From an optimization exercise on the open Yosys and OpenROAD flow, aimed at small area and a short achievable clock period; shortcuts taken in it are not production practice.
Not every run is shown, and edits may drop behaviour that the tests do not exercise.
Function was not checked in any run shown here: the RTL went through the layout flow alone.
Power is estimated from default activity; no workload was simulated.

===== flow/config.mk =====
export PLATFORM = sky130hd
export DESIGN_NAME = alu
export DESIGN_NICKNAME = alu
export VERILOG_FILES = /design/flow/design.v
export SDC_FILE = /design/flow/constraint.sdc
export NUM_CORES = 4
export LEC_CHECK = 0
export CAP_MARGIN = 20
export CELL_PAD_IN_SITES_DETAIL_PLACEMENT = 1
export CORE_MARGIN = 2
export CORE_UTILIZATION = 35
export SETUP_SLACK_MARGIN = 4
export SLEW_MARGIN = 20

===== flow/constraint.sdc =====
create_clock -name core_clock -period 7.0 [get_ports {FPUCLK}]
set_input_delay 1.4000 -clock core_clock [delete_from_list [all_inputs] [get_ports {FPUCLK}]]
set_output_delay 1.4000 -clock core_clock [all_outputs]
set_load 0.01 [all_outputs]

===== flow/design.v =====
module alu(FPUCLK, RST, A, B, CTRL, OUT);
  input FPUCLK, RST;
  input [31:0] A, B;
  input [2:0] CTRL;
  output reg [31:0] OUT;
  wire s1, c2, x3, s4, c5, x6, s7, c8, s9, c10, x11, s12, c13, x14, s15, c16, x17, s18, c19, s20, c21, x22, s23, c24, x25, s26, c27, x28, s29, c30, s31, c32, x33, s34, c35, x36, s37, c38, x39, s40, c41, x42, s43, c44, x45, s46, c47, x48, s49, c50, x51, s52, c53, x54, s55, c56, x57, s58, c59, x60, s61, c62, x63, s64, c65, x66, s67, c68, x69, s70, c71, s72, c73, x74, s75, c76, x77, s78, c79, x80, s81, c82, x83, s84, c85, x86, s87, c88, s89, c90, x91, s92, c93, x94, s95, c96, x97, s98, c99, x100, s101, c102, x103, s104, c105, x106, s107, c108, x109, s110, c111, x112, s113, c114, x115, s116, c117, x118, s119, c120, x121, s122, c123, x124, s125, c126, x127, s128, c129, x130, s131, c132, x133, s134, c135, x136, s137, c138, x139, s140, c141, x142, s143, c144, x145, s146, c147, x148, s149, c150, x151, s152, c153, x154, s155, c156, x157, s158, c159, x160, s161, c162, x163, s164, c165, x166, s167, c168, x169, s170, c171, x172, s173, c174, x175, s176, c177, x178, s179, c180, x181, s182, c183, x184, s185, c186, x187, s188, c189, x190, s191, c192, x193, s194, c195, x196, s197, c198, x199, s200, c201, x202, s203, c204, x205, s206, c207, x208, s209, c210, x211, s212, c213, x214, s215, c216, x217, s218, c219, x220, s221, c222, x223, s224, c225, x226, s227, c228, x229, s230, c231, s232, c233, x234, s235, c236, x237, s238, c239, x240, s241, c242, x243, s244, c245, x246, s247, c248, x249, s250, c251, x252, s253, c254, x255, s256, c257, x258, s259, c260, x261, s262, c263, x264, s265, c266, x267, s268, c269, x270, s271, c272, x273, s274, c275, x276, s277, c278, x279, s280, c281, x282, s283, c284, x285, s286, c287, x288, s289, c290, x291, s292, c293, x294, s295, c296, x297, s298, c299, x300, s301, c302, x303, s304, c305, x306, s307, c308, x309, s310, c311, x312, s313, c314, x315, s316, c317, x318, s319, c320, x321, s322, c323, x324, s325, c326, x327, s328, c329, x330, s331, c332, x333, s334, c335, x336, s337, c338, x339, s340, c341, x342, s343, c344, x345, s346, c347, x348, s349, c350, x351, s352, c353, x354, s355, c356, x357, s358, c359, x360, s361, c362, x363, s364, c365, x366, s367, c368, x369, s370, c371, x372, s373, c374, s375, c376, x377, s378, c379, x380, s381, c382, s383, c384, x385, s386, c387, x388, s389, c390, x391, s392, c393, x394, s395, c396, x397, s398, c399, x400, s401, c402, x403, s404, c405, x406, s407, c408, x409, s410, c411, x412, s413, c414, x415, s416, c417, x418, s419, c420, x421, s422, c423, x424, s425, c426, x427, s428, c429, x430, s431, c432, x433, s434, c435, x436, s437, c438, x439, s440, c441, x442, s443, c444, x445, s446, c447, x448, s449, c450, x451, s452, c453, x454, s455, c456, x457, s458, c459, x460, s461, c462, x463, s464, c465, x466, s467, c468, x469, s470, c471, x472, s473, c474, x475, s476, c477, x478, s479, c480, x481, s482, c483, x484, s485, c486, x487, s488, c489, x490, s491, c492, x493, s494, c495, x496, s497, c498, x499, s500, c501, x502, s503, c504, x505, s506, c507, x508, s509, c510, x511, s512, c513, x514, s515, c516, x517, s518, c519, x520, s521, c522, x523, s524, c525, x526, s527, c528, x529, s530, c531, x532, s533, c534, s535, c536, x537, s538, c539, x540, s541, c542, x543, s544, c545, x546, s547, c548, x549, s550, c551, x552, s553, c554, x555, s556, c557, x558, s559, c560, x561, s562, c563, x564, s565, c566, x567, s568, c569, x570, s571, c572, x573, s574, c575, x576, s577, c578, x579, s580, c581, x582, s583, c584, x585, s586, c587, x588, s589, c590, x591, s592, c593, x594, s595, c596, x597, s598, c599, x600, s601, c602, x603, s604, c605, x606, s607, c608, x609, s610, c611, x612, s613, c614, x615, s616, c617, x618, s619, c620, x621, s622, c623, x624, s625, c626, x627, s628, c629, x630, s631, c632, x633, s634, c635, x636, s637, c638, x639, s640, c641, x642, s643, c644, x645, s646, c647, s648, c649, x650, s651, c652, x653, s654, c655, x656, s657, c658, x659, s660, c661, x662, s663, c664, x665, s666, c667, x668, s669, c670, x671, s672, c673, x674, s675, c676, x677, s678, c679, x680, s681, c682, x683, s684, c685, x686, s687, c688, x689, s690, c691, x692, s693, c694, x695, s696, c697, x698, s699, c700, x701, s702, c703, x704, s705, c706, x707, s708, c709, x710, s711, c712, s713, c714, x715, s716, c717, x718, s719, c720, x721, s722, c723, x724, s725, c726, x727, s728, c729, x730, s731, c732, x733, s734, c735, x736, s737, c738, x739, s740, c741, x742, s743, c744, x745, s746, c747, x748, s749, c750, x751, s752, c753, x754, s755, c756, x757, s758, c759, x760, s761, c762, x763, s764, c765, x766, s767, c768, x769, s770, c771, x772, s773, c774, x775, s776, c777, x778, s779, c780, x781;
  wire mul0 = CTRL[1], sub0 = CTRL[0];
  wire sa = A[31], sb = B[31];
  wire [7:0] ea = A[30:23], eb = B[30:23];
  wire [22:0] fa = A[22:0], fb = B[22:0];
  wire a_inf = &ea, b_inf = &eb;
  wire a_zero = ~|A, b_zero = ~|B;
  wire [7:0] dab = ea - eb;
  wire [7:0] dba = eb - ea;
  wire d_zero = (ea == eb);
  wire f_lt = (fa < fb);
  wire sp_b = a_zero;             
  wire sp_a = ~a_zero & b_zero;   
  wire sel_b = sp_b | (~sp_a & (dab[7] | (d_zero & f_lt)));
  wire [7:0] sh = dab[7] ? dba : dab;
  wire sh_big = (sh > 8'd23) | sp_a | sp_b;
  wire swap = ~mul0 & sel_b;
  wire eff_sub = sa ^ sb ^ sub0;
  wire [7:0] e_add = sel_b ? eb : ea;
  wire s_add = sp_b ? (sb | sub0) : (sel_b ? (sb ^ sub0) : sa);
  wire inf_s_add = a_inf ? sa : sb;
  wire [7:0] e_mul = ea + eb + 8'h81;
  wire s_mul = sa ^ sb;
  reg [22:0] ma, mb;        
  reg r1_mul, r1_sub, r1_shbig, r1_s, r1_inf, r1_zero;
  reg [4:0] r1_sh;
  reg [7:0] r1_e;
  always @(posedge FPUCLK) begin
    ma <= swap ? fb : fa;
    mb <= swap ? fa : fb;
    r1_mul <= mul0;
    r1_sub <= ~mul0 & eff_sub;
    r1_shbig <= sh_big;
    r1_sh <= sh[4:0];
    r1_e <= mul0 ? e_mul : e_add;
    r1_s <= mul0 ? s_mul : ((a_inf | b_inf) ? inf_s_add : s_add);
    r1_inf <= a_inf | b_inf;
    r1_zero <= mul0 & (a_zero | b_zero);
  end
  wire [23:0] big = {1'b1, ma};
  wire [23:0] sh0 = r1_shbig ? 24'd0 : {1'b1, mb};
  wire [23:0] sh1 = r1_sh[0] ? {1'b0, sh0[23:1]} : sh0;
  wire [23:0] sh2 = r1_sh[1] ? {2'b0, sh1[23:2]} : sh1;
  wire [23:0] sh3 = r1_sh[2] ? {4'b0, sh2[23:4]} : sh2;
  wire [23:0] sh4 = r1_sh[3] ? {8'b0, sh3[23:8]} : sh3;
  wire [23:0] sml = r1_sh[4] ? {16'b0, sh4[23:16]} : sh4;
  wire [23:0] smx = sml ^ {24{r1_sub}};
  assign x3 = mb[0] ^ (ma[22] & mb[1]);
  assign s1 = x3 ^ (ma[21] & mb[2]);
  assign c2 = x3 ? (ma[21] & mb[2]) : mb[0];
  assign x6 = (ma[20] & mb[3]) ^ (ma[19] & mb[4]);
  assign s4 = x6 ^ (ma[18] & mb[5]);
  assign c5 = x6 ? (ma[18] & mb[5]) : (ma[20] & mb[3]);
  assign s7 = (ma[17] & mb[6]) ^ (ma[16] & mb[7]);
  assign c8 = (ma[17] & mb[6]) & (ma[16] & mb[7]);
  assign x11 = mb[1] ^ (ma[22] & mb[2]);
  assign s9 = x11 ^ (ma[21] & mb[3]);
  assign c10 = x11 ? (ma[21] & mb[3]) : mb[1];
  assign x14 = (ma[20] & mb[4]) ^ (ma[19] & mb[5]);
  assign s12 = x14 ^ (ma[18] & mb[6]);
  assign c13 = x14 ? (ma[18] & mb[6]) : (ma[20] & mb[4]);
  assign x17 = (ma[17] & mb[7]) ^ (ma[16] & mb[8]);
  assign s15 = x17 ^ (ma[15] & mb[9]);
  assign c16 = x17 ? (ma[15] & mb[9]) : (ma[17] & mb[7]);
  assign s18 = (ma[14] & mb[10]) ^ (ma[13] & mb[11]);
  assign c19 = (ma[14] & mb[10]) & (ma[13] & mb[11]);
  assign x22 = mb[2] ^ (ma[22] & mb[3]);
  assign s20 = x22 ^ (ma[21] & mb[4]);
  assign c21 = x22 ? (ma[21] & mb[4]) : mb[2];
  assign x25 = (ma[20] & mb[5]) ^ (ma[19] & mb[6]);
  assign s23 = x25 ^ (ma[18] & mb[7]);
  assign c24 = x25 ? (ma[18] & mb[7]) : (ma[20] & mb[5]);
  assign x28 = (ma[17] & mb[8]) ^ (ma[16] & mb[9]);
  assign s26 = x28 ^ (ma[15] & mb[10]);
  assign c27 = x28 ? (ma[15] & mb[10]) : (ma[17] & mb[8]);
  assign s29 = (ma[14] & mb[11]) ^ (ma[13] & mb[12]);
  assign c30 = (ma[14] & mb[11]) & (ma[13] & mb[12]);
  assign x33 = mb[3] ^ (ma[22] & mb[4]);
  assign s31 = x33 ^ (ma[21] & mb[5]);
  assign c32 = x33 ? (ma[21] & mb[5]) : mb[3];
  assign x36 = (ma[20] & mb[6]) ^ (ma[19] & mb[7]);
  assign s34 = x36 ^ (ma[18] & mb[8]);
  assign c35 = x36 ? (ma[18] & mb[8]) : (ma[20] & mb[6]);
  assign x39 = (ma[17] & mb[9]) ^ (ma[16] & mb[10]);
  assign s37 = x39 ^ (ma[15] & mb[11]);
  assign c38 = x39 ? (ma[15] & mb[11]) : (ma[17] & mb[9]);
  assign x42 = mb[4] ^ (ma[22] & mb[5]);
  assign s40 = x42 ^ (ma[21] & mb[6]);
  assign c41 = x42 ? (ma[21] & mb[6]) : mb[4];
  assign x45 = (ma[20] & mb[7]) ^ (ma[19] & mb[8]);
  assign s43 = x45 ^ (ma[18] & mb[9]);
  assign c44 = x45 ? (ma[18] & mb[9]) : (ma[20] & mb[7]);
  assign x48 = mb[5] ^ (ma[22] & mb[6]);
  assign s46 = x48 ^ (ma[21] & mb[7]);
  assign c47 = x48 ? (ma[21] & mb[7]) : mb[5];
  assign x51 = s1 ^ s4;
  assign s49 = x51 ^ s7;
  assign c50 = x51 ? s7 : s1;
  assign x54 = (ma[15] & mb[8]) ^ (ma[14] & mb[9]);
  assign s52 = x54 ^ (ma[13] & mb[10]);
  assign c53 = x54 ? (ma[13] & mb[10]) : (ma[15] & mb[8]);
  assign x57 = (ma[12] & mb[11]) ^ (ma[11] & mb[12]);
  assign s55 = x57 ^ (ma[10] & mb[13]);
  assign c56 = x57 ? (ma[10] & mb[13]) : (ma[12] & mb[11]);
  assign x60 = s9 ^ s12;
  assign s58 = x60 ^ s15;
  assign c59 = x60 ? s15 : s9;
  assign x63 = s18 ^ (ma[12] & mb[12]);
  assign s61 = x63 ^ (ma[11] & mb[13]);
  assign c62 = x63 ? (ma[11] & mb[13]) : s18;
  assign x66 = (ma[10] & mb[14]) ^ (ma[9] & mb[15]);
  assign s64 = x66 ^ (ma[8] & mb[16]);
  assign c65 = x66 ? (ma[8] & mb[16]) : (ma[10] & mb[14]);
  assign x69 = (ma[7] & mb[17]) ^ (ma[6] & mb[18]);
  assign s67 = x69 ^ (ma[5] & mb[19]);
  assign c68 = x69 ? (ma[5] & mb[19]) : (ma[7] & mb[17]);
  assign s70 = (ma[4] & mb[20]) ^ (ma[3] & mb[21]);
  assign c71 = (ma[4] & mb[20]) & (ma[3] & mb[21]);
  assign x74 = s20 ^ s23;
  assign s72 = x74 ^ s26;
  assign c73 = x74 ? s26 : s20;
  assign x77 = s29 ^ (ma[12] & mb[13]);
  assign s75 = x77 ^ (ma[11] & mb[14]);
  assign c76 = x77 ? (ma[11] & mb[14]) : s29;
  assign x80 = (ma[10] & mb[15]) ^ (ma[9] & mb[16]);
  assign s78 = x80 ^ (ma[8] & mb[17]);
  assign c79 = x80 ? (ma[8] & mb[17]) : (ma[10] & mb[15]);
  assign x83 = (ma[7] & mb[18]) ^ (ma[6] & mb[19]);
  assign s81 = x83 ^ (ma[5] & mb[20]);
  assign c82 = x83 ? (ma[5] & mb[20]) : (ma[7] & mb[18]);
  assign x86 = (ma[4] & mb[21]) ^ (ma[3] & mb[22]);
  assign s84 = x86 ^ ma[2];
  assign c85 = x86 ? ma[2] : (ma[4] & mb[21]);
  assign s87 = c10 ^ c13;
  assign c88 = c10 & c13;
  assign x91 = s31 ^ s34;
  assign s89 = x91 ^ s37;
  assign c90 = x91 ? s37 : s31;
  assign x94 = (ma[14] & mb[12]) ^ (ma[13] & mb[13]);
  assign s92 = x94 ^ (ma[12] & mb[14]);
  assign c93 = x94 ? (ma[12] & mb[14]) : (ma[14] & mb[12]);
  assign x97 = (ma[11] & mb[15]) ^ (ma[10] & mb[16]);
  assign s95 = x97 ^ (ma[9] & mb[17]);
  assign c96 = x97 ? (ma[9] & mb[17]) : (ma[11] & mb[15]);
  assign x100 = (ma[8] & mb[18]) ^ (ma[7] & mb[19]);
  assign s98 = x100 ^ (ma[6] & mb[20]);
  assign c99 = x100 ? (ma[6] & mb[20]) : (ma[8] & mb[18]);
  assign x103 = (ma[5] & mb[21]) ^ (ma[4] & mb[22]);
  assign s101 = x103 ^ ma[3];
  assign c102 = x103 ? ma[3] : (ma[5] & mb[21]);
  assign x106 = c21 ^ c24;
  assign s104 = x106 ^ c27;
  assign c105 = x106 ? c27 : c21;
  assign x109 = s40 ^ s43;
  assign s107 = x109 ^ (ma[17] & mb[10]);
  assign c108 = x109 ? (ma[17] & mb[10]) : s40;
  assign x112 = (ma[16] & mb[11]) ^ (ma[15] & mb[12]);
  assign s110 = x112 ^ (ma[14] & mb[13]);
  assign c111 = x112 ? (ma[14] & mb[13]) : (ma[16] & mb[11]);
  assign x115 = (ma[13] & mb[14]) ^ (ma[12] & mb[15]);
  assign s113 = x115 ^ (ma[11] & mb[16]);
  assign c114 = x115 ? (ma[11] & mb[16]) : (ma[13] & mb[14]);
  assign x118 = (ma[10] & mb[17]) ^ (ma[9] & mb[18]);
  assign s116 = x118 ^ (ma[8] & mb[19]);
  assign c117 = x118 ? (ma[8] & mb[19]) : (ma[10] & mb[17]);
  assign x121 = (ma[7] & mb[20]) ^ (ma[6] & mb[21]);
  assign s119 = x121 ^ (ma[5] & mb[22]);
  assign c120 = x121 ? (ma[5] & mb[22]) : (ma[7] & mb[20]);
  assign x124 = ma[4] ^ c32;
  assign s122 = x124 ^ c35;
  assign c123 = x124 ? c35 : ma[4];
  assign x127 = s46 ^ (ma[20] & mb[8]);
  assign s125 = x127 ^ (ma[19] & mb[9]);
  assign c126 = x127 ? (ma[19] & mb[9]) : s46;
  assign x130 = (ma[18] & mb[10]) ^ (ma[17] & mb[11]);
  assign s128 = x130 ^ (ma[16] & mb[12]);
  assign c129 = x130 ? (ma[16] & mb[12]) : (ma[18] & mb[10]);
  assign x133 = (ma[15] & mb[13]) ^ (ma[14] & mb[14]);
  assign s131 = x133 ^ (ma[13] & mb[15]);
  assign c132 = x133 ? (ma[13] & mb[15]) : (ma[15] & mb[13]);
  assign x136 = (ma[12] & mb[16]) ^ (ma[11] & mb[17]);
  assign s134 = x136 ^ (ma[10] & mb[18]);
  assign c135 = x136 ? (ma[10] & mb[18]) : (ma[12] & mb[16]);
  assign x139 = (ma[9] & mb[19]) ^ (ma[8] & mb[20]);
  assign s137 = x139 ^ (ma[7] & mb[21]);
  assign c138 = x139 ? (ma[7] & mb[21]) : (ma[9] & mb[19]);
  assign x142 = (ma[6] & mb[22]) ^ ma[5];
  assign s140 = x142 ^ c41;
  assign c141 = x142 ? c41 : (ma[6] & mb[22]);
  assign x145 = mb[6] ^ (ma[22] & mb[7]);
  assign s143 = x145 ^ (ma[21] & mb[8]);
  assign c144 = x145 ? (ma[21] & mb[8]) : mb[6];
  assign x148 = (ma[20] & mb[9]) ^ (ma[19] & mb[10]);
  assign s146 = x148 ^ (ma[18] & mb[11]);
  assign c147 = x148 ? (ma[18] & mb[11]) : (ma[20] & mb[9]);
  assign x151 = (ma[17] & mb[12]) ^ (ma[16] & mb[13]);
  assign s149 = x151 ^ (ma[15] & mb[14]);
  assign c150 = x151 ? (ma[15] & mb[14]) : (ma[17] & mb[12]);
  assign x154 = (ma[14] & mb[15]) ^ (ma[13] & mb[16]);
  assign s152 = x154 ^ (ma[12] & mb[17]);
  assign c153 = x154 ? (ma[12] & mb[17]) : (ma[14] & mb[15]);
  assign x157 = (ma[11] & mb[18]) ^ (ma[10] & mb[19]);
  assign s155 = x157 ^ (ma[9] & mb[20]);
  assign c156 = x157 ? (ma[9] & mb[20]) : (ma[11] & mb[18]);
  assign x160 = (ma[8] & mb[21]) ^ (ma[7] & mb[22]);
  assign s158 = x160 ^ ma[6];
  assign c159 = x160 ? ma[6] : (ma[8] & mb[21]);
  assign x163 = mb[7] ^ (ma[22] & mb[8]);
  assign s161 = x163 ^ (ma[21] & mb[9]);
  assign c162 = x163 ? (ma[21] & mb[9]) : mb[7];
  assign x166 = (ma[20] & mb[10]) ^ (ma[19] & mb[11]);
  assign s164 = x166 ^ (ma[18] & mb[12]);
  assign c165 = x166 ? (ma[18] & mb[12]) : (ma[20] & mb[10]);
  assign x169 = (ma[17] & mb[13]) ^ (ma[16] & mb[14]);
  assign s167 = x169 ^ (ma[15] & mb[15]);
  assign c168 = x169 ? (ma[15] & mb[15]) : (ma[17] & mb[13]);
  assign x172 = (ma[14] & mb[16]) ^ (ma[13] & mb[17]);
  assign s170 = x172 ^ (ma[12] & mb[18]);
  assign c171 = x172 ? (ma[12] & mb[18]) : (ma[14] & mb[16]);
  assign x175 = (ma[11] & mb[19]) ^ (ma[10] & mb[20]);
  assign s173 = x175 ^ (ma[9] & mb[21]);
  assign c174 = x175 ? (ma[9] & mb[21]) : (ma[11] & mb[19]);
  assign x178 = mb[8] ^ (ma[22] & mb[9]);
  assign s176 = x178 ^ (ma[21] & mb[10]);
  assign c177 = x178 ? (ma[21] & mb[10]) : mb[8];
  assign x181 = (ma[20] & mb[11]) ^ (ma[19] & mb[12]);
  assign s179 = x181 ^ (ma[18] & mb[13]);
  assign c180 = x181 ? (ma[18] & mb[13]) : (ma[20] & mb[11]);
  assign x184 = (ma[17] & mb[14]) ^ (ma[16] & mb[15]);
  assign s182 = x184 ^ (ma[15] & mb[16]);
  assign c183 = x184 ? (ma[15] & mb[16]) : (ma[17] & mb[14]);
  assign x187 = (ma[14] & mb[17]) ^ (ma[13] & mb[18]);
  assign s185 = x187 ^ (ma[12] & mb[19]);
  assign c186 = x187 ? (ma[12] & mb[19]) : (ma[14] & mb[17]);
  assign x190 = mb[9] ^ (ma[22] & mb[10]);
  assign s188 = x190 ^ (ma[21] & mb[11]);
  assign c189 = x190 ? (ma[21] & mb[11]) : mb[9];
  assign x193 = (ma[20] & mb[12]) ^ (ma[19] & mb[13]);
  assign s191 = x193 ^ (ma[18] & mb[14]);
  assign c192 = x193 ? (ma[18] & mb[14]) : (ma[20] & mb[12]);
  assign x196 = (ma[17] & mb[15]) ^ (ma[16] & mb[16]);
  assign s194 = x196 ^ (ma[15] & mb[17]);
  assign c195 = x196 ? (ma[15] & mb[17]) : (ma[17] & mb[15]);
  assign x199 = mb[10] ^ (ma[22] & mb[11]);
  assign s197 = x199 ^ (ma[21] & mb[12]);
  assign c198 = x199 ? (ma[21] & mb[12]) : mb[10];
  assign x202 = (ma[20] & mb[13]) ^ (ma[19] & mb[14]);
  assign s200 = x202 ^ (ma[18] & mb[15]);
  assign c201 = x202 ? (ma[18] & mb[15]) : (ma[20] & mb[13]);
  assign x205 = mb[11] ^ (ma[22] & mb[12]);
  assign s203 = x205 ^ (ma[21] & mb[13]);
  assign c204 = x205 ? (ma[21] & mb[13]) : mb[11];
  assign x208 = s49 ^ s52;
  assign s206 = x208 ^ s55;
  assign c207 = x208 ? s55 : s49;
  assign x211 = (ma[9] & mb[14]) ^ (ma[8] & mb[15]);
  assign s209 = x211 ^ (ma[7] & mb[16]);
  assign c210 = x211 ? (ma[7] & mb[16]) : (ma[9] & mb[14]);
  assign x214 = s58 ^ s61;
  assign s212 = x214 ^ s64;
  assign c213 = x214 ? s64 : s58;
  assign x217 = s67 ^ s70;
  assign s215 = x217 ^ (ma[2] & mb[22]);
  assign c216 = x217 ? (ma[2] & mb[22]) : s67;
  assign x220 = ma[1] ^ c2;
  assign s218 = x220 ^ c5;
  assign c219 = x220 ? c5 : ma[1];
  assign x223 = s72 ^ s75;
  assign s221 = x223 ^ s78;
  assign c222 = x223 ? s78 : s72;
  assign x226 = s81 ^ s84;
  assign s224 = x226 ^ s87;
  assign c225 = x226 ? s87 : s81;
  assign x229 = c16 ^ c19;
  assign s227 = x229 ^ c59;
  assign c228 = x229 ? c59 : c16;
  assign s230 = c62 ^ c65;
  assign c231 = c62 & c65;
  assign x234 = s89 ^ s92;
  assign s232 = x234 ^ s95;
  assign c233 = x234 ? s95 : s89;
  assign x237 = s98 ^ s101;
  assign s235 = x237 ^ s104;
  assign c236 = x237 ? s104 : s98;
  assign x240 = c30 ^ c73;
  assign s238 = x240 ^ c76;
  assign c239 = x240 ? c76 : c30;
  assign x243 = c79 ^ c82;
  assign s241 = x243 ^ c85;
  assign c242 = x243 ? c85 : c79;
  assign x246 = s107 ^ s110;
  assign s244 = x246 ^ s113;
  assign c245 = x246 ? s113 : s107;
  assign x249 = s116 ^ s119;
  assign s247 = x249 ^ s122;
  assign c248 = x249 ? s122 : s116;
  assign x252 = c38 ^ c90;
  assign s250 = x252 ^ c93;
  assign c251 = x252 ? c93 : c38;
  assign x255 = c96 ^ c99;
  assign s253 = x255 ^ c102;
  assign c254 = x255 ? c102 : c96;
  assign x258 = s125 ^ s128;
  assign s256 = x258 ^ s131;
  assign c257 = x258 ? s131 : s125;
  assign x261 = s134 ^ s137;
  assign s259 = x261 ^ s140;
  assign c260 = x261 ? s140 : s134;
  assign x264 = c44 ^ c108;
  assign s262 = x264 ^ c111;
  assign c263 = x264 ? c111 : c44;
  assign x267 = c114 ^ c117;
  assign s265 = x267 ^ c120;
  assign c266 = x267 ? c120 : c114;
  assign x270 = s143 ^ s146;
  assign s268 = x270 ^ s149;
  assign c269 = x270 ? s149 : s143;
  assign x273 = s152 ^ s155;
  assign s271 = x273 ^ s158;
  assign c272 = x273 ? s158 : s152;
  assign x276 = c47 ^ c126;
  assign s274 = x276 ^ c129;
  assign c275 = x276 ? c129 : c47;
  assign x279 = c132 ^ c135;
  assign s277 = x279 ^ c138;
  assign c278 = x279 ? c138 : c132;
  assign x282 = s161 ^ s164;
  assign s280 = x282 ^ s167;
  assign c281 = x282 ? s167 : s161;
  assign x285 = s170 ^ s173;
  assign s283 = x285 ^ (ma[8] & mb[22]);
  assign c284 = x285 ? (ma[8] & mb[22]) : s170;
  assign x288 = ma[7] ^ c144;
  assign s286 = x288 ^ c147;
  assign c287 = x288 ? c147 : ma[7];
  assign x291 = c150 ^ c153;
  assign s289 = x291 ^ c156;
  assign c290 = x291 ? c156 : c150;
  assign x294 = s176 ^ s179;
  assign s292 = x294 ^ s182;
  assign c293 = x294 ? s182 : s176;
  assign x297 = s185 ^ (ma[11] & mb[20]);
  assign s295 = x297 ^ (ma[10] & mb[21]);
  assign c296 = x297 ? (ma[10] & mb[21]) : s185;
  assign x300 = (ma[9] & mb[22]) ^ ma[8];
  assign s298 = x300 ^ c162;
  assign c299 = x300 ? c162 : (ma[9] & mb[22]);
  assign x303 = c165 ^ c168;
  assign s301 = x303 ^ c171;
  assign c302 = x303 ? c171 : c165;
  assign x306 = s188 ^ s191;
  assign s304 = x306 ^ s194;
  assign c305 = x306 ? s194 : s188;
  assign x309 = (ma[14] & mb[18]) ^ (ma[13] & mb[19]);
  assign s307 = x309 ^ (ma[12] & mb[20]);
  assign c308 = x309 ? (ma[12] & mb[20]) : (ma[14] & mb[18]);
  assign x312 = (ma[11] & mb[21]) ^ (ma[10] & mb[22]);
  assign s310 = x312 ^ ma[9];
  assign c311 = x312 ? ma[9] : (ma[11] & mb[21]);
  assign x315 = c177 ^ c180;
  assign s313 = x315 ^ c183;
  assign c314 = x315 ? c183 : c177;
  assign x318 = s197 ^ s200;
  assign s316 = x318 ^ (ma[17] & mb[16]);
  assign c317 = x318 ? (ma[17] & mb[16]) : s197;
  assign x321 = (ma[16] & mb[17]) ^ (ma[15] & mb[18]);
  assign s319 = x321 ^ (ma[14] & mb[19]);
  assign c320 = x321 ? (ma[14] & mb[19]) : (ma[16] & mb[17]);
  assign x324 = (ma[13] & mb[20]) ^ (ma[12] & mb[21]);
  assign s322 = x324 ^ (ma[11] & mb[22]);
  assign c323 = x324 ? (ma[11] & mb[22]) : (ma[13] & mb[20]);
  assign x327 = ma[10] ^ c189;
  assign s325 = x327 ^ c192;
  assign c326 = x327 ? c192 : ma[10];
  assign x330 = s203 ^ (ma[20] & mb[14]);
  assign s328 = x330 ^ (ma[19] & mb[15]);
  assign c329 = x330 ? (ma[19] & mb[15]) : s203;
  assign x333 = (ma[18] & mb[16]) ^ (ma[17] & mb[17]);
  assign s331 = x333 ^ (ma[16] & mb[18]);
  assign c332 = x333 ? (ma[16] & mb[18]) : (ma[18] & mb[16]);
  assign x336 = (ma[15] & mb[19]) ^ (ma[14] & mb[20]);
  assign s334 = x336 ^ (ma[13] & mb[21]);
  assign c335 = x336 ? (ma[13] & mb[21]) : (ma[15] & mb[19]);
  assign x339 = (ma[12] & mb[22]) ^ ma[11];
  assign s337 = x339 ^ c198;
  assign c338 = x339 ? c198 : (ma[12] & mb[22]);
  assign x342 = mb[12] ^ (ma[22] & mb[13]);
  assign s340 = x342 ^ (ma[21] & mb[14]);
  assign c341 = x342 ? (ma[21] & mb[14]) : mb[12];
  assign x345 = (ma[20] & mb[15]) ^ (ma[19] & mb[16]);
  assign s343 = x345 ^ (ma[18] & mb[17]);
  assign c344 = x345 ? (ma[18] & mb[17]) : (ma[20] & mb[15]);
  assign x348 = (ma[17] & mb[18]) ^ (ma[16] & mb[19]);
  assign s346 = x348 ^ (ma[15] & mb[20]);
  assign c347 = x348 ? (ma[15] & mb[20]) : (ma[17] & mb[18]);
  assign x351 = (ma[14] & mb[21]) ^ (ma[13] & mb[22]);
  assign s349 = x351 ^ ma[12];
  assign c350 = x351 ? ma[12] : (ma[14] & mb[21]);
  assign x354 = mb[13] ^ (ma[22] & mb[14]);
  assign s352 = x354 ^ (ma[21] & mb[15]);
  assign c353 = x354 ? (ma[21] & mb[15]) : mb[13];
  assign x357 = (ma[20] & mb[16]) ^ (ma[19] & mb[17]);
  assign s355 = x357 ^ (ma[18] & mb[18]);
  assign c356 = x357 ? (ma[18] & mb[18]) : (ma[20] & mb[16]);
  assign x360 = (ma[17] & mb[19]) ^ (ma[16] & mb[20]);
  assign s358 = x360 ^ (ma[15] & mb[21]);
  assign c359 = x360 ? (ma[15] & mb[21]) : (ma[17] & mb[19]);
  assign x363 = mb[14] ^ (ma[22] & mb[15]);
  assign s361 = x363 ^ (ma[21] & mb[16]);
  assign c362 = x363 ? (ma[21] & mb[16]) : mb[14];
  assign x366 = (ma[20] & mb[17]) ^ (ma[19] & mb[18]);
  assign s364 = x366 ^ (ma[18] & mb[19]);
  assign c365 = x366 ? (ma[18] & mb[19]) : (ma[20] & mb[17]);
  assign x369 = mb[15] ^ (ma[22] & mb[16]);
  assign s367 = x369 ^ (ma[21] & mb[17]);
  assign c368 = x369 ? (ma[21] & mb[17]) : mb[15];
  assign x372 = s206 ^ s209;
  assign s370 = x372 ^ (ma[6] & mb[17]);
  assign c371 = x372 ? (ma[6] & mb[17]) : s206;
  assign s373 = (ma[5] & mb[18]) ^ (ma[4] & mb[19]);
  assign c374 = (ma[5] & mb[18]) & (ma[4] & mb[19]);
  assign x377 = s212 ^ s215;
  assign s375 = x377 ^ s218;
  assign c376 = x377 ? s218 : s212;
  assign x380 = c8 ^ c50;
  assign s378 = x380 ^ c53;
  assign c379 = x380 ? c53 : c8;
  assign s381 = c56 ^ c207;
  assign c382 = c56 & c207;
  assign x385 = s221 ^ s224;
  assign s383 = x385 ^ s227;
  assign c384 = x385 ? s227 : s221;
  assign x388 = s230 ^ c68;
  assign s386 = x388 ^ c71;
  assign c387 = x388 ? c71 : s230;
  assign x391 = c213 ^ c216;
  assign s389 = x391 ^ c219;
  assign c390 = x391 ? c219 : c213;
  assign x394 = s232 ^ s235;
  assign s392 = x394 ^ s238;
  assign c393 = x394 ? s238 : s232;
  assign x397 = s241 ^ c88;
  assign s395 = x397 ^ c222;
  assign c396 = x397 ? c222 : s241;
  assign x400 = c225 ^ c228;
  assign s398 = x400 ^ c231;
  assign c399 = x400 ? c231 : c225;
  assign x403 = s244 ^ s247;
  assign s401 = x403 ^ s250;
  assign c402 = x403 ? s250 : s244;
  assign x406 = s253 ^ c105;
  assign s404 = x406 ^ c233;
  assign c405 = x406 ? c233 : s253;
  assign x409 = c236 ^ c239;
  assign s407 = x409 ^ c242;
  assign c408 = x409 ? c242 : c236;
  assign x412 = s256 ^ s259;
  assign s410 = x412 ^ s262;
  assign c411 = x412 ? s262 : s256;
  assign x415 = s265 ^ c123;
  assign s413 = x415 ^ c245;
  assign c414 = x415 ? c245 : s265;
  assign x418 = c248 ^ c251;
  assign s416 = x418 ^ c254;
  assign c417 = x418 ? c254 : c248;
  assign x421 = s268 ^ s271;
  assign s419 = x421 ^ s274;
  assign c420 = x421 ? s274 : s268;
  assign x424 = s277 ^ c141;
  assign s422 = x424 ^ c257;
  assign c423 = x424 ? c257 : s277;
  assign x427 = c260 ^ c263;
  assign s425 = x427 ^ c266;
  assign c426 = x427 ? c266 : c260;
  assign x430 = s280 ^ s283;
  assign s428 = x430 ^ s286;
  assign c429 = x430 ? s286 : s280;
  assign x433 = s289 ^ c159;
  assign s431 = x433 ^ c269;
  assign c432 = x433 ? c269 : s289;
  assign x436 = c272 ^ c275;
  assign s434 = x436 ^ c278;
  assign c435 = x436 ? c278 : c272;
  assign x439 = s292 ^ s295;
  assign s437 = x439 ^ s298;
  assign c438 = x439 ? s298 : s292;
  assign x442 = s301 ^ c174;
  assign s440 = x442 ^ c281;
  assign c441 = x442 ? c281 : s301;
  assign x445 = c284 ^ c287;
  assign s443 = x445 ^ c290;
  assign c444 = x445 ? c290 : c284;
  assign x448 = s304 ^ s307;
  assign s446 = x448 ^ s310;
  assign c447 = x448 ? s310 : s304;
  assign x451 = s313 ^ c186;
  assign s449 = x451 ^ c293;
  assign c450 = x451 ? c293 : s313;
  assign x454 = c296 ^ c299;
  assign s452 = x454 ^ c302;
  assign c453 = x454 ? c302 : c296;
  assign x457 = s316 ^ s319;
  assign s455 = x457 ^ s322;
  assign c456 = x457 ? s322 : s316;
  assign x460 = s325 ^ c195;
  assign s458 = x460 ^ c305;
  assign c459 = x460 ? c305 : s325;
  assign x463 = c308 ^ c311;
  assign s461 = x463 ^ c314;
  assign c462 = x463 ? c314 : c308;
  assign x466 = s328 ^ s331;
  assign s464 = x466 ^ s334;
  assign c465 = x466 ? s334 : s328;
  assign x469 = s337 ^ c201;
  assign s467 = x469 ^ c317;
  assign c468 = x469 ? c317 : s337;
  assign x472 = c320 ^ c323;
  assign s470 = x472 ^ c326;
  assign c471 = x472 ? c326 : c320;
  assign x475 = s340 ^ s343;
  assign s473 = x475 ^ s346;
  assign c474 = x475 ? s346 : s340;
  assign x478 = s349 ^ c204;
  assign s476 = x478 ^ c329;
  assign c477 = x478 ? c329 : s349;
  assign x481 = c332 ^ c335;
  assign s479 = x481 ^ c338;
  assign c480 = x481 ? c338 : c332;
  assign x484 = s352 ^ s355;
  assign s482 = x484 ^ s358;
  assign c483 = x484 ? s358 : s352;
  assign x487 = (ma[14] & mb[22]) ^ ma[13];
  assign s485 = x487 ^ c341;
  assign c486 = x487 ? c341 : (ma[14] & mb[22]);
  assign x490 = c344 ^ c347;
  assign s488 = x490 ^ c350;
  assign c489 = x490 ? c350 : c344;
  assign x493 = s361 ^ s364;
  assign s491 = x493 ^ (ma[17] & mb[20]);
  assign c492 = x493 ? (ma[17] & mb[20]) : s361;
  assign x496 = (ma[16] & mb[21]) ^ (ma[15] & mb[22]);
  assign s494 = x496 ^ ma[14];
  assign c495 = x496 ? ma[14] : (ma[16] & mb[21]);
  assign x499 = c353 ^ c356;
  assign s497 = x499 ^ c359;
  assign c498 = x499 ? c359 : c353;
  assign x502 = s367 ^ (ma[20] & mb[18]);
  assign s500 = x502 ^ (ma[19] & mb[19]);
  assign c501 = x502 ? (ma[19] & mb[19]) : s367;
  assign x505 = (ma[18] & mb[20]) ^ (ma[17] & mb[21]);
  assign s503 = x505 ^ (ma[16] & mb[22]);
  assign c504 = x505 ? (ma[16] & mb[22]) : (ma[18] & mb[20]);
  assign x508 = ma[15] ^ c362;
  assign s506 = x508 ^ c365;
  assign c507 = x508 ? c365 : ma[15];
  assign x511 = mb[16] ^ (ma[22] & mb[17]);
  assign s509 = x511 ^ (ma[21] & mb[18]);
  assign c510 = x511 ? (ma[21] & mb[18]) : mb[16];
  assign x514 = (ma[20] & mb[19]) ^ (ma[19] & mb[20]);
  assign s512 = x514 ^ (ma[18] & mb[21]);
  assign c513 = x514 ? (ma[18] & mb[21]) : (ma[20] & mb[19]);
  assign x517 = (ma[17] & mb[22]) ^ ma[16];
  assign s515 = x517 ^ c368;
  assign c516 = x517 ? c368 : (ma[17] & mb[22]);
  assign x520 = mb[17] ^ (ma[22] & mb[18]);
  assign s518 = x520 ^ (ma[21] & mb[19]);
  assign c519 = x520 ? (ma[21] & mb[19]) : mb[17];
  assign x523 = (ma[20] & mb[20]) ^ (ma[19] & mb[21]);
  assign s521 = x523 ^ (ma[18] & mb[22]);
  assign c522 = x523 ? (ma[18] & mb[22]) : (ma[20] & mb[20]);
  assign x526 = mb[18] ^ (ma[22] & mb[19]);
  assign s524 = x526 ^ (ma[21] & mb[20]);
  assign c525 = x526 ? (ma[21] & mb[20]) : mb[18];
  assign x529 = s370 ^ s373;
  assign s527 = x529 ^ (ma[3] & mb[20]);
  assign c528 = x529 ? (ma[3] & mb[20]) : s370;
  assign x532 = s375 ^ s378;
  assign s530 = x532 ^ s381;
  assign c531 = x532 ? s381 : s375;
  assign s533 = c210 ^ c371;
  assign c534 = c210 & c371;
  assign x537 = s383 ^ s386;
  assign s535 = x537 ^ s389;
  assign c536 = x537 ? s389 : s383;
  assign x540 = c376 ^ c379;
  assign s538 = x540 ^ c382;
  assign c539 = x540 ? c382 : c376;
  assign x543 = s392 ^ s395;
  assign s541 = x543 ^ s398;
  assign c542 = x543 ? s398 : s392;
  assign x546 = c384 ^ c387;
  assign s544 = x546 ^ c390;
  assign c545 = x546 ? c390 : c384;
  assign x549 = s401 ^ s404;
  assign s547 = x549 ^ s407;
  assign c548 = x549 ? s407 : s401;
  assign x552 = c393 ^ c396;
  assign s550 = x552 ^ c399;
  assign c551 = x552 ? c399 : c393;
  assign x555 = s410 ^ s413;
  assign s553 = x555 ^ s416;
  assign c554 = x555 ? s416 : s410;
  assign x558 = c402 ^ c405;
  assign s556 = x558 ^ c408;
  assign c557 = x558 ? c408 : c402;
  assign x561 = s419 ^ s422;
  assign s559 = x561 ^ s425;
  assign c560 = x561 ? s425 : s419;
  assign x564 = c411 ^ c414;
  assign s562 = x564 ^ c417;
  assign c563 = x564 ? c417 : c411;
  assign x567 = s428 ^ s431;
  assign s565 = x567 ^ s434;
  assign c566 = x567 ? s434 : s428;
  assign x570 = c420 ^ c423;
  assign s568 = x570 ^ c426;
  assign c569 = x570 ? c426 : c420;
  assign x573 = s437 ^ s440;
  assign s571 = x573 ^ s443;
  assign c572 = x573 ? s443 : s437;
  assign x576 = c429 ^ c432;
  assign s574 = x576 ^ c435;
  assign c575 = x576 ? c435 : c429;
  assign x579 = s446 ^ s449;
  assign s577 = x579 ^ s452;
  assign c578 = x579 ? s452 : s446;
  assign x582 = c438 ^ c441;
  assign s580 = x582 ^ c444;
  assign c581 = x582 ? c444 : c438;
  assign x585 = s455 ^ s458;
  assign s583 = x585 ^ s461;
  assign c584 = x585 ? s461 : s455;
  assign x588 = c447 ^ c450;
  assign s586 = x588 ^ c453;
  assign c587 = x588 ? c453 : c447;
  assign x591 = s464 ^ s467;
  assign s589 = x591 ^ s470;
  assign c590 = x591 ? s470 : s464;
  assign x594 = c456 ^ c459;
  assign s592 = x594 ^ c462;
  assign c593 = x594 ? c462 : c456;
  assign x597 = s473 ^ s476;
  assign s595 = x597 ^ s479;
  assign c596 = x597 ? s479 : s473;
  assign x600 = c465 ^ c468;
  assign s598 = x600 ^ c471;
  assign c599 = x600 ? c471 : c465;
  assign x603 = s482 ^ s485;
  assign s601 = x603 ^ s488;
  assign c602 = x603 ? s488 : s482;
  assign x606 = c474 ^ c477;
  assign s604 = x606 ^ c480;
  assign c605 = x606 ? c480 : c474;
  assign x609 = s491 ^ s494;
  assign s607 = x609 ^ s497;
  assign c608 = x609 ? s497 : s491;
  assign x612 = c483 ^ c486;
  assign s610 = x612 ^ c489;
  assign c611 = x612 ? c489 : c483;
  assign x615 = s500 ^ s503;
  assign s613 = x615 ^ s506;
  assign c614 = x615 ? s506 : s500;
  assign x618 = c492 ^ c495;
  assign s616 = x618 ^ c498;
  assign c617 = x618 ? c498 : c492;
  assign x621 = s509 ^ s512;
  assign s619 = x621 ^ s515;
  assign c620 = x621 ? s515 : s509;
  assign x624 = c501 ^ c504;
  assign s622 = x624 ^ c507;
  assign c623 = x624 ? c507 : c501;
  assign x627 = s518 ^ s521;
  assign s625 = x627 ^ ma[17];
  assign c626 = x627 ? ma[17] : s518;
  assign x630 = c510 ^ c513;
  assign s628 = x630 ^ c516;
  assign c629 = x630 ? c516 : c510;
  assign x633 = s524 ^ (ma[20] & mb[21]);
  assign s631 = x633 ^ (ma[19] & mb[22]);
  assign c632 = x633 ? (ma[19] & mb[22]) : s524;
  assign x636 = ma[18] ^ c519;
  assign s634 = x636 ^ c522;
  assign c635 = x636 ? c522 : ma[18];
  assign x639 = mb[19] ^ (ma[22] & mb[20]);
  assign s637 = x639 ^ (ma[21] & mb[21]);
  assign c638 = x639 ? (ma[21] & mb[21]) : mb[19];
  assign x642 = (ma[20] & mb[22]) ^ ma[19];
  assign s640 = x642 ^ c525;
  assign c641 = x642 ? c525 : (ma[20] & mb[22]);
  assign x645 = mb[20] ^ (ma[22] & mb[21]);
  assign s643 = x645 ^ (ma[21] & mb[22]);
  assign c644 = x645 ? (ma[21] & mb[22]) : mb[20];
  assign s646 = s527 ^ (ma[2] & mb[21]);
  assign c647 = s527 & (ma[2] & mb[21]);
  assign x650 = s530 ^ s533;
  assign s648 = x650 ^ c374;
  assign c649 = x650 ? c374 : s530;
  assign x653 = s535 ^ s538;
  assign s651 = x653 ^ c531;
  assign c652 = x653 ? c531 : s535;
  assign x656 = s541 ^ s544;
  assign s654 = x656 ^ c536;
  assign c655 = x656 ? c536 : s541;
  assign x659 = s547 ^ s550;
  assign s657 = x659 ^ c542;
  assign c658 = x659 ? c542 : s547;
  assign x662 = s553 ^ s556;
  assign s660 = x662 ^ c548;
  assign c661 = x662 ? c548 : s553;
  assign x665 = s559 ^ s562;
  assign s663 = x665 ^ c554;
  assign c664 = x665 ? c554 : s559;
  assign x668 = s565 ^ s568;
  assign s666 = x668 ^ c560;
  assign c667 = x668 ? c560 : s565;
  assign x671 = s571 ^ s574;
  assign s669 = x671 ^ c566;
  assign c670 = x671 ? c566 : s571;
  assign x674 = s577 ^ s580;
  assign s672 = x674 ^ c572;
  assign c673 = x674 ? c572 : s577;
  assign x677 = s583 ^ s586;
  assign s675 = x677 ^ c578;
  assign c676 = x677 ? c578 : s583;
  assign x680 = s589 ^ s592;
  assign s678 = x680 ^ c584;
  assign c679 = x680 ? c584 : s589;
  assign x683 = s595 ^ s598;
  assign s681 = x683 ^ c590;
  assign c682 = x683 ? c590 : s595;
  assign x686 = s601 ^ s604;
  assign s684 = x686 ^ c596;
  assign c685 = x686 ? c596 : s601;
  assign x689 = s607 ^ s610;
  assign s687 = x689 ^ c602;
  assign c688 = x689 ? c602 : s607;
  assign x692 = s613 ^ s616;
  assign s690 = x692 ^ c608;
  assign c691 = x692 ? c608 : s613;
  assign x695 = s619 ^ s622;
  assign s693 = x695 ^ c614;
  assign c694 = x695 ? c614 : s619;
  assign x698 = s625 ^ s628;
  assign s696 = x698 ^ c620;
  assign c697 = x698 ? c620 : s625;
  assign x701 = s631 ^ s634;
  assign s699 = x701 ^ c626;
  assign c700 = x701 ? c626 : s631;
  assign x704 = s637 ^ s640;
  assign s702 = x704 ^ c632;
  assign c703 = x704 ? c632 : s637;
  assign x707 = s643 ^ ma[20];
  assign s705 = x707 ^ c638;
  assign c706 = x707 ? c638 : s643;
  assign x710 = mb[21] ^ (ma[22] & mb[22]);
  assign s708 = x710 ^ ma[21];
  assign c709 = x710 ? ma[21] : mb[21];
  reg [70:0] r2_m;
  reg [7:0] r2_e;
  reg r2_mul, r2_sub, r2_s, r2_inf, r2_zero;
  always @(posedge FPUCLK) begin
    r2_m <= {(r1_mul ? 1'b0 : smx[23]), (r1_mul ? 1'b0 : big[23]), (r1_mul & c709), (r1_mul ? ma[22] : smx[22]), (r1_mul ? mb[22] : big[22]), (r1_mul & c706), (r1_mul ? c644 : smx[21]), (r1_mul ? s708 : big[21]), (r1_mul & c703), (r1_mul ? c641 : smx[20]), (r1_mul ? s705 : big[20]), (r1_mul & c700), (r1_mul ? c635 : smx[19]), (r1_mul ? s702 : big[19]), (r1_mul & c697), (r1_mul ? c629 : smx[18]), (r1_mul ? s699 : big[18]), (r1_mul & c694), (r1_mul ? c623 : smx[17]), (r1_mul ? s696 : big[17]), (r1_mul & c691), (r1_mul ? c617 : smx[16]), (r1_mul ? s693 : big[16]), (r1_mul & c688), (r1_mul ? c611 : smx[15]), (r1_mul ? s690 : big[15]), (r1_mul & c685), (r1_mul ? c605 : smx[14]), (r1_mul ? s687 : big[14]), (r1_mul & c682), (r1_mul ? c599 : smx[13]), (r1_mul ? s684 : big[13]), (r1_mul & c679), (r1_mul ? c593 : smx[12]), (r1_mul ? s681 : big[12]), (r1_mul & c676), (r1_mul ? c587 : smx[11]), (r1_mul ? s678 : big[11]), (r1_mul & c673), (r1_mul ? c581 : smx[10]), (r1_mul ? s675 : big[10]), (r1_mul & c670), (r1_mul ? c575 : smx[9]), (r1_mul ? s672 : big[9]), (r1_mul & c667), (r1_mul ? c569 : smx[8]), (r1_mul ? s669 : big[8]), (r1_mul & c664), (r1_mul ? c563 : smx[7]), (r1_mul ? s666 : big[7]), (r1_mul & c661), (r1_mul ? c557 : smx[6]), (r1_mul ? s663 : big[6]), (r1_mul & c658), (r1_mul ? c551 : smx[5]), (r1_mul ? s660 : big[5]), (r1_mul & c655), (r1_mul ? c545 : smx[4]), (r1_mul ? s657 : big[4]), (r1_mul & c652), (r1_mul ? c539 : smx[3]), (r1_mul ? s654 : big[3]), (r1_mul & c649), (r1_mul ? c534 : smx[2]), (r1_mul ? s651 : big[2]), (r1_mul & c647), (r1_mul ? c528 : smx[1]), (r1_mul ? s648 : big[1]), (r1_mul ? ma[0] : r1_sub), (r1_mul ? (ma[1] & mb[22]) : smx[0]), (r1_mul ? s646 : big[0])};
    r2_e <= r1_e;
    r2_mul <= r1_mul;
    r2_sub <= r1_sub;
    r2_s <= r1_s;
    r2_inf <= r1_inf;
    r2_zero <= r1_zero;
  end
  assign s711 = r2_m[0] ^ r2_m[1];
  assign c712 = r2_m[0] & r2_m[1];
  assign x715 = r2_m[3] ^ r2_m[4];
  assign s713 = x715 ^ r2_m[5];
  assign c714 = x715 ? r2_m[5] : r2_m[3];
  assign x718 = r2_m[6] ^ r2_m[7];
  assign s716 = x718 ^ r2_m[8];
  assign c717 = x718 ? r2_m[8] : r2_m[6];
  assign x721 = r2_m[9] ^ r2_m[10];
  assign s719 = x721 ^ r2_m[11];
  assign c720 = x721 ? r2_m[11] : r2_m[9];
  assign x724 = r2_m[12] ^ r2_m[13];
  assign s722 = x724 ^ r2_m[14];
  assign c723 = x724 ? r2_m[14] : r2_m[12];
  assign x727 = r2_m[15] ^ r2_m[16];
  assign s725 = x727 ^ r2_m[17];
  assign c726 = x727 ? r2_m[17] : r2_m[15];
  assign x730 = r2_m[18] ^ r2_m[19];
  assign s728 = x730 ^ r2_m[20];
  assign c729 = x730 ? r2_m[20] : r2_m[18];
  assign x733 = r2_m[21] ^ r2_m[22];
  assign s731 = x733 ^ r2_m[23];
  assign c732 = x733 ? r2_m[23] : r2_m[21];
  assign x736 = r2_m[24] ^ r2_m[25];
  assign s734 = x736 ^ r2_m[26];
  assign c735 = x736 ? r2_m[26] : r2_m[24];
  assign x739 = r2_m[27] ^ r2_m[28];
  assign s737 = x739 ^ r2_m[29];
  assign c738 = x739 ? r2_m[29] : r2_m[27];
  assign x742 = r2_m[30] ^ r2_m[31];
  assign s740 = x742 ^ r2_m[32];
  assign c741 = x742 ? r2_m[32] : r2_m[30];
  assign x745 = r2_m[33] ^ r2_m[34];
  assign s743 = x745 ^ r2_m[35];
  assign c744 = x745 ? r2_m[35] : r2_m[33];
  assign x748 = r2_m[36] ^ r2_m[37];
  assign s746 = x748 ^ r2_m[38];
  assign c747 = x748 ? r2_m[38] : r2_m[36];
  assign x751 = r2_m[39] ^ r2_m[40];
  assign s749 = x751 ^ r2_m[41];
  assign c750 = x751 ? r2_m[41] : r2_m[39];
  assign x754 = r2_m[42] ^ r2_m[43];
  assign s752 = x754 ^ r2_m[44];
  assign c753 = x754 ? r2_m[44] : r2_m[42];
  assign x757 = r2_m[45] ^ r2_m[46];
  assign s755 = x757 ^ r2_m[47];
  assign c756 = x757 ? r2_m[47] : r2_m[45];
  assign x760 = r2_m[48] ^ r2_m[49];
  assign s758 = x760 ^ r2_m[50];
  assign c759 = x760 ? r2_m[50] : r2_m[48];
  assign x763 = r2_m[51] ^ r2_m[52];
  assign s761 = x763 ^ r2_m[53];
  assign c762 = x763 ? r2_m[53] : r2_m[51];
  assign x766 = r2_m[54] ^ r2_m[55];
  assign s764 = x766 ^ r2_m[56];
  assign c765 = x766 ? r2_m[56] : r2_m[54];
  assign x769 = r2_m[57] ^ r2_m[58];
  assign s767 = x769 ^ r2_m[59];
  assign c768 = x769 ? r2_m[59] : r2_m[57];
  assign x772 = r2_m[60] ^ r2_m[61];
  assign s770 = x772 ^ r2_m[62];
  assign c771 = x772 ? r2_m[62] : r2_m[60];
  assign x775 = r2_m[63] ^ r2_m[64];
  assign s773 = x775 ^ r2_m[65];
  assign c774 = x775 ? r2_m[65] : r2_m[63];
  assign x778 = r2_m[66] ^ r2_m[67];
  assign s776 = x778 ^ r2_m[68];
  assign c777 = x778 ? r2_m[68] : r2_m[66];
  assign x781 = r2_m[69] ^ r2_m[70];
  assign s779 = x781 ^ r2_mul;
  assign c780 = x781 ? r2_mul : r2_m[69];
  wire [24:0] mrow0 = {c780, s779, s776, s773, s770, s767, s764, s761, s758, s755, s752, s749, s746, s743, s740, s737, s734, s731, s728, s725, s722, s719, s716, s713, s711};
  wire [24:0] mrow1 = {1'b0, c777, c774, c771, c768, c765, c762, c759, c756, c753, c750, c747, c744, c741, c738, c735, c732, c729, c726, c723, c720, c717, c714, c712, r2_m[2]};
  wire [24:0] msum = mrow0 + mrow1;
  wire [24:0] m3 = {msum[24] & ~r2_sub, msum[23:0]};
  reg [24:0] r3_m;
  reg [7:0] r3_e;
  reg r3_s, r3_inf, r3_zero;
  always @(posedge FPUCLK) begin
    r3_m <= m3;
    r3_e <= r2_e;
    r3_s <= r2_s;
    r3_inf <= r2_inf;
    r3_zero <= r2_zero;
  end
  reg [4:0] lz;
  integer i;
  always @(*) begin
    lz = 5'd24;
    for (i = 0; i < 24; i = i + 1)
      if (r3_m[i]) lz = 5'd23 - i;
  end
  wire [23:0] nsh = r3_m[23:0] << lz;
  wire m_zero = ~|r3_m;
  wire [22:0] frac = r3_m[24] ? r3_m[23:1] : nsh[22:0];
  wire [7:0] e_n = r3_m[24] ? r3_e + 8'd1 : r3_e - {3'b0, lz};
  wire [31:0] res = r3_inf ? {r3_s, 8'hff, 23'd0} :
                    (r3_zero | m_zero) ? 32'd0 : {r3_s, e_n, frac};
  always @(posedge FPUCLK or negedge RST) begin
    if (!RST) OUT <= 32'd0;
    else OUT <= res;
  end
endmodule

===== flow/run.sh =====
#!/bin/bash
# synth_recipe.tcl (not shown) runs the flow's synth.tcl, then flattens the netlist and writes it again
# the make line also repeats each setting of config.mk as NAME=value (left out here)
make -C /OpenROAD-flow-scripts/flow DESIGN_CONFIG=/design/flow/config.mk WORK_HOME=/design/flow/orfs CLKGATE_MAP_FILE= SYNTH_SCRIPT=/design/flow/synth_recipe.tcl finish

==> run_1/ff_map.png <==
(1.5 px per µm) Other sequential cells in the stronger grey, the rest of the logic in the fainter grey.
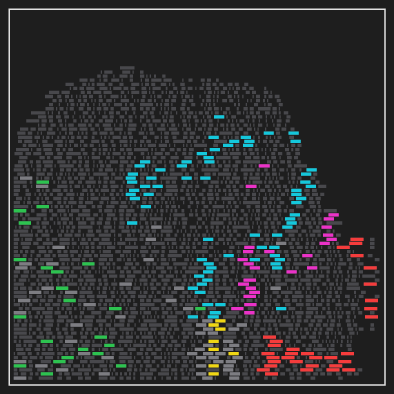
Green shows ma, flops 23. Magenta shows r3_m, flops 25. Yellow shows r2_e, flops 8, where south. Cyan shows r2_m, flops 71. Red shows OUT, flops 32, where south-east.
Final Core Density: 49.6%
Reg area: 4680 µm²
sequential power: 2330 µW
sequential cell area share: 15.9%

==> run_1/congestion_map.png <==
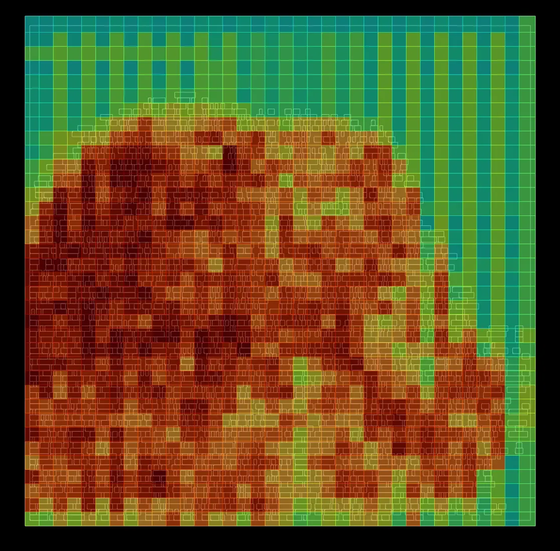
GR Layer Usage met3: 4.48%
total track usage: 25.9%
Routed WL per cell: 29.2 µm

==> run_1/sizing.png <==
(1.5 px per µm)
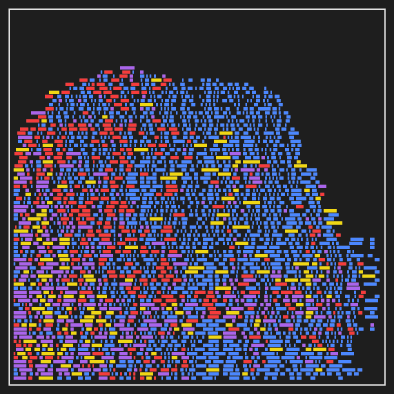
Purple shows x3 and x4, cells 357, share 12%. Red shows x2, cells 396, share 14%. Blue shows x1 and smaller, cells 1,983, share 68%. Yellow shows x6 and larger, cells 163, share 5.6%.

==> run_1/clock_wires.png <==
(2 px per µm)
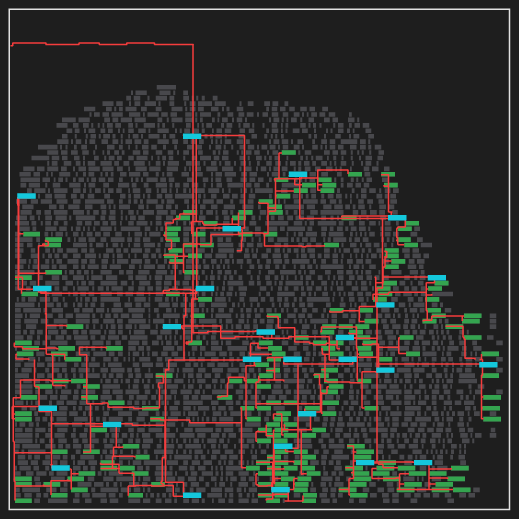
Cyan shows clock-net drivers, count 26. Green shows flip-flops, count 217. Red shows clock wires, length 3,890 µm.
There are 27 routed clock nets.
Fin Clk Skew: 46.7 ps
Clock net power: 1480 µW
clock power share: 7.9%
Clock Latency Late Sink: 620 ps

==> results.toml, run 1 <==
[worst_setup_path]
r2r_cells = 19
worstPathArrival_ps = 4540
path_max_fanout = 5
max_stage_delay_ps = 360
startpoint = "B[15]"
crit_required_ps = 7480
crit_path_end_kind = "register"
timing.rr.start = "r3_m[1]"
crit_family = "compound AO/OA/AOI/OAI gates"
worstSetupPathType = "in -> reg"
cp_cell_sequence = "dlygate4sd2_1 -> inv_1 -> ha_1 -> a21o_1 -> a21o_1 -> a21oi_2 -> o21a_1 -> o2111ai_2 -> a41oi_2 -> o22a_4 -> o21a_4 -> buf_12 -> buf_12 -> buf_8 -> mux2_4"
rrSetupSlack_ps = 2940
critPathBufInv = 5
startpoint_type = "input port"

[clock_network]
cts_tree = "done"
clk_pin_slew_ps = 70
cts_setup_buffers = 119
cts_buffer_depth = 3

[timing]
slew_violations = 0
rsz0062_at_grt = "true"
tns_ps = 0
slew_headroom_pct = 33.4
hold_slack_ps = 328
worst_slew_pin_slew_ps = 999
period_minus_slack_ps = 4060

[floorplan]
die_w_um = 249
ios = 101
nWellTaps = 773
die_h_um = 249
initial_core_util_pct = 35.6
row_count = 89

[power_and_ir_drop]
power.group.top = "combinational logic"
pwr-share-seq_pct = 12.4
total_power_uw = 18800
swShare_pct = 48.7
vdd_ir_drop_max_mv = 0.361

[min_path]
worst_hold_path.endpoint = "r2_e[6]"
hold_path.class = "reg -> reg"

[detailed_routing]
topRoutingLayerUsed = "met5"
wirelength_met1_um = 36300
met2_length_um = 49700
drc_errors = 0
vias = 22600

[synthesis]
synthTopCellsByArea = "dfxtp_1 (18%), xnor2_1 (16%), maj3_1 (7.7%), nand2_1 (6.4%), xor2_1 (6.4%)"
synth_common_cells = "xnor2_1 (391), nand2_1 (362), dfxtp_1 (185)"
synth_top_family_by_area = "XOR/XNOR gates"
yosys_warnings = 1
avgSynthCellArea_um2 = 8.10
synthesis.instances = 2603
yosysUniqueCellTypes = 77
syn_nets = 2770
synth_edf_count = 0
synth_compound_area_share_pct = 12.9
async_reset_ff_share_pct = 14.7
seq_area_frac_synth_pct = 21.4
syn-cell-area_um2 = 21100

[final_layout]
diodes = 4
drive_above_1_share_pct = 31.6
nClkBuffers = 31
top_regs = "r2_m: 71 flops, OUT: 32 flops, r3_m: 25 flops"
nFlopsAndLatches = 217
nets = 3047
n_all_inverters = 119
final_common_cell = "nand2_1"
largest_register_ffs = 71
num-nonclk-buffers = 397

[placed_design]
place_inst = 3351
placed_area_um2 = 22900
port_buffers = 99
dp_hpwl_um = 50700

[global_route]
grt.overflow.total = 0
use_met1_pct = 29.9
use_met2_pct = 45.7
grt_pass1_vias = 22200
busiest_layer = "met2"

[outcome]
outcome = "finished clean"
==> run 2, diff against run 1 <==
==> flow/flow/run.sh (new file) <==
#!/bin/bash
set -euo pipefail
cd "$(dirname "$0")/.."
export BUFFER_PORTS_ARGS="-buffer_cell sky130_fd_sc_hd__buf_2"
bash standard.sh > standard_flow.log 2>&1
==> flow/standard.sh (new file) <==
#!/bin/bash
# synth_recipe.tcl (not shown) runs the flow's synth.tcl, then flattens the netlist and writes it again
# the make line also repeats each setting of config.mk as NAME=value (left out here)
make -C /OpenROAD-flow-scripts/flow DESIGN_CONFIG=/design/flow/config.mk WORK_HOME=/design/flow/orfs CLKGATE_MAP_FILE= SYNTH_SCRIPT=/design/flow/synth_recipe.tcl "${@:-finish}"
removed: flow/run.sh
==> run_2/ff_map.png <==
(1.5 px per µm) Other sequential cells in the stronger grey, the rest of the logic in the fainter grey.
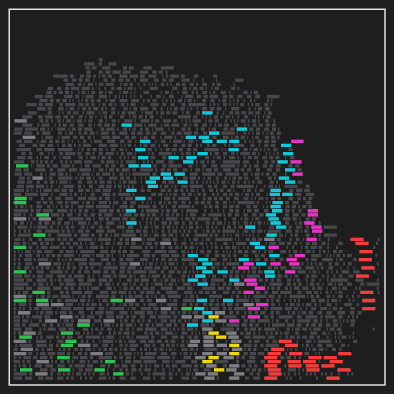
Yellow shows r2_e, flops 8, where south. Red shows OUT, flops 32. Cyan shows r2_m, flops 71, where centre. Green shows ma, flops 23. Magenta shows r3_m, flops 25.
Another 58 sequential cells are not coloured.
Final Core Density: 49.1%
sequential cell area share: 16.1%
Reg area: 4680 µm²

==> run_2/clock_wires.png <==
(2 px per µm)
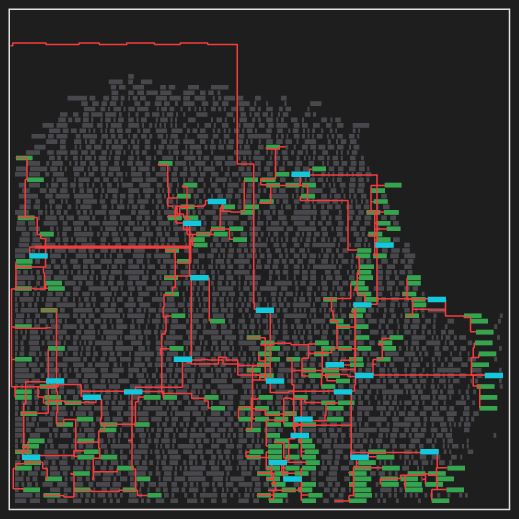
Cyan shows clock-net drivers, count 25. Red shows clock wires, length 3,650 µm. Green shows flip-flops, count 217.
There are 26 routed clock nets.

==> run 2 against run 1 <==
Critical path type is now reg -> reg; critical path depth fell by 4; count of clock-buffer cells in the layout rose by 2; synthesized cell count did not move; maximum frequency fell by 21%; largest power group unchanged; utilization fell by 0.57 points; clock skew fell by 19 ps; flip-flop and latch count did not move; worst hold slack got worse by 1.9 ps.
==> results.toml, run 2 <==
[outcome]
outcome = "finished clean"

[floorplan]
die_w_um = 249
die_h_um = 249
nWellTaps = 773
row_count = 89
ios = 101
initial_core_util_pct = 35.6

[synthesis]
synth-simple-area-share_pct = 14.5
synth_edf_count = 0
synthesis.instances = 2603
synthXorXnorAreaFrac_pct = 24.6
synth_compound_area_share_pct = 12.9
syn_nets = 2770
synth_common_cells = "xnor2_1 (391), nand2_1 (362), dfxtp_1 (185)"
seq_area_frac_synth_pct = 21.4
avgSynthCellArea_um2 = 8.10
async_reset_ff_share_pct = 14.7
yosys_warnings = 1
yosysUniqueCellTypes = 77
netlist.area_leader.share_pct = 17.6
synthTopCellsByArea = "dfxtp_1 (18%), xnor2_1 (16%), maj3_1 (7.7%), nand2_1 (6.4%), xor2_1 (6.4%)"
synth_top_family_by_area = "XOR/XNOR gates"
syn-cell-area_um2 = 21100

[power_and_ir_drop]
total_power_uw = 19600
pwr-share-seq_pct = 11.9
power.group.top = "combinational logic"
p_int_uw = 9440
vdd_ir_drop_max_mv = 0.460
p_seq_uw = 2330
powerClk_uw = 1350
clkPwrFrac_pct = 6.9
swShare_pct = 51.9

[worst_setup_path]
crit_path_end_kind = "register"
r2r_cells = 11
startpoint = "ma[9]"
rrSetupSlack_ps = 1870
crit_required_ps = 7450
r2r_end = "r2_m[23]"
critPathBufInv = 1
crit_end = "r2_m[23]"
worstPathArrival_ps = 5580
timing.rr.start = "ma[9]"
startpoint_type = "register"
cp_cell_sequence = "nand2_1 -> maj3_1 -> maj3_1 -> and3_1 -> nor2b_2 -> xor2_1 -> buf_4 -> xnor2_1 -> xnor2_1 -> o21bai_1 -> a21oi_1"
max_stage_delay_ps = 960
path_max_fanout = 13
crit_family = "XOR/XNOR gates"
worstSetupPathType = "reg -> reg"

[timing]
slew_headroom_pct = 20.7
period_minus_slack_ps = 5130
finalClockSkew_ps = 27.7
hold_viol = 0
slew_violations = 0
tns_ps = 0
rsz0062_at_grt = "true"
hold_slack_ps = 326

[min_path]
hold_path.class = "reg -> reg"
worst_hold_path.endpoint = "r2_e[4]"

[detailed_routing]
vias = 23900
viasPerCell = 6.52
met2_length_um = 52200
drc_errors = 0
topRoutingLayerUsed = "met5"
wirelength_met1_um = 38200

[final_layout]
largest_register_ffs = 71
final_common_cell = "nand2_1"
nClkBuffers = 33
diodes = 8
nFlopsAndLatches = 217
drive_above_1_share_pct = 34.3
nets = 3034
top_regs = "r2_m: 71 flops, OUT: 32 flops, r3_m: 25 flops"
n_all_inverters = 119
instances_no_fill = 3666

[global_route]
use_met2_pct = 43.8
grt_pass1_vias = 22100
grt.overflow.total = 0

[clock_network]
cts_setup_buffers = 96
insertion_delay_ps = 590
cts_buffer_depth = 3
clk_pin_slew_ps = 80
cts_tree = "done"

[placed_design]
placed_area_um2 = 22400
dp_hpwl_um = 50600
port_buffers = 99
place_inst = 3353

[run]
maxCapViolations = 0
==> run_2/congestion_map.png <==
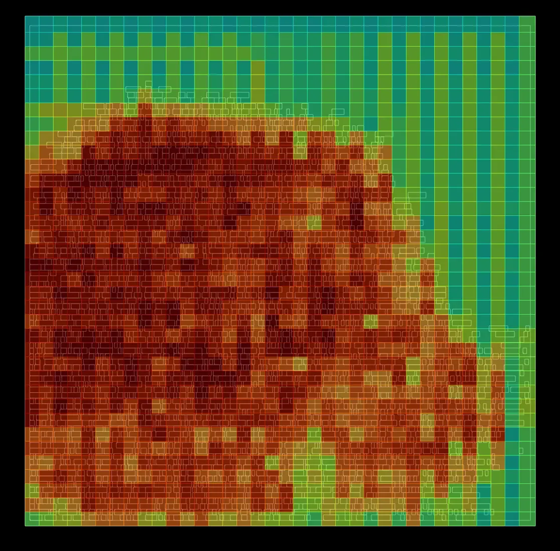
GR Layer Usage met3: 5.41%
GRT met1 Usage: 28.5%
Routed WL per cell: 32.8 µm
total track usage: 25.1%
Top Usage Layer GRT: met2

==> run_2/sizing.png <==
(1.5 px per µm)
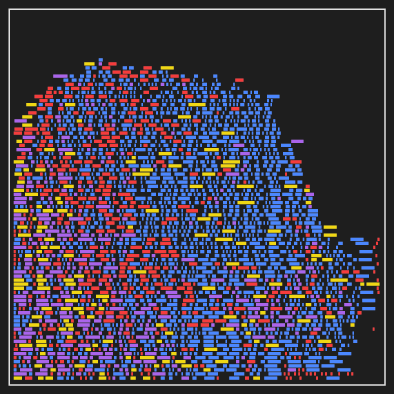
Red shows x2, cells 480, share 17%. Purple shows x3 and x4, cells 353, share 12%. Yellow shows x6 and larger, cells 157, share 5.4%. Blue shows x1 and smaller, cells 1,895, share 66%.
non-clock buffer total of the final layout: 383
synthesis-to-layout area growth: 37.9%
Worst Setup Slack, final: 1870 ps

==> run 3, diff against run 2 <==
--- a/flow/design.v
+++ b/flow/design.v
@@ -2,7 +2,7 @@
   input FPUCLK, RST;
   input [31:0] A, B;
   input [2:0] CTRL;
-  output reg [31:0] OUT;
+  output [31:0] OUT;
   wire s1, c2, x3, s4, c5, x6, s7, c8, s9, c10, x11, s12, c13, x14, s15, c16, x17, s18, c19, s20, c21, x22, s23, c24, x25, s26, c27, x28, s29, c30, s31, c32, x33, s34, c35, x36, s37, c38, x39, s40, c41, x42, s43, c44, x45, s46, c47, x48, s49, c50, x51, s52, c53, x54, s55, c56, x57, s58, c59, x60, s61, c62, x63, s64, c65, x66, s67, c68, x69, s70, c71, s72, c73, x74, s75, c76, x77, s78, c79, x80, s81, c82, x83, s84, c85, x86, s87, c88, s89, c90, x91, s92, c93, x94, s95, c96, x97, s98, c99, x100, s101, c102, x103, s104, c105, x106, s107, c108, x109, s110, c111, x112, s113, c114, x115, s116, c117, x118, s119, c120, x121, s122, c123, x124, s125, c126, x127, s128, c129, x130, s131, c132, x133, s134, c135, x136, s137, c138, x139, s140, c141, x142, s143, c144, x145, s146, c147, x148, s149, c150, x151, s152, c153, x154, s155, c156, x157, s158, c159, x160, s161, c162, x163, s164, c165, x166, s167, c168, x169, s170, c171, x172, s173, c174, x175, s176, c177, x178, s179, c180, x181, s182, c183, x184, s185, c186, x187, s188, c189, x190, s191, c192, x193, s194, c195, x196, s197, c198, x199, s200, c201, x202, s203, c204, x205, s206, c207, x208, s209, c210, x211, s212, c213, x214, s215, c216, x217, s218, c219, x220, s221, c222, x223, s224, c225, x226, s227, c228, x229, s230, c231, s232, c233, x234, s235, c236, x237, s238, c239, x240, s241, c242, x243, s244, c245, x246, s247, c248, x249, s250, c251, x252, s253, c254, x255, s256, c257, x258, s259, c260, x261, s262, c263, x264, s265, c266, x267, s268, c269, x270, s271, c272, x273, s274, c275, x276, s277, c278, x279, s280, c281, x282, s283, c284, x285, s286, c287, x288, s289, c290, x291, s292, c293, x294, s295, c296, x297, s298, c299, x300, s301, c302, x303, s304, c305, x306, s307, c308, x309, s310, c311, x312, s313, c314, x315, s316, c317, x318, s319, c320, x321, s322, c323, x324, s325, c326, x327, s328, c329, x330, s331, c332, x333, s334, c335, x336, s337, c338, x339, s340, c341, x342, s343, c344, x345, s346, c347, x348, s349, c350, x351, s352, c353, x354, s355, c356, x357, s358, c359, x360, s361, c362, x363, s364, c365, x366, s367, c368, x369, s370, c371, x372, s373, c374, s375, c376, x377, s378, c379, x380, s381, c382, s383, c384, x385, s386, c387, x388, s389, c390, x391, s392, c393, x394, s395, c396, x397, s398, c399, x400, s401, c402, x403, s404, c405, x406, s407, c408, x409, s410, c411, x412, s413, c414, x415, s416, c417, x418, s419, c420, x421, s422, c423, x424, s425, c426, x427, s428, c429, x430, s431, c432, x433, s434, c435, x436, s437, c438, x439, s440, c441, x442, s443, c444, x445, s446, c447, x448, s449, c450, x451, s452, c453, x454, s455, c456, x457, s458, c459, x460, s461, c462, x463, s464, c465, x466, s467, c468, x469, s470, c471, x472, s473, c474, x475, s476, c477, x478, s479, c480, x481, s482, c483, x484, s485, c486, x487, s488, c489, x490, s491, c492, x493, s494, c495, x496, s497, c498, x499, s500, c501, x502, s503, c504, x505, s506, c507, x508, s509, c510, x511, s512, c513, x514, s515, c516, x517, s518, c519, x520, s521, c522, x523, s524, c525, x526, s527, c528, x529, s530, c531, x532, s533, c534, s535, c536, x537, s538, c539, x540, s541, c542, x543, s544, c545, x546, s547, c548, x549, s550, c551, x552, s553, c554, x555, s556, c557, x558, s559, c560, x561, s562, c563, x564, s565, c566, x567, s568, c569, x570, s571, c572, x573, s574, c575, x576, s577, c578, x579, s580, c581, x582, s583, c584, x585, s586, c587, x588, s589, c590, x591, s592, c593, x594, s595, c596, x597, s598, c599, x600, s601, c602, x603, s604, c605, x606, s607, c608, x609, s610, c611, x612, s613, c614, x615, s616, c617, x618, s619, c620, x621, s622, c623, x624, s625, c626, x627, s628, c629, x630, s631, c632, x633, s634, c635, x636, s637, c638, x639, s640, c641, x642, s643, c644, x645, s646, c647, s648, c649, x650, s651, c652, x653, s654, c655, x656, s657, c658, x659, s660, c661, x662, s663, c664, x665, s666, c667, x668, s669, c670, x671, s672, c673, x674, s675, c676, x677, s678, c679, x680, s681, c682, x683, s684, c685, x686, s687, c688, x689, s690, c691, x692, s693, c694, x695, s696, c697, x698, s699, c700, x701, s702, c703, x704, s705, c706, x707, s708, c709, x710, s711, c712, s713, c714, x715, s716, c717, x718, s719, c720, x721, s722, c723, x724, s725, c726, x727, s728, c729, x730, s731, c732, x733, s734, c735, x736, s737, c738, x739, s740, c741, x742, s743, c744, x745, s746, c747, x748, s749, c750, x751, s752, c753, x754, s755, c756, x757, s758, c759, x760, s761, c762, x763, s764, c765, x766, s767, c768, x769, s770, c771, x772, s773, c774, x775, s776, c777, x778, s779, c780, x781;
   wire mul0 = CTRL[1], sub0 = CTRL[0];
   wire sa = A[31], sb = B[31];
@@ -27,12 +27,13 @@
   wire [7:0] e_mul = ea + eb + 8'h81;
   wire s_mul = sa ^ sb;
   reg [22:0] ma, mb;        
-  reg r1_mul, r1_sub, r1_shbig, r1_s, r1_inf, r1_zero;
+  reg r1_swap, r1_mul, r1_sub, r1_shbig, r1_s, r1_inf, r1_zero;
   reg [4:0] r1_sh;
   reg [7:0] r1_e;
   always @(posedge FPUCLK) begin
-    ma <= swap ? fb : fa;
-    mb <= swap ? fa : fb;
+    ma <= fa;
+    mb <= fb;
+    r1_swap <= swap;
     r1_mul <= mul0;
     r1_sub <= ~mul0 & eff_sub;
     r1_shbig <= sh_big;
@@ -42,8 +43,10 @@
     r1_inf <= a_inf | b_inf;
     r1_zero <= mul0 & (a_zero | b_zero);
   end
-  wire [23:0] big = {1'b1, ma};
-  wire [23:0] sh0 = r1_shbig ? 24'd0 : {1'b1, mb};
+  wire [22:0] xa = r1_swap ? mb : ma;
+  wire [22:0] xb = r1_swap ? ma : mb;
+  wire [23:0] big = {1'b1, xa};
+  wire [23:0] sh0 = r1_shbig ? 24'd0 : {1'b1, xb};
   wire [23:0] sh1 = r1_sh[0] ? {1'b0, sh0[23:1]} : sh0;
   wire [23:0] sh2 = r1_sh[1] ? {2'b0, sh1[23:2]} : sh1;
   wire [23:0] sh3 = r1_sh[2] ? {4'b0, sh2[23:4]} : sh2;
@@ -867,11 +870,24 @@
   wire [23:0] nsh = r3_m[23:0] << lz;
   wire m_zero = ~|r3_m;
   wire [22:0] frac = r3_m[24] ? r3_m[23:1] : nsh[22:0];
-  wire [7:0] e_n = r3_m[24] ? r3_e + 8'd1 : r3_e - {3'b0, lz};
-  wire [31:0] res = r3_inf ? {r3_s, 8'hff, 23'd0} :
-                    (r3_zero | m_zero) ? 32'd0 : {r3_s, e_n, frac};
+  wire [7:0] r3_e1 = r3_e + 8'd1;
+  wire kill = r3_zero | m_zero;                  
+  wire fixed = r3_inf | kill;                    
+  wire [7:0] e_base = r3_inf ? 8'hff : kill ? 8'h00 : (r3_m[24] ? r3_e1 : r3_e);
+  wire [4:0] e_dec = (fixed | r3_m[24]) ? 5'd0 : lz;
+  reg r4_s;
+  reg [7:0] r4_e;
+  reg [4:0] r4_d;
+  reg [22:0] r4_f;
   always @(posedge FPUCLK or negedge RST) begin
-    if (!RST) OUT <= 32'd0;
-    else OUT <= res;
+    if (!RST) begin
+      r4_s <= 1'b0; r4_e <= 8'd0; r4_d <= 5'd0; r4_f <= 23'd0;
+    end else begin
+      r4_s <= r3_s & (r3_inf | ~kill);
+      r4_e <= e_base;
+      r4_d <= e_dec;
+      r4_f <= fixed ? 23'd0 : frac;
+    end
   end
+  assign OUT = {r4_s, r4_e - {3'b0, r4_d}, r4_f};
 endmodule
--- a/flow/config.mk
+++ b/flow/config.mk
@@ -11,3 +11,4 @@
 export CORE_UTILIZATION = 35
 export SETUP_SLACK_MARGIN = 4
 export SLEW_MARGIN = 20
+export TNS_END_PERCENT = 5
==> run_3/clock_wires.png <==
(2 px per µm)
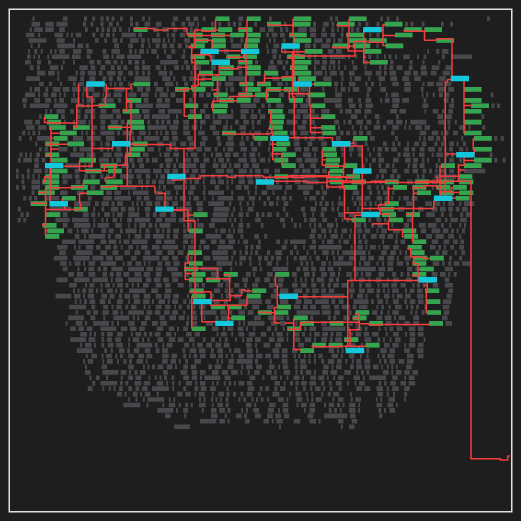
Green shows flip-flops, count 223. Cyan shows clock-net drivers, count 25. Red shows clock wires, length 3,160 µm.
There are 26 routed clock nets.
clock power share: 14.3%
Clock Latency Late Sink: 560 ps

==> run_3/sizing.png <==
(1.5 px per µm)
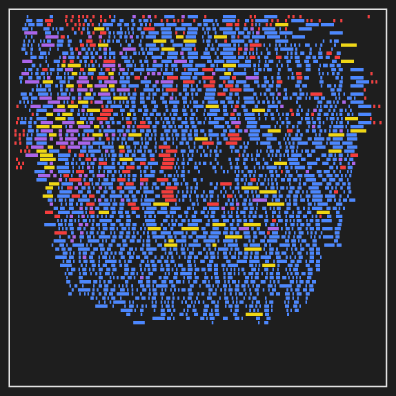
Blue shows x1 and smaller, cells 2,256, share 84%. Yellow shows x6 and larger, cells 75, share 2.8%. Purple shows x3 and x4, cells 130, share 4.9%. Red shows x2, cells 214, share 8.0%.

==> run 3 against run 2 <==
Final cell count shrank 5.5%; synthesized cell count is 1.5% lower; worst setup slack better by 1400 ps; clock power is 6% higher; global-route usage decreased by 0.81 points; combinational power is 59% lower; maximum frequency up 38%; sequential share of layout area is 2.9 points higher; register-to-register slack improved by 1600 ps; count of clock-buffer cells in the layout down 2; first-iteration DRC count shrank 58%; highest routed layer unchanged.
==> results.toml, run 3 <==
[outcome]
outcome = "finished clean"

[global_route]
use_met2_pct = 41.7
busiest_layer = "met2"
grt.overflow.total = 0
use_met1_pct = 29.5
grt_pass1_vias = 20900
use_met3_pct = 4.13

[synthesis]
synth_top_family_by_area = "XOR/XNOR gates"
yosysUniqueCellTypes = 72
netlist.area_leader.share_pct = 17.5
synth_common_cells = "xnor2_1 (362), nand2_1 (347), dfxtp_1 (186)"
synthTopCellsByArea = "dfxtp_1 (18%), xnor2_1 (15%), maj3_1 (8.0%), nand2_1 (6.1%), ha_1 (5.4%)"
avgSynthCellArea_um2 = 8.29
synth-simple-area-share_pct = 15.0
syn-cell-area_um2 = 21300
seq_area_frac_synth_pct = 21.9
async_reset_ff_share_pct = 16.6
synth_compound_area_share_pct = 13.2
synth_edf_count = 0
synthesis.instances = 2565

[floorplan]
row_count = 90
die_h_um = 251
die_w_um = 251
nWellTaps = 782
ios = 101

[final_layout]
seq_share_pct = 19.0
instances_no_fill = 3463
multi_input_area_um2 = 16100
num-nonclk-buffers = 210
top_regs = "r2_m: 71 flops, r3_m: 25 flops"
syn_to_final_growth_pct = 17.5
diodes = 6
nets = 2822
drive_above_1_share_pct = 15.7
fillers = 6998
largest_register_ffs = 71
regArea_um2 = 4750
nFlopsAndLatches = 223
final_common_cell = "xnor2_1"
nClkBuffers = 31

[detailed_routing]
wirelength_met1_um = 32000
wire_per_inst_um = 22.7
topRoutingLayerUsed = "met5"
drc_errors = 0
viasPerCell = 5.72
met2_length_um = 37100

[worst_setup_path]
crit_path_end_kind = "output port"
worstPathArrival_ps = 2310
rrSetupSlack_ps = 3460
timing.rr.start = "r3_m[19]"
worstSetupPathType = "reg -> out"
critPathBufInv = 3
startpoint_type = "register"
crit_family = "adder cells"
cp_cell_sequence = "ha_4 -> fa_2 -> inv_1 -> a21oi_2 -> o21bai_2 -> buf_4 -> xor2_1 -> buf_2"
max_stage_delay_ps = 400
r2r_end = "r4_f[19]"
r2r_cells = 9
crit_end = "OUT[27]"
path_max_fanout = 2
crit_required_ps = 5600

[timing]
finalClockSkew_ps = 26.3
slew_headroom_pct = 33.6
hold_viol = 0
rsz0062_at_grt = "true"
tns_ps = 0
slew_violations = 0
worst_slew_pin_slew_ps = 995
fin_ws_ps = 3290

[power_and_ir_drop]
powerClk_uw = 1430
swShare_pct = 45.4
vdd_ir_drop_max_mv = 0.218
p_int_uw = 5460
pwr-share-seq_pct = 20.8
p_seq_uw = 2080
total_power_uw = 10000

[placed_design]
placed_area_um2 = 22500
place_inst = 3336
port_buffers = 99
dp_hpwl_um = 51900

[min_path]
worst_hold_path.endpoint = "r2_zero"
hold_path.class = "reg -> reg"

[clock_network]
clk_pin_slew_ps = 60
cts_buffer_depth = 3
cts_setup_buffers = 52
cts_tree = "done"
==> run_3/ff_map.png <==
(1.5 px per µm) Other sequential cells in the stronger grey, the rest of the logic in the fainter grey.
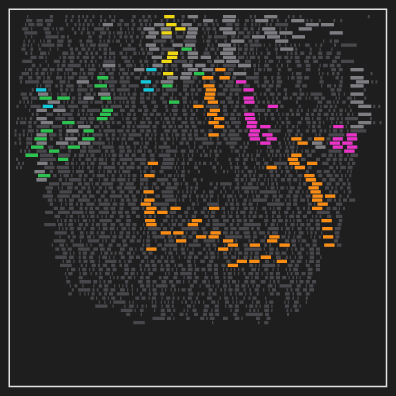
Cyan shows r1_sh, flops 5. Magenta shows r3_m, flops 25. Green shows ma, flops 23. Orange shows r2_m, flops 71. Yellow shows r2_e, flops 8, where north.

==> run_3/congestion_map.png <==
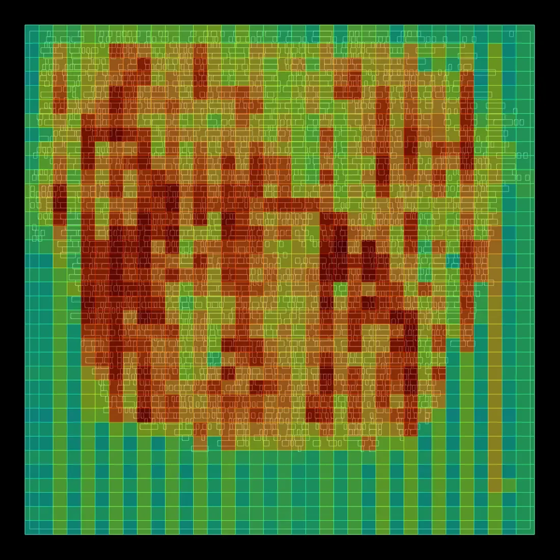
total track usage: 24.3%
Final Core Density: 41.5%

==> run 4, diff against run 3 <==
--- a/flow/config.mk
+++ b/flow/config.mk
@@ -9,6 +9,7 @@
 export CELL_PAD_IN_SITES_DETAIL_PLACEMENT = 1
 export CORE_MARGIN = 2
 export CORE_UTILIZATION = 35
+export CTS_BUF_LIST = sky130_fd_sc_hd__clkbuf_8
 export SETUP_SLACK_MARGIN = 4
 export SLEW_MARGIN = 20
 export TNS_END_PERCENT = 5
==> run_4/clock_wires.png <==
(2 px per µm)
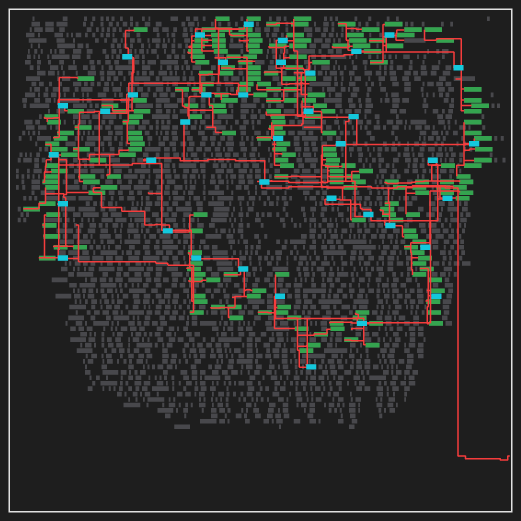
Green shows flip-flops, count 223. Red shows clock wires, length 3,690 µm. Cyan shows clock-net drivers, count 39.
There are 40 routed clock nets.
clock power share: 14.7%
Clock net power: 1500 µW
Fin Clk Skew: 33.1 ps
Clock Latency Late Sink: 590 ps

==> run_4/class_map.png <==
(1.5 px per µm)
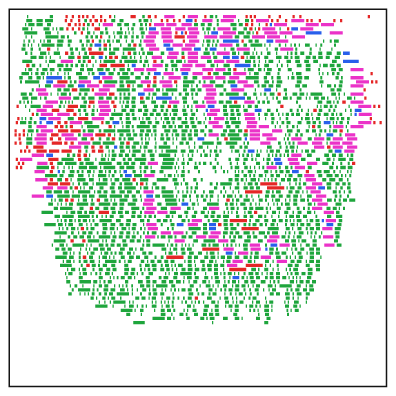
Green shows remaining logic cells, cells 2,197, share of their area 69%. Blue shows clock drivers and dummy loads, cells 69, share of their area 3.9%. Magenta shows registers, cells 223, share of their area 20%. Red shows remaining buffers and delay cells, cells 216, share of their area 7.9%.
Rows: 90
cell area after layout: 25,200 µm²
core box area: 60,200 µm²
Final Core Density: 41.8%

==> run 4 against run 3 <==
Critical endpoint is now OUT[30]; synthesized cell count did not move; still clean on timing, DRC and antenna; routed wire length increased by 2.5%; critical path depth increased by 1; worst hold slack worse by 3.3 ps.
==> results.toml, run 4 <==
[outcome]
outcome = "finished clean"

[worst_setup_path]
worstSetupPathType = "reg -> out"
r2r_cells = 10
r2r_end = "r4_f[16]"
timing.rr.start = "r3_m[23]"
path_max_fanout = 2
cp_cell_sequence = "inv_1 -> ha_1 -> a21o_1 -> a21oi_2 -> o21bai_1 -> a21o_1 -> nor3_2 -> xor2_1 -> buf_2"
crit_end = "OUT[30]"
max_stage_delay_ps = 380
rrSetupSlack_ps = 3380
startpoint_type = "register"
startpoint = "r4_d[1]"
critPathBufInv = 2
crit_required_ps = 5600
crit_family = "compound AO/OA/AOI/OAI gates"

[placed_design]
placed_area_um2 = 22500
place_inst = 3336
dp_hpwl_um = 51900

[timing]
slew_violations = 0
tns_ps = 0
period_minus_slack_ps = 3780
hold_slack_ps = 309
rsz0062_at_grt = "true"
slew_headroom_pct = 32.3
hold_viol = 0
fin_ws_ps = 3220

[synthesis]
synth_common_cells = "xnor2_1 (362), nand2_1 (347), dfxtp_1 (186)"
async_reset_ff_share_pct = 16.6
synth-simple-area-share_pct = 15.0
synthTopCellsByArea = "dfxtp_1 (18%), xnor2_1 (15%), maj3_1 (8.0%), nand2_1 (6.1%), ha_1 (5.4%)"
synth_top_family_by_area = "XOR/XNOR gates"
synthesis.instances = 2565
netlist.area_leader.share_pct = 17.5
avgSynthCellArea_um2 = 8.29
seq_area_frac_synth_pct = 21.9
syn-cell-area_um2 = 21300
yosysUniqueCellTypes = 72
synth_edf_count = 0
syn_nets = 2730
synthXorXnorAreaFrac_pct = 24.9

[final_layout]
nClkBuffers = 49
instances_no_fill = 3492
seq_share_pct = 18.9
diodes = 5
num-nonclk-buffers = 216
multi_input_area_um2 = 16100
largest_register_ffs = 71
regArea_um2 = 4750
nets = 2842
syn_to_final_growth_pct = 18.5
drive_above_1_share_pct = 17.0

[floorplan]
die_h_um = 251
initial_core_util_pct = 35.3
die_w_um = 251
ios = 101
nWellTaps = 782

[global_route]
busiest_layer = "met2"
grt_pass1_vias = 21400
use_met2_pct = 42.5

[detailed_routing]
wire_per_inst_um = 23.1
wirelength_met1_um = 32700
viasPerCell = 5.72
met2_length_um = 38100

[clock_network]
cts_tree = "done"
cts_setup_buffers = 53
clk_pin_slew_ps = 70

[power_and_ir_drop]
p_seq_uw = 2080
total_power_uw = 10200
swShare_pct = 45.5
pwr-share-seq_pct = 20.5
power.group.top = "combinational logic"
vdd_ir_drop_max_mv = 0.163

[min_path]
hold_path.class = "reg -> reg"

[run]
maxCapViolations = 0
==> run_4/congestion_map.png <==
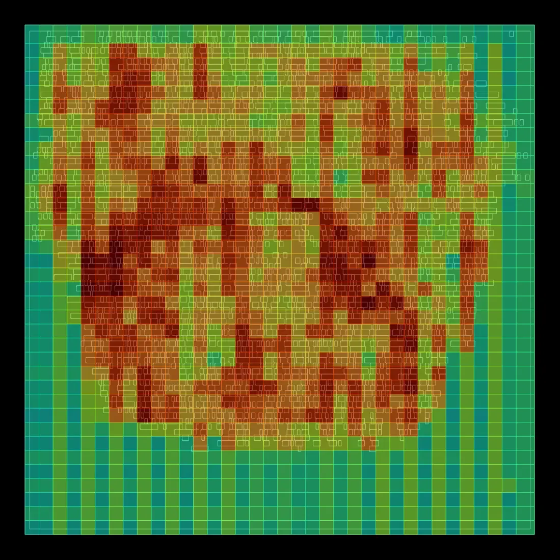
GR Layer Usage met3: 4.69%
GRT met1 Usage: 29.7%
total track usage: 24.8%

==> run_4/sizing.png <==
(1.5 px per µm)
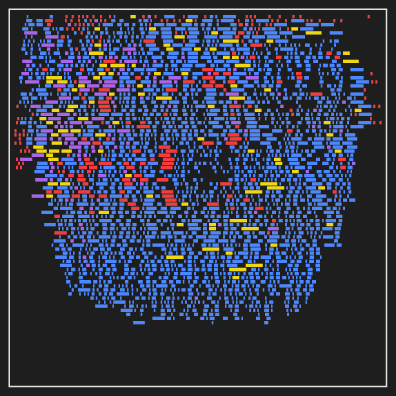
Yellow shows x6 and larger, cells 96, share 3.5%. Purple shows x3 and x4, cells 142, share 5.2%. Blue shows x1 and smaller, cells 2,246, share 83%. Red shows x2, cells 221, share 8.2%.

==> run 5, diff against run 4 <==
--- a/flow/design.v
+++ b/flow/design.v
@@ -21,15 +21,13 @@
   wire sh_big = (sh > 8'd23) | sp_a | sp_b;
   wire swap = ~mul0 & sel_b;
   wire eff_sub = sa ^ sb ^ sub0;
-  wire [7:0] e_add = sel_b ? eb : ea;
-  wire s_add = sp_b ? (sb | sub0) : (sel_b ? (sb ^ sub0) : sa);
   wire inf_s_add = a_inf ? sa : sb;
   wire [7:0] e_mul = ea + eb + 8'h81;
   wire s_mul = sa ^ sb;
   reg [22:0] ma, mb;        
-  reg r1_swap, r1_mul, r1_sub, r1_shbig, r1_s, r1_inf, r1_zero;
+  reg r1_swap, r1_mul, r1_sub, r1_shbig, r1_sa, r1_sb, r1_inf, r1_zero;
   reg [4:0] r1_sh;
-  reg [7:0] r1_e;
+  reg [7:0] r1_ea, r1_eb;
   always @(posedge FPUCLK) begin
     ma <= fa;
     mb <= fb;
@@ -38,8 +36,10 @@
     r1_sub <= ~mul0 & eff_sub;
     r1_shbig <= sh_big;
     r1_sh <= sh[4:0];
-    r1_e <= mul0 ? e_mul : e_add;
-    r1_s <= mul0 ? s_mul : ((a_inf | b_inf) ? inf_s_add : s_add);
+    r1_ea <= mul0 ? e_mul : ea;
+    r1_eb <= eb;
+    r1_sa <= mul0 ? s_mul : ((a_inf | b_inf) ? inf_s_add : sa);
+    r1_sb <= (a_inf | b_inf) ? inf_s_add : (sp_b ? (sb | sub0) : (sb ^ sub0));
     r1_inf <= a_inf | b_inf;
     r1_zero <= mul0 & (a_zero | b_zero);
   end
@@ -768,10 +768,10 @@
   reg r2_mul, r2_sub, r2_s, r2_inf, r2_zero;
   always @(posedge FPUCLK) begin
     r2_m <= {(r1_mul ? 1'b0 : smx[23]), (r1_mul ? 1'b0 : big[23]), (r1_mul & c709), (r1_mul ? ma[22] : smx[22]), (r1_mul ? mb[22] : big[22]), (r1_mul & c706), (r1_mul ? c644 : smx[21]), (r1_mul ? s708 : big[21]), (r1_mul & c703), (r1_mul ? c641 : smx[20]), (r1_mul ? s705 : big[20]), (r1_mul & c700), (r1_mul ? c635 : smx[19]), (r1_mul ? s702 : big[19]), (r1_mul & c697), (r1_mul ? c629 : smx[18]), (r1_mul ? s699 : big[18]), (r1_mul & c694), (r1_mul ? c623 : smx[17]), (r1_mul ? s696 : big[17]), (r1_mul & c691), (r1_mul ? c617 : smx[16]), (r1_mul ? s693 : big[16]), (r1_mul & c688), (r1_mul ? c611 : smx[15]), (r1_mul ? s690 : big[15]), (r1_mul & c685), (r1_mul ? c605 : smx[14]), (r1_mul ? s687 : big[14]), (r1_mul & c682), (r1_mul ? c599 : smx[13]), (r1_mul ? s684 : big[13]), (r1_mul & c679), (r1_mul ? c593 : smx[12]), (r1_mul ? s681 : big[12]), (r1_mul & c676), (r1_mul ? c587 : smx[11]), (r1_mul ? s678 : big[11]), (r1_mul & c673), (r1_mul ? c581 : smx[10]), (r1_mul ? s675 : big[10]), (r1_mul & c670), (r1_mul ? c575 : smx[9]), (r1_mul ? s672 : big[9]), (r1_mul & c667), (r1_mul ? c569 : smx[8]), (r1_mul ? s669 : big[8]), (r1_mul & c664), (r1_mul ? c563 : smx[7]), (r1_mul ? s666 : big[7]), (r1_mul & c661), (r1_mul ? c557 : smx[6]), (r1_mul ? s663 : big[6]), (r1_mul & c658), (r1_mul ? c551 : smx[5]), (r1_mul ? s660 : big[5]), (r1_mul & c655), (r1_mul ? c545 : smx[4]), (r1_mul ? s657 : big[4]), (r1_mul & c652), (r1_mul ? c539 : smx[3]), (r1_mul ? s654 : big[3]), (r1_mul & c649), (r1_mul ? c534 : smx[2]), (r1_mul ? s651 : big[2]), (r1_mul & c647), (r1_mul ? c528 : smx[1]), (r1_mul ? s648 : big[1]), (r1_mul ? ma[0] : r1_sub), (r1_mul ? (ma[1] & mb[22]) : smx[0]), (r1_mul ? s646 : big[0])};
-    r2_e <= r1_e;
+    r2_e <= r1_swap ? r1_eb : r1_ea;
     r2_mul <= r1_mul;
     r2_sub <= r1_sub;
-    r2_s <= r1_s;
+    r2_s <= r1_swap ? r1_sb : r1_sa;
     r2_inf <= r1_inf;
     r2_zero <= r1_zero;
   end
@@ -875,19 +875,24 @@
   wire fixed = r3_inf | kill;                    
   wire [7:0] e_base = r3_inf ? 8'hff : kill ? 8'h00 : (r3_m[24] ? r3_e1 : r3_e);
   wire [4:0] e_dec = (fixed | r3_m[24]) ? 5'd0 : lz;
-  reg r4_s;
-  reg [7:0] r4_e;
-  reg [4:0] r4_d;
+  wire [5:0] e_lo = {1'b0, e_base[4:0]} - {1'b0, e_dec};
+  wire [2:0] e_hm1 = e_base[7:5] - 3'd1;
+  reg r4_s, r4_b, r4_fx;
+  reg [4:0] r4_lo;
+  reg [2:0] r4_hi, r4_hm1;
   reg [22:0] r4_f;
   always @(posedge FPUCLK or negedge RST) begin
     if (!RST) begin
-      r4_s <= 1'b0; r4_e <= 8'd0; r4_d <= 5'd0; r4_f <= 23'd0;
+      r4_s <= 1'b0; r4_b <= 1'b0; r4_fx <= 1'b0; r4_lo <= 5'd0; r4_hi <= 3'd0; r4_hm1 <= 3'd0; r4_f <= 23'd0;
     end else begin
       r4_s <= r3_s & (r3_inf | ~kill);
-      r4_e <= e_base;
-      r4_d <= e_dec;
-      r4_f <= fixed ? 23'd0 : frac;
+      r4_b <= e_lo[5];
+      r4_lo <= e_lo[4:0];
+      r4_hi <= e_base[7:5];
+      r4_hm1 <= e_hm1;
+      r4_fx <= fixed;
+      r4_f <= frac;
     end
   end
-  assign OUT = {r4_s, r4_e - {3'b0, r4_d}, r4_f};
+  assign OUT = {r4_s, r4_b ? r4_hm1 : r4_hi, r4_lo, r4_f & {23{~r4_fx}}};
 endmodule
--- a/flow/config.mk
+++ b/flow/config.mk
@@ -9,7 +9,6 @@
 export CELL_PAD_IN_SITES_DETAIL_PLACEMENT = 1
 export CORE_MARGIN = 2
 export CORE_UTILIZATION = 35
-export CTS_BUF_LIST = sky130_fd_sc_hd__clkbuf_8
 export SETUP_SLACK_MARGIN = 4
 export SLEW_MARGIN = 20
 export TNS_END_PERCENT = 5
==> run_5/congestion_map.png <==
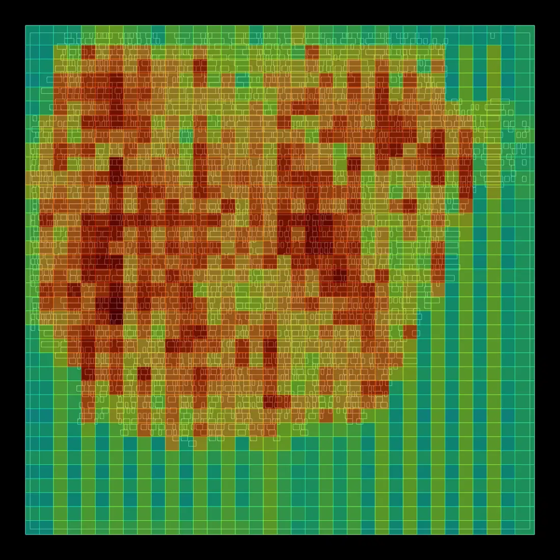
total track usage: 21.9%
Final Core Density: 41.3%
met2 usage: 38.0%
GRT met1 Usage: 27.4%
Routed WL per cell: 21.9 µm

==> run_5/clock_wires.png <==
(2 px per µm)
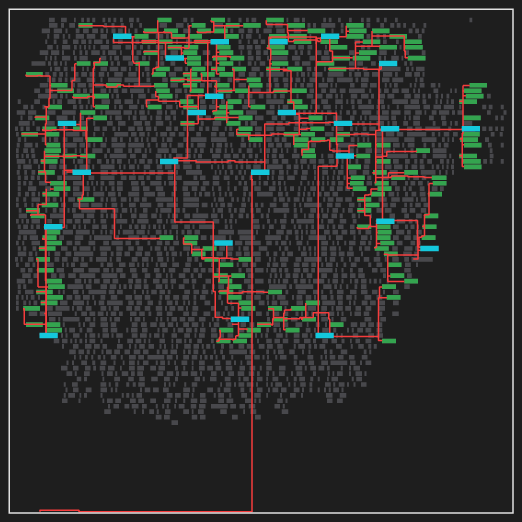
Green shows flip-flops, count 232. Red shows clock wires, length 3,310 µm. Cyan shows clock-net drivers, count 24.
There are 25 routed clock nets.

==> run 5 against run 4 <==
Global-route usage fell by 2.9 points; largest power group unchanged; power rose by 3.2%; routed wire length fell by 5.5%; still clean on timing, DRC and antenna; sequential share of layout area rose by 1.0 points; flip-flop and latch count rose by 9; maximum frequency rose by 6.2%; via count fell by 1.8%; register-to-register slack improved by 240 ps; final cell count fell by 0.37%; critical path depth rose by 5; first-iteration DRC count rose by 1.9%.
==> results.toml, run 5 <==
[timing]
fin_ws_ps = 3440
tns_ps = 0
slew_violations = 0
worst_slew_pin_slew_ps = 1060
finalClockSkew_ps = 25.2
period_minus_slack_ps = 3560
rsz0062_at_grt = "true"
slew_headroom_pct = 29.6
hold_slack_ps = 328

[worst_setup_path]
cp_cell_sequence = "buf_2 -> inv_1 -> ha_1 -> inv_1 -> nor2_1 -> nor2_1 -> o22ai_1 -> nor2_2 -> xnor2_4 -> mux2_4 -> o31ai_1 -> a21oi_1 -> xnor2_1 -> nand2_1"
crit_required_ps = 7430
r2r_end = "r3_m[24]"
critPathBufInv = 3
startpoint = "A[28]"
rrSetupSlack_ps = 3620
worstPathArrival_ps = 3990
startpoint_type = "input port"
timing.rr.start = "r2_m[0]"
max_stage_delay_ps = 360
crit_family = "compound AO/OA/AOI/OAI gates"
r2r_cells = 15
path_max_fanout = 7
crit_end = "r1_shbig"
worstSetupPathType = "in -> reg"
crit_path_end_kind = "register"

[final_layout]
fillers = 7137
diodes = 0
instances_no_fill = 3479
num-nonclk-buffers = 202
design_area_um2 = 24900
drive_above_1_share_pct = 17.2
largest_register_ffs = 71
n_all_inverters = 121
final_common_cell = "xnor2_1"
regArea_um2 = 4950
seq_share_pct = 19.9
nClkBuffers = 28
nFlopsAndLatches = 232
top_regs = "r2_m: 71 flops, r3_m: 25 flops"

[floorplan]
design.core.area_um2 = 60400
nWellTaps = 782
initial_core_util_pct = 35.4
ios = 101
die_w_um = 251
row_count = 90
die_h_um = 251

[placed_design]
port_buffers = 99
dp_hpwl_um = 48200
placed_area_um2 = 22500

[synthesis]
syn_nets = 2765
synthTopCellsByArea = "dfxtp_1 (18%), xnor2_1 (17%), maj3_1 (7.6%), nand2_1 (6.4%), xor2_1 (5.4%)"
synthXorXnorAreaFrac_pct = 24.2
async_reset_ff_share_pct = 15.9
netlist.area_leader.share_pct = 18.3
yosysUniqueCellTypes = 71
synth_edf_count = 0
synth_common_cells = "xnor2_1 (407), nand2_1 (362), dfxtp_1 (195)"
synth_compound_area_share_pct = 12.1
synthesis.instances = 2599
yosys_warnings = 1
synth_top_family_by_area = "XOR/XNOR gates"
syn-cell-area_um2 = 21400

[clock_network]
cts_buffer_depth = 3
insertion_delay_ps = 570
cts_setup_buffers = 35
cts_tree = "done"
clk_pin_slew_ps = 70

[power_and_ir_drop]
powerClk_uw = 1380
vdd_ir_drop_max_mv = 0.206
p_int_uw = 5730
pwr-share-seq_pct = 21.1
clkPwrFrac_pct = 13.2
swShare_pct = 45.4
power.group.top = "combinational logic"
p_seq_uw = 2220

[global_route]
grt_pass1_vias = 19900
use_met3_pct = 2.66
grt.overflow.total = 0

[min_path]
worst_hold_path.endpoint = "r3_inf"
hold_path.class = "reg -> reg"

[outcome]
outcome = "finished clean"

[detailed_routing]
viasPerCell = 5.63
drc_errors = 0
wirelength_met1_um = 31200
vias = 19600
postRouteAntennaNets = 0
topRoutingLayerUsed = "met4"
met2_length_um = 35900
==> run_5/ff_map.png <==
(1.5 px per µm) Other sequential cells in the stronger grey, the rest of the logic in the fainter grey.
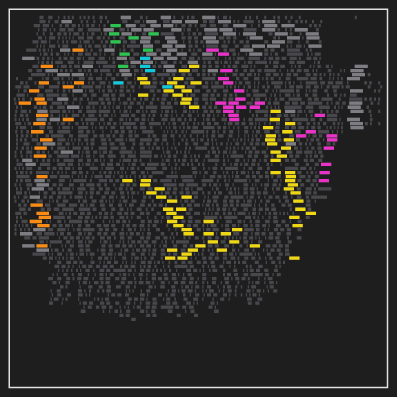
Magenta shows r3_m, flops 25. Yellow shows r2_m, flops 71. Green shows r1_eb, flops 8. Cyan shows r1_sh, flops 5. Orange shows ma, flops 23.

==> run_5/sizing.png <==
(1.5 px per µm)
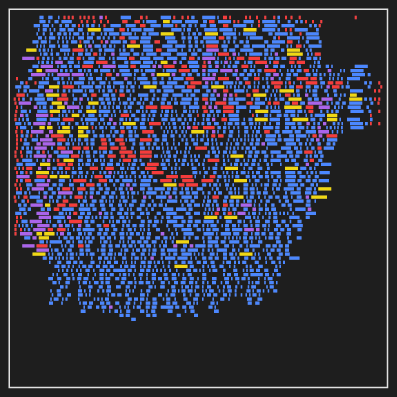
Purple shows x3 and x4, cells 126, share 4.7%. Blue shows x1 and smaller, cells 2,234, share 83%. Red shows x2, cells 271, share 10%. Yellow shows x6 and larger, cells 66, share 2.4%.

==> run 6, diff against run 5 <==
--- a/flow/config.mk
+++ b/flow/config.mk
@@ -5,6 +5,7 @@
 export SDC_FILE = /design/flow/constraint.sdc
 export NUM_CORES = 4
 export LEC_CHECK = 0
+export ABC_AREA = 1
 export CAP_MARGIN = 20
 export CELL_PAD_IN_SITES_DETAIL_PLACEMENT = 1
 export CORE_MARGIN = 2
==> run_6/ff_map.png <==
(1.5 px per µm) Other sequential cells in the stronger grey, the rest of the logic in the fainter grey.
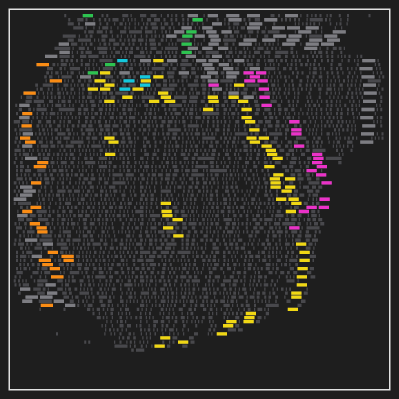
Cyan shows r1_sh, flops 5. Green shows r1_eb, flops 8, where north. Yellow shows r2_m, flops 71. Magenta shows r3_m, flops 25. Orange shows ma, flops 23.
Another 100 sequential cells are not coloured.
Final Core Density: 42.8%
sequential cell area share: 18.7%
sequential power: 2090 µW

==> run_6/congestion_map.png <==
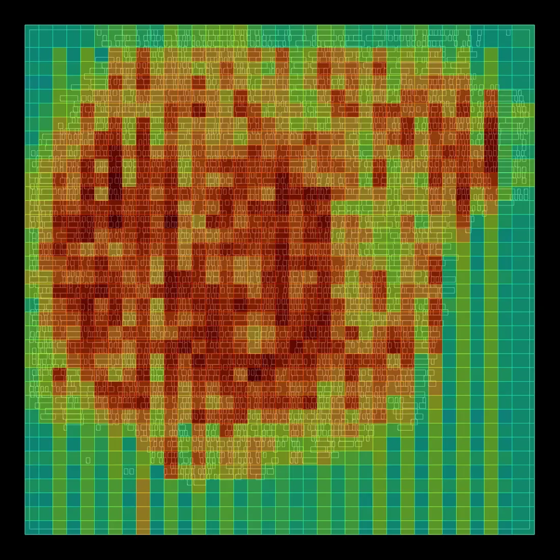
met2 usage: 45.0%
total track usage: 26.5%
Routed WL per cell: 20.7 µm
GRT met1 Usage: 31.9%
GR Layer Usage met3: 4.85%

==> run 6 against run 5 <==
Critical path depth is 4 higher; flip-flop and latch count stayed put; maximum frequency increased by 2.9%; sequential share of layout area fell by 1.2 points; utilization is 1.5 points higher; first-iteration DRC count grew 66%; register-to-register slack got worse by 80 ps; cell area increased by 5.4%; highest routed layer unchanged.
==> results.toml, run 6 <==
[outcome]
outcome = "finished clean"

[synthesis]
syn_nets = 3705
synthesis.instances = 3539
yosys_warnings = 1
synth_compound_area_share_pct = 15.1
async_reset_ff_share_pct = 15.9
synthXorXnorAreaFrac_pct = 8.25
synth_edf_count = 0
netlist.area_leader.share_pct = 18.6
synth_top_family_by_area = "simple AND/OR/NAND/NOR gates"
synth_common_cells = "nand2_1 (1,074), inv_1 (427), nand3_1 (307)"
seq_area_frac_synth_pct = 22.3
synth-simple-area-share_pct = 36.0
synthTopCellsByArea = "nand2_1 (19%), dfxtp_1 (18%), inv_1 (7.4%), nand3_1 (7.1%), ha_1 (5.3%)"
yosysUniqueCellTypes = 63

[power_and_ir_drop]
swShare_pct = 50.0
vdd_ir_drop_max_mv = 0.206
total_power_uw = 9870
powerClk_uw = 1500
p_int_uw = 4940
pwr-share-seq_pct = 21.2
power.group.top = "combinational logic"

[final_layout]
design_area_um2 = 26300
regArea_um2 = 4910
largest_register_ffs = 71
nets = 3861
final_common_cell = "nand2_1"
fillers = 8058
diodes = 1
nClkBuffers = 37
instances_no_fill = 4505
num-nonclk-buffers = 254
n_all_inverters = 446
top_regs = "r2_m: 71 flops, r3_m: 25 flops"
syn_to_final_growth_pct = 21.5
multi_input_area_um2 = 15600

[placed_design]
port_buffers = 99
place_inst = 4327
placed_area_um2 = 22800
dp_hpwl_um = 62300

[worst_setup_path]
r2r_end = "r2_m[9]"
r2r_cells = 18
critPathBufInv = 5
crit_path_end_kind = "register"
max_stage_delay_ps = 330
worstPathArrival_ps = 3950
cp_cell_sequence = "buf_4 -> inv_2 -> o21ai_2 -> a21boi_0 -> ha_1 -> inv_1 -> nor2_1 -> nor2_1 -> xor2_1 -> nand3b_1 -> nand3b_1 -> buf_4 -> nand2_2 -> inv_1 -> nand2_1 -> nand2_1 -> nand2_1 -> nand2_1"
crit_required_ps = 7490
worstSetupPathType = "reg -> reg"
startpoint = "mb[14]"
crit_family = "simple AND/OR/NAND/NOR gates"
rrSetupSlack_ps = 3540

[floorplan]
nWellTaps = 790
die_w_um = 253
row_count = 91
die_h_um = 253
initial_core_util_pct = 35.3
design.core.area_um2 = 61400

[detailed_routing]
postRouteAntennaNets = 0
viasPerCell = 5.74
vias = 25900
met2_length_um = 42900
topRoutingLayerUsed = "met4"

[global_route]
busiest_layer = "met2"
grt.overflow.total = 0
grt_pass1_vias = 24900

[timing]
hold_viol = 0
finalClockSkew_ps = 29.3
worst_slew_pin_slew_ps = 973
rsz0062_at_grt = "true"
slew_violations = 0

[min_path]
hold_path.class = "reg -> reg"

[clock_network]
cts_setup_buffers = 40
cts_buffer_depth = 3
insertion_delay_ps = 610
cts_tree = "done"

[run]
maxCapViolations = 0
==> run_6/sizing.png <==
(1.5 px per µm)
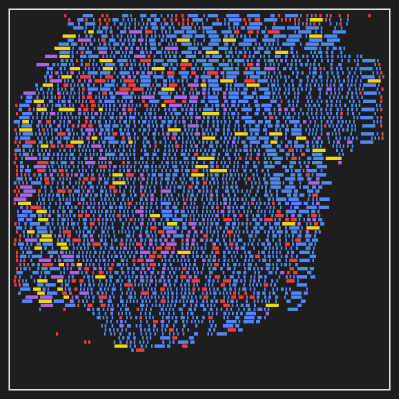
Yellow shows x6 and larger, cells 74, share 2.0%. Purple shows x3 and x4, cells 204, share 5.5%. Blue shows x1 and smaller, cells 3,124, share 84%. Red shows x2, cells 312, share 8.4%.

==> run_6/class_map.png <==
(1.5 px per µm)
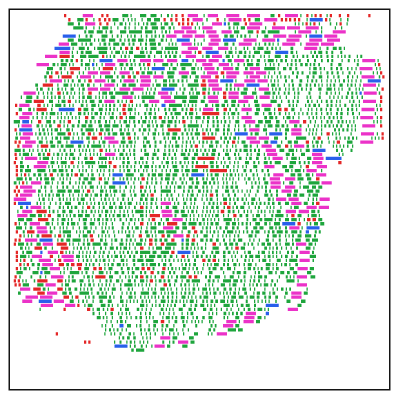
Green shows remaining logic cells, cells 3,180, share of their area 69%. Blue shows clock drivers and dummy loads, cells 48, share of their area 3.6%. Red shows remaining buffers and delay cells, cells 254, share of their area 8.1%. Magenta shows registers, cells 232, share of their area 19%.

==> run 7, diff against run 6 <==
--- a/flow/design.v
+++ b/flow/design.v
@@ -10,23 +10,25 @@
   wire [22:0] fa = A[22:0], fb = B[22:0];
   wire a_inf = &ea, b_inf = &eb;
   wire a_zero = ~|A, b_zero = ~|B;
-  wire [7:0] dab = ea - eb;
-  wire [7:0] dba = eb - ea;
+  wire [7:0] ex = ea + (eb ^ {8{~mul0}}) + 8'd1;
+  wire [7:0] dab = ex;
+  wire neg = dab[7];
+  wire [6:0] u = dab[6:0] ^ {7{neg}};    
   wire d_zero = (ea == eb);
   wire f_lt = (fa < fb);
   wire sp_b = a_zero;             
   wire sp_a = ~a_zero & b_zero;   
   wire sel_b = sp_b | (~sp_a & (dab[7] | (d_zero & f_lt)));
-  wire [7:0] sh = dab[7] ? dba : dab;
-  wire sh_big = (sh > 8'd23) | sp_a | sp_b;
+  wire sh_big = (|u[6:5]) | (&u[4:3]) | (neg & (u[4:0] == 5'd23)) | sp_a | sp_b;
   wire swap = ~mul0 & sel_b;
   wire eff_sub = sa ^ sb ^ sub0;
   wire inf_s_add = a_inf ? sa : sb;
-  wire [7:0] e_mul = ea + eb + 8'h81;
+  wire [7:0] e_mul = ex ^ 8'h80;
   wire s_mul = sa ^ sb;
   reg [22:0] ma, mb;        
   reg r1_swap, r1_mul, r1_sub, r1_shbig, r1_sa, r1_sb, r1_inf, r1_zero;
   reg [4:0] r1_sh;
+  reg r1_neg;
   reg [7:0] r1_ea, r1_eb;
   always @(posedge FPUCLK) begin
     ma <= fa;
@@ -35,7 +37,8 @@
     r1_mul <= mul0;
     r1_sub <= ~mul0 & eff_sub;
     r1_shbig <= sh_big;
-    r1_sh <= sh[4:0];
+    r1_sh <= u[4:0];
+    r1_neg <= neg;
     r1_ea <= mul0 ? e_mul : ea;
     r1_eb <= eb;
     r1_sa <= mul0 ? s_mul : ((a_inf | b_inf) ? inf_s_add : sa);
@@ -51,7 +54,8 @@
   wire [23:0] sh2 = r1_sh[1] ? {2'b0, sh1[23:2]} : sh1;
   wire [23:0] sh3 = r1_sh[2] ? {4'b0, sh2[23:4]} : sh2;
   wire [23:0] sh4 = r1_sh[3] ? {8'b0, sh3[23:8]} : sh3;
-  wire [23:0] sml = r1_sh[4] ? {16'b0, sh4[23:16]} : sh4;
+  wire [23:0] sh5 = r1_sh[4] ? {16'b0, sh4[23:16]} : sh4;
+  wire [23:0] sml = r1_neg ? {1'b0, sh5[23:1]} : sh5;
   wire [23:0] smx = sml ^ {24{r1_sub}};
   assign x3 = mb[0] ^ (ma[22] & mb[1]);
   assign s1 = x3 ^ (ma[21] & mb[2]);
--- a/flow/config.mk
+++ b/flow/config.mk
@@ -5,7 +5,6 @@
 export SDC_FILE = /design/flow/constraint.sdc
 export NUM_CORES = 4
 export LEC_CHECK = 0
-export ABC_AREA = 1
 export CAP_MARGIN = 20
 export CELL_PAD_IN_SITES_DETAIL_PLACEMENT = 1
 export CORE_MARGIN = 2
==> run_7/congestion_map.png <==
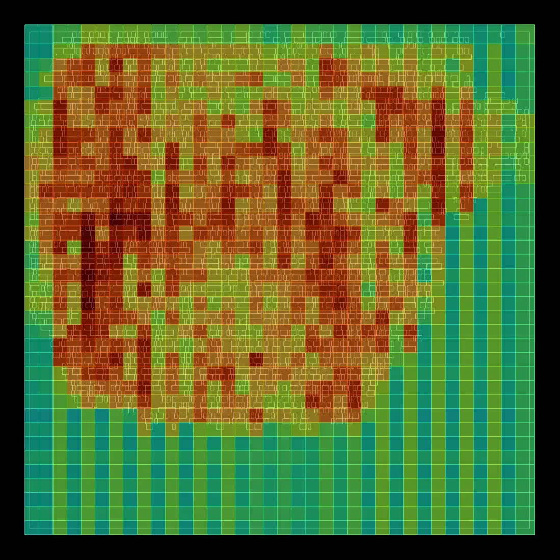
total track usage: 23.1%
GR Layer Usage met3: 3.38%
met2 usage: 39.9%
Routed WL per cell: 21.6 µm

==> run_7/ff_map.png <==
(1.5 px per µm) Other sequential cells in the stronger grey, the rest of the logic in the fainter grey.
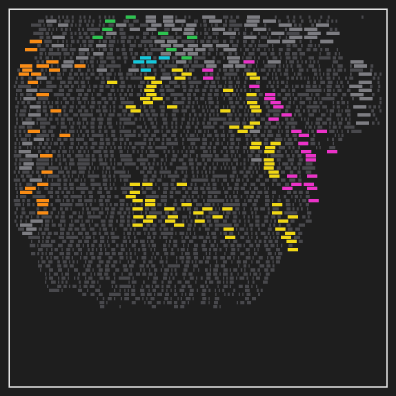
Yellow shows r2_m, flops 71. Green shows r1_eb, flops 8. Magenta shows r3_m, flops 25. Orange shows ma, flops 23. Cyan shows r1_sh, flops 5.
Another 101 sequential cells are not coloured.
sequential power: 2320 µW
Final Core Density: 41.0%
Reg area: 4960 µm²

==> run 7 against run 6 <==
Synthesized cell count fell by 27%; routed wire length shrank 20%; largest power group unchanged; critical endpoint is now r3_m[24]; cell area down 6.1%.
==> results.toml, run 7 <==
[detailed_routing]
drc_errors = 0
postRouteAntennaNets = 0
topRoutingLayerUsed = "met5"
met2_length_um = 36000
vias = 19400

[worst_setup_path]
r2r_cells = 15
crit_required_ps = 7440
startpoint_type = "register"
rrSetupSlack_ps = 3400
crit_end = "r3_m[24]"
worstSetupPathType = "reg -> reg"
path_max_fanout = 3
crit_path_end_kind = "register"
critPathBufInv = 0
r2r_end = "r3_m[24]"
max_stage_delay_ps = 490
timing.rr.start = "r2_m[6]"
crit_family = "compound AO/OA/AOI/OAI gates"
worstPathArrival_ps = 4050

[global_route]
use_met1_pct = 28.4
grt.overflow.total = 0
grt_pass1_vias = 20500
busiest_layer = "met2"

[run]
maxCapViolations = 0

[timing]
hold_slack_ps = 329
fin_ws_ps = 3400
finalClockSkew_ps = 21.2
slew_violations = 0
hold_viol = 0
slew_headroom_pct = 38.2
period_minus_slack_ps = 3600
rsz0062_at_grt = "true"
worst_slew_pin_slew_ps = 927
tns_ps = 0

[synthesis]
synth_edf_count = 0
synthTopCellsByArea = "dfxtp_1 (18%), xnor2_1 (16%), maj3_1 (7.4%), nand2_1 (6.4%), xor2_1 (5.8%)"
yosysUniqueCellTypes = 68
synth_common_cells = "xnor2_1 (396), nand2_1 (361), dfxtp_1 (196)"
yosys_warnings = 1
synthesis.instances = 2589
syn-cell-area_um2 = 21300
synthXorXnorAreaFrac_pct = 24.7
async_reset_ff_share_pct = 15.9
synth_top_family_by_area = "XOR/XNOR gates"
seq_area_frac_synth_pct = 22.7
netlist.area_leader.share_pct = 18.4
syn_nets = 2733
synth-simple-area-share_pct = 14.5
avgSynthCellArea_um2 = 8.24
synth_compound_area_share_pct = 12.6

[power_and_ir_drop]
clkPwrFrac_pct = 12.4
total_power_uw = 10800
swShare_pct = 46.0
vdd_ir_drop_max_mv = 0.225
power.group.top = "combinational logic"
powerClk_uw = 1330
pwr-share-seq_pct = 21.5

[clock_network]
cts_buffer_depth = 3
cts_tree = "done"
clk_pin_slew_ps = 70
cts_setup_buffers = 66

[floorplan]
die_w_um = 251
design.core.area_um2 = 60200
row_count = 90
ios = 101
die_h_um = 251
nWellTaps = 782
initial_core_util_pct = 35.4

[outcome]
outcome = "finished clean"

[final_layout]
nClkBuffers = 33
fillers = 7111
final_common_cell = "xnor2_1"
design_area_um2 = 24700
num-nonclk-buffers = 210
top_regs = "r2_m: 71 flops, r3_m: 25 flops"
n_all_inverters = 103
nets = 2814
drive_above_1_share_pct = 16.2
syn_to_final_growth_pct = 15.8
nFlopsAndLatches = 233
multi_input_area_um2 = 15800
diodes = 1
instances_no_fill = 3471
seq_share_pct = 20.1

[min_path]
hold_path.class = "reg -> reg"
worst_hold_path.endpoint = "r3_zero"

[placed_design]
placed_area_um2 = 22500
place_inst = 3343
port_buffers = 99
==> run_7/class_map.png <==
(1.5 px per µm)
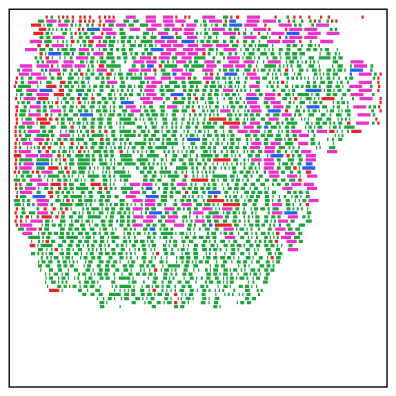
Magenta shows registers, cells 233, share of their area 21%. Green shows remaining logic cells, cells 2,200, share of their area 68%. Red shows remaining buffers and delay cells, cells 210, share of their area 7.4%. Blue shows clock drivers and dummy loads, cells 45, share of their area 3.4%.

==> run_7/clock_wires.png <==
(2 px per µm)
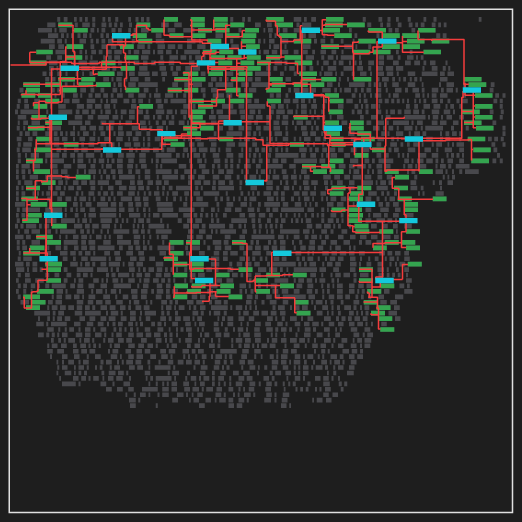
Green shows flip-flops, count 233. Cyan shows clock-net drivers, count 25. Red shows clock wires, length 3,320 µm.
There are 26 routed clock nets.

==> run 8, diff against run 7 <==
--- a/flow/config.mk
+++ b/flow/config.mk
@@ -8,7 +8,7 @@
 export CAP_MARGIN = 20
 export CELL_PAD_IN_SITES_DETAIL_PLACEMENT = 1
 export CORE_MARGIN = 2
-export CORE_UTILIZATION = 35
+export CORE_UTILIZATION = 55
 export SETUP_SLACK_MARGIN = 4
 export SLEW_MARGIN = 20
 export TNS_END_PERCENT = 5
==> run_8/congestion_map.png <==
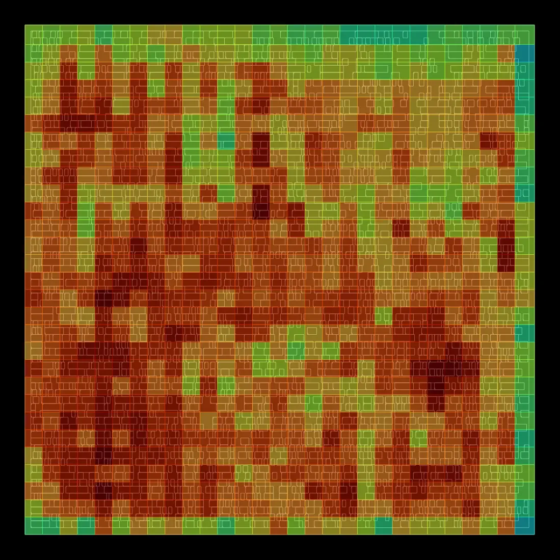
total track usage: 39.7%
GRT met1 Usage: 45.4%
Routed WL per cell: 26.2 µm
Final Core Density: 64.6%
GR Layer Usage met3: 8.30%

==> run_8/class_map.png <==
(2 px per µm)
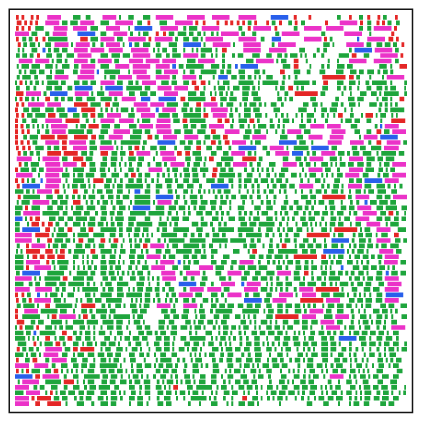
Red shows remaining buffers and delay cells, cells 220, share of their area 7.9%. Magenta shows registers, cells 233, share of their area 20%. Blue shows clock drivers and dummy loads, cells 52, share of their area 3.7%. Green shows remaining logic cells, cells 2,200, share of their area 68%.
sequential cell area share: 20.0%
core box area: 38,500 µm²
cell area after layout: 24,800 µm²
Rows: 72

==> run 8 against run 7 <==
Worst hold slack got worse by 1.8 ps; critical path depth shrank 2; final cell count shrank 7.1%.
==> results.toml, run 8 <==
[worst_setup_path]
cp_cell_sequence = "nand2_1 -> xnor3_1 -> xnor2_1 -> xnor2_1 -> buf_4 -> xnor2_2 -> buf_4 -> maj3_2 -> xnor2_1 -> xnor2_1 -> xnor2_1 -> nand2_1 -> o21ai_1"
r2r_end = "r2_m[9]"
r2r_cells = 13
crit_family = "XOR/XNOR gates"
rrSetupSlack_ps = 3390
max_stage_delay_ps = 570
worstSetupPathType = "reg -> reg"
worstPathArrival_ps = 4100
startpoint_type = "register"
timing.rr.start = "mb[3]"
startpoint = "mb[3]"
crit_path_end_kind = "register"

[synthesis]
synthXorXnorAreaFrac_pct = 24.7
synth-simple-area-share_pct = 14.5
synth_compound_area_share_pct = 12.6
synth_edf_count = 0
async_reset_ff_share_pct = 15.9
syn-cell-area_um2 = 21300
synthTopCellsByArea = "dfxtp_1 (18%), xnor2_1 (16%), maj3_1 (7.4%), nand2_1 (6.4%), xor2_1 (5.8%)"
yosys_warnings = 1
avgSynthCellArea_um2 = 8.24
synthesis.instances = 2589
syn_nets = 2733
synth_top_family_by_area = "XOR/XNOR gates"

[detailed_routing]
viasPerCell = 6.37
postRouteAntennaNets = 0
topRoutingLayerUsed = "met5"
met2_length_um = 40700
wirelength_met1_um = 31100
vias = 20500
drc_errors = 0

[placed_design]
place_inst = 3082
port_buffers = 99
placed_area_um2 = 22100

[timing]
tns_ps = 0
slew_violations = 0
rsz0062_at_grt = "true"
period_minus_slack_ps = 3610
finalClockSkew_ps = 34.0
hold_viol = 0

[clock_network]
cts_setup_buffers = 67
insertion_delay_ps = 590
cts_buffer_depth = 3
clk_pin_slew_ps = 60

[min_path]
worst_hold_path.endpoint = "r3_e[3]"
hold_path.class = "reg -> reg"

[final_layout]
final_common_cell = "xnor2_1"
nClkBuffers = 36
diodes = 1
largest_register_ffs = 71
fillers = 4471
regArea_um2 = 4950
nFlopsAndLatches = 233
instances_no_fill = 3224

[floorplan]
die_h_um = 201
initial_core_util_pct = 55.4

[global_route]
grt.overflow.total = 0
grt_pass1_vias = 22200

[power_and_ir_drop]
pwr-share-seq_pct = 20.0
power.group.top = "combinational logic"
clkPwrFrac_pct = 12.7
p_int_uw = 6110

[run]
maxCapViolations = 0

[outcome]
outcome = "finished clean"
==> run_8/ff_map.png <==
(2 px per µm) Other sequential cells in the stronger grey, the rest of the logic in the fainter grey.
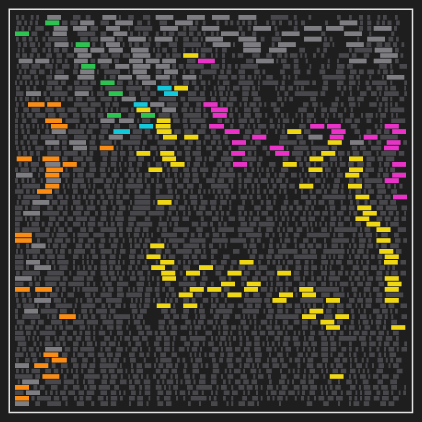
Green shows r1_eb, flops 8, where north-west. Yellow shows r2_m, flops 71. Cyan shows r1_sh, flops 5. Orange shows ma, flops 23. Magenta shows r3_m, flops 25.
Another 101 sequential cells are not coloured.

==> run_8/sizing.png <==
(2 px per µm)
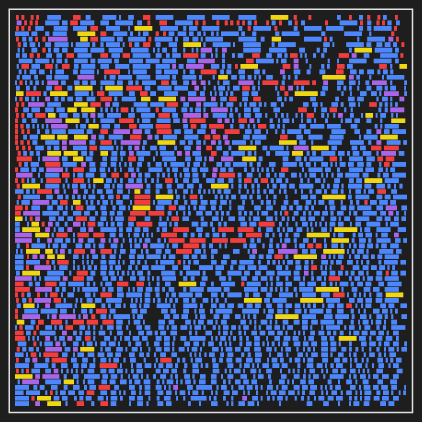
Yellow shows x6 and larger, cells 78, share 2.9%. Blue shows x1 and smaller, cells 2,229, share 82%. Purple shows x3 and x4, cells 127, share 4.7%. Red shows x2, cells 271, share 10%.
Worst Setup Slack, final: 3390 ps
synthesis-to-layout area growth: 16.5%

==> run 9: a larger rewrite; changed files in full <==
==> flow/design.v <==
module alu(FPUCLK, RST, A, B, CTRL, OUT);
  input FPUCLK, RST;
  input [31:0] A, B;
  input [2:0] CTRL;
  output [31:0] OUT;
  wire s1, c2, s3, c4, s5, c6, s7, c8, s9, c10, s11, c12, s13, c14, s15, c16, s17, c18, s19, c20, s21, c22, s23, c24, s25, c26, s27, c28, s29, c30, s31, c32, s33, c34, s35, c36, s37, c38, s39, c40, s41, c42, s43, c44, s45, c46, s47, c48, s49, c50, s51, c52, s53, c54, s55, c56, s57, c58, s59, c60, s61, c62, s63, c64, s65, c66, s67, c68, s69, c70, s71, c72, s73, c74, s75, c76, s77, c78, s79, c80, s81, c82, s83, c84, s85, c86, s87, c88, s89, c90, s91, c92, s93, c94, s95, c96, s97, c98, s99, c100, s101, c102, s103, c104, s105, c106, s107, c108, s109, c110, s111, c112, s113, c114, s115, c116, s117, c118, s119, c120, s121, c122, s123, c124, s125, c126, s127, c128, s129, c130, s131, c132, s133, c134, s135, c136, s137, c138, s139, c140, s141, c142, s143, c144, s145, c146, s147, c148, s149, c150, s151, c152, s153, c154, s155, c156, s157, c158, s159, c160, s161, c162, s163, c164, s165, c166, s167, c168, s169, c170, s171, c172, s173, c174, s175, c176, s177, c178, s179, c180, s181, c182, s183, c184, s185, c186, s187, c188, s189, c190, s191, c192, s193, c194, s195, c196, s197, c198, s199, c200, s201, c202, s203, c204, s205, c206, s207, c208, s209, c210, s211, c212, s213, c214, s215, c216, s217, c218, s219, c220, s221, c222, s223, c224, s225, c226, s227, c228, s229, c230, s231, c232, s233, c234, s235, c236, s237, c238, s239, c240, s241, c242, s243, c244, s245, c246, s247, c248, s249, c250, s251, c252, s253, c254, s255, c256, s257, c258, s259, c260, s261, c262, s263, c264, s265, c266, s267, c268, s269, c270, s271, c272, s273, c274, s275, c276, s277, c278, s279, c280, s281, c282, s283, c284, s285, c286, s287, c288, s289, c290, s291, c292, s293, c294, s295, c296, s297, c298, s299, c300, s301, c302, s303, c304, s305, c306, s307, c308, s309, c310, s311, c312, s313, c314, s315, c316, s317, c318, s319, c320, s321, c322, s323, c324, s325, c326, s327, c328, s329, c330, s331, c332, s333, c334, s335, c336, s337, c338, s339, c340, s341, c342, s343, c344, s345, c346, s347, c348, s349, c350, s351, c352, s353, c354, s355, c356, s357, c358, s359, c360, s361, c362, s363, c364, s365, c366, s367, c368, s369, c370, s371, c372, s373, c374, s375, c376, s377, c378, s379, c380, s381, c382, s383, c384, s385, c386, s387, c388, s389, c390, s391, c392, s393, c394, s395, c396, s397, c398, s399, c400, s401, c402, s403, c404, s405, c406, s407, c408, s409, c410, s411, c412, s413, c414, s415, c416, s417, c418, s419, c420, s421, c422, s423, c424, s425, c426, s427, c428, s429, c430, s431, c432, s433, c434, s435, c436, s437, c438, s439, c440, s441, c442, s443, c444, s445, c446, s447, c448, s449, c450, s451, c452, s453, c454, s455, c456, s457, c458, s459, c460, s461, c462, s463, c464, s465, c466, s467, c468, s469, c470, s471, c472, s473, c474, s475, c476, s477, c478, s479, c480, s481, c482, s483, c484, s485, c486, s487, c488, s489, c490, s491, c492, s493, c494, s495, c496, s497, c498, s499, c500, s501, c502, s503, c504, s505, c506, s507, c508, s509, c510, s511, c512, s513, c514, s515, c516, s517, c518, s519, c520, s521, c522, s523, c524, s525, c526, s527, c528;
  wire mul0 = CTRL[1], sub0 = CTRL[0];
  wire sa = A[31], sb = B[31];
  wire [7:0] ea = A[30:23], eb = B[30:23];
  wire [22:0] fa = A[22:0], fb = B[22:0];
  wire a_inf = &ea, b_inf = &eb;
  wire a_zero = ~|A, b_zero = ~|B;
  wire [7:0] dab = ea - eb;
  wire d_zero = (ea == eb);
  wire f_lt = (fa < fb);
  wire sp_b = a_zero;             
  wire sp_a = ~a_zero & b_zero;   
  wire sel_b = sp_b | (~sp_a & (dab[7] | (d_zero & f_lt)));
  wire swap = ~mul0 & sel_b;
  wire eff_sub = sa ^ sb ^ sub0;
  wire inf_s_add = a_inf ? sa : sb;
  wire [7:0] e_mul = ea + eb + 8'h81;
  wire s_mul = sa ^ sb;
  reg [22:0] ma, mb;        
  reg r1_swap, r1_mul, r1_sub, r1_sa, r1_sb, r1_inf, r1_zero;
  reg [7:0] r1_d;
  reg r1_sp;
  reg [7:0] r1_ea, r1_eb;
  always @(posedge FPUCLK) begin
    ma <= fa;
    mb <= fb;
    r1_swap <= swap;
    r1_mul <= mul0;
    r1_sub <= ~mul0 & eff_sub;
    r1_d <= dab;
    r1_sp <= sp_a | sp_b;
    r1_ea <= mul0 ? e_mul : ea;
    r1_eb <= eb;
    r1_sa <= mul0 ? s_mul : ((a_inf | b_inf) ? inf_s_add : sa);
    r1_sb <= (a_inf | b_inf) ? inf_s_add : (sp_b ? (sb | sub0) : (sb ^ sub0));
    r1_inf <= a_inf | b_inf;
    r1_zero <= mul0 & (a_zero | b_zero);
  end
  wire [22:0] mg = mb & {23{r1_mul}};
  wire [22:0] mag = ma & {23{r1_mul}};
  wire [22:0] xa = r1_swap ? mb : ma;
  wire [22:0] xb = r1_swap ? ma : mb;
  wire [23:0] big = {1'b1, xa};
  wire neg = r1_d[7];
  wire [6:0] u = r1_d[6:0] ^ {7{neg}};
  wire [4:0] r1_sh = u[4:0];
  wire r1_shbig = (|u[6:5]) | (&u[4:3]) | (neg & (u[4:0] == 5'd23)) | r1_sp;
  wire [23:0] sh0 = {1'b1, xb};
  wire [23:0] sh1 = r1_sh[0] ? {1'b0, sh0[23:1]} : sh0;
  wire [23:0] sh2 = r1_sh[1] ? {2'b0, sh1[23:2]} : sh1;
  wire [23:0] sh3 = r1_sh[2] ? {4'b0, sh2[23:4]} : sh2;
  wire [23:0] sh4 = r1_sh[3] ? {8'b0, sh3[23:8]} : sh3;
  wire [23:0] sh5 = r1_sh[4] ? {16'b0, sh4[23:16]} : sh4;
  wire [23:0] sh6 = neg ? {1'b0, sh5[23:1]} : sh5;
  wire [23:0] sml = r1_shbig ? 24'd0 : sh6;
  wire [23:0] smx = sml ^ {24{r1_sub}};
  assign s1 = mg[0] ^ (ma[22] & mg[1]) ^ (ma[21] & mg[2]);
  assign c2 = (mg[0] & (ma[22] & mg[1])) | (mg[0] & (ma[21] & mg[2])) | ((ma[22] & mg[1]) & (ma[21] & mg[2]));
  assign s3 = (ma[20] & mg[3]) ^ (ma[19] & mg[4]) ^ (ma[18] & mg[5]);
  assign c4 = ((ma[20] & mg[3]) & (ma[19] & mg[4])) | ((ma[20] & mg[3]) & (ma[18] & mg[5])) | ((ma[19] & mg[4]) & (ma[18] & mg[5]));
  assign s5 = (ma[17] & mg[6]) ^ (ma[16] & mg[7]);
  assign c6 = (ma[17] & mg[6]) & (ma[16] & mg[7]);
  assign s7 = mg[1] ^ (ma[22] & mg[2]) ^ (ma[21] & mg[3]);
  assign c8 = (mg[1] & (ma[22] & mg[2])) | (mg[1] & (ma[21] & mg[3])) | ((ma[22] & mg[2]) & (ma[21] & mg[3]));
  assign s9 = (ma[20] & mg[4]) ^ (ma[19] & mg[5]) ^ (ma[18] & mg[6]);
  assign c10 = ((ma[20] & mg[4]) & (ma[19] & mg[5])) | ((ma[20] & mg[4]) & (ma[18] & mg[6])) | ((ma[19] & mg[5]) & (ma[18] & mg[6]));
  assign s11 = (ma[17] & mg[7]) ^ (ma[16] & mg[8]) ^ (ma[15] & mg[9]);
  assign c12 = ((ma[17] & mg[7]) & (ma[16] & mg[8])) | ((ma[17] & mg[7]) & (ma[15] & mg[9])) | ((ma[16] & mg[8]) & (ma[15] & mg[9]));
  assign s13 = (ma[14] & mg[10]) ^ (ma[13] & mg[11]);
  assign c14 = (ma[14] & mg[10]) & (ma[13] & mg[11]);
  assign s15 = mg[2] ^ (ma[22] & mg[3]) ^ (ma[21] & mg[4]);
  assign c16 = (mg[2] & (ma[22] & mg[3])) | (mg[2] & (ma[21] & mg[4])) | ((ma[22] & mg[3]) & (ma[21] & mg[4]));
  assign s17 = (ma[20] & mg[5]) ^ (ma[19] & mg[6]) ^ (ma[18] & mg[7]);
  assign c18 = ((ma[20] & mg[5]) & (ma[19] & mg[6])) | ((ma[20] & mg[5]) & (ma[18] & mg[7])) | ((ma[19] & mg[6]) & (ma[18] & mg[7]));
  assign s19 = (ma[17] & mg[8]) ^ (ma[16] & mg[9]) ^ (ma[15] & mg[10]);
  assign c20 = ((ma[17] & mg[8]) & (ma[16] & mg[9])) | ((ma[17] & mg[8]) & (ma[15] & mg[10])) | ((ma[16] & mg[9]) & (ma[15] & mg[10]));
  assign s21 = (ma[14] & mg[11]) ^ (ma[13] & mg[12]);
  assign c22 = (ma[14] & mg[11]) & (ma[13] & mg[12]);
  assign s23 = mg[3] ^ (ma[22] & mg[4]) ^ (ma[21] & mg[5]);
  assign c24 = (mg[3] & (ma[22] & mg[4])) | (mg[3] & (ma[21] & mg[5])) | ((ma[22] & mg[4]) & (ma[21] & mg[5]));
  assign s25 = (ma[20] & mg[6]) ^ (ma[19] & mg[7]) ^ (ma[18] & mg[8]);
  assign c26 = ((ma[20] & mg[6]) & (ma[19] & mg[7])) | ((ma[20] & mg[6]) & (ma[18] & mg[8])) | ((ma[19] & mg[7]) & (ma[18] & mg[8]));
  assign s27 = (ma[17] & mg[9]) ^ (ma[16] & mg[10]) ^ (ma[15] & mg[11]);
  assign c28 = ((ma[17] & mg[9]) & (ma[16] & mg[10])) | ((ma[17] & mg[9]) & (ma[15] & mg[11])) | ((ma[16] & mg[10]) & (ma[15] & mg[11]));
  assign s29 = mg[4] ^ (ma[22] & mg[5]) ^ (ma[21] & mg[6]);
  assign c30 = (mg[4] & (ma[22] & mg[5])) | (mg[4] & (ma[21] & mg[6])) | ((ma[22] & mg[5]) & (ma[21] & mg[6]));
  assign s31 = (ma[20] & mg[7]) ^ (ma[19] & mg[8]) ^ (ma[18] & mg[9]);
  assign c32 = ((ma[20] & mg[7]) & (ma[19] & mg[8])) | ((ma[20] & mg[7]) & (ma[18] & mg[9])) | ((ma[19] & mg[8]) & (ma[18] & mg[9]));
  assign s33 = mg[5] ^ (ma[22] & mg[6]) ^ (ma[21] & mg[7]);
  assign c34 = (mg[5] & (ma[22] & mg[6])) | (mg[5] & (ma[21] & mg[7])) | ((ma[22] & mg[6]) & (ma[21] & mg[7]));
  assign s35 = s1 ^ s3 ^ s5;
  assign c36 = (s1 & s3) | (s1 & s5) | (s3 & s5);
  assign s37 = (ma[15] & mg[8]) ^ (ma[14] & mg[9]) ^ (ma[13] & mg[10]);
  assign c38 = ((ma[15] & mg[8]) & (ma[14] & mg[9])) | ((ma[15] & mg[8]) & (ma[13] & mg[10])) | ((ma[14] & mg[9]) & (ma[13] & mg[10]));
  assign s39 = (ma[12] & mg[11]) ^ (ma[11] & mg[12]) ^ (ma[10] & mg[13]);
  assign c40 = ((ma[12] & mg[11]) & (ma[11] & mg[12])) | ((ma[12] & mg[11]) & (ma[10] & mg[13])) | ((ma[11] & mg[12]) & (ma[10] & mg[13]));
  assign s41 = s7 ^ s9 ^ s11;
  assign c42 = (s7 & s9) | (s7 & s11) | (s9 & s11);
  assign s43 = s13 ^ (ma[12] & mg[12]) ^ (ma[11] & mg[13]);
  assign c44 = (s13 & (ma[12] & mg[12])) | (s13 & (ma[11] & mg[13])) | ((ma[12] & mg[12]) & (ma[11] & mg[13]));
  assign s45 = (ma[10] & mg[14]) ^ (ma[9] & mg[15]) ^ (ma[8] & mg[16]);
  assign c46 = ((ma[10] & mg[14]) & (ma[9] & mg[15])) | ((ma[10] & mg[14]) & (ma[8] & mg[16])) | ((ma[9] & mg[15]) & (ma[8] & mg[16]));
  assign s47 = (ma[7] & mg[17]) ^ (ma[6] & mg[18]) ^ (ma[5] & mg[19]);
  assign c48 = ((ma[7] & mg[17]) & (ma[6] & mg[18])) | ((ma[7] & mg[17]) & (ma[5] & mg[19])) | ((ma[6] & mg[18]) & (ma[5] & mg[19]));
  assign s49 = (ma[4] & mg[20]) ^ (ma[3] & mg[21]);
  assign c50 = (ma[4] & mg[20]) & (ma[3] & mg[21]);
  assign s51 = s15 ^ s17 ^ s19;
  assign c52 = (s15 & s17) | (s15 & s19) | (s17 & s19);
  assign s53 = s21 ^ (ma[12] & mg[13]) ^ (ma[11] & mg[14]);
  assign c54 = (s21 & (ma[12] & mg[13])) | (s21 & (ma[11] & mg[14])) | ((ma[12] & mg[13]) & (ma[11] & mg[14]));
  assign s55 = (ma[10] & mg[15]) ^ (ma[9] & mg[16]) ^ (ma[8] & mg[17]);
  assign c56 = ((ma[10] & mg[15]) & (ma[9] & mg[16])) | ((ma[10] & mg[15]) & (ma[8] & mg[17])) | ((ma[9] & mg[16]) & (ma[8] & mg[17]));
  assign s57 = (ma[7] & mg[18]) ^ (ma[6] & mg[19]) ^ (ma[5] & mg[20]);
  assign c58 = ((ma[7] & mg[18]) & (ma[6] & mg[19])) | ((ma[7] & mg[18]) & (ma[5] & mg[20])) | ((ma[6] & mg[19]) & (ma[5] & mg[20]));
  assign s59 = (ma[4] & mg[21]) ^ (ma[3] & mg[22]) ^ mag[2];
  assign c60 = ((ma[4] & mg[21]) & (ma[3] & mg[22])) | ((ma[4] & mg[21]) & mag[2]) | ((ma[3] & mg[22]) & mag[2]);
  assign s61 = c8 ^ c10;
  assign c62 = c8 & c10;
  assign s63 = s23 ^ s25 ^ s27;
  assign c64 = (s23 & s25) | (s23 & s27) | (s25 & s27);
  assign s65 = (ma[14] & mg[12]) ^ (ma[13] & mg[13]) ^ (ma[12] & mg[14]);
  assign c66 = ((ma[14] & mg[12]) & (ma[13] & mg[13])) | ((ma[14] & mg[12]) & (ma[12] & mg[14])) | ((ma[13] & mg[13]) & (ma[12] & mg[14]));
  assign s67 = (ma[11] & mg[15]) ^ (ma[10] & mg[16]) ^ (ma[9] & mg[17]);
  assign c68 = ((ma[11] & mg[15]) & (ma[10] & mg[16])) | ((ma[11] & mg[15]) & (ma[9] & mg[17])) | ((ma[10] & mg[16]) & (ma[9] & mg[17]));
  assign s69 = (ma[8] & mg[18]) ^ (ma[7] & mg[19]) ^ (ma[6] & mg[20]);
  assign c70 = ((ma[8] & mg[18]) & (ma[7] & mg[19])) | ((ma[8] & mg[18]) & (ma[6] & mg[20])) | ((ma[7] & mg[19]) & (ma[6] & mg[20]));
  assign s71 = (ma[5] & mg[21]) ^ (ma[4] & mg[22]) ^ mag[3];
  assign c72 = ((ma[5] & mg[21]) & (ma[4] & mg[22])) | ((ma[5] & mg[21]) & mag[3]) | ((ma[4] & mg[22]) & mag[3]);
  assign s73 = c16 ^ c18 ^ c20;
  assign c74 = (c16 & c18) | (c16 & c20) | (c18 & c20);
  assign s75 = s29 ^ s31 ^ (ma[17] & mg[10]);
  assign c76 = (s29 & s31) | (s29 & (ma[17] & mg[10])) | (s31 & (ma[17] & mg[10]));
  assign s77 = (ma[16] & mg[11]) ^ (ma[15] & mg[12]) ^ (ma[14] & mg[13]);
  assign c78 = ((ma[16] & mg[11]) & (ma[15] & mg[12])) | ((ma[16] & mg[11]) & (ma[14] & mg[13])) | ((ma[15] & mg[12]) & (ma[14] & mg[13]));
  assign s79 = (ma[13] & mg[14]) ^ (ma[12] & mg[15]) ^ (ma[11] & mg[16]);
  assign c80 = ((ma[13] & mg[14]) & (ma[12] & mg[15])) | ((ma[13] & mg[14]) & (ma[11] & mg[16])) | ((ma[12] & mg[15]) & (ma[11] & mg[16]));
  assign s81 = (ma[10] & mg[17]) ^ (ma[9] & mg[18]) ^ (ma[8] & mg[19]);
  assign c82 = ((ma[10] & mg[17]) & (ma[9] & mg[18])) | ((ma[10] & mg[17]) & (ma[8] & mg[19])) | ((ma[9] & mg[18]) & (ma[8] & mg[19]));
  assign s83 = (ma[7] & mg[20]) ^ (ma[6] & mg[21]) ^ (ma[5] & mg[22]);
  assign c84 = ((ma[7] & mg[20]) & (ma[6] & mg[21])) | ((ma[7] & mg[20]) & (ma[5] & mg[22])) | ((ma[6] & mg[21]) & (ma[5] & mg[22]));
  assign s85 = mag[4] ^ c24 ^ c26;
  assign c86 = (mag[4] & c24) | (mag[4] & c26) | (c24 & c26);
  assign s87 = s33 ^ (ma[20] & mg[8]) ^ (ma[19] & mg[9]);
  assign c88 = (s33 & (ma[20] & mg[8])) | (s33 & (ma[19] & mg[9])) | ((ma[20] & mg[8]) & (ma[19] & mg[9]));
  assign s89 = (ma[18] & mg[10]) ^ (ma[17] & mg[11]) ^ (ma[16] & mg[12]);
  assign c90 = ((ma[18] & mg[10]) & (ma[17] & mg[11])) | ((ma[18] & mg[10]) & (ma[16] & mg[12])) | ((ma[17] & mg[11]) & (ma[16] & mg[12]));
  assign s91 = (ma[15] & mg[13]) ^ (ma[14] & mg[14]) ^ (ma[13] & mg[15]);
  assign c92 = ((ma[15] & mg[13]) & (ma[14] & mg[14])) | ((ma[15] & mg[13]) & (ma[13] & mg[15])) | ((ma[14] & mg[14]) & (ma[13] & mg[15]));
  assign s93 = (ma[12] & mg[16]) ^ (ma[11] & mg[17]) ^ (ma[10] & mg[18]);
  assign c94 = ((ma[12] & mg[16]) & (ma[11] & mg[17])) | ((ma[12] & mg[16]) & (ma[10] & mg[18])) | ((ma[11] & mg[17]) & (ma[10] & mg[18]));
  assign s95 = (ma[9] & mg[19]) ^ (ma[8] & mg[20]) ^ (ma[7] & mg[21]);
  assign c96 = ((ma[9] & mg[19]) & (ma[8] & mg[20])) | ((ma[9] & mg[19]) & (ma[7] & mg[21])) | ((ma[8] & mg[20]) & (ma[7] & mg[21]));
  assign s97 = (ma[6] & mg[22]) ^ mag[5] ^ c30;
  assign c98 = ((ma[6] & mg[22]) & mag[5]) | ((ma[6] & mg[22]) & c30) | (mag[5] & c30);
  assign s99 = mg[6] ^ (ma[22] & mg[7]) ^ (ma[21] & mg[8]);
  assign c100 = (mg[6] & (ma[22] & mg[7])) | (mg[6] & (ma[21] & mg[8])) | ((ma[22] & mg[7]) & (ma[21] & mg[8]));
  assign s101 = (ma[20] & mg[9]) ^ (ma[19] & mg[10]) ^ (ma[18] & mg[11]);
  assign c102 = ((ma[20] & mg[9]) & (ma[19] & mg[10])) | ((ma[20] & mg[9]) & (ma[18] & mg[11])) | ((ma[19] & mg[10]) & (ma[18] & mg[11]));
  assign s103 = (ma[17] & mg[12]) ^ (ma[16] & mg[13]) ^ (ma[15] & mg[14]);
  assign c104 = ((ma[17] & mg[12]) & (ma[16] & mg[13])) | ((ma[17] & mg[12]) & (ma[15] & mg[14])) | ((ma[16] & mg[13]) & (ma[15] & mg[14]));
  assign s105 = (ma[14] & mg[15]) ^ (ma[13] & mg[16]) ^ (ma[12] & mg[17]);
  assign c106 = ((ma[14] & mg[15]) & (ma[13] & mg[16])) | ((ma[14] & mg[15]) & (ma[12] & mg[17])) | ((ma[13] & mg[16]) & (ma[12] & mg[17]));
  assign s107 = (ma[11] & mg[18]) ^ (ma[10] & mg[19]) ^ (ma[9] & mg[20]);
  assign c108 = ((ma[11] & mg[18]) & (ma[10] & mg[19])) | ((ma[11] & mg[18]) & (ma[9] & mg[20])) | ((ma[10] & mg[19]) & (ma[9] & mg[20]));
  assign s109 = (ma[8] & mg[21]) ^ (ma[7] & mg[22]) ^ mag[6];
  assign c110 = ((ma[8] & mg[21]) & (ma[7] & mg[22])) | ((ma[8] & mg[21]) & mag[6]) | ((ma[7] & mg[22]) & mag[6]);
  assign s111 = mg[7] ^ (ma[22] & mg[8]) ^ (ma[21] & mg[9]);
  assign c112 = (mg[7] & (ma[22] & mg[8])) | (mg[7] & (ma[21] & mg[9])) | ((ma[22] & mg[8]) & (ma[21] & mg[9]));
  assign s113 = (ma[20] & mg[10]) ^ (ma[19] & mg[11]) ^ (ma[18] & mg[12]);
  assign c114 = ((ma[20] & mg[10]) & (ma[19] & mg[11])) | ((ma[20] & mg[10]) & (ma[18] & mg[12])) | ((ma[19] & mg[11]) & (ma[18] & mg[12]));
  assign s115 = (ma[17] & mg[13]) ^ (ma[16] & mg[14]) ^ (ma[15] & mg[15]);
  assign c116 = ((ma[17] & mg[13]) & (ma[16] & mg[14])) | ((ma[17] & mg[13]) & (ma[15] & mg[15])) | ((ma[16] & mg[14]) & (ma[15] & mg[15]));
  assign s117 = (ma[14] & mg[16]) ^ (ma[13] & mg[17]) ^ (ma[12] & mg[18]);
  assign c118 = ((ma[14] & mg[16]) & (ma[13] & mg[17])) | ((ma[14] & mg[16]) & (ma[12] & mg[18])) | ((ma[13] & mg[17]) & (ma[12] & mg[18]));
  assign s119 = (ma[11] & mg[19]) ^ (ma[10] & mg[20]) ^ (ma[9] & mg[21]);
  assign c120 = ((ma[11] & mg[19]) & (ma[10] & mg[20])) | ((ma[11] & mg[19]) & (ma[9] & mg[21])) | ((ma[10] & mg[20]) & (ma[9] & mg[21]));
  assign s121 = mg[8] ^ (ma[22] & mg[9]) ^ (ma[21] & mg[10]);
  assign c122 = (mg[8] & (ma[22] & mg[9])) | (mg[8] & (ma[21] & mg[10])) | ((ma[22] & mg[9]) & (ma[21] & mg[10]));
  assign s123 = (ma[20] & mg[11]) ^ (ma[19] & mg[12]) ^ (ma[18] & mg[13]);
  assign c124 = ((ma[20] & mg[11]) & (ma[19] & mg[12])) | ((ma[20] & mg[11]) & (ma[18] & mg[13])) | ((ma[19] & mg[12]) & (ma[18] & mg[13]));
  assign s125 = (ma[17] & mg[14]) ^ (ma[16] & mg[15]) ^ (ma[15] & mg[16]);
  assign c126 = ((ma[17] & mg[14]) & (ma[16] & mg[15])) | ((ma[17] & mg[14]) & (ma[15] & mg[16])) | ((ma[16] & mg[15]) & (ma[15] & mg[16]));
  assign s127 = (ma[14] & mg[17]) ^ (ma[13] & mg[18]) ^ (ma[12] & mg[19]);
  assign c128 = ((ma[14] & mg[17]) & (ma[13] & mg[18])) | ((ma[14] & mg[17]) & (ma[12] & mg[19])) | ((ma[13] & mg[18]) & (ma[12] & mg[19]));
  assign s129 = mg[9] ^ (ma[22] & mg[10]) ^ (ma[21] & mg[11]);
  assign c130 = (mg[9] & (ma[22] & mg[10])) | (mg[9] & (ma[21] & mg[11])) | ((ma[22] & mg[10]) & (ma[21] & mg[11]));
  assign s131 = (ma[20] & mg[12]) ^ (ma[19] & mg[13]) ^ (ma[18] & mg[14]);
  assign c132 = ((ma[20] & mg[12]) & (ma[19] & mg[13])) | ((ma[20] & mg[12]) & (ma[18] & mg[14])) | ((ma[19] & mg[13]) & (ma[18] & mg[14]));
  assign s133 = (ma[17] & mg[15]) ^ (ma[16] & mg[16]) ^ (ma[15] & mg[17]);
  assign c134 = ((ma[17] & mg[15]) & (ma[16] & mg[16])) | ((ma[17] & mg[15]) & (ma[15] & mg[17])) | ((ma[16] & mg[16]) & (ma[15] & mg[17]));
  assign s135 = mg[10] ^ (ma[22] & mg[11]) ^ (ma[21] & mg[12]);
  assign c136 = (mg[10] & (ma[22] & mg[11])) | (mg[10] & (ma[21] & mg[12])) | ((ma[22] & mg[11]) & (ma[21] & mg[12]));
  assign s137 = (ma[20] & mg[13]) ^ (ma[19] & mg[14]) ^ (ma[18] & mg[15]);
  assign c138 = ((ma[20] & mg[13]) & (ma[19] & mg[14])) | ((ma[20] & mg[13]) & (ma[18] & mg[15])) | ((ma[19] & mg[14]) & (ma[18] & mg[15]));
  assign s139 = mg[11] ^ (ma[22] & mg[12]) ^ (ma[21] & mg[13]);
  assign c140 = (mg[11] & (ma[22] & mg[12])) | (mg[11] & (ma[21] & mg[13])) | ((ma[22] & mg[12]) & (ma[21] & mg[13]));
  assign s141 = s35 ^ s37 ^ s39;
  assign c142 = (s35 & s37) | (s35 & s39) | (s37 & s39);
  assign s143 = (ma[9] & mg[14]) ^ (ma[8] & mg[15]) ^ (ma[7] & mg[16]);
  assign c144 = ((ma[9] & mg[14]) & (ma[8] & mg[15])) | ((ma[9] & mg[14]) & (ma[7] & mg[16])) | ((ma[8] & mg[15]) & (ma[7] & mg[16]));
  assign s145 = s41 ^ s43 ^ s45;
  assign c146 = (s41 & s43) | (s41 & s45) | (s43 & s45);
  assign s147 = s47 ^ s49 ^ (ma[2] & mg[22]);
  assign c148 = (s47 & s49) | (s47 & (ma[2] & mg[22])) | (s49 & (ma[2] & mg[22]));
  assign s149 = mag[1] ^ c2 ^ c4;
  assign c150 = (mag[1] & c2) | (mag[1] & c4) | (c2 & c4);
  assign s151 = s51 ^ s53 ^ s55;
  assign c152 = (s51 & s53) | (s51 & s55) | (s53 & s55);
  assign s153 = s57 ^ s59 ^ s61;
  assign c154 = (s57 & s59) | (s57 & s61) | (s59 & s61);
  assign s155 = c12 ^ c14 ^ c42;
  assign c156 = (c12 & c14) | (c12 & c42) | (c14 & c42);
  assign s157 = c44 ^ c46;
  assign c158 = c44 & c46;
  assign s159 = s63 ^ s65 ^ s67;
  assign c160 = (s63 & s65) | (s63 & s67) | (s65 & s67);
  assign s161 = s69 ^ s71 ^ s73;
  assign c162 = (s69 & s71) | (s69 & s73) | (s71 & s73);
  assign s163 = c22 ^ c52 ^ c54;
  assign c164 = (c22 & c52) | (c22 & c54) | (c52 & c54);
  assign s165 = c56 ^ c58 ^ c60;
  assign c166 = (c56 & c58) | (c56 & c60) | (c58 & c60);
  assign s167 = s75 ^ s77 ^ s79;
  assign c168 = (s75 & s77) | (s75 & s79) | (s77 & s79);
  assign s169 = s81 ^ s83 ^ s85;
  assign c170 = (s81 & s83) | (s81 & s85) | (s83 & s85);
  assign s171 = c28 ^ c64 ^ c66;
  assign c172 = (c28 & c64) | (c28 & c66) | (c64 & c66);
  assign s173 = c68 ^ c70 ^ c72;
  assign c174 = (c68 & c70) | (c68 & c72) | (c70 & c72);
  assign s175 = s87 ^ s89 ^ s91;
  assign c176 = (s87 & s89) | (s87 & s91) | (s89 & s91);
  assign s177 = s93 ^ s95 ^ s97;
  assign c178 = (s93 & s95) | (s93 & s97) | (s95 & s97);
  assign s179 = c32 ^ c76 ^ c78;
  assign c180 = (c32 & c76) | (c32 & c78) | (c76 & c78);
  assign s181 = c80 ^ c82 ^ c84;
  assign c182 = (c80 & c82) | (c80 & c84) | (c82 & c84);
  assign s183 = s99 ^ s101 ^ s103;
  assign c184 = (s99 & s101) | (s99 & s103) | (s101 & s103);
  assign s185 = s105 ^ s107 ^ s109;
  assign c186 = (s105 & s107) | (s105 & s109) | (s107 & s109);
  assign s187 = c34 ^ c88 ^ c90;
  assign c188 = (c34 & c88) | (c34 & c90) | (c88 & c90);
  assign s189 = c92 ^ c94 ^ c96;
  assign c190 = (c92 & c94) | (c92 & c96) | (c94 & c96);
  assign s191 = s111 ^ s113 ^ s115;
  assign c192 = (s111 & s113) | (s111 & s115) | (s113 & s115);
  assign s193 = s117 ^ s119 ^ (ma[8] & mg[22]);
  assign c194 = (s117 & s119) | (s117 & (ma[8] & mg[22])) | (s119 & (ma[8] & mg[22]));
  assign s195 = mag[7] ^ c100 ^ c102;
  assign c196 = (mag[7] & c100) | (mag[7] & c102) | (c100 & c102);
  assign s197 = c104 ^ c106 ^ c108;
  assign c198 = (c104 & c106) | (c104 & c108) | (c106 & c108);
  assign s199 = s121 ^ s123 ^ s125;
  assign c200 = (s121 & s123) | (s121 & s125) | (s123 & s125);
  assign s201 = s127 ^ (ma[11] & mg[20]) ^ (ma[10] & mg[21]);
  assign c202 = (s127 & (ma[11] & mg[20])) | (s127 & (ma[10] & mg[21])) | ((ma[11] & mg[20]) & (ma[10] & mg[21]));
  assign s203 = (ma[9] & mg[22]) ^ mag[8] ^ c112;
  assign c204 = ((ma[9] & mg[22]) & mag[8]) | ((ma[9] & mg[22]) & c112) | (mag[8] & c112);
  assign s205 = c114 ^ c116 ^ c118;
  assign c206 = (c114 & c116) | (c114 & c118) | (c116 & c118);
  assign s207 = s129 ^ s131 ^ s133;
  assign c208 = (s129 & s131) | (s129 & s133) | (s131 & s133);
  assign s209 = (ma[14] & mg[18]) ^ (ma[13] & mg[19]) ^ (ma[12] & mg[20]);
  assign c210 = ((ma[14] & mg[18]) & (ma[13] & mg[19])) | ((ma[14] & mg[18]) & (ma[12] & mg[20])) | ((ma[13] & mg[19]) & (ma[12] & mg[20]));
  assign s211 = (ma[11] & mg[21]) ^ (ma[10] & mg[22]) ^ mag[9];
  assign c212 = ((ma[11] & mg[21]) & (ma[10] & mg[22])) | ((ma[11] & mg[21]) & mag[9]) | ((ma[10] & mg[22]) & mag[9]);
  assign s213 = c122 ^ c124 ^ c126;
  assign c214 = (c122 & c124) | (c122 & c126) | (c124 & c126);
  assign s215 = s135 ^ s137 ^ (ma[17] & mg[16]);
  assign c216 = (s135 & s137) | (s135 & (ma[17] & mg[16])) | (s137 & (ma[17] & mg[16]));
  assign s217 = (ma[16] & mg[17]) ^ (ma[15] & mg[18]) ^ (ma[14] & mg[19]);
  assign c218 = ((ma[16] & mg[17]) & (ma[15] & mg[18])) | ((ma[16] & mg[17]) & (ma[14] & mg[19])) | ((ma[15] & mg[18]) & (ma[14] & mg[19]));
  assign s219 = (ma[13] & mg[20]) ^ (ma[12] & mg[21]) ^ (ma[11] & mg[22]);
  assign c220 = ((ma[13] & mg[20]) & (ma[12] & mg[21])) | ((ma[13] & mg[20]) & (ma[11] & mg[22])) | ((ma[12] & mg[21]) & (ma[11] & mg[22]));
  assign s221 = mag[10] ^ c130 ^ c132;
  assign c222 = (mag[10] & c130) | (mag[10] & c132) | (c130 & c132);
  assign s223 = s139 ^ (ma[20] & mg[14]) ^ (ma[19] & mg[15]);
  assign c224 = (s139 & (ma[20] & mg[14])) | (s139 & (ma[19] & mg[15])) | ((ma[20] & mg[14]) & (ma[19] & mg[15]));
  assign s225 = (ma[18] & mg[16]) ^ (ma[17] & mg[17]) ^ (ma[16] & mg[18]);
  assign c226 = ((ma[18] & mg[16]) & (ma[17] & mg[17])) | ((ma[18] & mg[16]) & (ma[16] & mg[18])) | ((ma[17] & mg[17]) & (ma[16] & mg[18]));
  assign s227 = (ma[15] & mg[19]) ^ (ma[14] & mg[20]) ^ (ma[13] & mg[21]);
  assign c228 = ((ma[15] & mg[19]) & (ma[14] & mg[20])) | ((ma[15] & mg[19]) & (ma[13] & mg[21])) | ((ma[14] & mg[20]) & (ma[13] & mg[21]));
  assign s229 = (ma[12] & mg[22]) ^ mag[11] ^ c136;
  assign c230 = ((ma[12] & mg[22]) & mag[11]) | ((ma[12] & mg[22]) & c136) | (mag[11] & c136);
  assign s231 = mg[12] ^ (ma[22] & mg[13]) ^ (ma[21] & mg[14]);
  assign c232 = (mg[12] & (ma[22] & mg[13])) | (mg[12] & (ma[21] & mg[14])) | ((ma[22] & mg[13]) & (ma[21] & mg[14]));
  assign s233 = (ma[20] & mg[15]) ^ (ma[19] & mg[16]) ^ (ma[18] & mg[17]);
  assign c234 = ((ma[20] & mg[15]) & (ma[19] & mg[16])) | ((ma[20] & mg[15]) & (ma[18] & mg[17])) | ((ma[19] & mg[16]) & (ma[18] & mg[17]));
  assign s235 = (ma[17] & mg[18]) ^ (ma[16] & mg[19]) ^ (ma[15] & mg[20]);
  assign c236 = ((ma[17] & mg[18]) & (ma[16] & mg[19])) | ((ma[17] & mg[18]) & (ma[15] & mg[20])) | ((ma[16] & mg[19]) & (ma[15] & mg[20]));
  assign s237 = (ma[14] & mg[21]) ^ (ma[13] & mg[22]) ^ mag[12];
  assign c238 = ((ma[14] & mg[21]) & (ma[13] & mg[22])) | ((ma[14] & mg[21]) & mag[12]) | ((ma[13] & mg[22]) & mag[12]);
  assign s239 = mg[13] ^ (ma[22] & mg[14]) ^ (ma[21] & mg[15]);
  assign c240 = (mg[13] & (ma[22] & mg[14])) | (mg[13] & (ma[21] & mg[15])) | ((ma[22] & mg[14]) & (ma[21] & mg[15]));
  assign s241 = (ma[20] & mg[16]) ^ (ma[19] & mg[17]) ^ (ma[18] & mg[18]);
  assign c242 = ((ma[20] & mg[16]) & (ma[19] & mg[17])) | ((ma[20] & mg[16]) & (ma[18] & mg[18])) | ((ma[19] & mg[17]) & (ma[18] & mg[18]));
  assign s243 = (ma[17] & mg[19]) ^ (ma[16] & mg[20]) ^ (ma[15] & mg[21]);
  assign c244 = ((ma[17] & mg[19]) & (ma[16] & mg[20])) | ((ma[17] & mg[19]) & (ma[15] & mg[21])) | ((ma[16] & mg[20]) & (ma[15] & mg[21]));
  assign s245 = mg[14] ^ (ma[22] & mg[15]) ^ (ma[21] & mg[16]);
  assign c246 = (mg[14] & (ma[22] & mg[15])) | (mg[14] & (ma[21] & mg[16])) | ((ma[22] & mg[15]) & (ma[21] & mg[16]));
  assign s247 = (ma[20] & mg[17]) ^ (ma[19] & mg[18]) ^ (ma[18] & mg[19]);
  assign c248 = ((ma[20] & mg[17]) & (ma[19] & mg[18])) | ((ma[20] & mg[17]) & (ma[18] & mg[19])) | ((ma[19] & mg[18]) & (ma[18] & mg[19]));
  assign s249 = mg[15] ^ (ma[22] & mg[16]) ^ (ma[21] & mg[17]);
  assign c250 = (mg[15] & (ma[22] & mg[16])) | (mg[15] & (ma[21] & mg[17])) | ((ma[22] & mg[16]) & (ma[21] & mg[17]));
  assign s251 = s141 ^ s143 ^ (ma[6] & mg[17]);
  assign c252 = (s141 & s143) | (s141 & (ma[6] & mg[17])) | (s143 & (ma[6] & mg[17]));
  assign s253 = (ma[5] & mg[18]) ^ (ma[4] & mg[19]);
  assign c254 = (ma[5] & mg[18]) & (ma[4] & mg[19]);
  assign s255 = s145 ^ s147 ^ s149;
  assign c256 = (s145 & s147) | (s145 & s149) | (s147 & s149);
  assign s257 = c6 ^ c36 ^ c38;
  assign c258 = (c6 & c36) | (c6 & c38) | (c36 & c38);
  assign s259 = c40 ^ c142;
  assign c260 = c40 & c142;
  assign s261 = s151 ^ s153 ^ s155;
  assign c262 = (s151 & s153) | (s151 & s155) | (s153 & s155);
  assign s263 = s157 ^ c48 ^ c50;
  assign c264 = (s157 & c48) | (s157 & c50) | (c48 & c50);
  assign s265 = c146 ^ c148 ^ c150;
  assign c266 = (c146 & c148) | (c146 & c150) | (c148 & c150);
  assign s267 = s159 ^ s161 ^ s163;
  assign c268 = (s159 & s161) | (s159 & s163) | (s161 & s163);
  assign s269 = s165 ^ c62 ^ c152;
  assign c270 = (s165 & c62) | (s165 & c152) | (c62 & c152);
  assign s271 = c154 ^ c156 ^ c158;
  assign c272 = (c154 & c156) | (c154 & c158) | (c156 & c158);
  assign s273 = s167 ^ s169 ^ s171;
  assign c274 = (s167 & s169) | (s167 & s171) | (s169 & s171);
  assign s275 = s173 ^ c74 ^ c160;
  assign c276 = (s173 & c74) | (s173 & c160) | (c74 & c160);
  assign s277 = c162 ^ c164 ^ c166;
  assign c278 = (c162 & c164) | (c162 & c166) | (c164 & c166);
  assign s279 = s175 ^ s177 ^ s179;
  assign c280 = (s175 & s177) | (s175 & s179) | (s177 & s179);
  assign s281 = s181 ^ c86 ^ c168;
  assign c282 = (s181 & c86) | (s181 & c168) | (c86 & c168);
  assign s283 = c170 ^ c172 ^ c174;
  assign c284 = (c170 & c172) | (c170 & c174) | (c172 & c174);
  assign s285 = s183 ^ s185 ^ s187;
  assign c286 = (s183 & s185) | (s183 & s187) | (s185 & s187);
  assign s287 = s189 ^ c98 ^ c176;
  assign c288 = (s189 & c98) | (s189 & c176) | (c98 & c176);
  assign s289 = c178 ^ c180 ^ c182;
  assign c290 = (c178 & c180) | (c178 & c182) | (c180 & c182);
  assign s291 = s191 ^ s193 ^ s195;
  assign c292 = (s191 & s193) | (s191 & s195) | (s193 & s195);
  assign s293 = s197 ^ c110 ^ c184;
  assign c294 = (s197 & c110) | (s197 & c184) | (c110 & c184);
  assign s295 = c186 ^ c188 ^ c190;
  assign c296 = (c186 & c188) | (c186 & c190) | (c188 & c190);
  assign s297 = s199 ^ s201 ^ s203;
  assign c298 = (s199 & s201) | (s199 & s203) | (s201 & s203);
  assign s299 = s205 ^ c120 ^ c192;
  assign c300 = (s205 & c120) | (s205 & c192) | (c120 & c192);
  assign s301 = c194 ^ c196 ^ c198;
  assign c302 = (c194 & c196) | (c194 & c198) | (c196 & c198);
  assign s303 = s207 ^ s209 ^ s211;
  assign c304 = (s207 & s209) | (s207 & s211) | (s209 & s211);
  assign s305 = s213 ^ c128 ^ c200;
  assign c306 = (s213 & c128) | (s213 & c200) | (c128 & c200);
  assign s307 = c202 ^ c204 ^ c206;
  assign c308 = (c202 & c204) | (c202 & c206) | (c204 & c206);
  assign s309 = s215 ^ s217 ^ s219;
  assign c310 = (s215 & s217) | (s215 & s219) | (s217 & s219);
  assign s311 = s221 ^ c134 ^ c208;
  assign c312 = (s221 & c134) | (s221 & c208) | (c134 & c208);
  assign s313 = c210 ^ c212 ^ c214;
  assign c314 = (c210 & c212) | (c210 & c214) | (c212 & c214);
  assign s315 = s223 ^ s225 ^ s227;
  assign c316 = (s223 & s225) | (s223 & s227) | (s225 & s227);
  assign s317 = s229 ^ c138 ^ c216;
  assign c318 = (s229 & c138) | (s229 & c216) | (c138 & c216);
  assign s319 = c218 ^ c220 ^ c222;
  assign c320 = (c218 & c220) | (c218 & c222) | (c220 & c222);
  assign s321 = s231 ^ s233 ^ s235;
  assign c322 = (s231 & s233) | (s231 & s235) | (s233 & s235);
  assign s323 = s237 ^ c140 ^ c224;
  assign c324 = (s237 & c140) | (s237 & c224) | (c140 & c224);
  assign s325 = c226 ^ c228 ^ c230;
  assign c326 = (c226 & c228) | (c226 & c230) | (c228 & c230);
  assign s327 = s239 ^ s241 ^ s243;
  assign c328 = (s239 & s241) | (s239 & s243) | (s241 & s243);
  assign s329 = (ma[14] & mg[22]) ^ mag[13] ^ c232;
  assign c330 = ((ma[14] & mg[22]) & mag[13]) | ((ma[14] & mg[22]) & c232) | (mag[13] & c232);
  assign s331 = c234 ^ c236 ^ c238;
  assign c332 = (c234 & c236) | (c234 & c238) | (c236 & c238);
  assign s333 = s245 ^ s247 ^ (ma[17] & mg[20]);
  assign c334 = (s245 & s247) | (s245 & (ma[17] & mg[20])) | (s247 & (ma[17] & mg[20]));
  assign s335 = (ma[16] & mg[21]) ^ (ma[15] & mg[22]) ^ mag[14];
  assign c336 = ((ma[16] & mg[21]) & (ma[15] & mg[22])) | ((ma[16] & mg[21]) & mag[14]) | ((ma[15] & mg[22]) & mag[14]);
  assign s337 = c240 ^ c242 ^ c244;
  assign c338 = (c240 & c242) | (c240 & c244) | (c242 & c244);
  assign s339 = s249 ^ (ma[20] & mg[18]) ^ (ma[19] & mg[19]);
  assign c340 = (s249 & (ma[20] & mg[18])) | (s249 & (ma[19] & mg[19])) | ((ma[20] & mg[18]) & (ma[19] & mg[19]));
  assign s341 = (ma[18] & mg[20]) ^ (ma[17] & mg[21]) ^ (ma[16] & mg[22]);
  assign c342 = ((ma[18] & mg[20]) & (ma[17] & mg[21])) | ((ma[18] & mg[20]) & (ma[16] & mg[22])) | ((ma[17] & mg[21]) & (ma[16] & mg[22]));
  assign s343 = mag[15] ^ c246 ^ c248;
  assign c344 = (mag[15] & c246) | (mag[15] & c248) | (c246 & c248);
  assign s345 = mg[16] ^ (ma[22] & mg[17]) ^ (ma[21] & mg[18]);
  assign c346 = (mg[16] & (ma[22] & mg[17])) | (mg[16] & (ma[21] & mg[18])) | ((ma[22] & mg[17]) & (ma[21] & mg[18]));
  assign s347 = (ma[20] & mg[19]) ^ (ma[19] & mg[20]) ^ (ma[18] & mg[21]);
  assign c348 = ((ma[20] & mg[19]) & (ma[19] & mg[20])) | ((ma[20] & mg[19]) & (ma[18] & mg[21])) | ((ma[19] & mg[20]) & (ma[18] & mg[21]));
  assign s349 = (ma[17] & mg[22]) ^ mag[16] ^ c250;
  assign c350 = ((ma[17] & mg[22]) & mag[16]) | ((ma[17] & mg[22]) & c250) | (mag[16] & c250);
  assign s351 = mg[17] ^ (ma[22] & mg[18]) ^ (ma[21] & mg[19]);
  assign c352 = (mg[17] & (ma[22] & mg[18])) | (mg[17] & (ma[21] & mg[19])) | ((ma[22] & mg[18]) & (ma[21] & mg[19]));
  assign s353 = (ma[20] & mg[20]) ^ (ma[19] & mg[21]) ^ (ma[18] & mg[22]);
  assign c354 = ((ma[20] & mg[20]) & (ma[19] & mg[21])) | ((ma[20] & mg[20]) & (ma[18] & mg[22])) | ((ma[19] & mg[21]) & (ma[18] & mg[22]));
  assign s355 = mg[18] ^ (ma[22] & mg[19]) ^ (ma[21] & mg[20]);
  assign c356 = (mg[18] & (ma[22] & mg[19])) | (mg[18] & (ma[21] & mg[20])) | ((ma[22] & mg[19]) & (ma[21] & mg[20]));
  assign s357 = s251 ^ s253 ^ (ma[3] & mg[20]);
  assign c358 = (s251 & s253) | (s251 & (ma[3] & mg[20])) | (s253 & (ma[3] & mg[20]));
  assign s359 = s255 ^ s257 ^ s259;
  assign c360 = (s255 & s257) | (s255 & s259) | (s257 & s259);
  assign s361 = c144 ^ c252;
  assign c362 = c144 & c252;
  assign s363 = s261 ^ s263 ^ s265;
  assign c364 = (s261 & s263) | (s261 & s265) | (s263 & s265);
  assign s365 = c256 ^ c258 ^ c260;
  assign c366 = (c256 & c258) | (c256 & c260) | (c258 & c260);
  assign s367 = s267 ^ s269 ^ s271;
  assign c368 = (s267 & s269) | (s267 & s271) | (s269 & s271);
  assign s369 = c262 ^ c264 ^ c266;
  assign c370 = (c262 & c264) | (c262 & c266) | (c264 & c266);
  assign s371 = s273 ^ s275 ^ s277;
  assign c372 = (s273 & s275) | (s273 & s277) | (s275 & s277);
  assign s373 = c268 ^ c270 ^ c272;
  assign c374 = (c268 & c270) | (c268 & c272) | (c270 & c272);
  assign s375 = s279 ^ s281 ^ s283;
  assign c376 = (s279 & s281) | (s279 & s283) | (s281 & s283);
  assign s377 = c274 ^ c276 ^ c278;
  assign c378 = (c274 & c276) | (c274 & c278) | (c276 & c278);
  assign s379 = s285 ^ s287 ^ s289;
  assign c380 = (s285 & s287) | (s285 & s289) | (s287 & s289);
  assign s381 = c280 ^ c282 ^ c284;
  assign c382 = (c280 & c282) | (c280 & c284) | (c282 & c284);
  assign s383 = s291 ^ s293 ^ s295;
  assign c384 = (s291 & s293) | (s291 & s295) | (s293 & s295);
  assign s385 = c286 ^ c288 ^ c290;
  assign c386 = (c286 & c288) | (c286 & c290) | (c288 & c290);
  assign s387 = s297 ^ s299 ^ s301;
  assign c388 = (s297 & s299) | (s297 & s301) | (s299 & s301);
  assign s389 = c292 ^ c294 ^ c296;
  assign c390 = (c292 & c294) | (c292 & c296) | (c294 & c296);
  assign s391 = s303 ^ s305 ^ s307;
  assign c392 = (s303 & s305) | (s303 & s307) | (s305 & s307);
  assign s393 = c298 ^ c300 ^ c302;
  assign c394 = (c298 & c300) | (c298 & c302) | (c300 & c302);
  assign s395 = s309 ^ s311 ^ s313;
  assign c396 = (s309 & s311) | (s309 & s313) | (s311 & s313);
  assign s397 = c304 ^ c306 ^ c308;
  assign c398 = (c304 & c306) | (c304 & c308) | (c306 & c308);
  assign s399 = s315 ^ s317 ^ s319;
  assign c400 = (s315 & s317) | (s315 & s319) | (s317 & s319);
  assign s401 = c310 ^ c312 ^ c314;
  assign c402 = (c310 & c312) | (c310 & c314) | (c312 & c314);
  assign s403 = s321 ^ s323 ^ s325;
  assign c404 = (s321 & s323) | (s321 & s325) | (s323 & s325);
  assign s405 = c316 ^ c318 ^ c320;
  assign c406 = (c316 & c318) | (c316 & c320) | (c318 & c320);
  assign s407 = s327 ^ s329 ^ s331;
  assign c408 = (s327 & s329) | (s327 & s331) | (s329 & s331);
  assign s409 = c322 ^ c324 ^ c326;
  assign c410 = (c322 & c324) | (c322 & c326) | (c324 & c326);
  assign s411 = s333 ^ s335 ^ s337;
  assign c412 = (s333 & s335) | (s333 & s337) | (s335 & s337);
  assign s413 = c328 ^ c330 ^ c332;
  assign c414 = (c328 & c330) | (c328 & c332) | (c330 & c332);
  assign s415 = s339 ^ s341 ^ s343;
  assign c416 = (s339 & s341) | (s339 & s343) | (s341 & s343);
  assign s417 = c334 ^ c336 ^ c338;
  assign c418 = (c334 & c336) | (c334 & c338) | (c336 & c338);
  assign s419 = s345 ^ s347 ^ s349;
  assign c420 = (s345 & s347) | (s345 & s349) | (s347 & s349);
  assign s421 = c340 ^ c342 ^ c344;
  assign c422 = (c340 & c342) | (c340 & c344) | (c342 & c344);
  assign s423 = s351 ^ s353 ^ mag[17];
  assign c424 = (s351 & s353) | (s351 & mag[17]) | (s353 & mag[17]);
  assign s425 = c346 ^ c348 ^ c350;
  assign c426 = (c346 & c348) | (c346 & c350) | (c348 & c350);
  assign s427 = s355 ^ (ma[20] & mg[21]) ^ (ma[19] & mg[22]);
  assign c428 = (s355 & (ma[20] & mg[21])) | (s355 & (ma[19] & mg[22])) | ((ma[20] & mg[21]) & (ma[19] & mg[22]));
  assign s429 = mag[18] ^ c352 ^ c354;
  assign c430 = (mag[18] & c352) | (mag[18] & c354) | (c352 & c354);
  assign s431 = mg[19] ^ (ma[22] & mg[20]) ^ (ma[21] & mg[21]);
  assign c432 = (mg[19] & (ma[22] & mg[20])) | (mg[19] & (ma[21] & mg[21])) | ((ma[22] & mg[20]) & (ma[21] & mg[21]));
  assign s433 = (ma[20] & mg[22]) ^ mag[19] ^ c356;
  assign c434 = ((ma[20] & mg[22]) & mag[19]) | ((ma[20] & mg[22]) & c356) | (mag[19] & c356);
  assign s435 = mg[20] ^ (ma[22] & mg[21]) ^ (ma[21] & mg[22]);
  assign c436 = (mg[20] & (ma[22] & mg[21])) | (mg[20] & (ma[21] & mg[22])) | ((ma[22] & mg[21]) & (ma[21] & mg[22]));
  reg [91:0] r2_m;
  reg [7:0] r2_e;
  reg r2_mul, r2_sub, r2_s, r2_inf, r2_zero;
  always @(posedge FPUCLK) begin
    r2_m <= {(~r1_mul & smx[23]), (r1_mul | (~r1_mul & big[23])), (mag[22] | (~r1_mul & smx[22])), (mg[22] | (~r1_mul & big[22])), c436, mag[21], ((ma[22] & mg[22]) | (~r1_mul & smx[21])), (mg[21] | (~r1_mul & big[21])), c434, c432, (mag[20] | (~r1_mul & smx[20])), (s435 | (~r1_mul & big[20])), c430, c428, (s433 | (~r1_mul & smx[19])), (s431 | (~r1_mul & big[19])), c426, c424, (s429 | (~r1_mul & smx[18])), (s427 | (~r1_mul & big[18])), c422, c420, (s425 | (~r1_mul & smx[17])), (s423 | (~r1_mul & big[17])), c418, c416, (s421 | (~r1_mul & smx[16])), (s419 | (~r1_mul & big[16])), c414, c412, (s417 | (~r1_mul & smx[15])), (s415 | (~r1_mul & big[15])), c410, c408, (s413 | (~r1_mul & smx[14])), (s411 | (~r1_mul & big[14])), c406, c404, (s409 | (~r1_mul & smx[13])), (s407 | (~r1_mul & big[13])), c402, c400, (s405 | (~r1_mul & smx[12])), (s403 | (~r1_mul & big[12])), c398, c396, (s401 | (~r1_mul & smx[11])), (s399 | (~r1_mul & big[11])), c394, c392, (s397 | (~r1_mul & smx[10])), (s395 | (~r1_mul & big[10])), c390, c388, (s393 | (~r1_mul & smx[9])), (s391 | (~r1_mul & big[9])), c386, c384, (s389 | (~r1_mul & smx[8])), (s387 | (~r1_mul & big[8])), c382, c380, (s385 | (~r1_mul & smx[7])), (s383 | (~r1_mul & big[7])), c378, c376, (s381 | (~r1_mul & smx[6])), (s379 | (~r1_mul & big[6])), c374, c372, (s377 | (~r1_mul & smx[5])), (s375 | (~r1_mul & big[5])), c370, c368, (s373 | (~r1_mul & smx[4])), (s371 | (~r1_mul & big[4])), c366, c364, (s369 | (~r1_mul & smx[3])), (s367 | (~r1_mul & big[3])), c362, c360, (s365 | (~r1_mul & smx[2])), (s363 | (~r1_mul & big[2])), c358, c254, (s361 | (~r1_mul & smx[1])), (s359 | (~r1_mul & big[1])), mag[0], ((ma[1] & mg[22]) | (~r1_mul & r1_sub)), ((ma[2] & mg[21]) | (~r1_mul & smx[0])), (s357 | (~r1_mul & big[0]))};
    r2_e <= r1_swap ? r1_eb : r1_ea;
    r2_mul <= r1_mul;
    r2_sub <= r1_sub;
    r2_s <= r1_swap ? r1_sb : r1_sa;
    r2_inf <= r1_inf;
    r2_zero <= r1_zero;
  end
  assign s437 = r2_m[0] ^ r2_m[1];
  assign c438 = r2_m[0] & r2_m[1];
  assign s439 = r2_m[4] ^ r2_m[5] ^ r2_m[6];
  assign c440 = (r2_m[4] & r2_m[5]) | (r2_m[4] & r2_m[6]) | (r2_m[5] & r2_m[6]);
  assign s441 = r2_m[8] ^ r2_m[9] ^ r2_m[10];
  assign c442 = (r2_m[8] & r2_m[9]) | (r2_m[8] & r2_m[10]) | (r2_m[9] & r2_m[10]);
  assign s443 = r2_m[12] ^ r2_m[13] ^ r2_m[14];
  assign c444 = (r2_m[12] & r2_m[13]) | (r2_m[12] & r2_m[14]) | (r2_m[13] & r2_m[14]);
  assign s445 = r2_m[16] ^ r2_m[17] ^ r2_m[18];
  assign c446 = (r2_m[16] & r2_m[17]) | (r2_m[16] & r2_m[18]) | (r2_m[17] & r2_m[18]);
  assign s447 = r2_m[20] ^ r2_m[21] ^ r2_m[22];
  assign c448 = (r2_m[20] & r2_m[21]) | (r2_m[20] & r2_m[22]) | (r2_m[21] & r2_m[22]);
  assign s449 = r2_m[24] ^ r2_m[25] ^ r2_m[26];
  assign c450 = (r2_m[24] & r2_m[25]) | (r2_m[24] & r2_m[26]) | (r2_m[25] & r2_m[26]);
  assign s451 = r2_m[28] ^ r2_m[29] ^ r2_m[30];
  assign c452 = (r2_m[28] & r2_m[29]) | (r2_m[28] & r2_m[30]) | (r2_m[29] & r2_m[30]);
  assign s453 = r2_m[32] ^ r2_m[33] ^ r2_m[34];
  assign c454 = (r2_m[32] & r2_m[33]) | (r2_m[32] & r2_m[34]) | (r2_m[33] & r2_m[34]);
  assign s455 = r2_m[36] ^ r2_m[37] ^ r2_m[38];
  assign c456 = (r2_m[36] & r2_m[37]) | (r2_m[36] & r2_m[38]) | (r2_m[37] & r2_m[38]);
  assign s457 = r2_m[40] ^ r2_m[41] ^ r2_m[42];
  assign c458 = (r2_m[40] & r2_m[41]) | (r2_m[40] & r2_m[42]) | (r2_m[41] & r2_m[42]);
  assign s459 = r2_m[44] ^ r2_m[45] ^ r2_m[46];
  assign c460 = (r2_m[44] & r2_m[45]) | (r2_m[44] & r2_m[46]) | (r2_m[45] & r2_m[46]);
  assign s461 = r2_m[48] ^ r2_m[49] ^ r2_m[50];
  assign c462 = (r2_m[48] & r2_m[49]) | (r2_m[48] & r2_m[50]) | (r2_m[49] & r2_m[50]);
  assign s463 = r2_m[52] ^ r2_m[53] ^ r2_m[54];
  assign c464 = (r2_m[52] & r2_m[53]) | (r2_m[52] & r2_m[54]) | (r2_m[53] & r2_m[54]);
  assign s465 = r2_m[56] ^ r2_m[57] ^ r2_m[58];
  assign c466 = (r2_m[56] & r2_m[57]) | (r2_m[56] & r2_m[58]) | (r2_m[57] & r2_m[58]);
  assign s467 = r2_m[60] ^ r2_m[61] ^ r2_m[62];
  assign c468 = (r2_m[60] & r2_m[61]) | (r2_m[60] & r2_m[62]) | (r2_m[61] & r2_m[62]);
  assign s469 = r2_m[64] ^ r2_m[65] ^ r2_m[66];
  assign c470 = (r2_m[64] & r2_m[65]) | (r2_m[64] & r2_m[66]) | (r2_m[65] & r2_m[66]);
  assign s471 = r2_m[68] ^ r2_m[69] ^ r2_m[70];
  assign c472 = (r2_m[68] & r2_m[69]) | (r2_m[68] & r2_m[70]) | (r2_m[69] & r2_m[70]);
  assign s473 = r2_m[72] ^ r2_m[73] ^ r2_m[74];
  assign c474 = (r2_m[72] & r2_m[73]) | (r2_m[72] & r2_m[74]) | (r2_m[73] & r2_m[74]);
  assign s475 = r2_m[76] ^ r2_m[77] ^ r2_m[78];
  assign c476 = (r2_m[76] & r2_m[77]) | (r2_m[76] & r2_m[78]) | (r2_m[77] & r2_m[78]);
  assign s477 = r2_m[80] ^ r2_m[81] ^ r2_m[82];
  assign c478 = (r2_m[80] & r2_m[81]) | (r2_m[80] & r2_m[82]) | (r2_m[81] & r2_m[82]);
  assign s479 = r2_m[84] ^ r2_m[85] ^ r2_m[86];
  assign c480 = (r2_m[84] & r2_m[85]) | (r2_m[84] & r2_m[86]) | (r2_m[85] & r2_m[86]);
  assign s481 = s437 ^ r2_m[2];
  assign c482 = s437 & r2_m[2];
  assign s483 = s439 ^ r2_m[7] ^ c438;
  assign c484 = (s439 & r2_m[7]) | (s439 & c438) | (r2_m[7] & c438);
  assign s485 = s441 ^ r2_m[11] ^ c440;
  assign c486 = (s441 & r2_m[11]) | (s441 & c440) | (r2_m[11] & c440);
  assign s487 = s443 ^ r2_m[15] ^ c442;
  assign c488 = (s443 & r2_m[15]) | (s443 & c442) | (r2_m[15] & c442);
  assign s489 = s445 ^ r2_m[19] ^ c444;
  assign c490 = (s445 & r2_m[19]) | (s445 & c444) | (r2_m[19] & c444);
  assign s491 = s447 ^ r2_m[23] ^ c446;
  assign c492 = (s447 & r2_m[23]) | (s447 & c446) | (r2_m[23] & c446);
  assign s493 = s449 ^ r2_m[27] ^ c448;
  assign c494 = (s449 & r2_m[27]) | (s449 & c448) | (r2_m[27] & c448);
  assign s495 = s451 ^ r2_m[31] ^ c450;
  assign c496 = (s451 & r2_m[31]) | (s451 & c450) | (r2_m[31] & c450);
  assign s497 = s453 ^ r2_m[35] ^ c452;
  assign c498 = (s453 & r2_m[35]) | (s453 & c452) | (r2_m[35] & c452);
  assign s499 = s455 ^ r2_m[39] ^ c454;
  assign c500 = (s455 & r2_m[39]) | (s455 & c454) | (r2_m[39] & c454);
  assign s501 = s457 ^ r2_m[43] ^ c456;
  assign c502 = (s457 & r2_m[43]) | (s457 & c456) | (r2_m[43] & c456);
  assign s503 = s459 ^ r2_m[47] ^ c458;
  assign c504 = (s459 & r2_m[47]) | (s459 & c458) | (r2_m[47] & c458);
  assign s505 = s461 ^ r2_m[51] ^ c460;
  assign c506 = (s461 & r2_m[51]) | (s461 & c460) | (r2_m[51] & c460);
  assign s507 = s463 ^ r2_m[55] ^ c462;
  assign c508 = (s463 & r2_m[55]) | (s463 & c462) | (r2_m[55] & c462);
  assign s509 = s465 ^ r2_m[59] ^ c464;
  assign c510 = (s465 & r2_m[59]) | (s465 & c464) | (r2_m[59] & c464);
  assign s511 = s467 ^ r2_m[63] ^ c466;
  assign c512 = (s467 & r2_m[63]) | (s467 & c466) | (r2_m[63] & c466);
  assign s513 = s469 ^ r2_m[67] ^ c468;
  assign c514 = (s469 & r2_m[67]) | (s469 & c468) | (r2_m[67] & c468);
  assign s515 = s471 ^ r2_m[71] ^ c470;
  assign c516 = (s471 & r2_m[71]) | (s471 & c470) | (r2_m[71] & c470);
  assign s517 = s473 ^ r2_m[75] ^ c472;
  assign c518 = (s473 & r2_m[75]) | (s473 & c472) | (r2_m[75] & c472);
  assign s519 = s475 ^ r2_m[79] ^ c474;
  assign c520 = (s475 & r2_m[79]) | (s475 & c474) | (r2_m[79] & c474);
  assign s521 = s477 ^ r2_m[83] ^ c476;
  assign c522 = (s477 & r2_m[83]) | (s477 & c476) | (r2_m[83] & c476);
  assign s523 = s479 ^ r2_m[87] ^ c478;
  assign c524 = (s479 & r2_m[87]) | (s479 & c478) | (r2_m[87] & c478);
  assign s525 = r2_m[88] ^ r2_m[89] ^ c480;
  assign c526 = (r2_m[88] & r2_m[89]) | (r2_m[88] & c480) | (r2_m[89] & c480);
  assign s527 = r2_m[90] ^ r2_m[91];
  assign c528 = r2_m[90] & r2_m[91];
  wire [24:0] mrow0 = {c528, s527, s525, s523, s521, s519, s517, s515, s513, s511, s509, s507, s505, s503, s501, s499, s497, s495, s493, s491, s489, s487, s485, s483, s481};
  wire [24:0] mrow1 = {1'b0, c526, c524, c522, c520, c518, c516, c514, c512, c510, c508, c506, c504, c502, c500, c498, c496, c494, c492, c490, c488, c486, c484, c482, r2_m[3]};
  wire [24:0] msum = mrow0 + mrow1;
  wire [24:0] m3 = {msum[24] & ~r2_sub, msum[23:0]};
  reg [24:0] r3_m;
  reg [7:0] r3_e;
  reg r3_s, r3_inf, r3_zero;
  always @(posedge FPUCLK) begin
    r3_m <= m3;
    r3_e <= r2_e;
    r3_s <= r2_s;
    r3_inf <= r2_inf;
    r3_zero <= r2_zero;
  end
  reg [4:0] lz;
  integer i;
  always @(*) begin
    lz = 5'd24;
    for (i = 0; i < 24; i = i + 1)
      if (r3_m[i]) lz = 5'd23 - i;
  end
  wire [23:0] nsh = r3_m[23:0] << lz;
  wire m_zero = ~|r3_m;
  wire [22:0] frac = r3_m[24] ? r3_m[23:1] : nsh[22:0];
  wire [7:0] r3_e1 = r3_e + 8'd1;
  wire kill = r3_zero | m_zero;                  
  wire fixed = r3_inf | kill;                    
  wire [7:0] e_base = r3_inf ? 8'hff : kill ? 8'h00 : (r3_m[24] ? r3_e1 : r3_e);
  wire [4:0] e_dec = (fixed | r3_m[24]) ? 5'd0 : lz;
  wire [5:0] e_lo = {1'b0, e_base[4:0]} - {1'b0, e_dec};
  wire [2:0] e_hm1 = e_base[7:5] - 3'd1;
  reg r4_s, r4_b, r4_fx;
  reg [4:0] r4_lo;
  reg [2:0] r4_hi, r4_hm1;
  reg [22:0] r4_f;
  always @(posedge FPUCLK or negedge RST) begin
    if (!RST) begin
      r4_s <= 1'b0; r4_b <= 1'b0; r4_fx <= 1'b0; r4_lo <= 5'd0; r4_hi <= 3'd0; r4_hm1 <= 3'd0; r4_f <= 23'd0;
    end else begin
      r4_s <= r3_s & (r3_inf | ~kill);
      r4_b <= e_lo[5];
      r4_lo <= e_lo[4:0];
      r4_hi <= e_base[7:5];
      r4_hm1 <= e_hm1;
      r4_fx <= fixed;
      r4_f <= frac;
    end
  end
  assign OUT = {r4_s, r4_b ? r4_hm1 : r4_hi, r4_lo, r4_f & {23{~r4_fx}}};
endmodule
==> flow/flow/run.sh <==
#!/bin/bash
set -euo pipefail
cd "$(dirname "$0")/.."
export BUFFER_PORTS_ARGS="-buffer_cell sky130_fd_sc_hd__buf_2"
export SYNTH_ARGS="-noabc"
bash standard.sh > standard_flow.log 2>&1
==> flow/config.mk <==
export PLATFORM = sky130hd
export DESIGN_NAME = alu
export DESIGN_NICKNAME = alu
export VERILOG_FILES = /design/flow/design.v
export SDC_FILE = /design/flow/constraint.sdc
export NUM_CORES = 4
export LEC_CHECK = 0
export CAP_MARGIN = 20
export CELL_PAD_IN_SITES_DETAIL_PLACEMENT = 1
export CORE_MARGIN = 2
export CORE_UTILIZATION = 35
export SETUP_SLACK_MARGIN = 4
export SLEW_MARGIN = 20
export TNS_END_PERCENT = 5
==> run_9/sizing.png <==
(1.5 px per µm)
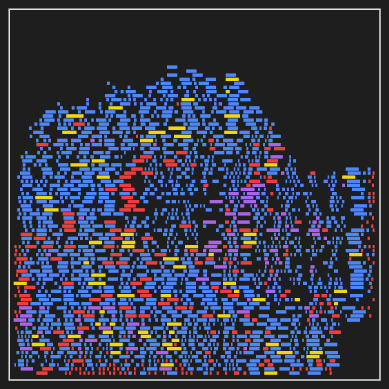
Yellow shows x6 and larger, cells 65, share 3.1%. Blue shows x1 and smaller, cells 1,660, share 80%. Purple shows x3 and x4, cells 96, share 4.6%. Red shows x2, cells 251, share 12%.
cell area after layout: 23,900 µm²
synthesis-to-layout area growth: 16.3%
Worst Setup Slack, final: 3280 ps
non-clock buffer total of the final layout: 161

==> run_9/ff_map.png <==
(1.5 px per µm) Other sequential cells in the stronger grey, the rest of the logic in the fainter grey.
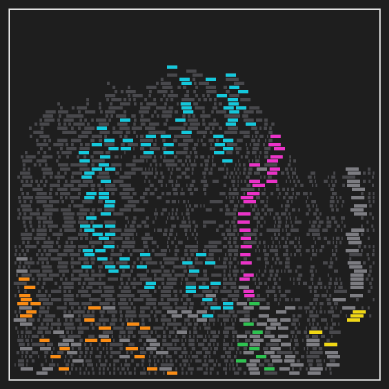
Orange shows ma, flops 23, where south-west. Magenta shows r3_m, flops 25. Yellow shows r4_lo, flops 5, where south-east. Cyan shows r2_m, flops 91. Green shows r1_eb, flops 8.
Another 102 sequential cells are not coloured.
Reg area: 5380 µm²
Final Core Density: 41.3%
sequential power: 2360 µW
sequential cell area share: 22.6%

==> run 9 against run 8 <==
Still clean on timing, DRC and antenna; maximum frequency is 3.0% lower; combinational power is 17% lower; sequential share of layout area is 2.6 points higher; via count is 19% lower; global-route usage is 16 points lower; first-iteration DRC count is 18% lower; cell area is 4.0% lower; flip-flop and latch count is 21 higher; worst hold slack worse by 4.3 ps; clock skew is 3.8 ps lower.
==> results.toml, run 9 <==
[outcome]
outcome = "finished clean"

[synthesis]
synth_common_cells = "and3_1 (260), fa_1 (256), dfxtp_1 (217)"
avgSynthCellArea_um2 = 10.3
synthXorXnorAreaFrac_pct = 2.90
syn_nets = 2413
syn-cell-area_um2 = 20500
synth_top_family_by_area = "adder cells"
synthesis.instances = 1998
async_reset_ff_share_pct = 14.6
seq_area_frac_synth_pct = 25.7
synth_edf_count = 0

[placed_design]
port_buffers = 99
dp_hpwl_um = 49100
placed_area_um2 = 21600
place_inst = 2748

[timing]
slew_headroom_pct = 33.3
finalClockSkew_ps = 30.2
worst_slew_pin_slew_ps = 984
slew_violations = 0
tns_ps = 0
hold_viol = 0
hold_slack_ps = 323

[final_layout]
drive_above_1_share_pct = 19.9
nFlopsAndLatches = 254
top_regs = "r2_m: 91 flops, r3_m: 25 flops"
n_all_inverters = 78
diodes = 0
largest_register_ffs = 91
multi_input_area_um2 = 14900

[worst_setup_path]
path_max_fanout = 13
crit_required_ps = 7450
worstSetupPathType = "reg -> reg"
timing.rr.start = "r1_mul"
crit_family = "adder cells"
max_stage_delay_ps = 570
startpoint = "r1_mul"
r2r_end = "r2_m[17]"
r2r_cells = 8
cp_cell_sequence = "buf_12 -> and3_4 -> fa_1 -> fa_1 -> fa_1 -> fa_2 -> fa_1 -> or4b_1"
crit_path_end_kind = "register"
worstPathArrival_ps = 4170
rrSetupSlack_ps = 3280
startpoint_type = "register"

[global_route]
use_met3_pct = 3.53
grt.overflow.total = 0
grt_pass1_vias = 18300

[detailed_routing]
viasPerCell = 5.85
postRouteAntennaNets = 0
wirelength_met1_um = 29500
met2_length_um = 34400
drc_errors = 0

[power_and_ir_drop]
swShare_pct = 44.9
pwr-share-seq_pct = 22.9
total_power_uw = 10300
power.group.top = "combinational logic"

[run]
maxCapViolations = 0

[clock_network]
cts_setup_buffers = 12
cts_tree = "done"
cts_buffer_depth = 3
clk_pin_slew_ps = 70

[floorplan]
row_count = 88
nWellTaps = 765
design.core.area_um2 = 57800
ios = 101
==> run_9/congestion_map.png <==
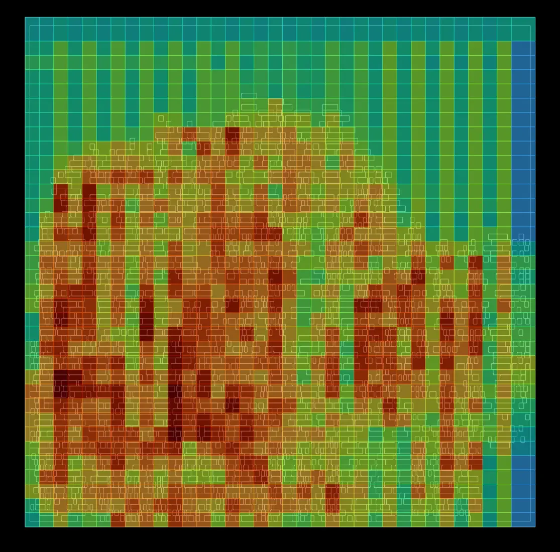
total track usage: 23.6%
GRT met1 Usage: 30.3%
met2 usage: 40.0%
Routed WL per cell: 25.3 µm

==> run_9/clock_wires.png <==
(2 px per µm)
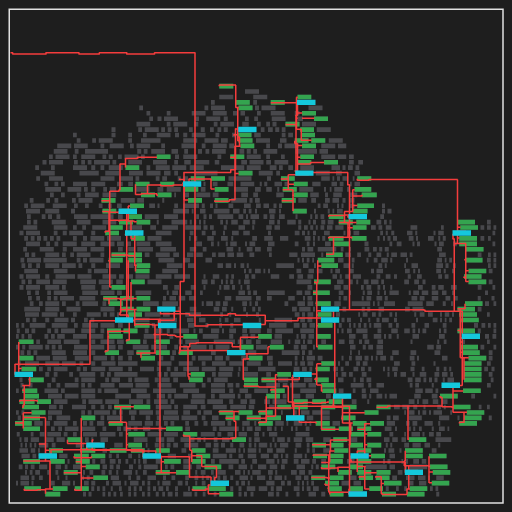
Red shows clock wires, length 3,590 µm. Cyan shows clock-net drivers, count 28. Green shows flip-flops, count 254.
There are 29 routed clock nets.

==> run 10, diff against run 9 <==
--- a/flow/design.v
+++ b/flow/design.v
@@ -21,14 +21,14 @@
   wire inf_s_add = a_inf ? sa : sb;
   wire [7:0] e_mul = ea + eb + 8'h81;
   wire s_mul = sa ^ sb;
-  reg [22:0] ma, mb;        
+  reg [22:0] nma, nmb;      
   reg r1_swap, r1_mul, r1_sub, r1_sa, r1_sb, r1_inf, r1_zero;
   reg [7:0] r1_d;
   reg r1_sp;
   reg [7:0] r1_ea, r1_eb;
   always @(posedge FPUCLK) begin
-    ma <= fa;
-    mb <= fb;
+    nma <= ~fa;
+    nmb <= ~fb;
     r1_swap <= swap;
     r1_mul <= mul0;
     r1_sub <= ~mul0 & eff_sub;
@@ -41,6 +41,7 @@
     r1_inf <= a_inf | b_inf;
     r1_zero <= mul0 & (a_zero | b_zero);
   end
+  wire [22:0] ma = ~nma, mb = ~nmb;
   wire [22:0] mg = mb & {23{r1_mul}};
   wire [22:0] mag = ma & {23{r1_mul}};
   wire [22:0] xa = r1_swap ? mb : ma;
==> run_10/sizing.png <==
(1.5 px per µm)
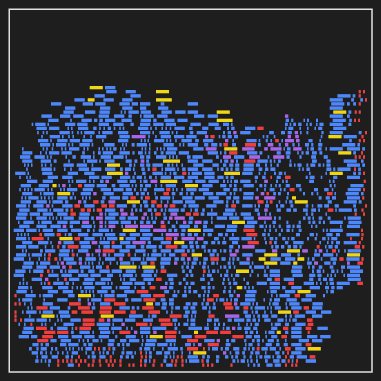
Yellow shows x6 and larger, cells 51, share 2.5%. Red shows x2, cells 237, share 11%. Purple shows x3 and x4, cells 97, share 4.7%. Blue shows x1 and smaller, cells 1,678, share 81%.
Worst Setup Slack, final: 3290 ps
non-clock buffer total of the final layout: 163
synthesis-to-layout area growth: 15.8%

==> run_10/class_map.png <==
(1.5 px per µm)
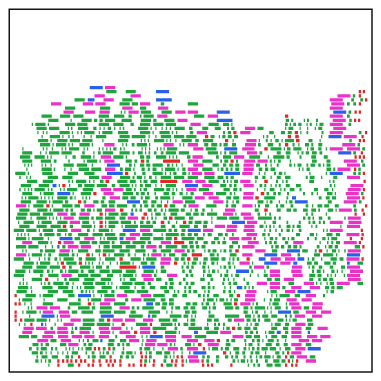
Green shows remaining logic cells, cells 1,592, share of their area 66%. Blue shows clock drivers and dummy loads, cells 54, share of their area 4.8%. Magenta shows registers, cells 254, share of their area 24%. Red shows remaining buffers and delay cells, cells 163, share of their area 4.9%.
sequential cell area share: 23.3%
cell area after layout: 22,700 µm²
Final Core Density: 41.1%
core box area: 55,300 µm²
Rows: 86

==> run 10 against run 9 <==
Critical path type unchanged; combinational power shrank 4.2%; flip-flop and latch count did not move; clock skew fell by 16 ps; largest power group unchanged; maximum frequency up 0.21%.
==> results.toml, run 10 <==
[final_layout]
multi_input_cells = 1475
fillers = 6224
nets = 2455
instances_no_fill = 2811
n_all_inverters = 117
largest_register_ffs = 91
final_cell_mix = "nor2_1 (316), fa_1 (249), dfxtp_1 (195), inv_1 (115), buf_2 (99)"
buffer_area_share_pct = 4.72
nFlopsAndLatches = 254
nClkBuffers = 38
diodes = 0
top_regs = "r2_m: 91 flops, r3_m: 25 flops"
multi_input_area_um2 = 13900
drive_above_1_share_pct = 18.7
multi_input_area_share_pct = 61.3
final_common_cell = "nor2_1"

[placed_design]
place_inst = 2711
placed_area_um2 = 20800
place_congestion = 0.925
port_buffers = 99
dp_hpwl_um = 49300

[clock_network]
cts_buffer_depth = 3
insertion_delay_ps = 590
cts_tree = "done"
cts_setup_buffers = 29
cts_buffers = 29
post_cts_resized = 69
cts_hold_buf = 0
clk_pin_slew_ps = 70
root_buffer = "clkbuf_16"

[detailed_routing]
drt_pass1_iterations = 6
wirelength_met1_um = 28700
wl_um = 68600
met2_length_um = 32600
viasPerCell = 5.65
postRouteAntennaNets = 0
vias = 15900
drc_errors = 0
topRoutingLayerUsed = "met4"
drt_iter0_drc = 1220

[synthesis]
synth_common_cells = "nor2_1 (335), fa_1 (256), dfxtp_1 (217)"
avgSynthCellArea_um2 = 10.1
synth_fa_ha_area_share_pct = 31.9
yosys.area.top_type = "fa_1"
syn_nets = 2367
syn-cell-area_um2 = 19600
synth_compound_area_share_pct = 11.1
synth_edf_count = 0
synth_top_family_by_area = "adder cells"
async_reset_ff_share_pct = 14.6
synth-simple-area-share_pct = 14.2
synth.mux.area_fraction_pct = 7.73
netlist.area_leader.share_pct = 26.1
yosysUniqueCellTypes = 81
seq_area_frac_synth_pct = 26.9
synthTopCellsByArea = "fa_1 (26%), dfxtp_1 (22%), nor2_1 (6.4%), ha_1 (5.7%), dfrtp_1 (4.7%)"
yosys_warnings = 1
synth_most_common_cell = "nor2_1"
synthesis.instances = 1952
synthXorXnorAreaFrac_pct = 3.61

[timing]
rsz0062_at_grt = "true"
max_clock_freq_mhz = 270
finalClockSkew_ps = 14.4
period_minus_slack_ps = 3710
worst_slew_pin_slew_ps = 1220
hold_slack_ps = 326
tns_ps = 0
slew_headroom_pct = 18.7
slew_violations = 0
hold_viol = 0

[global_route]
busiest_layer = "met2"
grt.overflow.total = 0
grt_pass1_vias = 17400
grt_pass1_wl_um = 105000

[worst_setup_path]
startpoint = "r2_m[4]"
crit_required_ps = 7470
path_max_fanout = 5
worstPathArrival_ps = 4180
r2r_end = "r3_m[24]"
crit_end = "r3_m[24]"
crit_path_end_kind = "register"
r2r_cells = 12
max_stage_delay_ps = 560
timing.rr.start = "r2_m[4]"
worstSetupPathType = "reg -> reg"
cp_cell_sequence = "fa_1 -> fa_2 -> buf_4 -> fa_1 -> a211oi_2 -> o21a_1 -> o21ai_1 -> nand2_1 -> o2111ai_4 -> a31oi_4 -> o21ai_4 -> a311o_1"
cp_num_cells = 12
rrSetupSlack_ps = 3290
critPathBufInv = 1
crit_family = "adder cells"
startpoint_type = "register"

[floorplan]
die_w_um = 241
initial_core_util_pct = 35.5
ios = 101
die_h_um = 241
nWellTaps = 748

[outcome]
outcome = "finished clean"

[power_and_ir_drop]
powerClk_uw = 1680
pwr-share-seq_pct = 22.7
clkPwrFrac_pct = 16.6
power.group.top = "combinational logic"
total_power_uw = 10100
vdd_ir_drop_max_mv = 0.324
comb_cell_power_uw = 6150
swShare_pct = 45.9
p_int_uw = 5480

[min_path]
hold_path.class = "reg -> reg"
hold_depth = 0
worst_hold_path.endpoint = "r3_e[7]"

[run]
maxCapViolations = 0
==> run_10/ff_map.png <==
(1.5 px per µm) Other sequential cells in the stronger grey, the rest of the logic in the fainter grey.
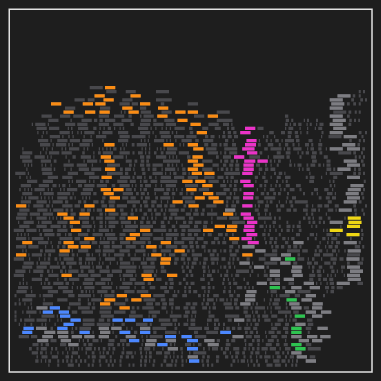
Orange shows r2_m, flops 91. Green shows r1_eb, flops 8, where south-east. Yellow shows r4_lo, flops 5, where east. Blue shows nma, flops 23. Magenta shows r3_m, flops 25.
Another 102 sequential cells are not coloured.
Reg area: 5300 µm²
sequential power: 2300 µW

==> run_10/congestion_map.png <==
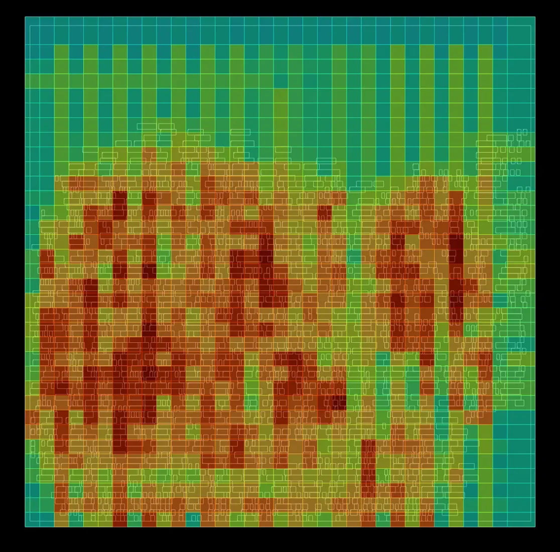
Routed WL per cell: 24.4 µm
GR Layer Usage met3: 3.65%
GRT met1 Usage: 30.9%
met2 usage: 40.6%
total track usage: 24.0%


==> screenshots <==
Clock wires, drivers and flops.
(2 px per µm)
(a)
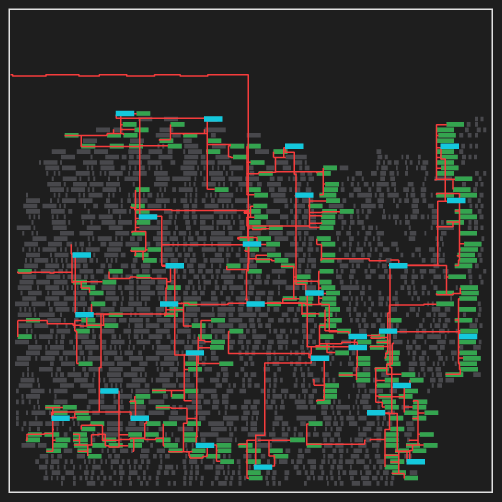
(b)
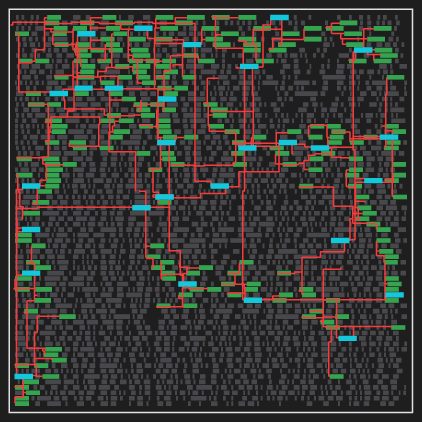
(c)
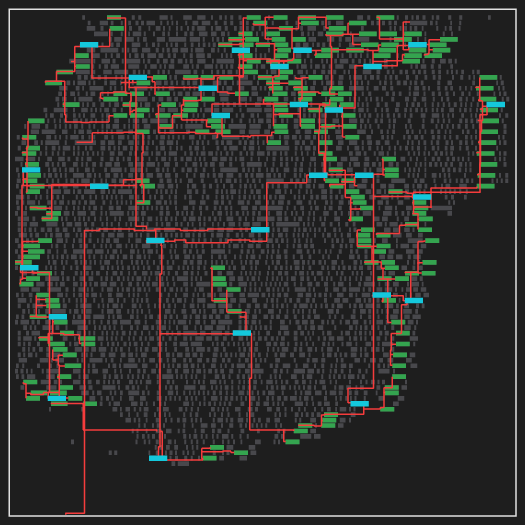
run 6 -> (c)
run 8 -> (b)
run 10 -> (a)
- smallest die: (b)

Key to (b):
Green shows flip-flops, count 233. Cyan shows clock-net drivers, count 28. Red shows clock wires, length 3,630 µm.
Position of the flops: spread over the die.


==> gallery <==
Placement by cell class.
(1.5 px per µm)
shot_01.png
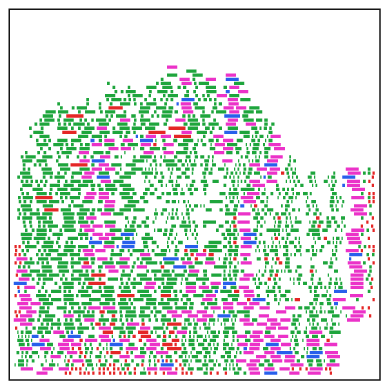
shot_02.png
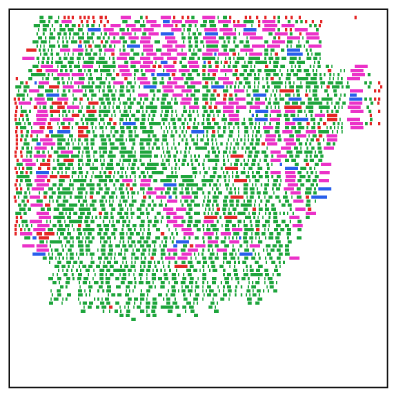
shot_02.png -> run 5
shot_01.png -> run 9
The one with the most cells is shot_02.png.

Key to shot_01.png:
Blue shows clock drivers and dummy loads, cells 52, share of their area 4.2%. Magenta shows registers, cells 254, share of their area 24%. Green shows remaining logic cells, cells 1,605, share of their area 66%. Red shows remaining buffers and delay cells, cells 161, share of their area 6.1%.

[re-timing with driven ports]
No port has a modelled driver above. Below, the same layouts with a new extraction and two added sets of constraints.
Step 1 sets driving cells, clkbuf_16 on the clock port and buf_2 on the other inputs (assumed; they add their load-dependent delay and slew).
Step 2 also shifts input and output timing later by t, the mid clock arrival at the registers, as if the neighbouring blocks saw the same clock.
Three values: ideal, step 1, step 2; two values: the first two.
run | shift t [ns] | slack for setup (ns) | hold slack, ns
run 1 | 0.658 | 2.939 / 2.945 / 2.309 | 0.328 / 0.328 / 0.328
run 2 | 0.637 | 1.870 / 1.870 / 1.870 | 0.326 / 0.326 / 0.326
run 3 | 0.609 | 3.287 / 3.223 / 2.817 | 0.312 / 0.312 / 0.312
run 4 | 0.638 | 3.217 / 3.154 / 2.849 | 0.309 / 0.309 / 0.309
run 5 | 0.615 | 3.440 / 3.478 / 2.863 | 0.328 / 0.328 / 0.328
run 6 | 0.659 | 3.541 / 3.541 / 3.093 | 0.327 / 0.327 / 0.327
run 7 | 0.609 | 3.396 / 3.396 / 3.030 | 0.329 / 0.329 / 0.329
run 8 | 0.629 | 3.394 / 3.394 / 2.848 | 0.327 / 0.327 / 0.327
run 9 | 0.631 | 3.283 / 3.283 / 2.974 | 0.323 / 0.323 / 0.323
run 10 | 0.635 | 3.291 / 3.291 / 3.036 | 0.326 / 0.326 / 0.326
After both steps setup and hold are still met in every run listed. The setup slack of run 1, which loses most, moves by +0.006 ns with the drivers and by -0.630 ns with both steps.
